This design comes from an exercise in tuning for small area on the open sky130 flow, not from production work.
Function was checked by simulation only, so behaviour that the tests miss may differ from the original.
Not every run is shown, and edits may drop behaviour that the tests do not exercise.

Fig. 1: run 1, wires at chosen ports, followed through buffers
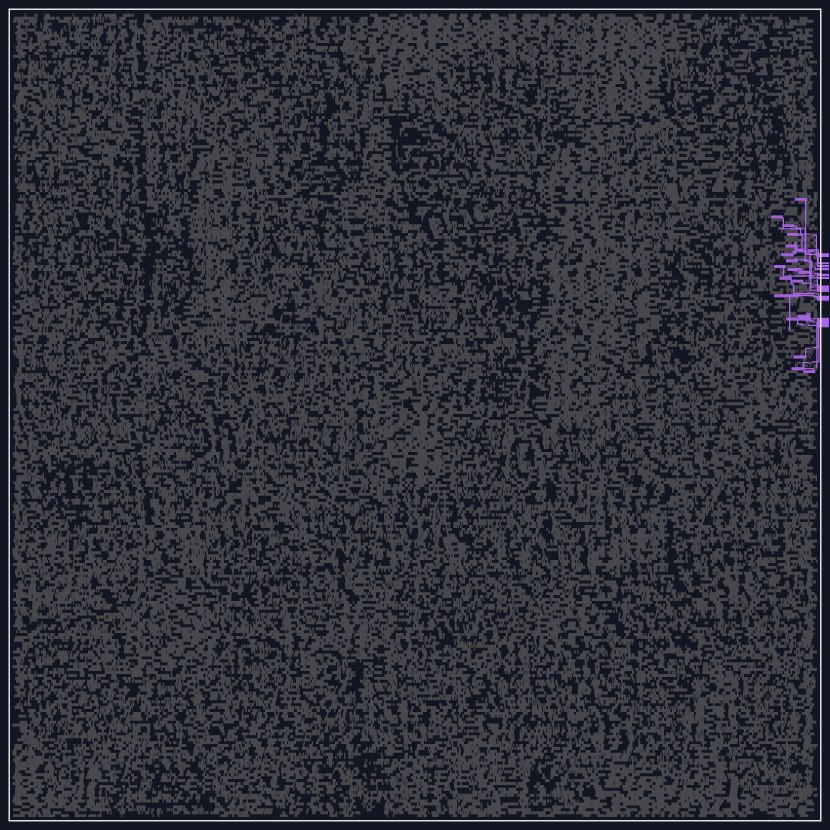
Fig. 2: run 1, hierarchy map of the flops
Bar = 200 um.
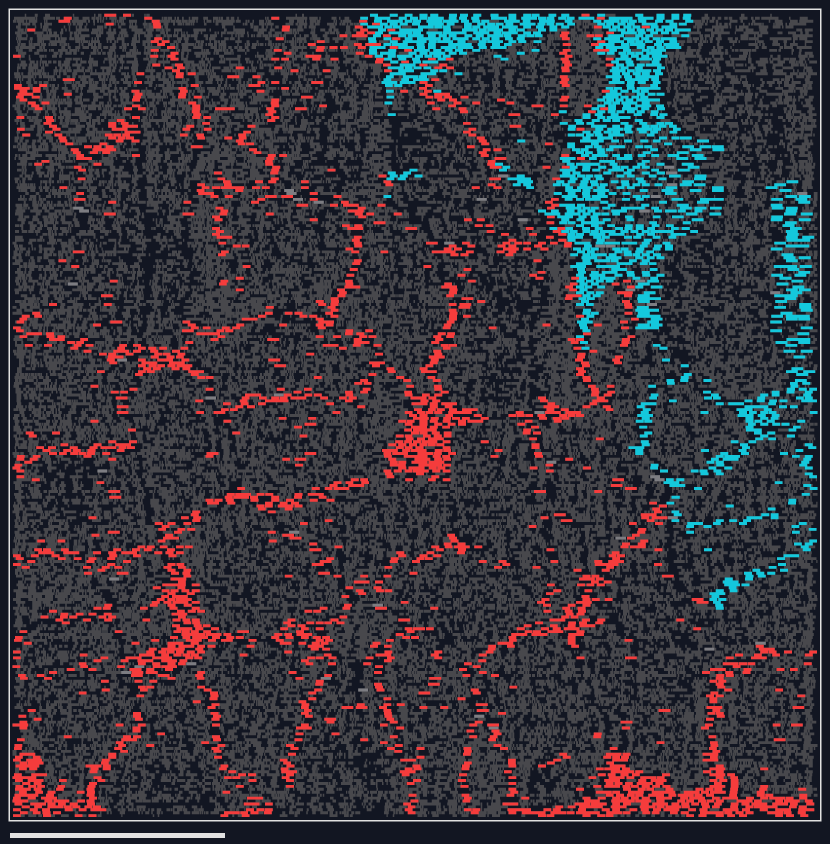
Fig. 3: run 1, zoomed window
Bar = 5 um. Region (367, 518) to (387, 538) um. Cells in gray, sequential cells in the stronger gray; small squares are vias.
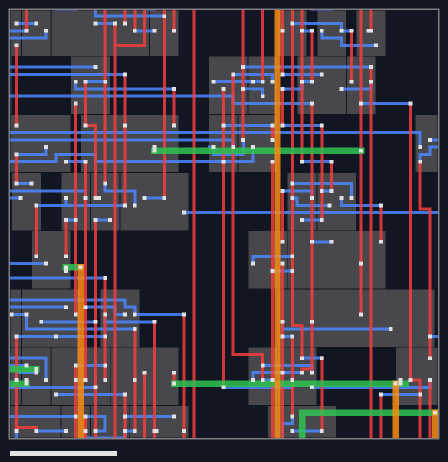
[flow/run.sh]
#!/bin/bash
# synth_recipe.tcl (not shown) runs the flow's synth.tcl, then flattens the netlist and writes it again
# the make line also repeats each setting of config.mk as NAME=value (left out here)
make -C /OpenROAD-flow-scripts/flow DESIGN_CONFIG=/design/flow/config.mk WORK_HOME=/design/flow/orfs CLKGATE_MAP_FILE= SYNTH_SCRIPT=/design/flow/synth_recipe.tcl finish
[flow/config.mk]
export PLATFORM = sky130hd
export DESIGN_NAME = top
export DESIGN_NICKNAME = top
export VERILOG_FILES = /design/flow/design.v
export SDC_FILE = /design/flow/constraint.sdc
export NUM_CORES = 8
export LEC_CHECK = 0
export ABC_AREA = 1
export CAP_MARGIN = 20
export CORE_MARGIN = 2
export CORE_UTILIZATION = 55
export CTS_CLUSTER_DIAMETER = 120
export CTS_CLUSTER_SIZE = 22
export SLEW_MARGIN = 20
[flow/constraint.sdc]
create_clock -name core_clock -period 11.0 [get_ports {Clk}]
set_input_delay 2.2000 -clock core_clock [delete_from_list [all_inputs] [get_ports {Clk}]]
set_output_delay 2.2000 -clock core_clock [all_outputs]
set_load 0.01 [all_outputs]
[flow/design.v]
module top (
  input         Clk,
  input         Reset,   
  input         InValid,
  input  [19:0] InData1,
  input  [19:0] InData2,
  input  [19:0] InData3,
  input  [19:0] InData4,
  output        OutValid,
  output [19:0] OutData1,
  output [19:0] OutData2,
  output [19:0] OutData3,
  output [19:0] OutData4
);
  localparam [15:0] PR1 = 16'b1010010010010010;
  localparam [15:0] PR2 = 16'b1100100100100100;
  localparam [15:0] PR3 = 16'b1100100100100100;
  localparam [15:0] PR4 = 16'b1100100100100100;
  localparam [15:0] PR5 = 16'b1100100100100100;
  localparam [15:0] PR6 = 16'b1100100100100100;
  localparam D = 5;
  function integer pc(input [15:0] v);
    integer i;
    begin
      pc = 0;
      for (i = 0; i < 16; i = i + 1) if (v[i]) pc = pc + 1;
    end
  endfunction
  localparam T1 = pc(PR1);
  localparam T2 = T1 + pc(PR2);
  localparam T3 = T2 + pc(PR3);
  localparam T4 = T2 + pc(PR4);
  localparam IN5 = (T3 > T4) ? T3 : T4;
  localparam T5 = IN5 + pc(PR5);
  localparam T6 = T5 + pc(PR6);
  localparam TL = T6 + 3 + D + 7;
  reg          inv_q;
  reg [TL-1:1] tl;
  wire [TL-1:0] vt = {tl, InValid & ~inv_q};
  always @(posedge Clk or negedge Reset) begin
    if (!Reset) begin
      inv_q <= 1'b0;
      tl    <= 0;
    end else begin
      inv_q <= InValid;
      tl    <= vt[TL-2:0];
    end
  end
  wire [19:0] r1, r2, r3, r4;
  CORDIC_ARRAY #(.PR1(PR1), .PR2(PR2), .PR3(PR3), .PR4(PR4), .PR5(PR5), .PR6(PR6), .TL(TL)) arr (
    .Clk(Clk), .vt(vt),
    .a1(InData1), .a2(InData2), .a3(InData3), .a4(InData4),
    .r1(r1), .r2(r2), .r3(r3), .r4(r4));
  BACKSUB #(.T3(T3), .T5(T5), .T6(T6), .D(D), .TL(TL)) bs (
    .Clk(Clk), .vt(vt), .r1(r1), .r2(r2), .r3(r3), .r4(r4),
    .OutValid(OutValid), .OutData1(OutData1), .OutData2(OutData2),
    .OutData3(OutData3), .OutData4(OutData4));
endmodule
module dly #(parameter W = 20, parameter N = 1) (
  input          Clk,
  input  [W-1:0] d,
  output [W-1:0] q
);
  generate
    if (N == 0) begin : z
      assign q = d;
    end else begin : s
      reg [W-1:0] r [0:N-1];
      integer i;
      always @(posedge Clk) begin
        r[0] <= d;
        for (i = 1; i < N; i = i + 1) r[i] <= r[i-1];
      end
      assign q = r[N-1];
    end
  endgenerate
endmodule
module tdl #(parameter W = 20, parameter N = 1) (
  input            Clk,
  input  [W-1:0]   d,
  output [W*N-1:0] q
);
  reg [W*N-1:0] r;
  generate
    if (N == 1) begin : one
      always @(posedge Clk) r <= d;
    end else begin : many
      always @(posedge Clk) r <= {r[W*(N-1)-1:0], d};
    end
  endgenerate
  assign q = r;
endmodule
module fmul (input [19:0] a, input [19:0] b, output [19:0] p);
  wire neg0 = b[1];
  wire one0 = b[0] ^ 1'b0;
  wire two0 = (b[1] & ~b[0] & ~1'b0) | (~b[1] & b[0] & 1'b0);
  wire pp0_0 = ((one0 & a[0]) | (two0 & 1'b0)) ^ neg0;
  wire pp0_1 = ((one0 & a[1]) | (two0 & a[0])) ^ neg0;
  wire pp0_2 = ((one0 & a[2]) | (two0 & a[1])) ^ neg0;
  wire pp0_3 = ((one0 & a[3]) | (two0 & a[2])) ^ neg0;
  wire pp0_4 = ((one0 & a[4]) | (two0 & a[3])) ^ neg0;
  wire pp0_5 = ((one0 & a[5]) | (two0 & a[4])) ^ neg0;
  wire pp0_6 = ((one0 & a[6]) | (two0 & a[5])) ^ neg0;
  wire pp0_7 = ((one0 & a[7]) | (two0 & a[6])) ^ neg0;
  wire pp0_8 = ((one0 & a[8]) | (two0 & a[7])) ^ neg0;
  wire pp0_9 = ((one0 & a[9]) | (two0 & a[8])) ^ neg0;
  wire pp0_10 = ((one0 & a[10]) | (two0 & a[9])) ^ neg0;
  wire pp0_11 = ((one0 & a[11]) | (two0 & a[10])) ^ neg0;
  wire pp0_12 = ((one0 & a[12]) | (two0 & a[11])) ^ neg0;
  wire pp0_13 = ((one0 & a[13]) | (two0 & a[12])) ^ neg0;
  wire pp0_14 = ((one0 & a[14]) | (two0 & a[13])) ^ neg0;
  wire pp0_15 = ((one0 & a[15]) | (two0 & a[14])) ^ neg0;
  wire pp0_16 = ((one0 & a[16]) | (two0 & a[15])) ^ neg0;
  wire pp0_17 = ((one0 & a[17]) | (two0 & a[16])) ^ neg0;
  wire pp0_18 = ((one0 & a[18]) | (two0 & a[17])) ^ neg0;
  wire pp0_19 = ((one0 & a[19]) | (two0 & a[18])) ^ neg0;
  wire pp0_20 = ~(((one0 & a[19]) | (two0 & a[19])) ^ neg0);
  wire neg1 = b[3];
  wire one1 = b[2] ^ b[1];
  wire two1 = (b[3] & ~b[2] & ~b[1]) | (~b[3] & b[2] & b[1]);
  wire pp1_0 = ((one1 & a[0]) | (two1 & 1'b0)) ^ neg1;
  wire pp1_1 = ((one1 & a[1]) | (two1 & a[0])) ^ neg1;
  wire pp1_2 = ((one1 & a[2]) | (two1 & a[1])) ^ neg1;
  wire pp1_3 = ((one1 & a[3]) | (two1 & a[2])) ^ neg1;
  wire pp1_4 = ((one1 & a[4]) | (two1 & a[3])) ^ neg1;
  wire pp1_5 = ((one1 & a[5]) | (two1 & a[4])) ^ neg1;
  wire pp1_6 = ((one1 & a[6]) | (two1 & a[5])) ^ neg1;
  wire pp1_7 = ((one1 & a[7]) | (two1 & a[6])) ^ neg1;
  wire pp1_8 = ((one1 & a[8]) | (two1 & a[7])) ^ neg1;
  wire pp1_9 = ((one1 & a[9]) | (two1 & a[8])) ^ neg1;
  wire pp1_10 = ((one1 & a[10]) | (two1 & a[9])) ^ neg1;
  wire pp1_11 = ((one1 & a[11]) | (two1 & a[10])) ^ neg1;
  wire pp1_12 = ((one1 & a[12]) | (two1 & a[11])) ^ neg1;
  wire pp1_13 = ((one1 & a[13]) | (two1 & a[12])) ^ neg1;
  wire pp1_14 = ((one1 & a[14]) | (two1 & a[13])) ^ neg1;
  wire pp1_15 = ((one1 & a[15]) | (two1 & a[14])) ^ neg1;
  wire pp1_16 = ((one1 & a[16]) | (two1 & a[15])) ^ neg1;
  wire pp1_17 = ((one1 & a[17]) | (two1 & a[16])) ^ neg1;
  wire pp1_18 = ((one1 & a[18]) | (two1 & a[17])) ^ neg1;
  wire pp1_19 = ((one1 & a[19]) | (two1 & a[18])) ^ neg1;
  wire pp1_20 = ~(((one1 & a[19]) | (two1 & a[19])) ^ neg1);
  wire neg2 = b[5];
  wire one2 = b[4] ^ b[3];
  wire two2 = (b[5] & ~b[4] & ~b[3]) | (~b[5] & b[4] & b[3]);
  wire pp2_0 = ((one2 & a[0]) | (two2 & 1'b0)) ^ neg2;
  wire pp2_1 = ((one2 & a[1]) | (two2 & a[0])) ^ neg2;
  wire pp2_2 = ((one2 & a[2]) | (two2 & a[1])) ^ neg2;
  wire pp2_3 = ((one2 & a[3]) | (two2 & a[2])) ^ neg2;
  wire pp2_4 = ((one2 & a[4]) | (two2 & a[3])) ^ neg2;
  wire pp2_5 = ((one2 & a[5]) | (two2 & a[4])) ^ neg2;
  wire pp2_6 = ((one2 & a[6]) | (two2 & a[5])) ^ neg2;
  wire pp2_7 = ((one2 & a[7]) | (two2 & a[6])) ^ neg2;
  wire pp2_8 = ((one2 & a[8]) | (two2 & a[7])) ^ neg2;
  wire pp2_9 = ((one2 & a[9]) | (two2 & a[8])) ^ neg2;
  wire pp2_10 = ((one2 & a[10]) | (two2 & a[9])) ^ neg2;
  wire pp2_11 = ((one2 & a[11]) | (two2 & a[10])) ^ neg2;
  wire pp2_12 = ((one2 & a[12]) | (two2 & a[11])) ^ neg2;
  wire pp2_13 = ((one2 & a[13]) | (two2 & a[12])) ^ neg2;
  wire pp2_14 = ((one2 & a[14]) | (two2 & a[13])) ^ neg2;
  wire pp2_15 = ((one2 & a[15]) | (two2 & a[14])) ^ neg2;
  wire pp2_16 = ((one2 & a[16]) | (two2 & a[15])) ^ neg2;
  wire pp2_17 = ((one2 & a[17]) | (two2 & a[16])) ^ neg2;
  wire pp2_18 = ((one2 & a[18]) | (two2 & a[17])) ^ neg2;
  wire pp2_19 = ((one2 & a[19]) | (two2 & a[18])) ^ neg2;
  wire pp2_20 = ~(((one2 & a[19]) | (two2 & a[19])) ^ neg2);
  wire neg3 = b[7];
  wire one3 = b[6] ^ b[5];
  wire two3 = (b[7] & ~b[6] & ~b[5]) | (~b[7] & b[6] & b[5]);
  wire pp3_0 = ((one3 & a[0]) | (two3 & 1'b0)) ^ neg3;
  wire pp3_1 = ((one3 & a[1]) | (two3 & a[0])) ^ neg3;
  wire pp3_2 = ((one3 & a[2]) | (two3 & a[1])) ^ neg3;
  wire pp3_3 = ((one3 & a[3]) | (two3 & a[2])) ^ neg3;
  wire pp3_4 = ((one3 & a[4]) | (two3 & a[3])) ^ neg3;
  wire pp3_5 = ((one3 & a[5]) | (two3 & a[4])) ^ neg3;
  wire pp3_6 = ((one3 & a[6]) | (two3 & a[5])) ^ neg3;
  wire pp3_7 = ((one3 & a[7]) | (two3 & a[6])) ^ neg3;
  wire pp3_8 = ((one3 & a[8]) | (two3 & a[7])) ^ neg3;
  wire pp3_9 = ((one3 & a[9]) | (two3 & a[8])) ^ neg3;
  wire pp3_10 = ((one3 & a[10]) | (two3 & a[9])) ^ neg3;
  wire pp3_11 = ((one3 & a[11]) | (two3 & a[10])) ^ neg3;
  wire pp3_12 = ((one3 & a[12]) | (two3 & a[11])) ^ neg3;
  wire pp3_13 = ((one3 & a[13]) | (two3 & a[12])) ^ neg3;
  wire pp3_14 = ((one3 & a[14]) | (two3 & a[13])) ^ neg3;
  wire pp3_15 = ((one3 & a[15]) | (two3 & a[14])) ^ neg3;
  wire pp3_16 = ((one3 & a[16]) | (two3 & a[15])) ^ neg3;
  wire pp3_17 = ((one3 & a[17]) | (two3 & a[16])) ^ neg3;
  wire pp3_18 = ((one3 & a[18]) | (two3 & a[17])) ^ neg3;
  wire pp3_19 = ((one3 & a[19]) | (two3 & a[18])) ^ neg3;
  wire pp3_20 = ~(((one3 & a[19]) | (two3 & a[19])) ^ neg3);
  wire neg4 = b[9];
  wire one4 = b[8] ^ b[7];
  wire two4 = (b[9] & ~b[8] & ~b[7]) | (~b[9] & b[8] & b[7]);
  wire pp4_0 = ((one4 & a[0]) | (two4 & 1'b0)) ^ neg4;
  wire pp4_1 = ((one4 & a[1]) | (two4 & a[0])) ^ neg4;
  wire pp4_2 = ((one4 & a[2]) | (two4 & a[1])) ^ neg4;
  wire pp4_3 = ((one4 & a[3]) | (two4 & a[2])) ^ neg4;
  wire pp4_4 = ((one4 & a[4]) | (two4 & a[3])) ^ neg4;
  wire pp4_5 = ((one4 & a[5]) | (two4 & a[4])) ^ neg4;
  wire pp4_6 = ((one4 & a[6]) | (two4 & a[5])) ^ neg4;
  wire pp4_7 = ((one4 & a[7]) | (two4 & a[6])) ^ neg4;
  wire pp4_8 = ((one4 & a[8]) | (two4 & a[7])) ^ neg4;
  wire pp4_9 = ((one4 & a[9]) | (two4 & a[8])) ^ neg4;
  wire pp4_10 = ((one4 & a[10]) | (two4 & a[9])) ^ neg4;
  wire pp4_11 = ((one4 & a[11]) | (two4 & a[10])) ^ neg4;
  wire pp4_12 = ((one4 & a[12]) | (two4 & a[11])) ^ neg4;
  wire pp4_13 = ((one4 & a[13]) | (two4 & a[12])) ^ neg4;
  wire pp4_14 = ((one4 & a[14]) | (two4 & a[13])) ^ neg4;
  wire pp4_15 = ((one4 & a[15]) | (two4 & a[14])) ^ neg4;
  wire pp4_16 = ((one4 & a[16]) | (two4 & a[15])) ^ neg4;
  wire pp4_17 = ((one4 & a[17]) | (two4 & a[16])) ^ neg4;
  wire pp4_18 = ((one4 & a[18]) | (two4 & a[17])) ^ neg4;
  wire pp4_19 = ((one4 & a[19]) | (two4 & a[18])) ^ neg4;
  wire pp4_20 = ~(((one4 & a[19]) | (two4 & a[19])) ^ neg4);
  wire neg5 = b[11];
  wire one5 = b[10] ^ b[9];
  wire two5 = (b[11] & ~b[10] & ~b[9]) | (~b[11] & b[10] & b[9]);
  wire pp5_0 = ((one5 & a[0]) | (two5 & 1'b0)) ^ neg5;
  wire pp5_1 = ((one5 & a[1]) | (two5 & a[0])) ^ neg5;
  wire pp5_2 = ((one5 & a[2]) | (two5 & a[1])) ^ neg5;
  wire pp5_3 = ((one5 & a[3]) | (two5 & a[2])) ^ neg5;
  wire pp5_4 = ((one5 & a[4]) | (two5 & a[3])) ^ neg5;
  wire pp5_5 = ((one5 & a[5]) | (two5 & a[4])) ^ neg5;
  wire pp5_6 = ((one5 & a[6]) | (two5 & a[5])) ^ neg5;
  wire pp5_7 = ((one5 & a[7]) | (two5 & a[6])) ^ neg5;
  wire pp5_8 = ((one5 & a[8]) | (two5 & a[7])) ^ neg5;
  wire pp5_9 = ((one5 & a[9]) | (two5 & a[8])) ^ neg5;
  wire pp5_10 = ((one5 & a[10]) | (two5 & a[9])) ^ neg5;
  wire pp5_11 = ((one5 & a[11]) | (two5 & a[10])) ^ neg5;
  wire pp5_12 = ((one5 & a[12]) | (two5 & a[11])) ^ neg5;
  wire pp5_13 = ((one5 & a[13]) | (two5 & a[12])) ^ neg5;
  wire pp5_14 = ((one5 & a[14]) | (two5 & a[13])) ^ neg5;
  wire pp5_15 = ((one5 & a[15]) | (two5 & a[14])) ^ neg5;
  wire pp5_16 = ((one5 & a[16]) | (two5 & a[15])) ^ neg5;
  wire pp5_17 = ((one5 & a[17]) | (two5 & a[16])) ^ neg5;
  wire pp5_18 = ((one5 & a[18]) | (two5 & a[17])) ^ neg5;
  wire pp5_19 = ((one5 & a[19]) | (two5 & a[18])) ^ neg5;
  wire pp5_20 = ~(((one5 & a[19]) | (two5 & a[19])) ^ neg5);
  wire neg6 = b[13];
  wire one6 = b[12] ^ b[11];
  wire two6 = (b[13] & ~b[12] & ~b[11]) | (~b[13] & b[12] & b[11]);
  wire pp6_0 = ((one6 & a[0]) | (two6 & 1'b0)) ^ neg6;
  wire pp6_1 = ((one6 & a[1]) | (two6 & a[0])) ^ neg6;
  wire pp6_2 = ((one6 & a[2]) | (two6 & a[1])) ^ neg6;
  wire pp6_3 = ((one6 & a[3]) | (two6 & a[2])) ^ neg6;
  wire pp6_4 = ((one6 & a[4]) | (two6 & a[3])) ^ neg6;
  wire pp6_5 = ((one6 & a[5]) | (two6 & a[4])) ^ neg6;
  wire pp6_6 = ((one6 & a[6]) | (two6 & a[5])) ^ neg6;
  wire pp6_7 = ((one6 & a[7]) | (two6 & a[6])) ^ neg6;
  wire pp6_8 = ((one6 & a[8]) | (two6 & a[7])) ^ neg6;
  wire pp6_9 = ((one6 & a[9]) | (two6 & a[8])) ^ neg6;
  wire pp6_10 = ((one6 & a[10]) | (two6 & a[9])) ^ neg6;
  wire pp6_11 = ((one6 & a[11]) | (two6 & a[10])) ^ neg6;
  wire pp6_12 = ((one6 & a[12]) | (two6 & a[11])) ^ neg6;
  wire pp6_13 = ((one6 & a[13]) | (two6 & a[12])) ^ neg6;
  wire pp6_14 = ((one6 & a[14]) | (two6 & a[13])) ^ neg6;
  wire pp6_15 = ((one6 & a[15]) | (two6 & a[14])) ^ neg6;
  wire pp6_16 = ((one6 & a[16]) | (two6 & a[15])) ^ neg6;
  wire pp6_17 = ((one6 & a[17]) | (two6 & a[16])) ^ neg6;
  wire pp6_18 = ((one6 & a[18]) | (two6 & a[17])) ^ neg6;
  wire pp6_19 = ((one6 & a[19]) | (two6 & a[18])) ^ neg6;
  wire pp6_20 = ~(((one6 & a[19]) | (two6 & a[19])) ^ neg6);
  wire neg7 = b[15];
  wire one7 = b[14] ^ b[13];
  wire two7 = (b[15] & ~b[14] & ~b[13]) | (~b[15] & b[14] & b[13]);
  wire pp7_0 = ((one7 & a[0]) | (two7 & 1'b0)) ^ neg7;
  wire pp7_1 = ((one7 & a[1]) | (two7 & a[0])) ^ neg7;
  wire pp7_2 = ((one7 & a[2]) | (two7 & a[1])) ^ neg7;
  wire pp7_3 = ((one7 & a[3]) | (two7 & a[2])) ^ neg7;
  wire pp7_4 = ((one7 & a[4]) | (two7 & a[3])) ^ neg7;
  wire pp7_5 = ((one7 & a[5]) | (two7 & a[4])) ^ neg7;
  wire pp7_6 = ((one7 & a[6]) | (two7 & a[5])) ^ neg7;
  wire pp7_7 = ((one7 & a[7]) | (two7 & a[6])) ^ neg7;
  wire pp7_8 = ((one7 & a[8]) | (two7 & a[7])) ^ neg7;
  wire pp7_9 = ((one7 & a[9]) | (two7 & a[8])) ^ neg7;
  wire pp7_10 = ((one7 & a[10]) | (two7 & a[9])) ^ neg7;
  wire pp7_11 = ((one7 & a[11]) | (two7 & a[10])) ^ neg7;
  wire pp7_12 = ((one7 & a[12]) | (two7 & a[11])) ^ neg7;
  wire pp7_13 = ((one7 & a[13]) | (two7 & a[12])) ^ neg7;
  wire pp7_14 = ((one7 & a[14]) | (two7 & a[13])) ^ neg7;
  wire pp7_15 = ((one7 & a[15]) | (two7 & a[14])) ^ neg7;
  wire pp7_16 = ((one7 & a[16]) | (two7 & a[15])) ^ neg7;
  wire pp7_17 = ((one7 & a[17]) | (two7 & a[16])) ^ neg7;
  wire pp7_18 = ((one7 & a[18]) | (two7 & a[17])) ^ neg7;
  wire pp7_19 = ((one7 & a[19]) | (two7 & a[18])) ^ neg7;
  wire pp7_20 = ~(((one7 & a[19]) | (two7 & a[19])) ^ neg7);
  wire neg8 = b[17];
  wire one8 = b[16] ^ b[15];
  wire two8 = (b[17] & ~b[16] & ~b[15]) | (~b[17] & b[16] & b[15]);
  wire pp8_0 = ((one8 & a[0]) | (two8 & 1'b0)) ^ neg8;
  wire pp8_1 = ((one8 & a[1]) | (two8 & a[0])) ^ neg8;
  wire pp8_2 = ((one8 & a[2]) | (two8 & a[1])) ^ neg8;
  wire pp8_3 = ((one8 & a[3]) | (two8 & a[2])) ^ neg8;
  wire pp8_4 = ((one8 & a[4]) | (two8 & a[3])) ^ neg8;
  wire pp8_5 = ((one8 & a[5]) | (two8 & a[4])) ^ neg8;
  wire pp8_6 = ((one8 & a[6]) | (two8 & a[5])) ^ neg8;
  wire pp8_7 = ((one8 & a[7]) | (two8 & a[6])) ^ neg8;
  wire pp8_8 = ((one8 & a[8]) | (two8 & a[7])) ^ neg8;
  wire pp8_9 = ((one8 & a[9]) | (two8 & a[8])) ^ neg8;
  wire pp8_10 = ((one8 & a[10]) | (two8 & a[9])) ^ neg8;
  wire pp8_11 = ((one8 & a[11]) | (two8 & a[10])) ^ neg8;
  wire pp8_12 = ((one8 & a[12]) | (two8 & a[11])) ^ neg8;
  wire pp8_13 = ((one8 & a[13]) | (two8 & a[12])) ^ neg8;
  wire pp8_14 = ((one8 & a[14]) | (two8 & a[13])) ^ neg8;
  wire pp8_15 = ((one8 & a[15]) | (two8 & a[14])) ^ neg8;
  wire pp8_16 = ((one8 & a[16]) | (two8 & a[15])) ^ neg8;
  wire pp8_17 = ((one8 & a[17]) | (two8 & a[16])) ^ neg8;
  wire pp8_18 = ((one8 & a[18]) | (two8 & a[17])) ^ neg8;
  wire pp8_19 = ((one8 & a[19]) | (two8 & a[18])) ^ neg8;
  wire pp8_20 = ~(((one8 & a[19]) | (two8 & a[19])) ^ neg8);
  wire neg9 = b[19];
  wire one9 = b[18] ^ b[17];
  wire two9 = (b[19] & ~b[18] & ~b[17]) | (~b[19] & b[18] & b[17]);
  wire pp9_0 = ((one9 & a[0]) | (two9 & 1'b0)) ^ neg9;
  wire pp9_1 = ((one9 & a[1]) | (two9 & a[0])) ^ neg9;
  wire pp9_2 = ((one9 & a[2]) | (two9 & a[1])) ^ neg9;
  wire pp9_3 = ((one9 & a[3]) | (two9 & a[2])) ^ neg9;
  wire pp9_4 = ((one9 & a[4]) | (two9 & a[3])) ^ neg9;
  wire pp9_5 = ((one9 & a[5]) | (two9 & a[4])) ^ neg9;
  wire pp9_6 = ((one9 & a[6]) | (two9 & a[5])) ^ neg9;
  wire pp9_7 = ((one9 & a[7]) | (two9 & a[6])) ^ neg9;
  wire pp9_8 = ((one9 & a[8]) | (two9 & a[7])) ^ neg9;
  wire pp9_9 = ((one9 & a[9]) | (two9 & a[8])) ^ neg9;
  wire pp9_10 = ((one9 & a[10]) | (two9 & a[9])) ^ neg9;
  wire pp9_11 = ((one9 & a[11]) | (two9 & a[10])) ^ neg9;
  wire pp9_12 = ((one9 & a[12]) | (two9 & a[11])) ^ neg9;
  wire pp9_13 = ((one9 & a[13]) | (two9 & a[12])) ^ neg9;
  wire pp9_14 = ((one9 & a[14]) | (two9 & a[13])) ^ neg9;
  wire pp9_15 = ((one9 & a[15]) | (two9 & a[14])) ^ neg9;
  wire pp9_16 = ((one9 & a[16]) | (two9 & a[15])) ^ neg9;
  wire pp9_17 = ((one9 & a[17]) | (two9 & a[16])) ^ neg9;
  wire pp9_18 = ((one9 & a[18]) | (two9 & a[17])) ^ neg9;
  wire pp9_19 = ((one9 & a[19]) | (two9 & a[18])) ^ neg9;
  wire pp9_20 = ~(((one9 & a[19]) | (two9 & a[19])) ^ neg9);
  wire m_1 = pp0_16 ^ pp1_14;
  wire m_2 = pp0_16 & pp1_14;
  wire m_3 = pp0_17 ^ pp1_15;
  wire m_4 = pp0_17 & pp1_15;
  wire m_5 = pp0_18 ^ pp1_16 ^ pp2_14;
  wire m_6 = (pp0_18 & pp1_16) | (pp0_18 & pp2_14) | (pp1_16 & pp2_14);
  wire m_7 = pp3_12 ^ pp4_10;
  wire m_8 = pp3_12 & pp4_10;
  wire m_9 = pp0_19 ^ pp1_17 ^ pp2_15;
  wire m_10 = (pp0_19 & pp1_17) | (pp0_19 & pp2_15) | (pp1_17 & pp2_15);
  wire m_11 = pp3_13 ^ pp4_11;
  wire m_12 = pp3_13 & pp4_11;
  wire m_13 = pp0_20 ^ pp1_18 ^ pp2_16;
  wire m_14 = (pp0_20 & pp1_18) | (pp0_20 & pp2_16) | (pp1_18 & pp2_16);
  wire m_15 = pp3_14 ^ pp4_12 ^ pp5_10;
  wire m_16 = (pp3_14 & pp4_12) | (pp3_14 & pp5_10) | (pp4_12 & pp5_10);
  wire m_17 = pp1_19 ^ pp2_17 ^ pp3_15;
  wire m_18 = (pp1_19 & pp2_17) | (pp1_19 & pp3_15) | (pp2_17 & pp3_15);
  wire m_19 = pp4_13 ^ pp5_11;
  wire m_20 = pp4_13 & pp5_11;
  wire m_21 = pp1_20 ^ pp2_18 ^ pp3_16;
  wire m_22 = (pp1_20 & pp2_18) | (pp1_20 & pp3_16) | (pp2_18 & pp3_16);
  wire m_23 = pp2_19 ^ pp3_17;
  wire m_24 = pp2_19 & pp3_17;
  wire m_25 = pp0_10 ^ pp1_8;
  wire m_26 = pp0_10 & pp1_8;
  wire m_27 = pp0_11 ^ pp1_9;
  wire m_28 = pp0_11 & pp1_9;
  wire m_29 = pp0_12 ^ pp1_10 ^ pp2_8;
  wire m_30 = (pp0_12 & pp1_10) | (pp0_12 & pp2_8) | (pp1_10 & pp2_8);
  wire m_31 = pp3_6 ^ pp4_4;
  wire m_32 = pp3_6 & pp4_4;
  wire m_33 = pp0_13 ^ pp1_11 ^ pp2_9;
  wire m_34 = (pp0_13 & pp1_11) | (pp0_13 & pp2_9) | (pp1_11 & pp2_9);
  wire m_35 = pp3_7 ^ pp4_5;
  wire m_36 = pp3_7 & pp4_5;
  wire m_37 = pp0_14 ^ pp1_12 ^ pp2_10;
  wire m_38 = (pp0_14 & pp1_12) | (pp0_14 & pp2_10) | (pp1_12 & pp2_10);
  wire m_39 = pp3_8 ^ pp4_6 ^ pp5_4;
  wire m_40 = (pp3_8 & pp4_6) | (pp3_8 & pp5_4) | (pp4_6 & pp5_4);
  wire m_41 = pp6_2 ^ pp7_0;
  wire m_42 = pp6_2 & pp7_0;
  wire m_43 = pp0_15 ^ pp1_13 ^ pp2_11;
  wire m_44 = (pp0_15 & pp1_13) | (pp0_15 & pp2_11) | (pp1_13 & pp2_11);
  wire m_45 = pp3_9 ^ pp4_7 ^ pp5_5;
  wire m_46 = (pp3_9 & pp4_7) | (pp3_9 & pp5_5) | (pp4_7 & pp5_5);
  wire m_47 = pp6_3 ^ pp7_1;
  wire m_48 = pp6_3 & pp7_1;
  wire m_49 = pp2_12 ^ pp3_10 ^ pp4_8;
  wire m_50 = (pp2_12 & pp3_10) | (pp2_12 & pp4_8) | (pp3_10 & pp4_8);
  wire m_51 = pp5_6 ^ pp6_4 ^ pp7_2;
  wire m_52 = (pp5_6 & pp6_4) | (pp5_6 & pp7_2) | (pp6_4 & pp7_2);
  wire m_53 = pp8_0 ^ neg8 ^ m_1;
  wire m_54 = (pp8_0 & neg8) | (pp8_0 & m_1) | (neg8 & m_1);
  wire m_55 = pp2_13 ^ pp3_11 ^ pp4_9;
  wire m_56 = (pp2_13 & pp3_11) | (pp2_13 & pp4_9) | (pp3_11 & pp4_9);
  wire m_57 = pp5_7 ^ pp6_5 ^ pp7_3;
  wire m_58 = (pp5_7 & pp6_5) | (pp5_7 & pp7_3) | (pp6_5 & pp7_3);
  wire m_59 = pp8_1 ^ m_2 ^ m_3;
  wire m_60 = (pp8_1 & m_2) | (pp8_1 & m_3) | (m_2 & m_3);
  wire m_61 = pp5_8 ^ pp6_6 ^ pp7_4;
  wire m_62 = (pp5_8 & pp6_6) | (pp5_8 & pp7_4) | (pp6_6 & pp7_4);
  wire m_63 = pp8_2 ^ pp9_0 ^ neg9;
  wire m_64 = (pp8_2 & pp9_0) | (pp8_2 & neg9) | (pp9_0 & neg9);
  wire m_65 = m_4 ^ m_5 ^ m_7;
  wire m_66 = (m_4 & m_5) | (m_4 & m_7) | (m_5 & m_7);
  wire m_67 = pp5_9 ^ pp6_7 ^ pp7_5;
  wire m_68 = (pp5_9 & pp6_7) | (pp5_9 & pp7_5) | (pp6_7 & pp7_5);
  wire m_69 = pp8_3 ^ pp9_1 ^ m_6;
  wire m_70 = (pp8_3 & pp9_1) | (pp8_3 & m_6) | (pp9_1 & m_6);
  wire m_71 = m_8 ^ m_9 ^ m_11;
  wire m_72 = (m_8 & m_9) | (m_8 & m_11) | (m_9 & m_11);
  wire m_73 = pp6_8 ^ pp7_6 ^ pp8_4;
  wire m_74 = (pp6_8 & pp7_6) | (pp6_8 & pp8_4) | (pp7_6 & pp8_4);
  wire m_75 = pp9_2 ^ 1'b1 ^ m_10;
  wire m_76 = (pp9_2 & 1'b1) | (pp9_2 & m_10) | (1'b1 & m_10);
  wire m_77 = m_12 ^ m_13 ^ m_15;
  wire m_78 = (m_12 & m_13) | (m_12 & m_15) | (m_13 & m_15);
  wire m_79 = pp6_9 ^ pp7_7 ^ pp8_5;
  wire m_80 = (pp6_9 & pp7_7) | (pp6_9 & pp8_5) | (pp7_7 & pp8_5);
  wire m_81 = pp9_3 ^ 1'b1 ^ m_14;
  wire m_82 = (pp9_3 & 1'b1) | (pp9_3 & m_14) | (1'b1 & m_14);
  wire m_83 = m_16 ^ m_17 ^ m_19;
  wire m_84 = (m_16 & m_17) | (m_16 & m_19) | (m_17 & m_19);
  wire m_85 = pp4_14 ^ pp5_12 ^ pp6_10;
  wire m_86 = (pp4_14 & pp5_12) | (pp4_14 & pp6_10) | (pp5_12 & pp6_10);
  wire m_87 = pp7_8 ^ pp8_6 ^ pp9_4;
  wire m_88 = (pp7_8 & pp8_6) | (pp7_8 & pp9_4) | (pp8_6 & pp9_4);
  wire m_89 = m_18 ^ m_20 ^ m_21;
  wire m_90 = (m_18 & m_20) | (m_18 & m_21) | (m_20 & m_21);
  wire m_91 = pp4_15 ^ pp5_13 ^ pp6_11;
  wire m_92 = (pp4_15 & pp5_13) | (pp4_15 & pp6_11) | (pp5_13 & pp6_11);
  wire m_93 = pp7_9 ^ pp8_7 ^ pp9_5;
  wire m_94 = (pp7_9 & pp8_7) | (pp7_9 & pp9_5) | (pp8_7 & pp9_5);
  wire m_95 = 1'b1 ^ m_22 ^ m_23;
  wire m_96 = (1'b1 & m_22) | (1'b1 & m_23) | (m_22 & m_23);
  wire m_97 = pp2_20 ^ pp3_18 ^ pp4_16;
  wire m_98 = (pp2_20 & pp3_18) | (pp2_20 & pp4_16) | (pp3_18 & pp4_16);
  wire m_99 = pp5_14 ^ pp6_12 ^ pp7_10;
  wire m_100 = (pp5_14 & pp6_12) | (pp5_14 & pp7_10) | (pp6_12 & pp7_10);
  wire m_101 = pp8_8 ^ pp9_6 ^ m_24;
  wire m_102 = (pp8_8 & pp9_6) | (pp8_8 & m_24) | (pp9_6 & m_24);
  wire m_103 = pp3_19 ^ pp4_17 ^ pp5_15;
  wire m_104 = (pp3_19 & pp4_17) | (pp3_19 & pp5_15) | (pp4_17 & pp5_15);
  wire m_105 = pp6_13 ^ pp7_11 ^ pp8_9;
  wire m_106 = (pp6_13 & pp7_11) | (pp6_13 & pp8_9) | (pp7_11 & pp8_9);
  wire m_107 = pp9_7 ^ 1'b1;
  wire m_108 = pp9_7 & 1'b1;
  wire m_109 = pp3_20 ^ pp4_18 ^ pp5_16;
  wire m_110 = (pp3_20 & pp4_18) | (pp3_20 & pp5_16) | (pp4_18 & pp5_16);
  wire m_111 = pp6_14 ^ pp7_12 ^ pp8_10;
  wire m_112 = (pp6_14 & pp7_12) | (pp6_14 & pp8_10) | (pp7_12 & pp8_10);
  wire m_113 = pp4_19 ^ pp5_17 ^ pp6_15;
  wire m_114 = (pp4_19 & pp5_17) | (pp4_19 & pp6_15) | (pp5_17 & pp6_15);
  wire m_115 = pp7_13 ^ pp8_11;
  wire m_116 = pp7_13 & pp8_11;
  wire m_117 = pp4_20 ^ pp5_18 ^ pp6_16;
  wire m_118 = (pp4_20 & pp5_18) | (pp4_20 & pp6_16) | (pp5_18 & pp6_16);
  wire m_119 = pp5_19 ^ pp6_17;
  wire m_120 = pp5_19 & pp6_17;
  wire m_121 = pp0_6 ^ pp1_4;
  wire m_122 = pp0_6 & pp1_4;
  wire m_123 = pp0_7 ^ pp1_5;
  wire m_124 = pp0_7 & pp1_5;
  wire m_125 = pp0_8 ^ pp1_6 ^ pp2_4;
  wire m_126 = (pp0_8 & pp1_6) | (pp0_8 & pp2_4) | (pp1_6 & pp2_4);
  wire m_127 = pp3_2 ^ pp4_0;
  wire m_128 = pp3_2 & pp4_0;
  wire m_129 = pp0_9 ^ pp1_7 ^ pp2_5;
  wire m_130 = (pp0_9 & pp1_7) | (pp0_9 & pp2_5) | (pp1_7 & pp2_5);
  wire m_131 = pp3_3 ^ pp4_1;
  wire m_132 = pp3_3 & pp4_1;
  wire m_133 = pp2_6 ^ pp3_4 ^ pp4_2;
  wire m_134 = (pp2_6 & pp3_4) | (pp2_6 & pp4_2) | (pp3_4 & pp4_2);
  wire m_135 = pp5_0 ^ neg5 ^ m_25;
  wire m_136 = (pp5_0 & neg5) | (pp5_0 & m_25) | (neg5 & m_25);
  wire m_137 = pp2_7 ^ pp3_5 ^ pp4_3;
  wire m_138 = (pp2_7 & pp3_5) | (pp2_7 & pp4_3) | (pp3_5 & pp4_3);
  wire m_139 = pp5_1 ^ m_26 ^ m_27;
  wire m_140 = (pp5_1 & m_26) | (pp5_1 & m_27) | (m_26 & m_27);
  wire m_141 = pp5_2 ^ pp6_0 ^ neg6;
  wire m_142 = (pp5_2 & pp6_0) | (pp5_2 & neg6) | (pp6_0 & neg6);
  wire m_143 = m_28 ^ m_29 ^ m_31;
  wire m_144 = (m_28 & m_29) | (m_28 & m_31) | (m_29 & m_31);
  wire m_145 = pp5_3 ^ pp6_1 ^ m_30;
  wire m_146 = (pp5_3 & pp6_1) | (pp5_3 & m_30) | (pp6_1 & m_30);
  wire m_147 = m_32 ^ m_33 ^ m_35;
  wire m_148 = (m_32 & m_33) | (m_32 & m_35) | (m_33 & m_35);
  wire m_149 = neg7 ^ m_34 ^ m_36;
  wire m_150 = (neg7 & m_34) | (neg7 & m_36) | (m_34 & m_36);
  wire m_151 = m_37 ^ m_39 ^ m_41;
  wire m_152 = (m_37 & m_39) | (m_37 & m_41) | (m_39 & m_41);
  wire m_153 = m_38 ^ m_40 ^ m_42;
  wire m_154 = (m_38 & m_40) | (m_38 & m_42) | (m_40 & m_42);
  wire m_155 = m_43 ^ m_45 ^ m_47;
  wire m_156 = (m_43 & m_45) | (m_43 & m_47) | (m_45 & m_47);
  wire m_157 = m_44 ^ m_46 ^ m_48;
  wire m_158 = (m_44 & m_46) | (m_44 & m_48) | (m_46 & m_48);
  wire m_159 = m_49 ^ m_51 ^ m_53;
  wire m_160 = (m_49 & m_51) | (m_49 & m_53) | (m_51 & m_53);
  wire m_161 = m_50 ^ m_52 ^ m_54;
  wire m_162 = (m_50 & m_52) | (m_50 & m_54) | (m_52 & m_54);
  wire m_163 = m_55 ^ m_57 ^ m_59;
  wire m_164 = (m_55 & m_57) | (m_55 & m_59) | (m_57 & m_59);
  wire m_165 = m_56 ^ m_58 ^ m_60;
  wire m_166 = (m_56 & m_58) | (m_56 & m_60) | (m_58 & m_60);
  wire m_167 = m_61 ^ m_63 ^ m_65;
  wire m_168 = (m_61 & m_63) | (m_61 & m_65) | (m_63 & m_65);
  wire m_169 = m_62 ^ m_64 ^ m_66;
  wire m_170 = (m_62 & m_64) | (m_62 & m_66) | (m_64 & m_66);
  wire m_171 = m_67 ^ m_69 ^ m_71;
  wire m_172 = (m_67 & m_69) | (m_67 & m_71) | (m_69 & m_71);
  wire m_173 = m_68 ^ m_70 ^ m_72;
  wire m_174 = (m_68 & m_70) | (m_68 & m_72) | (m_70 & m_72);
  wire m_175 = m_73 ^ m_75 ^ m_77;
  wire m_176 = (m_73 & m_75) | (m_73 & m_77) | (m_75 & m_77);
  wire m_177 = m_74 ^ m_76 ^ m_78;
  wire m_178 = (m_74 & m_76) | (m_74 & m_78) | (m_76 & m_78);
  wire m_179 = m_79 ^ m_81 ^ m_83;
  wire m_180 = (m_79 & m_81) | (m_79 & m_83) | (m_81 & m_83);
  wire m_181 = m_80 ^ m_82 ^ m_84;
  wire m_182 = (m_80 & m_82) | (m_80 & m_84) | (m_82 & m_84);
  wire m_183 = m_85 ^ m_87 ^ m_89;
  wire m_184 = (m_85 & m_87) | (m_85 & m_89) | (m_87 & m_89);
  wire m_185 = m_86 ^ m_88 ^ m_90;
  wire m_186 = (m_86 & m_88) | (m_86 & m_90) | (m_88 & m_90);
  wire m_187 = m_91 ^ m_93 ^ m_95;
  wire m_188 = (m_91 & m_93) | (m_91 & m_95) | (m_93 & m_95);
  wire m_189 = m_92 ^ m_94 ^ m_96;
  wire m_190 = (m_92 & m_94) | (m_92 & m_96) | (m_94 & m_96);
  wire m_191 = m_97 ^ m_99 ^ m_101;
  wire m_192 = (m_97 & m_99) | (m_97 & m_101) | (m_99 & m_101);
  wire m_193 = m_98 ^ m_100 ^ m_102;
  wire m_194 = (m_98 & m_100) | (m_98 & m_102) | (m_100 & m_102);
  wire m_195 = m_103 ^ m_105 ^ m_107;
  wire m_196 = (m_103 & m_105) | (m_103 & m_107) | (m_105 & m_107);
  wire m_197 = pp9_8 ^ m_104 ^ m_106;
  wire m_198 = (pp9_8 & m_104) | (pp9_8 & m_106) | (m_104 & m_106);
  wire m_199 = m_108 ^ m_109 ^ m_111;
  wire m_200 = (m_108 & m_109) | (m_108 & m_111) | (m_109 & m_111);
  wire m_201 = pp9_9 ^ 1'b1 ^ m_110;
  wire m_202 = (pp9_9 & 1'b1) | (pp9_9 & m_110) | (1'b1 & m_110);
  wire m_203 = m_112 ^ m_113 ^ m_115;
  wire m_204 = (m_112 & m_113) | (m_112 & m_115) | (m_113 & m_115);
  wire m_205 = pp7_14 ^ pp8_12 ^ pp9_10;
  wire m_206 = (pp7_14 & pp8_12) | (pp7_14 & pp9_10) | (pp8_12 & pp9_10);
  wire m_207 = m_114 ^ m_116 ^ m_117;
  wire m_208 = (m_114 & m_116) | (m_114 & m_117) | (m_116 & m_117);
  wire m_209 = pp7_15 ^ pp8_13 ^ pp9_11;
  wire m_210 = (pp7_15 & pp8_13) | (pp7_15 & pp9_11) | (pp8_13 & pp9_11);
  wire m_211 = 1'b1 ^ m_118 ^ m_119;
  wire m_212 = (1'b1 & m_118) | (1'b1 & m_119) | (m_118 & m_119);
  wire m_213 = pp5_20 ^ pp6_18 ^ pp7_16;
  wire m_214 = (pp5_20 & pp6_18) | (pp5_20 & pp7_16) | (pp6_18 & pp7_16);
  wire m_215 = pp8_14 ^ pp9_12 ^ m_120;
  wire m_216 = (pp8_14 & pp9_12) | (pp8_14 & m_120) | (pp9_12 & m_120);
  wire m_217 = pp6_19 ^ pp7_17 ^ pp8_15;
  wire m_218 = (pp6_19 & pp7_17) | (pp6_19 & pp8_15) | (pp7_17 & pp8_15);
  wire m_219 = pp9_13 ^ 1'b1;
  wire m_220 = pp9_13 & 1'b1;
  wire m_221 = pp6_20 ^ pp7_18 ^ pp8_16;
  wire m_222 = (pp6_20 & pp7_18) | (pp6_20 & pp8_16) | (pp7_18 & pp8_16);
  wire m_223 = pp7_19 ^ pp8_17;
  wire m_224 = pp7_19 & pp8_17;
  wire m_225 = pp0_4 ^ pp1_2;
  wire m_226 = pp0_4 & pp1_2;
  wire m_227 = pp0_5 ^ pp1_3;
  wire m_228 = pp0_5 & pp1_3;
  wire m_229 = pp2_2 ^ pp3_0 ^ neg3;
  wire m_230 = (pp2_2 & pp3_0) | (pp2_2 & neg3) | (pp3_0 & neg3);
  wire m_231 = pp2_3 ^ pp3_1 ^ m_122;
  wire m_232 = (pp2_3 & pp3_1) | (pp2_3 & m_122) | (pp3_1 & m_122);
  wire m_233 = neg4 ^ m_124 ^ m_125;
  wire m_234 = (neg4 & m_124) | (neg4 & m_125) | (m_124 & m_125);
  wire m_235 = m_126 ^ m_128 ^ m_129;
  wire m_236 = (m_126 & m_128) | (m_126 & m_129) | (m_128 & m_129);
  wire m_237 = m_130 ^ m_132 ^ m_133;
  wire m_238 = (m_130 & m_132) | (m_130 & m_133) | (m_132 & m_133);
  wire m_239 = m_134 ^ m_136 ^ m_137;
  wire m_240 = (m_134 & m_136) | (m_134 & m_137) | (m_136 & m_137);
  wire m_241 = m_138 ^ m_140 ^ m_141;
  wire m_242 = (m_138 & m_140) | (m_138 & m_141) | (m_140 & m_141);
  wire m_243 = m_142 ^ m_144 ^ m_145;
  wire m_244 = (m_142 & m_144) | (m_142 & m_145) | (m_144 & m_145);
  wire m_245 = m_146 ^ m_148 ^ m_149;
  wire m_246 = (m_146 & m_148) | (m_146 & m_149) | (m_148 & m_149);
  wire m_247 = m_150 ^ m_152 ^ m_153;
  wire m_248 = (m_150 & m_152) | (m_150 & m_153) | (m_152 & m_153);
  wire m_249 = m_154 ^ m_156 ^ m_157;
  wire m_250 = (m_154 & m_156) | (m_154 & m_157) | (m_156 & m_157);
  wire m_251 = m_158 ^ m_160 ^ m_161;
  wire m_252 = (m_158 & m_160) | (m_158 & m_161) | (m_160 & m_161);
  wire m_253 = m_162 ^ m_164 ^ m_165;
  wire m_254 = (m_162 & m_164) | (m_162 & m_165) | (m_164 & m_165);
  wire m_255 = m_166 ^ m_168 ^ m_169;
  wire m_256 = (m_166 & m_168) | (m_166 & m_169) | (m_168 & m_169);
  wire m_257 = m_170 ^ m_172 ^ m_173;
  wire m_258 = (m_170 & m_172) | (m_170 & m_173) | (m_172 & m_173);
  wire m_259 = m_174 ^ m_176 ^ m_177;
  wire m_260 = (m_174 & m_176) | (m_174 & m_177) | (m_176 & m_177);
  wire m_261 = m_178 ^ m_180 ^ m_181;
  wire m_262 = (m_178 & m_180) | (m_178 & m_181) | (m_180 & m_181);
  wire m_263 = m_182 ^ m_184 ^ m_185;
  wire m_264 = (m_182 & m_184) | (m_182 & m_185) | (m_184 & m_185);
  wire m_265 = m_186 ^ m_188 ^ m_189;
  wire m_266 = (m_186 & m_188) | (m_186 & m_189) | (m_188 & m_189);
  wire m_267 = m_190 ^ m_192 ^ m_193;
  wire m_268 = (m_190 & m_192) | (m_190 & m_193) | (m_192 & m_193);
  wire m_269 = m_194 ^ m_196 ^ m_197;
  wire m_270 = (m_194 & m_196) | (m_194 & m_197) | (m_196 & m_197);
  wire m_271 = m_198 ^ m_200 ^ m_201;
  wire m_272 = (m_198 & m_200) | (m_198 & m_201) | (m_200 & m_201);
  wire m_273 = m_202 ^ m_204 ^ m_205;
  wire m_274 = (m_202 & m_204) | (m_202 & m_205) | (m_204 & m_205);
  wire m_275 = m_206 ^ m_208 ^ m_209;
  wire m_276 = (m_206 & m_208) | (m_206 & m_209) | (m_208 & m_209);
  wire m_277 = m_210 ^ m_212 ^ m_213;
  wire m_278 = (m_210 & m_212) | (m_210 & m_213) | (m_212 & m_213);
  wire m_279 = m_214 ^ m_216 ^ m_217;
  wire m_280 = (m_214 & m_216) | (m_214 & m_217) | (m_216 & m_217);
  wire m_281 = pp9_14 ^ m_218 ^ m_220;
  wire m_282 = (pp9_14 & m_218) | (pp9_14 & m_220) | (m_218 & m_220);
  wire m_283 = pp9_15 ^ 1'b1 ^ m_222;
  wire m_284 = (pp9_15 & 1'b1) | (pp9_15 & m_222) | (1'b1 & m_222);
  wire m_285 = pp7_20 ^ pp8_18 ^ pp9_16;
  wire m_286 = (pp7_20 & pp8_18) | (pp7_20 & pp9_16) | (pp8_18 & pp9_16);
  wire m_287 = pp0_2 ^ pp1_0;
  wire m_288 = pp0_2 & pp1_0;
  wire m_289 = pp0_3 ^ pp1_1;
  wire m_290 = pp0_3 & pp1_1;
  wire m_291 = pp2_0 ^ neg2 ^ m_225;
  wire m_292 = (pp2_0 & neg2) | (pp2_0 & m_225) | (neg2 & m_225);
  wire m_293 = pp2_1 ^ m_226 ^ m_227;
  wire m_294 = (pp2_1 & m_226) | (pp2_1 & m_227) | (m_226 & m_227);
  wire m_295 = m_121 ^ m_228 ^ m_229;
  wire m_296 = (m_121 & m_228) | (m_121 & m_229) | (m_228 & m_229);
  wire m_297 = m_123 ^ m_230 ^ m_231;
  wire m_298 = (m_123 & m_230) | (m_123 & m_231) | (m_230 & m_231);
  wire m_299 = m_127 ^ m_232 ^ m_233;
  wire m_300 = (m_127 & m_232) | (m_127 & m_233) | (m_232 & m_233);
  wire m_301 = m_131 ^ m_234 ^ m_235;
  wire m_302 = (m_131 & m_234) | (m_131 & m_235) | (m_234 & m_235);
  wire m_303 = m_135 ^ m_236 ^ m_237;
  wire m_304 = (m_135 & m_236) | (m_135 & m_237) | (m_236 & m_237);
  wire m_305 = m_139 ^ m_238 ^ m_239;
  wire m_306 = (m_139 & m_238) | (m_139 & m_239) | (m_238 & m_239);
  wire m_307 = m_143 ^ m_240 ^ m_241;
  wire m_308 = (m_143 & m_240) | (m_143 & m_241) | (m_240 & m_241);
  wire m_309 = m_147 ^ m_242 ^ m_243;
  wire m_310 = (m_147 & m_242) | (m_147 & m_243) | (m_242 & m_243);
  wire m_311 = m_151 ^ m_244 ^ m_245;
  wire m_312 = (m_151 & m_244) | (m_151 & m_245) | (m_244 & m_245);
  wire m_313 = m_155 ^ m_246 ^ m_247;
  wire m_314 = (m_155 & m_246) | (m_155 & m_247) | (m_246 & m_247);
  wire m_315 = m_159 ^ m_248 ^ m_249;
  wire m_316 = (m_159 & m_248) | (m_159 & m_249) | (m_248 & m_249);
  wire m_317 = m_163 ^ m_250 ^ m_251;
  wire m_318 = (m_163 & m_250) | (m_163 & m_251) | (m_250 & m_251);
  wire m_319 = m_167 ^ m_252 ^ m_253;
  wire m_320 = (m_167 & m_252) | (m_167 & m_253) | (m_252 & m_253);
  wire m_321 = m_171 ^ m_254 ^ m_255;
  wire m_322 = (m_171 & m_254) | (m_171 & m_255) | (m_254 & m_255);
  wire m_323 = m_175 ^ m_256 ^ m_257;
  wire m_324 = (m_175 & m_256) | (m_175 & m_257) | (m_256 & m_257);
  wire m_325 = m_179 ^ m_258 ^ m_259;
  wire m_326 = (m_179 & m_258) | (m_179 & m_259) | (m_258 & m_259);
  wire m_327 = m_183 ^ m_260 ^ m_261;
  wire m_328 = (m_183 & m_260) | (m_183 & m_261) | (m_260 & m_261);
  wire m_329 = m_187 ^ m_262 ^ m_263;
  wire m_330 = (m_187 & m_262) | (m_187 & m_263) | (m_262 & m_263);
  wire m_331 = m_191 ^ m_264 ^ m_265;
  wire m_332 = (m_191 & m_264) | (m_191 & m_265) | (m_264 & m_265);
  wire m_333 = m_195 ^ m_266 ^ m_267;
  wire m_334 = (m_195 & m_266) | (m_195 & m_267) | (m_266 & m_267);
  wire m_335 = m_199 ^ m_268 ^ m_269;
  wire m_336 = (m_199 & m_268) | (m_199 & m_269) | (m_268 & m_269);
  wire m_337 = m_203 ^ m_270 ^ m_271;
  wire m_338 = (m_203 & m_270) | (m_203 & m_271) | (m_270 & m_271);
  wire m_339 = m_207 ^ m_272 ^ m_273;
  wire m_340 = (m_207 & m_272) | (m_207 & m_273) | (m_272 & m_273);
  wire m_341 = m_211 ^ m_274 ^ m_275;
  wire m_342 = (m_211 & m_274) | (m_211 & m_275) | (m_274 & m_275);
  wire m_343 = m_215 ^ m_276 ^ m_277;
  wire m_344 = (m_215 & m_276) | (m_215 & m_277) | (m_276 & m_277);
  wire m_345 = m_219 ^ m_278 ^ m_279;
  wire m_346 = (m_219 & m_278) | (m_219 & m_279) | (m_278 & m_279);
  wire m_347 = m_221 ^ m_280 ^ m_281;
  wire m_348 = (m_221 & m_280) | (m_221 & m_281) | (m_280 & m_281);
  wire m_349 = m_223 ^ m_282 ^ m_283;
  wire m_350 = (m_223 & m_282) | (m_223 & m_283) | (m_282 & m_283);
  wire m_351 = m_224 ^ m_284 ^ m_285;
  wire m_352 = (m_224 & m_284) | (m_224 & m_285) | (m_284 & m_285);
  wire [34:0] s;
  padd #(35) fa ({m_350, m_348, m_346, m_344, m_342, m_340, m_338, m_336, m_334, m_332, m_330, m_328, m_326, m_324, m_322, m_320, m_318, m_316, m_314, m_312, m_310, m_308, m_306, m_304, m_302, m_300, m_298, m_296, m_294, m_292, m_290, m_288, neg1, pp0_1, pp0_0}, {m_351, m_349, m_347, m_345, m_343, m_341, m_339, m_337, m_335, m_333, m_331, m_329, m_327, m_325, m_323, m_321, m_319, m_317, m_315, m_313, m_311, m_309, m_307, m_305, m_303, m_301, m_299, m_297, m_295, m_293, m_291, m_289, m_287, 1'b0, neg0}, 1'b0, s);
  assign p = s[34:15];
endmodule
module gk_fast (input [19:0] v, output [19:0] g);
  wire gk_fast_1 = v[1] ^ v[3];
  wire gk_fast_2 = v[1] & v[3];
  wire gk_fast_3 = v[2] ^ v[4] ^ v[15];
  wire gk_fast_4 = (v[2] & v[4]) | (v[2] & v[15]) | (v[4] & v[15]);
  wire gk_fast_5 = v[3] ^ v[5];
  wire gk_fast_6 = v[3] & v[5];
  wire gk_fast_7 = v[4] ^ v[6];
  wire gk_fast_8 = v[4] & v[6];
  wire gk_fast_9 = v[5] ^ v[7];
  wire gk_fast_10 = v[5] & v[7];
  wire gk_fast_11 = v[6] ^ v[8] ^ ~v[19];
  wire gk_fast_12 = (v[6] & v[8]) | (v[6] & ~v[19]) | (v[8] & ~v[19]);
  wire gk_fast_13 = v[7] ^ v[9];
  wire gk_fast_14 = v[7] & v[9];
  wire gk_fast_15 = v[14] ^ ~v[6] ^ ~v[9];
  wire gk_fast_16 = (v[14] & ~v[6]) | (v[14] & ~v[9]) | (~v[6] & ~v[9]);
  wire gk_fast_17 = ~v[7] ^ ~v[10] ^ ~v[13];
  wire gk_fast_18 = (~v[7] & ~v[10]) | (~v[7] & ~v[13]) | (~v[10] & ~v[13]);
  wire gk_fast_19 = 1'b1 ^ gk_fast_2;
  wire gk_fast_20 = 1'b1 & gk_fast_2;
  wire gk_fast_21 = v[16] ^ ~v[8] ^ ~v[11];
  wire gk_fast_22 = (v[16] & ~v[8]) | (v[16] & ~v[11]) | (~v[8] & ~v[11]);
  wire gk_fast_23 = ~v[14] ^ gk_fast_4 ^ gk_fast_5;
  wire gk_fast_24 = (~v[14] & gk_fast_4) | (~v[14] & gk_fast_5) | (gk_fast_4 & gk_fast_5);
  wire gk_fast_25 = v[17] ^ ~v[9] ^ ~v[12];
  wire gk_fast_26 = (v[17] & ~v[9]) | (v[17] & ~v[12]) | (~v[9] & ~v[12]);
  wire gk_fast_27 = ~v[15] ^ gk_fast_6 ^ gk_fast_7;
  wire gk_fast_28 = (~v[15] & gk_fast_6) | (~v[15] & gk_fast_7) | (gk_fast_6 & gk_fast_7);
  wire gk_fast_29 = v[18] ^ ~v[10] ^ ~v[13];
  wire gk_fast_30 = (v[18] & ~v[10]) | (v[18] & ~v[13]) | (~v[10] & ~v[13]);
  wire gk_fast_31 = ~v[16] ^ gk_fast_8 ^ gk_fast_9;
  wire gk_fast_32 = (~v[16] & gk_fast_8) | (~v[16] & gk_fast_9) | (gk_fast_8 & gk_fast_9);
  wire gk_fast_33 = ~v[11] ^ ~v[14] ^ ~v[17];
  wire gk_fast_34 = (~v[11] & ~v[14]) | (~v[11] & ~v[17]) | (~v[14] & ~v[17]);
  wire gk_fast_35 = 1'b1 ^ gk_fast_10 ^ gk_fast_11;
  wire gk_fast_36 = (1'b1 & gk_fast_10) | (1'b1 & gk_fast_11) | (gk_fast_10 & gk_fast_11);
  wire gk_fast_37 = ~v[12] ^ ~v[15] ^ ~v[18];
  wire gk_fast_38 = (~v[12] & ~v[15]) | (~v[12] & ~v[18]) | (~v[15] & ~v[18]);
  wire gk_fast_39 = 1'b1 ^ gk_fast_12 ^ gk_fast_13;
  wire gk_fast_40 = (1'b1 & gk_fast_12) | (1'b1 & gk_fast_13) | (gk_fast_12 & gk_fast_13);
  wire gk_fast_41 = v[8] ^ v[10] ^ ~v[13];
  wire gk_fast_42 = (v[8] & v[10]) | (v[8] & ~v[13]) | (v[10] & ~v[13]);
  wire gk_fast_43 = ~v[16] ^ v[19] ^ gk_fast_14;
  wire gk_fast_44 = (~v[16] & v[19]) | (~v[16] & gk_fast_14) | (v[19] & gk_fast_14);
  wire gk_fast_45 = v[9] ^ v[11] ^ ~v[14];
  wire gk_fast_46 = (v[9] & v[11]) | (v[9] & ~v[14]) | (v[11] & ~v[14]);
  wire gk_fast_47 = ~v[17] ^ 1'b1;
  wire gk_fast_48 = ~v[17] & 1'b1;
  wire gk_fast_49 = v[10] ^ v[12] ^ ~v[15];
  wire gk_fast_50 = (v[10] & v[12]) | (v[10] & ~v[15]) | (v[12] & ~v[15]);
  wire gk_fast_51 = ~v[18] ^ 1'b1;
  wire gk_fast_52 = ~v[18] & 1'b1;
  wire gk_fast_53 = v[11] ^ v[13] ^ ~v[16];
  wire gk_fast_54 = (v[11] & v[13]) | (v[11] & ~v[16]) | (v[13] & ~v[16]);
  wire gk_fast_55 = v[12] ^ v[14];
  wire gk_fast_56 = v[12] & v[14];
  wire gk_fast_57 = v[13] ^ v[15];
  wire gk_fast_58 = v[13] & v[15];
  wire gk_fast_59 = ~v[12] ^ 1'b1;
  wire gk_fast_60 = ~v[12] & 1'b1;
  wire gk_fast_61 = gk_fast_3 ^ gk_fast_16 ^ gk_fast_17;
  wire gk_fast_62 = (gk_fast_3 & gk_fast_16) | (gk_fast_3 & gk_fast_17) | (gk_fast_16 & gk_fast_17);
  wire gk_fast_63 = gk_fast_18 ^ gk_fast_20 ^ gk_fast_21;
  wire gk_fast_64 = (gk_fast_18 & gk_fast_20) | (gk_fast_18 & gk_fast_21) | (gk_fast_20 & gk_fast_21);
  wire gk_fast_65 = gk_fast_22 ^ gk_fast_24 ^ gk_fast_25;
  wire gk_fast_66 = (gk_fast_22 & gk_fast_24) | (gk_fast_22 & gk_fast_25) | (gk_fast_24 & gk_fast_25);
  wire gk_fast_67 = gk_fast_26 ^ gk_fast_28 ^ gk_fast_29;
  wire gk_fast_68 = (gk_fast_26 & gk_fast_28) | (gk_fast_26 & gk_fast_29) | (gk_fast_28 & gk_fast_29);
  wire gk_fast_69 = gk_fast_30 ^ gk_fast_32 ^ gk_fast_33;
  wire gk_fast_70 = (gk_fast_30 & gk_fast_32) | (gk_fast_30 & gk_fast_33) | (gk_fast_32 & gk_fast_33);
  wire gk_fast_71 = gk_fast_34 ^ gk_fast_36 ^ gk_fast_37;
  wire gk_fast_72 = (gk_fast_34 & gk_fast_36) | (gk_fast_34 & gk_fast_37) | (gk_fast_36 & gk_fast_37);
  wire gk_fast_73 = gk_fast_38 ^ gk_fast_40 ^ gk_fast_41;
  wire gk_fast_74 = (gk_fast_38 & gk_fast_40) | (gk_fast_38 & gk_fast_41) | (gk_fast_40 & gk_fast_41);
  wire gk_fast_75 = gk_fast_42 ^ gk_fast_44 ^ gk_fast_45;
  wire gk_fast_76 = (gk_fast_42 & gk_fast_44) | (gk_fast_42 & gk_fast_45) | (gk_fast_44 & gk_fast_45);
  wire gk_fast_77 = gk_fast_46 ^ gk_fast_48 ^ gk_fast_49;
  wire gk_fast_78 = (gk_fast_46 & gk_fast_48) | (gk_fast_46 & gk_fast_49) | (gk_fast_48 & gk_fast_49);
  wire gk_fast_79 = v[19] ^ gk_fast_50 ^ gk_fast_52;
  wire gk_fast_80 = (v[19] & gk_fast_50) | (v[19] & gk_fast_52) | (gk_fast_50 & gk_fast_52);
  wire gk_fast_81 = ~v[17] ^ 1'b1 ^ gk_fast_54;
  wire gk_fast_82 = (~v[17] & 1'b1) | (~v[17] & gk_fast_54) | (1'b1 & gk_fast_54);
  wire gk_fast_83 = ~v[18] ^ 1'b1 ^ gk_fast_56;
  wire gk_fast_84 = (~v[18] & 1'b1) | (~v[18] & gk_fast_56) | (1'b1 & gk_fast_56);
  wire gk_fast_85 = v[14] ^ v[16] ^ v[19];
  wire gk_fast_86 = (v[14] & v[16]) | (v[14] & v[19]) | (v[16] & v[19]);
  wire gk_fast_87 = v[15] ^ v[17];
  wire gk_fast_88 = v[15] & v[17];
  wire gk_fast_89 = v[16] ^ v[18];
  wire gk_fast_90 = v[16] & v[18];
  wire gk_fast_91 = gk_fast_1 ^ gk_fast_15;
  wire gk_fast_92 = gk_fast_1 & gk_fast_15;
  wire gk_fast_93 = gk_fast_19 ^ gk_fast_60 ^ gk_fast_61;
  wire gk_fast_94 = (gk_fast_19 & gk_fast_60) | (gk_fast_19 & gk_fast_61) | (gk_fast_60 & gk_fast_61);
  wire gk_fast_95 = gk_fast_23 ^ gk_fast_62 ^ gk_fast_63;
  wire gk_fast_96 = (gk_fast_23 & gk_fast_62) | (gk_fast_23 & gk_fast_63) | (gk_fast_62 & gk_fast_63);
  wire gk_fast_97 = gk_fast_27 ^ gk_fast_64 ^ gk_fast_65;
  wire gk_fast_98 = (gk_fast_27 & gk_fast_64) | (gk_fast_27 & gk_fast_65) | (gk_fast_64 & gk_fast_65);
  wire gk_fast_99 = gk_fast_31 ^ gk_fast_66 ^ gk_fast_67;
  wire gk_fast_100 = (gk_fast_31 & gk_fast_66) | (gk_fast_31 & gk_fast_67) | (gk_fast_66 & gk_fast_67);
  wire gk_fast_101 = gk_fast_35 ^ gk_fast_68 ^ gk_fast_69;
  wire gk_fast_102 = (gk_fast_35 & gk_fast_68) | (gk_fast_35 & gk_fast_69) | (gk_fast_68 & gk_fast_69);
  wire gk_fast_103 = gk_fast_39 ^ gk_fast_70 ^ gk_fast_71;
  wire gk_fast_104 = (gk_fast_39 & gk_fast_70) | (gk_fast_39 & gk_fast_71) | (gk_fast_70 & gk_fast_71);
  wire gk_fast_105 = gk_fast_43 ^ gk_fast_72 ^ gk_fast_73;
  wire gk_fast_106 = (gk_fast_43 & gk_fast_72) | (gk_fast_43 & gk_fast_73) | (gk_fast_72 & gk_fast_73);
  wire gk_fast_107 = gk_fast_47 ^ gk_fast_74 ^ gk_fast_75;
  wire gk_fast_108 = (gk_fast_47 & gk_fast_74) | (gk_fast_47 & gk_fast_75) | (gk_fast_74 & gk_fast_75);
  wire gk_fast_109 = gk_fast_51 ^ gk_fast_76 ^ gk_fast_77;
  wire gk_fast_110 = (gk_fast_51 & gk_fast_76) | (gk_fast_51 & gk_fast_77) | (gk_fast_76 & gk_fast_77);
  wire gk_fast_111 = gk_fast_53 ^ gk_fast_78 ^ gk_fast_79;
  wire gk_fast_112 = (gk_fast_53 & gk_fast_78) | (gk_fast_53 & gk_fast_79) | (gk_fast_78 & gk_fast_79);
  wire gk_fast_113 = gk_fast_55 ^ gk_fast_80 ^ gk_fast_81;
  wire gk_fast_114 = (gk_fast_55 & gk_fast_80) | (gk_fast_55 & gk_fast_81) | (gk_fast_80 & gk_fast_81);
  wire gk_fast_115 = gk_fast_57 ^ gk_fast_82 ^ gk_fast_83;
  wire gk_fast_116 = (gk_fast_57 & gk_fast_82) | (gk_fast_57 & gk_fast_83) | (gk_fast_82 & gk_fast_83);
  wire gk_fast_117 = gk_fast_58 ^ gk_fast_84 ^ gk_fast_85;
  wire gk_fast_118 = (gk_fast_58 & gk_fast_84) | (gk_fast_58 & gk_fast_85) | (gk_fast_84 & gk_fast_85);
  wire gk_fast_119 = 1'b1 ^ gk_fast_86 ^ gk_fast_87;
  wire gk_fast_120 = (1'b1 & gk_fast_86) | (1'b1 & gk_fast_87) | (gk_fast_86 & gk_fast_87);
  wire gk_fast_121 = 1'b1 ^ gk_fast_88 ^ gk_fast_89;
  wire gk_fast_122 = (1'b1 & gk_fast_88) | (1'b1 & gk_fast_89) | (gk_fast_88 & gk_fast_89);
  wire gk_fast_123 = v[17] ^ ~v[19] ^ gk_fast_90;
  wire gk_fast_124 = (v[17] & ~v[19]) | (v[17] & gk_fast_90) | (~v[19] & gk_fast_90);
  wire gk_fast_125 = v[18] ^ 1'b1;
  wire gk_fast_126 = v[18] & 1'b1;
  wire [19:0] ra = {1'b1, ~v[19], gk_fast_124, gk_fast_122, gk_fast_120, gk_fast_118, gk_fast_116, gk_fast_114, gk_fast_112, gk_fast_110, gk_fast_108, gk_fast_106, gk_fast_104, gk_fast_102, gk_fast_100, gk_fast_98, gk_fast_96, gk_fast_94, gk_fast_92, gk_fast_59};
  wire [19:0] rb = {1'b0, gk_fast_126, gk_fast_125, gk_fast_123, gk_fast_121, gk_fast_119, gk_fast_117, gk_fast_115, gk_fast_113, gk_fast_111, gk_fast_109, gk_fast_107, gk_fast_105, gk_fast_103, gk_fast_101, gk_fast_99, gk_fast_97, gk_fast_95, gk_fast_93, gk_fast_91};
  padd #(20) fa (ra, rb, 1'b0, g);
endmodule
module gk_small (input [19:0] v, output [19:0] g);
  wire gk_small_1 = v[1] ^ v[3];
  wire gk_small_2 = v[1] & v[3];
  wire gk_small_3 = v[2] ^ v[4] ^ v[15];
  wire gk_small_4 = (v[2] & v[4]) | (v[2] & v[15]) | (v[4] & v[15]);
  wire gk_small_5 = v[3] ^ v[5];
  wire gk_small_6 = v[3] & v[5];
  wire gk_small_7 = v[4] ^ v[6];
  wire gk_small_8 = v[4] & v[6];
  wire gk_small_9 = v[5] ^ v[7];
  wire gk_small_10 = v[5] & v[7];
  wire gk_small_11 = v[6] ^ v[8] ^ ~v[19];
  wire gk_small_12 = (v[6] & v[8]) | (v[6] & ~v[19]) | (v[8] & ~v[19]);
  wire gk_small_13 = v[7] ^ v[9];
  wire gk_small_14 = v[7] & v[9];
  wire gk_small_15 = v[14] ^ ~v[6] ^ ~v[9];
  wire gk_small_16 = (v[14] & ~v[6]) | (v[14] & ~v[9]) | (~v[6] & ~v[9]);
  wire gk_small_17 = ~v[7] ^ ~v[10] ^ ~v[13];
  wire gk_small_18 = (~v[7] & ~v[10]) | (~v[7] & ~v[13]) | (~v[10] & ~v[13]);
  wire gk_small_19 = 1'b1 ^ gk_small_2;
  wire gk_small_20 = 1'b1 & gk_small_2;
  wire gk_small_21 = v[16] ^ ~v[8] ^ ~v[11];
  wire gk_small_22 = (v[16] & ~v[8]) | (v[16] & ~v[11]) | (~v[8] & ~v[11]);
  wire gk_small_23 = ~v[14] ^ gk_small_4 ^ gk_small_5;
  wire gk_small_24 = (~v[14] & gk_small_4) | (~v[14] & gk_small_5) | (gk_small_4 & gk_small_5);
  wire gk_small_25 = v[17] ^ ~v[9] ^ ~v[12];
  wire gk_small_26 = (v[17] & ~v[9]) | (v[17] & ~v[12]) | (~v[9] & ~v[12]);
  wire gk_small_27 = ~v[15] ^ gk_small_6 ^ gk_small_7;
  wire gk_small_28 = (~v[15] & gk_small_6) | (~v[15] & gk_small_7) | (gk_small_6 & gk_small_7);
  wire gk_small_29 = v[18] ^ ~v[10] ^ ~v[13];
  wire gk_small_30 = (v[18] & ~v[10]) | (v[18] & ~v[13]) | (~v[10] & ~v[13]);
  wire gk_small_31 = ~v[16] ^ gk_small_8 ^ gk_small_9;
  wire gk_small_32 = (~v[16] & gk_small_8) | (~v[16] & gk_small_9) | (gk_small_8 & gk_small_9);
  wire gk_small_33 = ~v[11] ^ ~v[14] ^ ~v[17];
  wire gk_small_34 = (~v[11] & ~v[14]) | (~v[11] & ~v[17]) | (~v[14] & ~v[17]);
  wire gk_small_35 = 1'b1 ^ gk_small_10 ^ gk_small_11;
  wire gk_small_36 = (1'b1 & gk_small_10) | (1'b1 & gk_small_11) | (gk_small_10 & gk_small_11);
  wire gk_small_37 = ~v[12] ^ ~v[15] ^ ~v[18];
  wire gk_small_38 = (~v[12] & ~v[15]) | (~v[12] & ~v[18]) | (~v[15] & ~v[18]);
  wire gk_small_39 = 1'b1 ^ gk_small_12 ^ gk_small_13;
  wire gk_small_40 = (1'b1 & gk_small_12) | (1'b1 & gk_small_13) | (gk_small_12 & gk_small_13);
  wire gk_small_41 = v[8] ^ v[10] ^ ~v[13];
  wire gk_small_42 = (v[8] & v[10]) | (v[8] & ~v[13]) | (v[10] & ~v[13]);
  wire gk_small_43 = ~v[16] ^ v[19] ^ gk_small_14;
  wire gk_small_44 = (~v[16] & v[19]) | (~v[16] & gk_small_14) | (v[19] & gk_small_14);
  wire gk_small_45 = v[9] ^ v[11] ^ ~v[14];
  wire gk_small_46 = (v[9] & v[11]) | (v[9] & ~v[14]) | (v[11] & ~v[14]);
  wire gk_small_47 = ~v[17] ^ 1'b1;
  wire gk_small_48 = ~v[17] & 1'b1;
  wire gk_small_49 = v[10] ^ v[12] ^ ~v[15];
  wire gk_small_50 = (v[10] & v[12]) | (v[10] & ~v[15]) | (v[12] & ~v[15]);
  wire gk_small_51 = ~v[18] ^ 1'b1;
  wire gk_small_52 = ~v[18] & 1'b1;
  wire gk_small_53 = v[11] ^ v[13] ^ ~v[16];
  wire gk_small_54 = (v[11] & v[13]) | (v[11] & ~v[16]) | (v[13] & ~v[16]);
  wire gk_small_55 = v[12] ^ v[14];
  wire gk_small_56 = v[12] & v[14];
  wire gk_small_57 = v[13] ^ v[15];
  wire gk_small_58 = v[13] & v[15];
  wire gk_small_59 = ~v[12] ^ 1'b1;
  wire gk_small_60 = ~v[12] & 1'b1;
  wire gk_small_61 = gk_small_3 ^ gk_small_16 ^ gk_small_17;
  wire gk_small_62 = (gk_small_3 & gk_small_16) | (gk_small_3 & gk_small_17) | (gk_small_16 & gk_small_17);
  wire gk_small_63 = gk_small_18 ^ gk_small_20 ^ gk_small_21;
  wire gk_small_64 = (gk_small_18 & gk_small_20) | (gk_small_18 & gk_small_21) | (gk_small_20 & gk_small_21);
  wire gk_small_65 = gk_small_22 ^ gk_small_24 ^ gk_small_25;
  wire gk_small_66 = (gk_small_22 & gk_small_24) | (gk_small_22 & gk_small_25) | (gk_small_24 & gk_small_25);
  wire gk_small_67 = gk_small_26 ^ gk_small_28 ^ gk_small_29;
  wire gk_small_68 = (gk_small_26 & gk_small_28) | (gk_small_26 & gk_small_29) | (gk_small_28 & gk_small_29);
  wire gk_small_69 = gk_small_30 ^ gk_small_32 ^ gk_small_33;
  wire gk_small_70 = (gk_small_30 & gk_small_32) | (gk_small_30 & gk_small_33) | (gk_small_32 & gk_small_33);
  wire gk_small_71 = gk_small_34 ^ gk_small_36 ^ gk_small_37;
  wire gk_small_72 = (gk_small_34 & gk_small_36) | (gk_small_34 & gk_small_37) | (gk_small_36 & gk_small_37);
  wire gk_small_73 = gk_small_38 ^ gk_small_40 ^ gk_small_41;
  wire gk_small_74 = (gk_small_38 & gk_small_40) | (gk_small_38 & gk_small_41) | (gk_small_40 & gk_small_41);
  wire gk_small_75 = gk_small_42 ^ gk_small_44 ^ gk_small_45;
  wire gk_small_76 = (gk_small_42 & gk_small_44) | (gk_small_42 & gk_small_45) | (gk_small_44 & gk_small_45);
  wire gk_small_77 = gk_small_46 ^ gk_small_48 ^ gk_small_49;
  wire gk_small_78 = (gk_small_46 & gk_small_48) | (gk_small_46 & gk_small_49) | (gk_small_48 & gk_small_49);
  wire gk_small_79 = v[19] ^ gk_small_50 ^ gk_small_52;
  wire gk_small_80 = (v[19] & gk_small_50) | (v[19] & gk_small_52) | (gk_small_50 & gk_small_52);
  wire gk_small_81 = ~v[17] ^ 1'b1 ^ gk_small_54;
  wire gk_small_82 = (~v[17] & 1'b1) | (~v[17] & gk_small_54) | (1'b1 & gk_small_54);
  wire gk_small_83 = ~v[18] ^ 1'b1 ^ gk_small_56;
  wire gk_small_84 = (~v[18] & 1'b1) | (~v[18] & gk_small_56) | (1'b1 & gk_small_56);
  wire gk_small_85 = v[14] ^ v[16] ^ v[19];
  wire gk_small_86 = (v[14] & v[16]) | (v[14] & v[19]) | (v[16] & v[19]);
  wire gk_small_87 = v[15] ^ v[17];
  wire gk_small_88 = v[15] & v[17];
  wire gk_small_89 = v[16] ^ v[18];
  wire gk_small_90 = v[16] & v[18];
  wire gk_small_91 = gk_small_1 ^ gk_small_15;
  wire gk_small_92 = gk_small_1 & gk_small_15;
  wire gk_small_93 = gk_small_19 ^ gk_small_60 ^ gk_small_61;
  wire gk_small_94 = (gk_small_19 & gk_small_60) | (gk_small_19 & gk_small_61) | (gk_small_60 & gk_small_61);
  wire gk_small_95 = gk_small_23 ^ gk_small_62 ^ gk_small_63;
  wire gk_small_96 = (gk_small_23 & gk_small_62) | (gk_small_23 & gk_small_63) | (gk_small_62 & gk_small_63);
  wire gk_small_97 = gk_small_27 ^ gk_small_64 ^ gk_small_65;
  wire gk_small_98 = (gk_small_27 & gk_small_64) | (gk_small_27 & gk_small_65) | (gk_small_64 & gk_small_65);
  wire gk_small_99 = gk_small_31 ^ gk_small_66 ^ gk_small_67;
  wire gk_small_100 = (gk_small_31 & gk_small_66) | (gk_small_31 & gk_small_67) | (gk_small_66 & gk_small_67);
  wire gk_small_101 = gk_small_35 ^ gk_small_68 ^ gk_small_69;
  wire gk_small_102 = (gk_small_35 & gk_small_68) | (gk_small_35 & gk_small_69) | (gk_small_68 & gk_small_69);
  wire gk_small_103 = gk_small_39 ^ gk_small_70 ^ gk_small_71;
  wire gk_small_104 = (gk_small_39 & gk_small_70) | (gk_small_39 & gk_small_71) | (gk_small_70 & gk_small_71);
  wire gk_small_105 = gk_small_43 ^ gk_small_72 ^ gk_small_73;
  wire gk_small_106 = (gk_small_43 & gk_small_72) | (gk_small_43 & gk_small_73) | (gk_small_72 & gk_small_73);
  wire gk_small_107 = gk_small_47 ^ gk_small_74 ^ gk_small_75;
  wire gk_small_108 = (gk_small_47 & gk_small_74) | (gk_small_47 & gk_small_75) | (gk_small_74 & gk_small_75);
  wire gk_small_109 = gk_small_51 ^ gk_small_76 ^ gk_small_77;
  wire gk_small_110 = (gk_small_51 & gk_small_76) | (gk_small_51 & gk_small_77) | (gk_small_76 & gk_small_77);
  wire gk_small_111 = gk_small_53 ^ gk_small_78 ^ gk_small_79;
  wire gk_small_112 = (gk_small_53 & gk_small_78) | (gk_small_53 & gk_small_79) | (gk_small_78 & gk_small_79);
  wire gk_small_113 = gk_small_55 ^ gk_small_80 ^ gk_small_81;
  wire gk_small_114 = (gk_small_55 & gk_small_80) | (gk_small_55 & gk_small_81) | (gk_small_80 & gk_small_81);
  wire gk_small_115 = gk_small_57 ^ gk_small_82 ^ gk_small_83;
  wire gk_small_116 = (gk_small_57 & gk_small_82) | (gk_small_57 & gk_small_83) | (gk_small_82 & gk_small_83);
  wire gk_small_117 = gk_small_58 ^ gk_small_84 ^ gk_small_85;
  wire gk_small_118 = (gk_small_58 & gk_small_84) | (gk_small_58 & gk_small_85) | (gk_small_84 & gk_small_85);
  wire gk_small_119 = 1'b1 ^ gk_small_86 ^ gk_small_87;
  wire gk_small_120 = (1'b1 & gk_small_86) | (1'b1 & gk_small_87) | (gk_small_86 & gk_small_87);
  wire gk_small_121 = 1'b1 ^ gk_small_88 ^ gk_small_89;
  wire gk_small_122 = (1'b1 & gk_small_88) | (1'b1 & gk_small_89) | (gk_small_88 & gk_small_89);
  wire gk_small_123 = v[17] ^ ~v[19] ^ gk_small_90;
  wire gk_small_124 = (v[17] & ~v[19]) | (v[17] & gk_small_90) | (~v[19] & gk_small_90);
  wire gk_small_125 = v[18] ^ 1'b1;
  wire gk_small_126 = v[18] & 1'b1;
  wire [19:0] ra = {1'b1, ~v[19], gk_small_124, gk_small_122, gk_small_120, gk_small_118, gk_small_116, gk_small_114, gk_small_112, gk_small_110, gk_small_108, gk_small_106, gk_small_104, gk_small_102, gk_small_100, gk_small_98, gk_small_96, gk_small_94, gk_small_92, gk_small_59};
  wire [19:0] rb = {1'b0, gk_small_126, gk_small_125, gk_small_123, gk_small_121, gk_small_119, gk_small_117, gk_small_115, gk_small_113, gk_small_111, gk_small_109, gk_small_107, gk_small_105, gk_small_103, gk_small_101, gk_small_99, gk_small_97, gk_small_95, gk_small_93, gk_small_91};
  wire [20:0] rc;
  assign rc[0] = 1'b0;
  genvar i;
  generate for (i = 0; i < 20; i = i + 1) begin : rp
    assign g[i] = ra[i] ^ rb[i] ^ rc[i];
    assign rc[i+1] = (ra[i] & rb[i]) | (ra[i] & rc[i]) | (rb[i] & rc[i]);
  end endgenerate
endmodule
module cu #(
  parameter [15:0] PR = 16'h8000,
  parameter NS = 2,
  parameter GS = 0               
) (
  input             Clk,
  input  [NS-1:0]   vs,
  input  [19:0]     xi,
  input  [19:0]     yi,
  output [19:0]     xo,
  output [19:0]     yo
);
  function integer nreg(input integer p);
    integer i;
    begin
      nreg = 0;
      for (i = 0; i < p; i = i + 1) if (PR[i]) nreg = nreg + 1;
    end
  endfunction
  wire [19:0] x [0:16];
  wire [19:0] y [0:16];
  wire [19:0] px [0:15];
  wire [19:0] py [0:15];
  wire fz [0:16];
  wire pfz [0:15];
  assign x[0] = xi;
  assign y[0] = yi;
  assign fz[0] = 1'b0;
  wire v0 = vs[nreg(0)];
  wire [19:0] X = x[0];
  wire [19:0] Y = y[0];
  reg  r_mem, en0_mem, d0_mem;
  wire yz0   = (Y == 20'd0);
  wire ymin0 = Y[19] & (Y[18:0] == 19'd0);
  wire r     = v0 ? X[19] : r_mem;
  wire d0v   = X[19] ? (Y[19] & ~ymin0) : ~Y[19];    
  wire en0   = v0 | en0_mem;
  wire d0    = v0 ? d0v : d0_mem;
  always @(posedge Clk) if (v0) begin r_mem <= X[19]; en0_mem <= ~yz0; d0_mem <= d0v; end
  wire n1 = r ^ ~d0;                  
  wire n2 = r ^ d0;                   
  wire [19:0] ox = {20{en0}} & (Y ^ {20{n1}});
  wire [19:0] oy = {20{en0}} & (X ^ {20{n2}});
  assign px[0] = (X ^ {20{r}}) + ox + r + (en0 & n1);
  assign py[0] = (Y ^ {20{r}}) + oy + r + (en0 & n2);
  assign pfz[0] = yz0;
  genvar p;
  generate for (p = 1; p <= 14; p = p + 1) begin : st
    localparam S = p;
    wire v = vs[nreg(p)];
    wire signed [19:0] xx = x[p];
    wire signed [19:0] yy = y[p];
    wire signed [19:0] xsh = xx >>> S;
    wire signed [19:0] ysh = yy >>> S;
    reg  en_mem, d_mem;
    wire yz  = (yy == 20'd0);
    wire en  = v ? ~fz[p] : en_mem;
    wire d   = v ? ~yy[19] : d_mem;
    always @(posedge Clk) if (v) begin en_mem <= ~(fz[p] | yz); d_mem <= ~yy[19]; end
    assign pfz[p] = fz[p] | yz;
    wire [19:0] opx = {20{en}} & (ysh ^ {20{~d}});
    wire [19:0] opy = {20{en}} & (xsh ^ {20{d}});
    wire [19:0] sx, sy;
    padd #(20) ax (xx, opx, en & ~d, sx);
    padd #(20) ay (yy, opy, en & d, sy);
    assign px[p] = sx;
    assign py[p] = sy;
  end endgenerate
  generate
    if (GS) begin : gs
      gk_small gx (x[15], px[15]);
      gk_small gy (y[15], py[15]);
    end else begin : gf
      gk_fast gx (x[15], px[15]);
      gk_fast gy (y[15], py[15]);
    end
  endgenerate
  assign pfz[15] = fz[15];
  generate for (p = 0; p <= 15; p = p + 1) begin : pr
    if (PR[p]) begin : r
      reg [19:0] rx, ry;
      reg        rz;
      always @(posedge Clk) begin rx <= px[p]; ry <= py[p]; rz <= pfz[p]; end
      assign x[p+1] = rx;
      assign y[p+1] = ry;
      assign fz[p+1] = rz;
    end else begin : w
      assign x[p+1] = px[p];
      assign y[p+1] = py[p];
      assign fz[p+1] = pfz[p];
    end
  end endgenerate
  assign xo = x[16];
  assign yo = y[16];
endmodule
module padd #(parameter W = 20) (
  input  [W-1:0] a,
  input  [W-1:0] b,
  input          ci,
  output [W-1:0] s
);
  function integer lg2(input integer n);
    integer k;
    begin
      lg2 = 0;
      for (k = 1; k < n; k = k * 2) lg2 = lg2 + 1;
    end
  endfunction
  localparam LV = lg2(W);
  wire [W-1:0] p = a ^ b;
  wire [W-1:0] g = a & b;
  wire [W-1:0] G [0:LV];
  wire [W-1:0] P [0:LV];
  assign G[0] = {g[W-1:1], g[0] | (p[0] & ci)};
  assign P[0] = p;
  genvar i, l;
  generate for (l = 0; l < LV; l = l + 1) begin : lv
    for (i = 0; i < W; i = i + 1) begin : b
      if ((i >> l) & 1) begin : m
        localparam J = ((i >> l) << l) - 1;
        assign G[l+1][i] = G[l][i] | (P[l][i] & G[l][J]);
        assign P[l+1][i] = P[l][i] & P[l][J];
      end else begin : k
        assign G[l+1][i] = G[l][i];
        assign P[l+1][i] = P[l][i];
      end
    end
  end endgenerate
  assign s = p ^ {G[LV][W-2:0], ci};
endmodule
module CORDIC_ARRAY #(
  parameter [15:0] PR1 = 16'h0, PR2 = 16'h0, PR3 = 16'h0,
  parameter [15:0] PR4 = 16'h0, PR5 = 16'h0, PR6 = 16'h0,
  parameter TL = 64
) (
  input          Clk,
  input  [TL-1:0] vt,
  input  [19:0]  a1, a2, a3, a4,      
  output [19:0]  r1,                  
  output [19:0]  r2,                  
  output [19:0]  r3,                  
  output [19:0]  r4                   
);
  function integer pc(input [15:0] v);
    integer i;
    begin
      pc = 0;
      for (i = 0; i < 16; i = i + 1) if (v[i]) pc = pc + 1;
    end
  endfunction
  localparam L1 = pc(PR1), L2 = pc(PR2), L3 = pc(PR3), L4 = pc(PR4), L5 = pc(PR5), L6 = pc(PR6);
  localparam T1 = L1;
  localparam T2 = T1 + L2;
  localparam T3 = T2 + L3;
  localparam T4 = T2 + L4;
  localparam IN5 = (T3 > T4) ? T3 : T4;
  localparam T5 = IN5 + L5;
  localparam T6 = T5 + L6;
  localparam E1 = 0, E2 = T1, E3 = T2, E4 = T2 + 1, E5 = IN5 + 1, E6 = T5 + 2;
  wire [19:0] x1, y1, x2, y2, x3, y3, x4, y4, x5, y5, x6, y6;
  wire [19:0] a3d, a4d, y1d, x4d, y3d, y4d;
  dly #(20, T1) d_a3 (Clk, a3, a3d);
  dly #(20, T2) d_a4 (Clk, a4, a4d);
  dly #(20, L2) d_y1 (Clk, y1, y1d);
  dly #(20, IN5 - T4) d_x4 (Clk, x4, x4d);
  dly #(20, IN5 - T3) d_y3 (Clk, y3, y3d);
  dly #(20, T5 - T4) d_y4 (Clk, y4, y4d);
  cu #(.PR(PR1), .NS(L1+1), .GS(0)) u1 (.Clk(Clk), .vs(vt[E1 +: L1+1]), .xi(a1),  .yi(a2),  .xo(x1), .yo(y1));
  cu #(.PR(PR2), .NS(L2+1), .GS(1)) u2 (.Clk(Clk), .vs(vt[E2 +: L2+1]), .xi(x1),  .yi(a3d), .xo(x2), .yo(y2));
  cu #(.PR(PR3), .NS(L3+1), .GS(1)) u3 (.Clk(Clk), .vs(vt[E3 +: L3+1]), .xi(x2),  .yi(a4d), .xo(x3), .yo(y3));
  cu #(.PR(PR4), .NS(L4+1), .GS(1)) u4 (.Clk(Clk), .vs(vt[E4 +: L4+1]), .xi(y1d), .yi(y2),  .xo(x4), .yo(y4));
  cu #(.PR(PR5), .NS(L5+1), .GS(1)) u5 (.Clk(Clk), .vs(vt[E5 +: L5+1]), .xi(x4d), .yi(y3d), .xo(x5), .yo(y5));
  cu #(.PR(PR6), .NS(L6+1), .GS(1)) u6 (.Clk(Clk), .vs(vt[E6 +: L6+1]), .xi(y4d), .yi(y5),  .xo(x6), .yo(y6));
  assign r1 = x3;
  assign r2 = x5;
  assign r3 = x6;
  assign r4 = y6;
endmodule
module BACKSUB #(
  parameter T3 = 0, T5 = 0, T6 = 0, D = 4, TL = 64
) (
  input           Clk,
  input  [TL-1:0] vt,
  input  [19:0]   r1, r2, r3, r4,
  output          OutValid,
  output [19:0]   OutData1, OutData2, OutData3, OutData4
);
  localparam TA = T6 + 3 + D;           
  localparam N1 = TA + 5 - (T3 + 1);    
  localparam N2 = TA + 3 - (T5 + 2);    
  localparam N3 = TA + 1 - (T6 + 3);    
  wire [20*N1-1:0] d1;
  wire [20*N2-1:0] d2;
  wire [20*N3-1:0] d3;
  tdl #(20, N1) l1 (Clk, r1, d1);
  tdl #(20, N2) l2 (Clk, r2, d2);
  tdl #(20, N3) l3 (Clk, r3, d3);
  wire [19:0] R11 = d1[20*((T6+9)-(T3))-1 -: 20];
  wire [19:0] R12 = d1[20*((TA+5)-(T3+1))-1 -: 20];
  wire [19:0] R13 = d1[20*((TA+4)-(T3+2))-1 -: 20];
  wire [19:0] R14 = d1[20*((TA+2)-(T3+3))-1 -: 20];
  wire [19:0] z1  = d1[20*((TA+2)-(T3+4))-1 -: 20];
  wire [19:0] R22 = d2[20*((T6+7)-(T5+1))-1 -: 20];
  wire [19:0] R23 = d2[20*((TA+3)-(T5+2))-1 -: 20];
  wire [19:0] R24 = d2[20*((TA+3)-(T5+3))-1 -: 20];
  wire [19:0] z2  = d2[20*((TA+3)-(T5+4))-1 -: 20];
  wire [19:0] R33 = d3[20*((T6+5)-(T6+2))-1 -: 20];
  wire [19:0] R34 = d3[20*((TA+1)-(T6+3))-1 -: 20];
  wire [19:0] z3  = d3[20*((TA+1)-(T6+4))-1 -: 20];
  reg  [19:0] z4;
  always @(posedge Clk) if (vt[T6+4]) z4 <= r4;    
  wire s_r44 = vt[T6+3], s_r33 = vt[T6+5], s_r22 = vt[T6+7];
  wire [19:0] rin = s_r44 ? r4 : s_r33 ? R33 : s_r22 ? R22 : R11;
  wire [19:0] rout;
  rcp #(D) u_rcp (.Clk(Clk), .in(rin), .out(rout));
  wire t0 = vt[TA], t1 = vt[TA+1], t2 = vt[TA+2], t3 = vt[TA+3];
  wire t4 = vt[TA+4], t5 = vt[TA+5], t6 = vt[TA+6];
  reg [19:0] x4r, x3r, x2r, x4o, tr, acc;
  wire [19:0] ma1 = t3 ? x4r : rout;
  wire [19:0] ma2 = t0 ? z4 : t3 ? R24 : (t2 | t4) ? tr : acc;
  wire [19:0] mb1 = (t1 | t2) ? x4r : (t3 | t4) ? x3r : x2r;
  wire [19:0] mb2 = t1 ? R34 : t2 ? R14 : t3 ? R23 : t4 ? R13 : R12;
  wire [19:0] pa, pb;
  fmul ua (.a(ma1), .b(ma2), .p(pa));
  fmul ub (.a(mb1), .b(mb2), .p(pb));
  wire [19:0] base = t1 ? z3 : t2 ? z1 : t3 ? z2 : acc;
  wire [19:0] npa = ~(t3 ? pa : 20'd0);
  wire [19:0] npb = ~pb;
  wire [19:0] cs_s = base ^ npa ^ npb;
  wire [19:0] cs_c = (base & npa) | (base & npb) | (npa & npb);
  wire [19:0] sub;
  padd #(20) u_sub (cs_s, {cs_c[18:0], 1'b1}, 1'b1, sub);
  always @(posedge Clk) begin
    if (t0) x4r <= pa;
    if (t2) x3r <= pa;
    if (t4) x2r <= pa;
    if (t5) x4o <= x4r;
    if (t1 | t3) tr <= sub;
    if (t2 | t4 | t5) acc <= sub;
  end
  assign OutValid = t6;
  assign OutData1 = pa;
  assign OutData2 = x2r;
  assign OutData3 = x3r;
  assign OutData4 = x4o;
endmodule
module rcp #(parameter D = 4) (
  input         Clk,
  input  [19:0] in,
  output [19:0] out
);
  localparam NI = 19;                   
  function integer seg0(input integer s); seg0 = (s * NI) / D; endfunction
  wire [19:0] rem [0:D];
  wire [18:0] quo [0:D];
  wire [19:0] dvs [0:D];
  wire        sgn [0:D];
  wire        sat [0:D];
  wire [19:0] ab = in[19] ? -in : in;
  assign rem[0] = 20'd4096;
  assign quo[0] = 19'd0;
  assign dvs[0] = ab;
  assign sgn[0] = in[19];
  assign sat[0] = (ab <= 20'd2048);
  genvar s, k;
  generate for (s = 0; s < D; s = s + 1) begin : sg
    localparam I0 = seg0(s);
    localparam I1 = seg0(s + 1);
    wire [19:0] r [I0:I1];
    wire [18:0] q [I0:I1];
    assign r[I0] = rem[s];
    assign q[I0] = quo[s];
    wire [19:0] dv = dvs[s];
    for (k = I0; k < I1; k = k + 1) begin : it
      localparam WK = (13 + k < 20) ? 13 + k : 20;
      wire [WK:0] t;
      padd #(WK+1) sb ({1'b0, r[k][WK-1:0]}, ~{1'b0, dv[WK-1:0]}, 1'b1, t);
      wire hz = (WK < 20) ? ~|(dv >> WK) : 1'b1;
      wire qb = hz & ~t[WK];
      wire [19:0] rn = qb ? t[WK-1:0] : r[k][WK-1:0];
      assign r[k+1] = {rn[18:0], 1'b0};
      assign q[k+1] = q[k] | ({18'd0, qb} << (18 - k));
    end
    if (s < D - 1) begin : mid
      reg [19:0] r_rem, r_dvs;
      reg [18:0] r_quo;
      reg        r_sgn, r_sat;
      always @(posedge Clk) begin
        r_rem <= r[I1]; r_quo <= q[I1]; r_dvs <= dv; r_sgn <= sgn[s]; r_sat <= sat[s];
      end
      assign rem[s+1] = r_rem; assign quo[s+1] = r_quo; assign dvs[s+1] = r_dvs;
      assign sgn[s+1] = r_sgn; assign sat[s+1] = r_sat;
    end else begin : last
      reg [19:0] o;
      always @(posedge Clk)
        o <= sat[s] ? (sgn[s] ? 20'h80000 : 20'h7FFFF) : (sgn[s] ? -{1'b0, q[I1]} : {1'b0, q[I1]});
      assign out = o;
    end
  end endgenerate
endmodule
==> impl_metrics.tcl, run 1 <==
set metrics [dict create \
    drv_slew 0 \
    outcome "no timing/DRC/antenna violations" \
    netlist_area_um2 309600 \
    period_minus_slack_ns 10.79 \
    grt_max_degree 45 \
    synth_cells 38669 \
    antenna_cells 4 \
    initial_core_util 0.5521 \
    crit_end "OutData1[14]" \
    yosysTopAreaCell "dfxtp_1" \
    setup_viol 0 \
    regArea_um2 73460 \
    nClkBuffers 261 \
    die_h_um 754.3 \
    nWellTaps 7479 \
    num_vias 249202 \
    critPathKind "reg2out" \
    min_to "bs.l1.r[463]" \
    dp_hpwl_mm 712.4 \
    synth_compound_area_frac 0.1268 \
    yosys_register_bits 3542 \
    antenna_found_initial 13 \
    fin_setup_tns_ns 0 \
    ioPinCount 164 \
    clock-sinks 3542 \
    worstHoldPathType "reg2reg" \
    layout-drive-gt1-share 0.05048 \
    seq_area_frac_synth 0.2372 \
    fmaxAchievable_mhz 92.70 \
    fillers 51596 \
    timing.rr.start "tl[42]" \
    r2r_slack_ns 0.51 \
    synth_top_family_by_area "adder cells" \
    multi_input_area_share 0.6300 \
    synth_top_area_share 0.2112 \
    multi_input_area_um2 208700 \
    cts_max_level 4 \
    cp.depth 24 \
    hold_viol_final 0 \
    cap_violations 0 \
    max-clock-path-buffers 4 \
    relSlewSlack 0.3252 \
    overflow 0 \
    io_buffers 163 \
    synth_area_leaders "dfxtp_1 (21%), ha_1 (16%), fa_1 (13%), nand2_1 (8.6%), inv_1 (8.4%)" \
    end_kind "output pin" \
    final-nonclk-buf-share 0.02055 \
    path_clk_slew_ns 0.10 \
    r2r-end "bs.acc[15]" \
    cts_root_buffer "clkbuf_16" \
    critPathRequiredTime_ns 8.80 \
    path_cells "clkinv_2 > buf_4 > nand2_1 > nand2_1 > clkinv_1 > buf_4 > o22ai_1 > xor2_1 > fa_1 > inv_1 > fa_1 > fa_1 > fa_1 > ha_1 > a21oi_1 > o21ai_2 > nand2_1 > and2_1 > inv_1 > a21oi_1 > nand2_1 > a21oi_1 > xnor2_1 > clkdlybuf4s50_1" \
    arrival_ns 8.59 \
    rows 275 \
    ys.warnings.count 21 \
    synth_area_per_cell_um2 8.008 \
    post-route-period-util 0.9807 \
    cp-startpoint "tl[41]" \
    ys.flop_type "dfxtp_1" \
    async_reset_ff_frac 0.01270 \
    skew_ns 0.09788 \
    synthToLayoutAreaGrowth_pct 6.969 \
    dr.pass1.iters 9 \
]
## Picture notes: Fig. 1
legend:
  purple:
    port: OutData2
    bits: 20
    direction: output
    edge: right
    end_cells: 20
    buffers: 20
    wire: 850 um

## Picture notes: Fig. 2
legend:
  cyan:
    scope: bs
    sequential_cells: 1256
  red:
    scope: arr
    sequential_cells: 2241
    where: spread over the die

## Picture notes: Fig. 3
legend:
  red:
    layer: M2
  blue:
    layer: M1
  orange:
    layer: M4
  green:
    layer: M3
sequential cells in the window: 0
most frequent: nand2_1 (11), o21ai_0 (4), ha_1 (4)
cells with their middle in the window: 39

[run 1: layer usage]
layer	up-vias	track usage	routed length, um
li1	125658	-	-
met4	2	0.1038	35200
met5	-	0	7
met3	1297	0.02075	32280
met1	116985	0.3742	367500
met2	5260	0.5168	410000
[run 1: timing repair]
item,CTS,global route
gates resized for setup,39,582
setup endpoints to repair,48,626
setup buffers,9,96
hold buffers,0,0
pin swaps,2,48
cloned,1,6
[run 1: cells in the mapped netlist (65+ instances only)]
master / instances
nand4_1: 366
o21ai_2: 81
o21a_1: 129
nand3_1: 1433
inv_2: 95
o211ai_1: 78
dfxtp_1: 3267
fa_1: 2072
inv_1: 6935
o31ai_1: 213
nand2_1: 7087
o21bai_1: 137
o21ai_1: 365
nor3_1: 222
ha_1: 4011
xnor2_1: 1195
buf_2: 103
a211oi_1: 191
clkbuf_1: 414
edfxtp_1: 230
o21ai_0: 2623
nand2_2: 76
o22ai_1: 341
nand3b_1: 65
nor4_1: 254
a21oi_1: 2087
a21o_1: 308
nor2_1: 1346
or2_2: 185
xor2_1: 1977
[run 1: sequential cells by signal (all words and copies together), names as in the netlist, 120 cells and up]
name            cells
arr.u1.pr.r.rx    120
bs.l2.r           300
arr.d_y4.s.r      120
arr.d_a3.s.r      120
arr.d_y1.s.r      120
bs.l3.r           120
arr.u1.pr.r.ry    120
bs.l1.r           480
arr.d_a4.s.r      240
[run 1: metrics by stage]
| stage | worst slack, ns | util | instances | instance area [um2] |
|---|---|---|---|---|
| after floorplan | 1.092 | - | 38669 | 309600 |
| after global placement | -0.6377 | 0.5744 | 46234 | 322100 |
| after detailed placement | -0.7981 | 0.5744 | 46234 | 322100 |
| after CTS | 0.02669 | 0.5859 | 46557 | 328600 |
| after global routing | -0.1113 | 0.5906 | 46662 | 331200 |
| final | 0.2124 | 0.5906 | 46663 | 331200 |
[run 1: worst reg2reg max path: cells and delay by family, from the launching register on]
kind	cells	cell delay, ns
adder cells (fa/ha/maj)	8	3.23
AO/OA/AOI/OAI	11	2.19
flip-flops	1	0.46
AND/OR/NAND/NOR	12	1.54
XOR/XNOR	3	0.60
buffers and inverters	14	2.34
Fig. 4: run 1, worst path highlighted
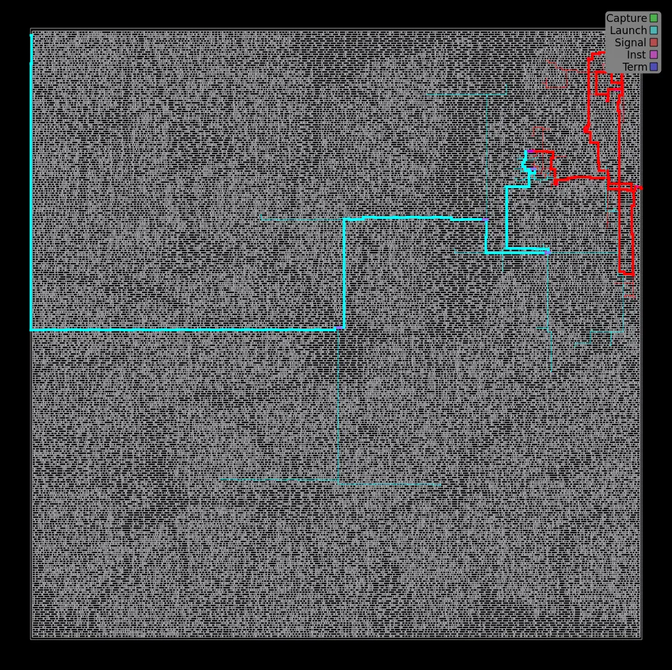

--- run 2 (diff from run 1) ---
--- a/flow/config.mk
+++ b/flow/config.mk
@@ -13,2 +13,3 @@
 export CTS_CLUSTER_SIZE = 22
+export PLACE_DENSITY = 0.72
 export SLEW_MARGIN = 20
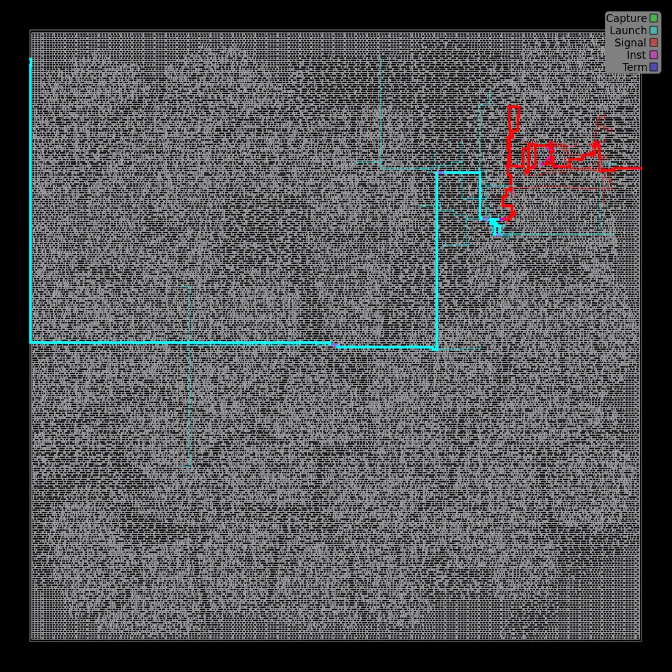
Fig. 5. Worst path highlighted (run 2).
Total Neg Setup Slack: 0 ns
Worst Setup Slack, final: 0.2724 ns
final core occ: 0.5896
final std cells w/o fill: 46613

==> run 2 against run 1 <==
Still clean on timing, DRC and antenna. Register-to-register slack better by 0.16 ns. Clock-buffer cell count is 9 lower. Core utilization is 0.099 points lower. Sequential share of layout area is essentially flat. Die area unchanged. Synthesized cell count stayed put. Cell area fell by 0.17%. Global-route usage decreased by 1.5 points. Critical path type unchanged. Critical endpoint is now OutData1[18]. Largest cell class unchanged.
==> impl_metrics.tcl, run 2 <==
set metrics [dict create \
    ioPinCount 164 \
    rows 275 \
    cts_root_buffer "clkbuf_16" \
    layout-drive-gt1-share 0.04879 \
    top_register "bs.l1.r" \
    synth.most_common_cell "nand2_1" \
    synthToLayoutAreaGrowth_pct 6.789 \
    cts_max_level 4 \
    post-route-period-util 0.9752 \
    drv_slew 0 \
    period_minus_slack_ns 10.73 \
    placed_area_um2 321400 \
    ys.flop_type "dfxtp_1" \
    placed_cells 46151 \
    synth_area_per_cell_um2 8.008 \
    clock-sinks 3542 \
    grt_max_degree 78 \
    reg_top3 "bs.l1.r: 480 flops, bs.l2.r: 300 flops, arr.d_a4.s.r: 240 flops" \
    arrival_ns 8.53 \
    outcome "no timing/DRC/antenna violations" \
    end_kind "output pin" \
    async_reset_ff_frac 0.01270 \
    synthTopCellsByCount "nand2_1 (7087), inv_1 (6935), ha_1 (4011), dfxtp_1 (3267), o21ai_0 (2623)" \
    die_h_um 754.3 \
    netlist_area_um2 309600 \
    synth_area_leaders "dfxtp_1 (21%), ha_1 (16%), fa_1 (13%), nand2_1 (8.6%), inv_1 (8.4%)" \
    yosysTopAreaCell "dfxtp_1" \
    cap_violations 0 \
    path_clk_slew_ns 0.09 \
    yosys_register_bits 3542 \
    overflow 0 \
    fmaxAchievable_mhz 93.22 \
    setup_viol 0 \
    synth_top_area_share 0.2112 \
    regArea_um2 73460 \
    dp_hpwl_mm 671.2 \
    synth_cells 38669 \
    num_vias 251283 \
    dr.pass1.iters 6 \
    fillers 50785 \
    critPathKind "reg2out" \
    largest_register_ffs 480 \
    ys.warnings.count 21 \
    critPathRequiredTime_ns 8.80 \
    fin_area_um2 330700 \
    antenna_found_initial 11 \
    skew_ns 0.1189 \
    initial_core_util 0.5521 \
]
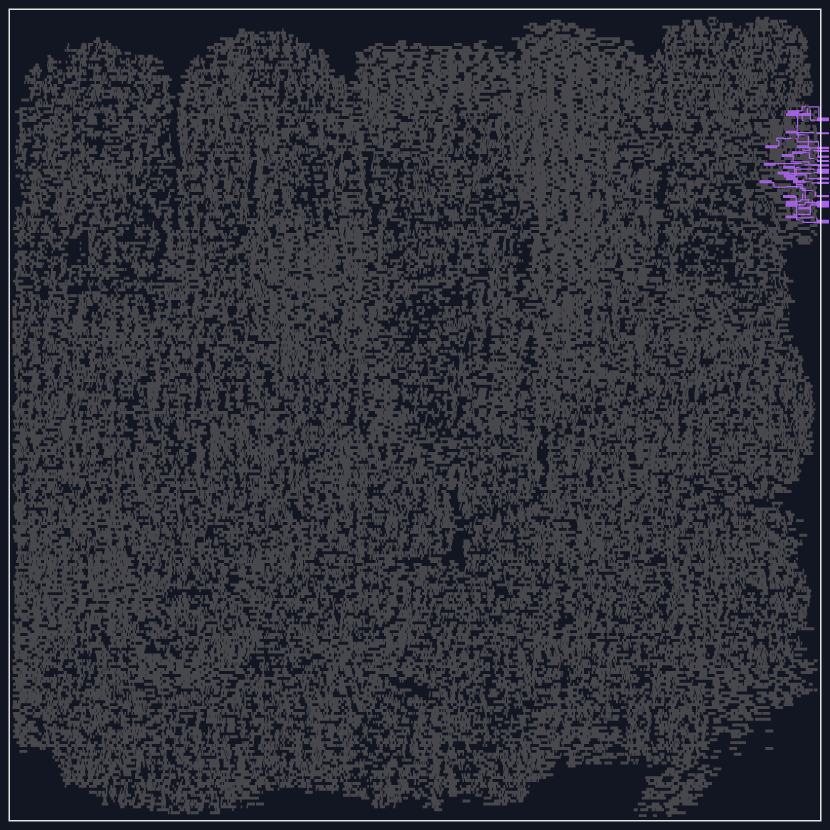
Fig. 6. Wires at chosen ports, followed through buffers (run 2).
legend:
  purple:
    port: OutData2
    bits: 20
    direction: output
    edge: right
    end_cells: 20
    buffers: 20
    wire: 681 um

## run 2: worst paths after layout
kind                       slack (ns)           end                    from
hold reg to reg                  0.26   bs.l1.r[17]  arr.u3.pr[15].r.rx[17]
max in group asynchronous        8.15        tl[21]                   Reset
hold / removal                   0.26   bs.l1.r[17]  arr.u3.pr[15].r.rx[17]
setup / recovery                 0.27  OutData1[18]                  tl[38]
min in group asynchronous        1.25        tl[12]                   Reset
setup reg to reg                 0.67    bs.acc[15]                  tl[42]
## run 2: what timing repair did
action / in CTS / in global routing
cloned: 0 / 6
setup buffers: 4 / 136
pin swaps: 1 / 51
resized for setup: 33 / 562
endpoints found under the setup margin: 58 / 628
hold buffers: 0 / 0
## run 2: area by class of cell
cell class / instances / share of cell area
multi-input cells: 27421 / 0.6305
flip-flops and latches: 3542 / 0.2221
inverters: 7078 / 0.08068
well taps: 7479 / 0.02830
repair buffers: 776 / 0.01937
clock buffers: 252 / 0.01630
clock inverters: 55 / 0.002596
repair inverters: 3 / 0.00006811
diodes: 7 / 0.00005297
## run 2: cells by family after synthesis
family | Yosys count | share of synthesized area
XOR/XNOR | 3176 | 0.08993
multiplexers | 60 | 0.001940
adder cells (fa/ha/maj) | 6083 | 0.2960
flip-flops | 3542 | 0.2372
AO/OA/AOI/OAI | 6900 | 0.1268
buffers and inverters | 7709 | 0.09511
AND/OR/NAND/NOR | 11199 | 0.1530
## run 2: worst max-delay path: cells and delay by family (launching register included)
kind                       cells  cell delay, ns
adders and majority gates      6            2.68
buffers and inverters          7            1.94
and+or+nand+nor                9            1.56
DFF                            1            0.56
AOI/OAI and AO/OA              5            0.53
xor gates and xnor gates       1            0.17
## run 2: per-layer routing
metal | vias up | track usage | share of wire | routed length, um
met5 | - | 0 | 0.000016 | 13
met4 | 2 | 0.09603 | 0.040 | 32520
met3 | 1548 | 0.02355 | 0.045 | 36340
met2 | 6021 | 0.4985 | 0.49 | 396500
met1 | 118127 | 0.3468 | 0.42 | 341300
li1 | 125585 | - | - | -
Fig. 7: run 2, hierarchy map of the flops
Bar = 200 um.
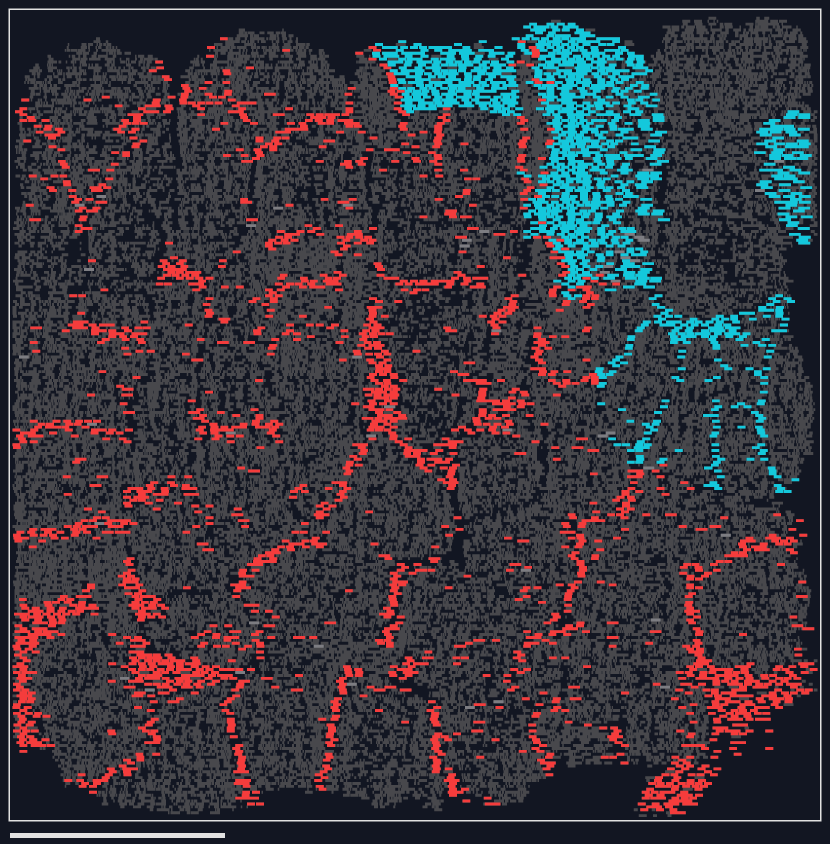

--- run 3 (diff from run 2) ---
--- a/flow/config.mk
+++ b/flow/config.mk
@@ -10,6 +10,6 @@
 export CORE_MARGIN = 2
-export CORE_UTILIZATION = 55
+export CORE_UTILIZATION = 65
 export CTS_CLUSTER_DIAMETER = 120
 export CTS_CLUSTER_SIZE = 22
-export PLACE_DENSITY = 0.72
+export PLACE_DENSITY = 0.8
 export SLEW_MARGIN = 20
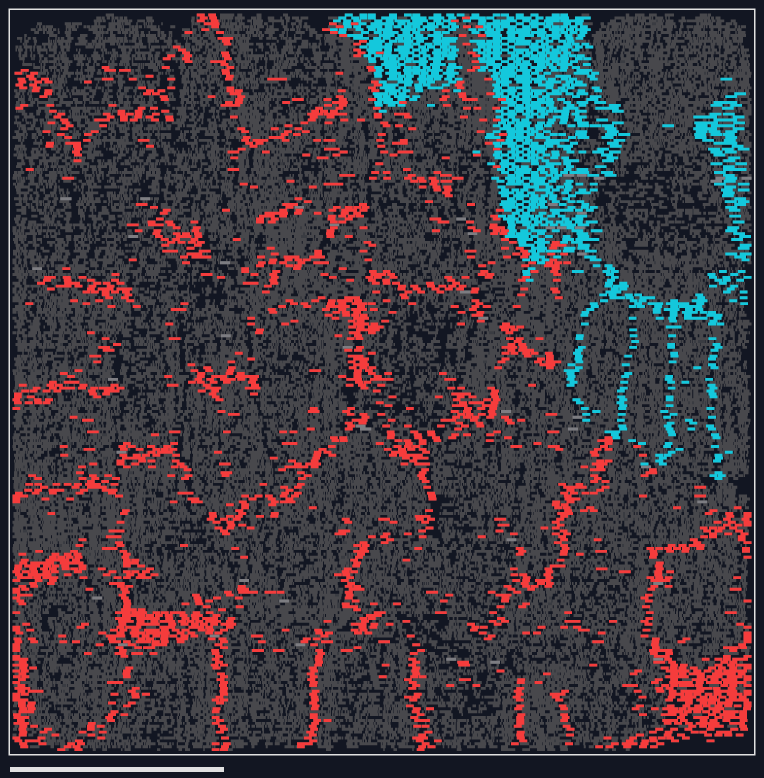
Fig. 8. Hierarchy map of the flops (run 3).
Bar = 200 um.
legend:
  cyan:
    scope: bs
    sequential_cells: 1256
  red:
    scope: arr
    sequential_cells: 2241
    where: spread over the die
not colored: 45

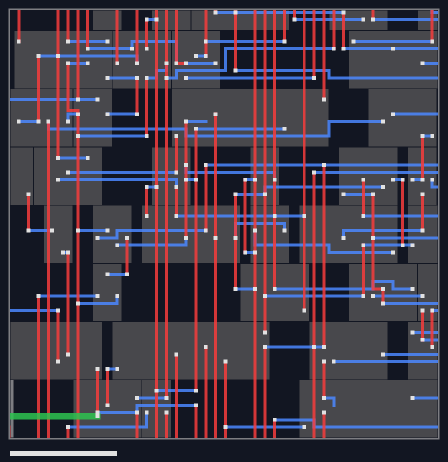
Fig. 9. Zoomed window (run 3).
Bar = 5 um. Region (337, 476) to (357, 496) um. Cells in gray, sequential cells in the stronger gray; small squares are vias.
legend:
  blue:
    layer: M1
  red:
    layer: M2
  green:
    layer: M3
sequential cells in the window: 0
cells with their middle in the window: 28
most frequent: ha_1 (5), fa_1 (4)

==> run 3 against run 2 <==
Maximum frequency increased by 0.51%. Register-to-register slack worse by 0.24 ns. Non-clock buffer count is 49 lower. Clock-buffer cell count increased by 5. Cell area down 0.53%. Critical path type unchanged.
==> impl_metrics.tcl, run 3 <==
set metrics [dict create \
    final_cell_mix "nand2_1 (7067), inv_1 (6905), ha_1 (4008)" \
    placed_cells 44878 \
    overflow 0 \
    layout-drive-gt1-share 0.04739 \
    max-clock-path-buffers 4 \
    path_clk_slew_ns 0.09 \
    grtUsageTotal 0.3310 \
    wl_mm 813.9 \
    fmaxAchievable_mhz 93.69 \
    end_kind "output pin" \
    synth_cells 38669 \
    placed_area_um2 319600 \
    synth_area_per_cell_um2 8.008 \
    instances_no_fill 45334 \
    fillers 38966 \
    ioPinCount 164 \
    io_buffers 163 \
    largest_register_ffs 480 \
    ys.warnings.count 21 \
    skew_ns 0.1382 \
    fin_util 0.6931 \
    seq_area_frac_synth 0.2372 \
    outcome "no timing/DRC/antenna violations" \
    crit_slowest_cell "clkdlybuf4s50_1" \
    relSlewSlack 0.2399 \
    setup_viol 0 \
    period_minus_slack_ns 10.67 \
    synth_edf_count 230 \
    fp.dieArea_um2 481900 \
    antenna_found_initial 15 \
    max_stage_delay_ns 0.56 \
    core_um2 474500 \
    dp_hpwl_mm 668.1 \
    synth_area_leaders "dfxtp_1 (21%), ha_1 (16%), fa_1 (13%), nand2_1 (8.6%), inv_1 (8.4%)" \
    worstHoldPathType "reg2reg" \
    critPathKind "reg2out" \
    whs_ns 0.2227 \
    viasPerCell 5.619 \
    timing.rr.start "tl[41]" \
    yosys_register_bits 3542 \
    post-route-period-util 0.9703 \
    grt_max_degree 58 \
    synth_fp_nets 44835 \
    nets 45145 \
    initial_core_util 0.6526 \
    layout_commonest_cell "nand2_1" \
    ys.flop_type "dfxtp_1" \
    rows 253 \
    synth_top_area_share 0.2112 \
    holdPathStages 0 \
    critPathRequiredTime_ns 8.80 \
    critPathLaunchType "register" \
    crit_top_cell "fa_1" \
    place_congestion 0.9650 \
    crit_fanout 18 \
    dr.pass1.iters 7 \
    top_register "bs.l1.r" \
    cap_violations 0 \
    synth_cell_types 85 \
    cts_max_level 4 \
    yosysTopAreaCell "dfxtp_1" \
    cp-startpoint "tl[40]" \
    clock-sinks 3542 \
    num_vias 254720 \
    fin_setup_tns_ns 0 \
    arrival_ns 8.47 \
    grt_pass1_wl_mm 1304 \
    die_h_um 694.2 \
    synth.most_common_cell "nand2_1" \
    final_antenna_net_count 0 \
    reg_top3 "bs.l1.r: 480 flops, bs.l2.r: 300 flops, arr.d_a4.s.r: 240 flops" \
    hold_viol_final 0 \
    synthTopCellsByCount "nand2_1 (7087), inv_1 (6935), ha_1 (4011), dfxtp_1 (3267), o21ai_0 (2623)" \
    fin_area_um2 328900 \
    netlist_area_um2 309600 \
    async_reset_ff_frac 0.01270 \
    cts_root_buffer "clkbuf_16" \
    drv_slew 0 \
    hold_start "arr.u4.pr[15].r.ry[5]" \
    clk_latency_ns 1.04 \
    synthToLayoutAreaGrowth_pct 6.221 \
]
[run 3: path summary, 6_finish.rpt]
check                                     end  slack (ns)
max                              OutData1[17]        0.33
min in group asynchronous              tl[12]        1.33
max reg2reg                        bs.acc[19]        0.43
max in group asynchronous               tl[1]        8.29
min                        arr.d_y4.s.r[0][5]        0.22
min reg2reg                arr.d_y4.s.r[0][5]        0.22
[run 3: cell families after synthesis]
family | share of synthesized area
adders and majority gates | 0.2960
and+or+nand+nor | 0.1530
muxes | 0.001940
buffers and inverters | 0.09511
DFF | 0.2372
xor gates and xnor gates | 0.08993
AOI/OAI and AO/OA | 0.1268
[run 3: cell type report]
cell class	count	area [um2]	share of cell area
inverters	7078	26690	0.08113
clock inverters	50	764.5	0.002324
clock buffers	257	5426	0.01650
repair buffers	727	6112	0.01858
well taps	6247	7816	0.02376
flip-flops and latches	3542	73450	0.2233
repair inverters	7	50.05	0.0001522
multi-input cells	27422	208600	0.6342
diodes	4	10.01	0.00003043
[run 3: critical path, delay by kind of cell (launching register included)]
kind	cells	cell delay [ns]
buffers and inverters	8	1.56
xor gates and xnor gates	1	0.19
AOI/OAI and AO/OA	5	0.98
DFF	1	0.53
and+or+nand+nor	9	1.10
adders and majority gates	7	3.07
[run 3: repair_timing]
action                                  CTS  global route
hold buffers                              0             0
buffers inserted                          7           126
endpoints found under the setup margin   63           633
gates cloned                              1            11
pin swaps                                 0            47
gates resized for setup                  46           587
[run 3: routing by layer]
layer / vias up / GRT usage / wire [um]
li1: 125487 / - / -
met1: 119994 / 0.4079 / 334200
met2: 7348 / 0.5894 / 398200
met3: 1889 / 0.03047 / 41660
met4: 2 / 0.1431 / 39910
met5: - / 0 / 13
[run 3: through the flow]
step / setup WS [ns]
after CTS: 0.001166
after floorplan: 1.092
after global routing: -0.1001
after global placement: -0.06699
after detailed placement: -0.3265
final: 0.3271
Fig. 10: run 3, worst path highlighted
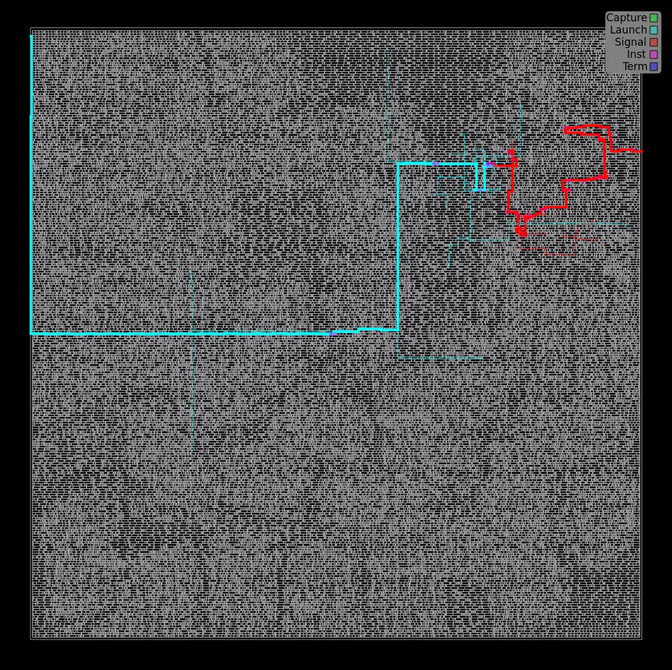

--- run 4 (diff from run 3) ---
--- a/flow/config.mk
+++ b/flow/config.mk
@@ -10,6 +10,6 @@
 export CORE_MARGIN = 2
-export CORE_UTILIZATION = 65
-export CTS_CLUSTER_DIAMETER = 120
-export CTS_CLUSTER_SIZE = 22
-export PLACE_DENSITY = 0.8
+export CORE_UTILIZATION = 40
+export CTS_CLUSTER_DIAMETER = 140
+export CTS_CLUSTER_SIZE = 25
+export PLACE_DENSITY = 0.7
 export SLEW_MARGIN = 20
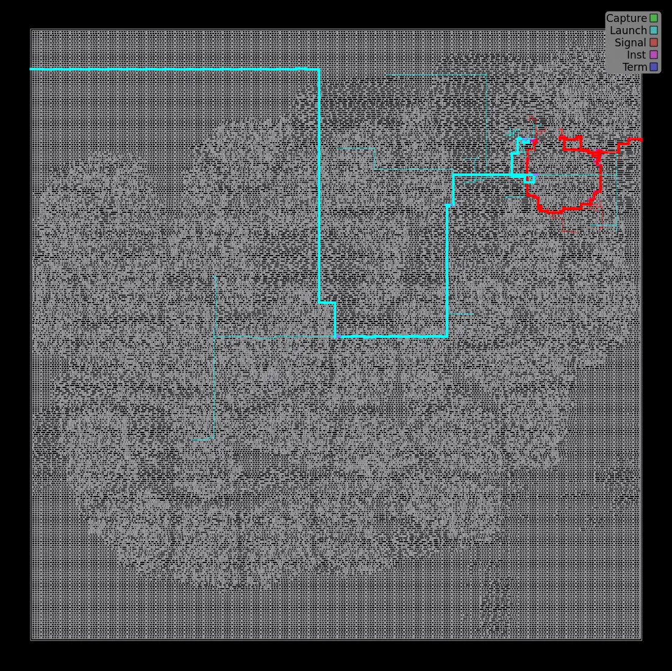
Fig. 11. Worst path highlighted (run 4).
Tmin final: 10.73 ns
final std cells w/o fill: 49341
final core occ: 0.4317
Worst Setup Slack, final: 0.2712 ns

==> run 4 against run 3 <==
Synthesized cell count stayed put. Clock skew is 0.019 ns lower. Core utilization is 26 points lower. Global-route usage is 13 points lower. Area after synthesis unchanged. Setup slack got worse by 0.056 ns. Final cell count increased by 8.8%. Register-to-register slack better by 0.14 ns. Via count fell by 1.3%. Critical endpoint is now OutData1[14]. Largest cell class unchanged.
==> impl_metrics.tcl, run 4 <==
set metrics [dict create \
    grtUsageMet1 0.2470 \
    fp.dieArea_um2 781200 \
    critPathLaunchType "register" \
    top_register "bs.l1.r" \
    whs_ns 0.2347 \
    ioPinCount 164 \
    synthTopCellsByCount "nand2_1 (7087), inv_1 (6935), ha_1 (4011), dfxtp_1 (3267), o21ai_0 (2623)" \
    synth_edf_count 230 \
    synth_area_per_cell_um2 8.008 \
    synth_top_area_share 0.2112 \
    skew_ns 0.1193 \
    crit_top_cell "fa_1" \
    nets 45164 \
    critPathKind "reg2out" \
    synthToLayoutAreaGrowth_pct 7.726 \
    hold_viol_final 0 \
    worst-path-buf-inv 7 \
    synth_area_leaders "dfxtp_1 (21%), ha_1 (16%), fa_1 (13%), nand2_1 (8.6%), inv_1 (8.4%)" \
    fmaxAchievable_mhz 93.21 \
    max-clock-path-buffers 4 \
    drv_slew 0 \
    initial_core_util 0.4007 \
    ys.warnings.count 21 \
    grt_max_degree 58 \
    wl_mm 800.2 \
    cts_hold_buf 0 \
    final_cell_mix "nand2_1 (7053), inv_1 (6906), ha_1 (4008)" \
    antenna_found_initial 21 \
    critPathRequiredTime_ns 8.80 \
    largest_register_ffs 480 \
    grtUsageTotal 0.1980 \
    post-route-period-util 0.9753 \
    synth.most_common_cell "nand2_1" \
    dp_slack_ns -0.8369 \
    viasPerCell 5.097 \
    overflow 0 \
    outcome "no timing/DRC/antenna violations" \
    cap_violations 0 \
    dr.pass1.iters 8 \
    relSlewSlack 0.3281 \
    layout_commonest_cell "nand2_1" \
    rows 323 \
    path_clk_slew_ns 0.11 \
    final_antenna_net_count 0 \
    crit_slowest_cell "clkdlybuf4s50_1" \
    netlist_area_um2 309600 \
    synth_cells 38669 \
]
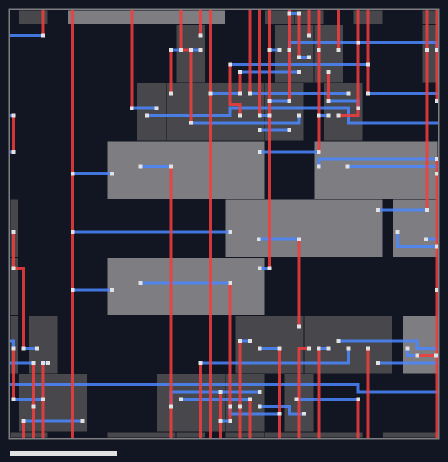
Fig. 12. Zoomed window (run 4).
Bar = 5 um. Region (432, 609) to (452, 629) um. Cells in gray, sequential cells in the stronger gray; small squares are vias.
legend:
  red:
    layer: M2
  blue:
    layer: M1
most frequent: dfxtp_1 (4)
sequential cells in the window: 4
netlist names of flops here include: arr.u5.pr.r.rx (4)
cells with their middle in the window: 18

-- run 4: final timing paths --
check	start	to	slack (ns)	cells past startpoint
max in group asynchronous	Reset	tl[20]	8.29	2
min in group asynchronous	Reset	tl[1]	1.18	1
worst min-delay path	arr.u6.pr[15].r.rx[7]	bs.l3.r[7]	0.23	0
worst max-delay path	tl[40]	OutData1[14]	0.27	29
worst min register to register	arr.u6.pr[15].r.rx[7]	bs.l3.r[7]	0.23	0
worst max register to register	tl[41]	bs.acc[15]	0.57	46
-- run 4: layout make-up --
| cell class | instances | area [um2] |
|---|---|---|
| Antenna cell | 10 | 25.02 |
| Clock buffer | 233 | 4743 |
| Clock inverter | 42 | 654.4 |
| Fill cell | 75991 | 439100 |
| Inverter | 7078 | 26700 |
| Multi-Input combinational cell | 27424 | 208700 |
| Sequential cell | 3542 | 73460 |
| Tap cell | 10237 | 12810 |
| Timing Repair Buffer | 770 | 6462 |
| Timing Repair inverter | 5 | 35.03 |
-- run 4: what timing repair did --
action,CTS,global route
setup endpoints to repair,66,622
setup buffers,11,138
pin swaps,1,52
cloned,6,8
gates resized for setup,62,607
-- run 4: kinds of logic (layout without fill, tap and decap cells) --
| logic type | Yosys count | in the layout | share of synthesized area |
|---|---|---|---|
| AOI/OAI and AO/OA | 6900 | 6901 | 0.1268 |
| xor gates and xnor gates | 3176 | 3176 | 0.08993 |
| adders and majority gates | 6083 | 6083 | 0.2960 |
| buffers and inverters | 7709 | 8128 | 0.09511 |
| DFF | 3542 | 3542 | 0.2372 |
| muxes | 60 | 60 | 0.001940 |
| other | 0 | 10 | 0 |
| and+or+nand+nor | 11199 | 11204 | 0.1530 |
-- run 4: layer usage --
| metal | routed length (um) | up-vias |
|---|---|---|
| li1 | - | 125455 |
| met1 | 341100 | 118603 |
| met2 | 394600 | 5998 |
| met3 | 35630 | 1446 |
| met4 | 28860 | 8 |
| met5 | 48 | - |
Fig. 13: run 4, hierarchy map of the flops
Bar = 200 um.
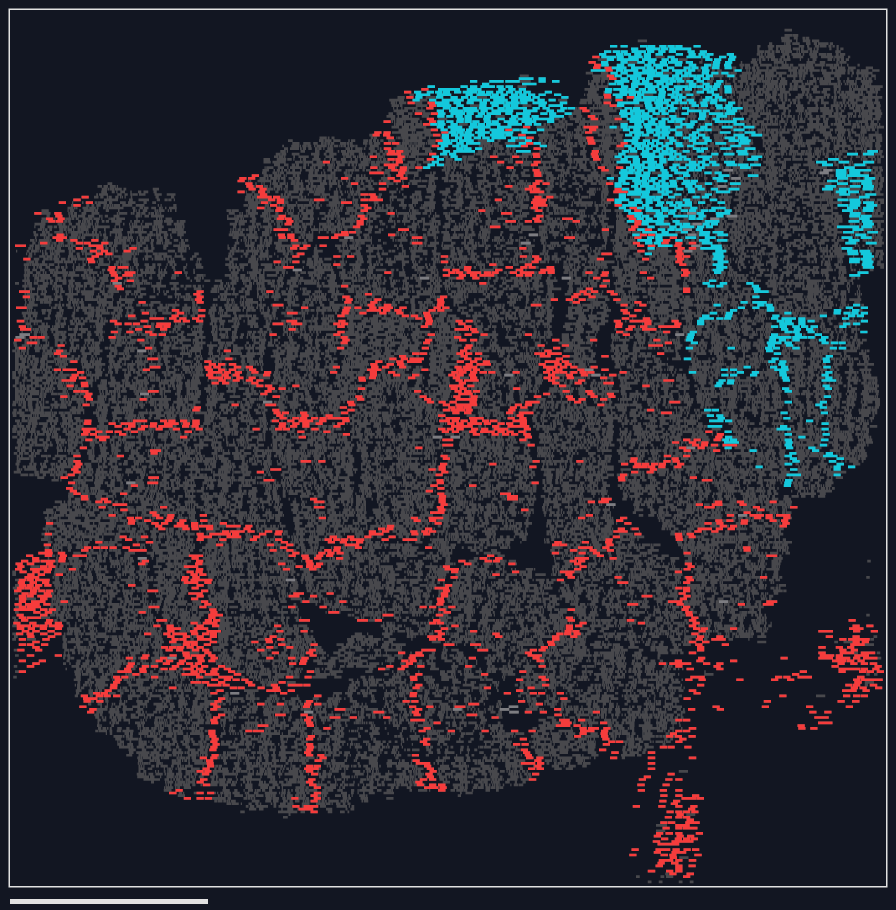

--- run 5 (diff from run 4) ---
--- a/flow/design.v
+++ b/flow/design.v
@@ -20,3 +20,3 @@
   localparam [15:0] PR6 = 16'b1100100100100100;
-  localparam D = 5;
+  localparam D = 6;
   function integer pc(input [15:0] v);
@@ -35,3 +35,3 @@
   localparam T6 = T5 + pc(PR6);
-  localparam TL = T6 + 3 + D + 7;
+  localparam TL = T6 + 3 + D + 8;
   reg          inv_q;
@@ -1020,4 +1020,9 @@
     wire [19:0] sx, sy;
-    padd #(20) ax (xx, opx, en & ~d, sx);
-    padd #(20) ay (yy, opy, en & d, sy);
+    if (S >= 6) begin : sa
+      sadd #(20, 20 - S) ax (xx, opx[19-S:0], opx[19], en & ~d, sx);
+      sadd #(20, 20 - S) ay (yy, opy[19-S:0], opy[19], en & d, sy);
+    end else begin : pa
+      padd #(20) ax (xx, opx, en & ~d, sx);
+      padd #(20) ay (yy, opy, en & d, sy);
+    end
     assign px[p] = sx;
@@ -1087,2 +1092,58 @@
 endmodule
+module sadd #(parameter W = 20, parameter L = 10) (
+  input  [W-1:0] a,
+  input  [L-1:0] bl,
+  input          bm,
+  input          ci,
+  output [W-1:0] s
+);
+  function integer lg2(input integer n);
+    integer k;
+    begin
+      lg2 = 0;
+      for (k = 1; k < n; k = k * 2) lg2 = lg2 + 1;
+    end
+  endfunction
+  localparam K = W - L;
+  localparam LV = lg2(L);
+  wire [L-1:0] p = a[L-1:0] ^ bl;
+  wire [L-1:0] g = a[L-1:0] & bl;
+  wire [L-1:0] G [0:LV];
+  wire [L-1:0] P [0:LV];
+  assign G[0] = {g[L-1:1], g[0] | (p[0] & ci)};
+  assign P[0] = p;
+  genvar i, l;
+  generate for (l = 0; l < LV; l = l + 1) begin : lv
+    for (i = 0; i < L; i = i + 1) begin : b
+      if ((i >> l) & 1) begin : m
+        localparam J = ((i >> l) << l) - 1;
+        assign G[l+1][i] = G[l][i] | (P[l][i] & G[l][J]);
+        assign P[l+1][i] = P[l][i] & P[l][J];
+      end else begin : k
+        assign G[l+1][i] = G[l][i];
+        assign P[l+1][i] = P[l][i];
+      end
+    end
+  end endgenerate
+  assign s[L-1:0] = p ^ {G[LV][L-2:0], ci};
+  generate if (K > 0) begin : hi
+    localparam KV = lg2(K);
+    wire kk = G[LV][L-1] ^ bm;
+    wire [K-1:0] t = a[W-1:L] ^ {K{bm}};
+    wire [K-1:0] A [0:KV];
+    assign A[0] = t;
+    for (l = 0; l < KV; l = l + 1) begin : lv
+      for (i = 0; i < K; i = i + 1) begin : b
+        if ((i >> l) & 1) begin : m
+          localparam J = ((i >> l) << l) - 1;
+          assign A[l+1][i] = A[l][i] & A[l][J];
+        end else begin : k
+          assign A[l+1][i] = A[l][i];
+        end
+      end
+    end
+    wire [K-1:0] pa = {A[KV][K-2:0], 1'b1};
+    assign s[W-1:L] = a[W-1:L] ^ ({K{kk}} & pa);
+  end endgenerate
+endmodule
 module CORDIC_ARRAY #(
@@ -1174,3 +1235,3 @@
   wire t4 = vt[TA+4], t5 = vt[TA+5], t6 = vt[TA+6];
-  reg [19:0] x4r, x3r, x2r, x4o, tr, acc;
+  reg [19:0] x4r, x3r, x2r, x1r, x4o, tr, acc;
   wire [19:0] ma1 = t3 ? x4r : rout;
@@ -1193,2 +1254,3 @@
     if (t4) x2r <= pa;
+    if (t6) x1r <= pa;
     if (t5) x4o <= x4r;
@@ -1197,4 +1259,4 @@
   end
-  assign OutValid = t6;
-  assign OutData1 = pa;
+  assign OutValid = vt[TA+7];
+  assign OutData1 = x1r;
   assign OutData2 = x2r;
--- a/flow/config.mk
+++ b/flow/config.mk
@@ -11,5 +11,2 @@
 export CORE_UTILIZATION = 40
-export CTS_CLUSTER_DIAMETER = 140
-export CTS_CLUSTER_SIZE = 25
-export PLACE_DENSITY = 0.7
 export SLEW_MARGIN = 20
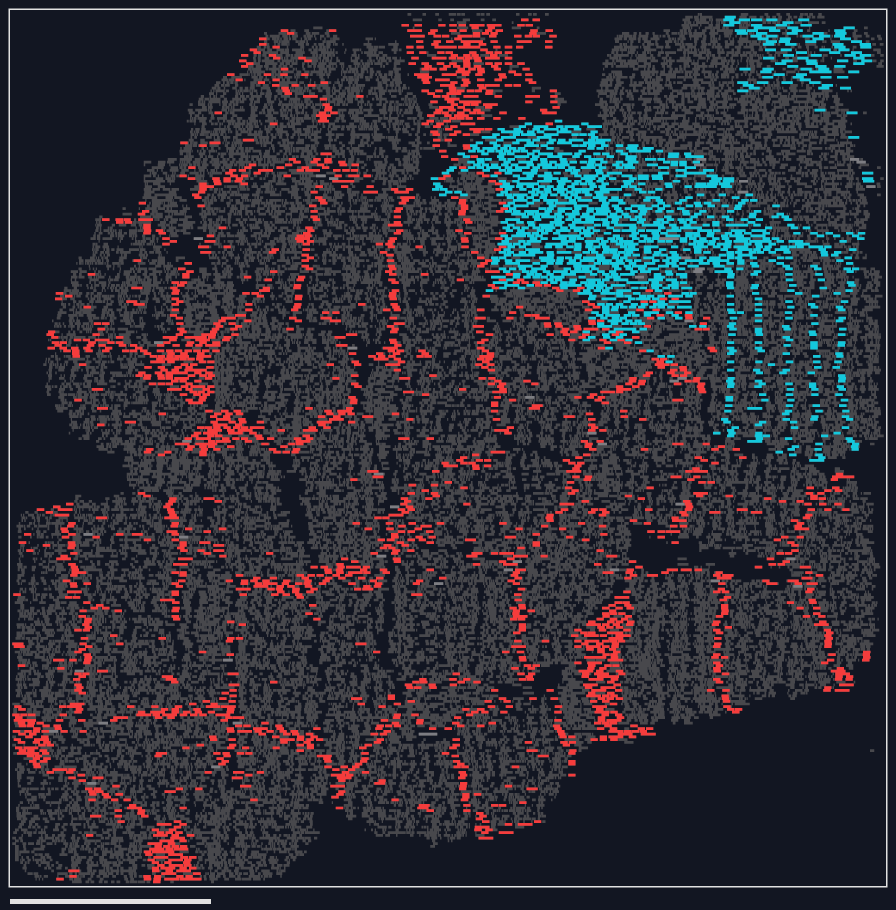
Fig. 14. Hierarchy map of the flops (run 5).
Bar = 200 um.
legend:
  red:
    scope: arr
    sequential_cells: 2241
  cyan:
    scope: bs
    sequential_cells: 1385
not colored: 47

==> run 5 against run 4 <==
First-iteration DRC count is 10% lower. Setup slack worse by 0.0068 ns. Worst hold slack better by 0.0045 ns. Still clean on timing, DRC and antenna.
==> impl_metrics.tcl, run 5 <==
set metrics [dict create \
    critPathLaunchType "register" \
    synth_cells 38294 \
    yosys.area_share.adder 0.2546 \
    skew_ns 0.1335 \
    layout_commonest_cell "nand2_1" \
    synth_area_leaders "dfxtp_1 (22%), fa_1 (13%), ha_1 (13%), nand2_1 (9.8%), inv_1 (8.3%)" \
    nets 44823 \
    clock-sinks 3673 \
    layout-drive-gt1-share 0.1068 \
    drt_drc_violations_left 0 \
    ys.warnings.count 30 \
    synthXorXnorAreaFrac 0.1012 \
    synth_fp_nets 43332 \
    fillers 73495 \
    hold_start "arr.d_y1.s.r[2][9]" \
    dp_hpwl_mm 669.9 \
    grt_max_degree 45 \
    max-clock-path-buffers 4 \
    outcome "no timing/DRC/antenna violations" \
    dr.pass1.iters 9 \
    drt_iter0_drc 14527 \
    initial_core_util 0.4010 \
    synthToLayoutAreaGrowth_pct 14.22 \
    yosysTopAreaCell "dfxtp_1" \
    yosys_register_bits 3673 \
    post-route-period-util 0.9760 \
    ioPinCount 164 \
    rsz0062_at_grt "yes" \
    period_minus_slack_ns 10.74 \
    place_congestion 0.9192 \
    cp-startpoint "arr.d_a4.s.r[11][4]" \
    arrival_ns 11.61 \
    crit_slowest_cell "fa_2" \
    fmaxAchievable_mhz 93.15 \
    crit_top_cell "nand2_2" \
    dp_slack_ns -0.4683 \
    cts_made_buffers 408 \
    viasPerCell 4.937 \
    fp.dieArea_um2 757900 \
    timing.rr.start "arr.d_a4.s.r[11][4]" \
    synth_cell_types 84 \
    async_reset_ff_frac 0.01280 \
    synth_edf_count 250 \
    grt_pass1_wl_mm 1296 \
    grtUsageTotal 0.2078 \
    yosys.area_share.simple 0.1799 \
    die_h_um 870.6 \
    drv_slew 0 \
    crit_fanout 6 \
    final_cell_mix "nand2_1 (7685), inv_1 (6587), dfxtp_1 (3358)" \
    critPathKind "reg2reg" \
    synth_top_family_by_area "adder cells" \
    core_um2 749200 \
    clk_latency_ns 1.10 \
    final_antenna_net_count 0 \
    routedWlPerCell_um 16.29 \
    overflow 0 \
    synthTopCellsByCount "nand2_1 (7881), inv_1 (6669), dfxtp_1 (3376), ha_1 (3026), o21ai_0 (2779)" \
    largest_register_ffs 500 \
    synth_mux_area_frac 0.003582 \
    setup_viol 0 \
    synth_top_area_share 0.2250 \
    multi_input_area_um2 199800 \
    cap_violations 0 \
    setup_ws_ns 0.2644 \
    end_kind "register" \
    path_clk_slew_ns 0.08 \
    synth_area_per_cell_um2 7.844 \
    synth_compound_area_frac 0.1109 \
    wl_mm 815.2 \
    io_buffers 163 \
    cts_hold_buf 0 \
    relSlewSlack 0.3004 \
    rows 318 \
    regArea_um2 76310 \
    seq_area_frac_synth 0.2539 \
    cts_max_level 5 \
    cts_tree "done" \
    max_stage_delay_ns 0.52 \
    chipWidth_um 870.6 \
    antenna_found_initial 15 \
    reg_top3 "bs.l1.r: 500 flops, bs.l2.r: 320 flops, arr.d_a4.s.r: 240 flops" \
    fin_util 0.4580 \
    worstMarginPinSlew_ns 1.038 \
    critPathRequiredTime_ns 11.88 \
    cts_root_buffer "clkbuf_16" \
    worstHoldPathType "reg2reg" \
    netlist_area_um2 300400 \
    top_register "bs.l1.r" \
    synth.most_common_cell "nand2_1" \
    hold_viol_final 0 \
    grt_pass1_vias 244462 \
    num_vias 247115 \
    ys.flop_type "dfxtp_1" \
]
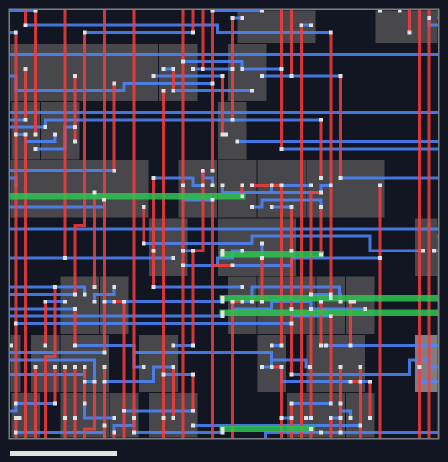
Fig. 15. Zoomed window (run 5).
Bar = 5 um. Region (425, 599) to (445, 619) um. Cells in gray, sequential cells in the stronger gray; small squares are vias.
legend:
  green:
    layer: M3
  red:
    layer: M2
  blue:
    layer: M1
sequential cells in the window: 0
most frequent: nand2_1 (8), nand3_1 (5), inv_1 (4)
cells with their middle in the window: 33

## run 5: changes by cell type in the layout (fill, tap and decap cells not counted), sizes merged, moves of 131 or more
cell	delta
nand3	+131
ha	-985
clkbuf	+287
buf	+1005
nand2	+904
o31ai	-131
fa	-143
a21oi	-413
inv	-209
nor2	+251
xor2	+303
## run 5: logic make-up after synthesis
group,Yosys count
buffers and inverters,7552
XOR/XNOR,3452
adder cells (fa/ha/maj),4955
AO/OA/AOI/OAI,5995
multiplexers,107
flip-flops,3673
AND/OR/NAND/NOR,12560
## run 5: what timing repair did
action	in CTS	in global routing
resized for setup	120	1375
buffers inserted	12	256
gates cloned	1	12
setup endpoints to repair	121	658
pin swaps	32	533
## run 5: layout make-up
| type | count | area share |
|---|---|---|
| diodes | 4 | 0.00002917 |
| clock buffers | 516 | 0.03288 |
| clock inverters | 242 | 0.009299 |
| inverters | 6853 | 0.07538 |
| multi-input cells | 27070 | 0.5823 |
| flip-flops and latches | 3673 | 0.2224 |
| well taps | 9920 | 0.03617 |
| repair buffers | 1777 | 0.04152 |
| repair inverters | 2 | 0.00004376 |
## run 5: worst max-delay path, delay by kind of cell, from the launching register on
family,cells,cell delay (ns)
compound gates,29,4.05
simple gates,39,3.25
fa+ha+maj,7,2.19
buf+inv,7,0.46
flops,1,0.33
xor+xnor,1,0.26
## run 5: routing by layer
metal  vias to the layer above  GRT usage  share of wire
met1                    116012     0.2626           0.44
met3                      1301    0.01756          0.037
li1                     125003          -              -
met4                         2    0.06763          0.037
met2                      4797     0.3737           0.49
met5                         -          0      0.0000086
## run 5: stage by stage
step	instance area, um2	setup TNS, ns	cells	hold slack (ns)
global route	343100	-10.11	50055	0.2120
finish	343100	0	50057	0.2392
detailed placement	321800	-14.32	49019	0.3121
global placement	321800	-7.298	49019	0.3096
floorplan	300500	0	38294	0.3096
CTS	336700	0	49790	0.2156
## run 5: final timing paths
path,to,slack [ns],cells past startpoint
min,arr.d_y1.s.r[3][9],0.24,0
max in group asynchronous,tl[22],8.08,3
max,arr.u3.pr[2].r.rx[16],0.26,83
max reg2reg,arr.u3.pr[2].r.rx[16],0.26,83
min in group asynchronous,tl[36],1.17,1
min reg2reg,arr.d_y1.s.r[3][9],0.24,0

==> layout pictures side by side <==
Wires at chosen ports, followed through buffers.
(a)
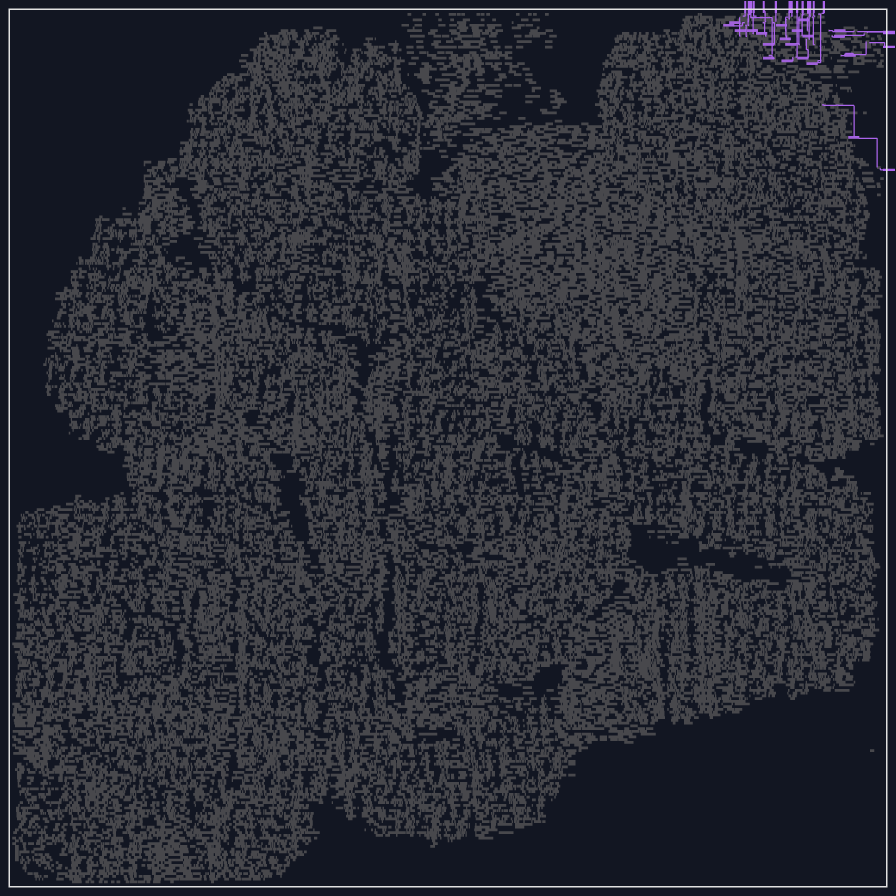
(b)
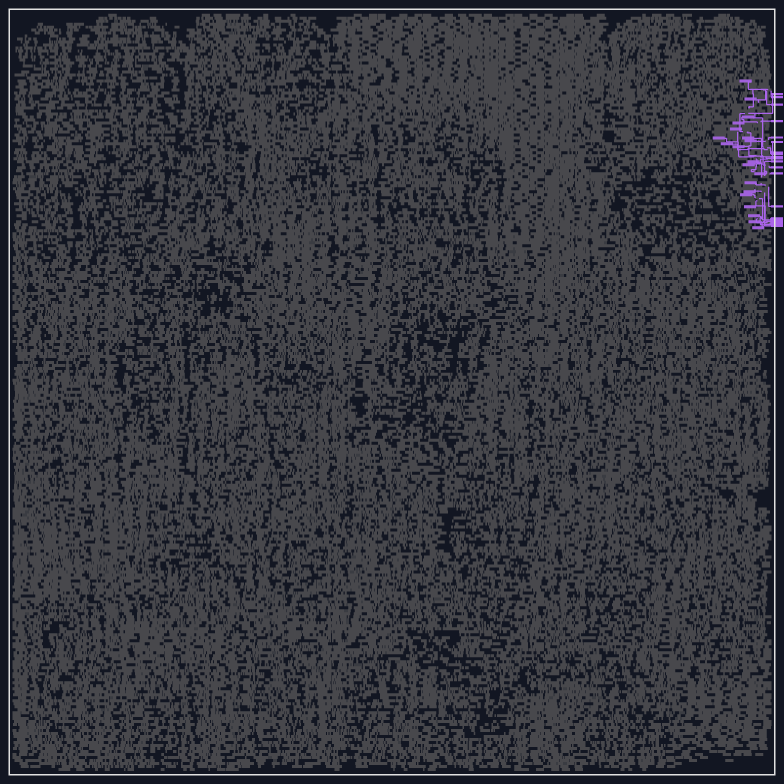
(c)
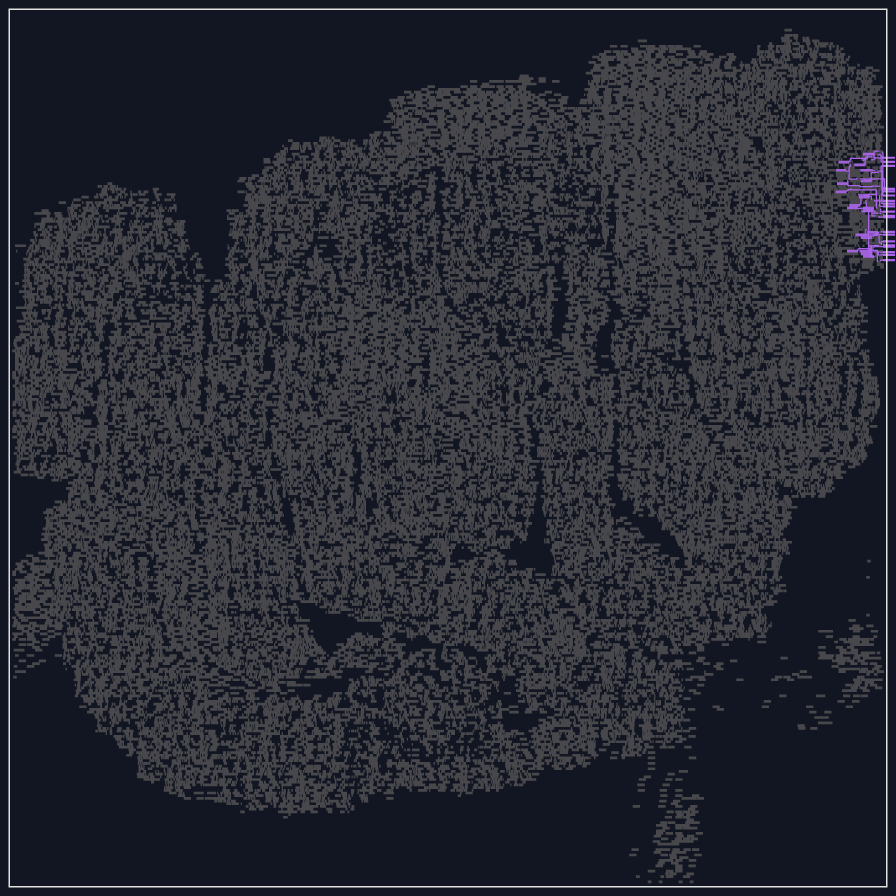
(b) -> run 3
(c) -> run 4
(a) -> run 5

Key to (c):
legend:
  purple:
    port: OutData2
    bits: 20
    direction: output
    edge: right
    end_cells: 20
    buffers: 20
    wire: 765 um

## separate check: timing with driven ports
Ports are ideal in the flow. The routed layouts listed here were re-timed in OpenROAD.
Step 1 (the two cells are an assumption about what drives the block):
set clk [get_ports {Clk}]
set_driving_cell -lib_cell sky130_fd_sc_hd__clkbuf_16 $clk
set_driving_cell -lib_cell sky130_fd_sc_hd__buf_2 [delete_from_list [all_inputs] $clk]
Step 2 also shifts input and output timing later by t, the mid clock arrival at the registers, as if the neighbouring blocks saw the same clock.
Slacks: ideal ports / drivers / drivers and shift; pairs: ideal ports / drivers.
run	shift t [ns]	setup slack, ns	worst setup path after step 2	worst register clock-pin slew, ns	cell pins on the clock port's net
run 1	1.118	0.212 / 0.087 / 0.164	input to register	0.11 / 0.11	1
run 2	1.116	0.272 / 0.149 / 0.244	input to register	0.11 / 0.11	1
run 3	1.096	0.327 / 0.204 / 0.228	input to register	0.11 / 0.11	1
run 4	1.143	0.271 / 0.135 / 0.025	input to register	0.12 / 0.12	1
run 5	1.152	0.264 / 0.264 / 0.075	input to register	0.09 / 0.09	1
After both steps every run listed still meets setup and hold. The setup slack of run 4, which loses most, moves by -0.136 ns with the drivers and by -0.246 ns with both steps.
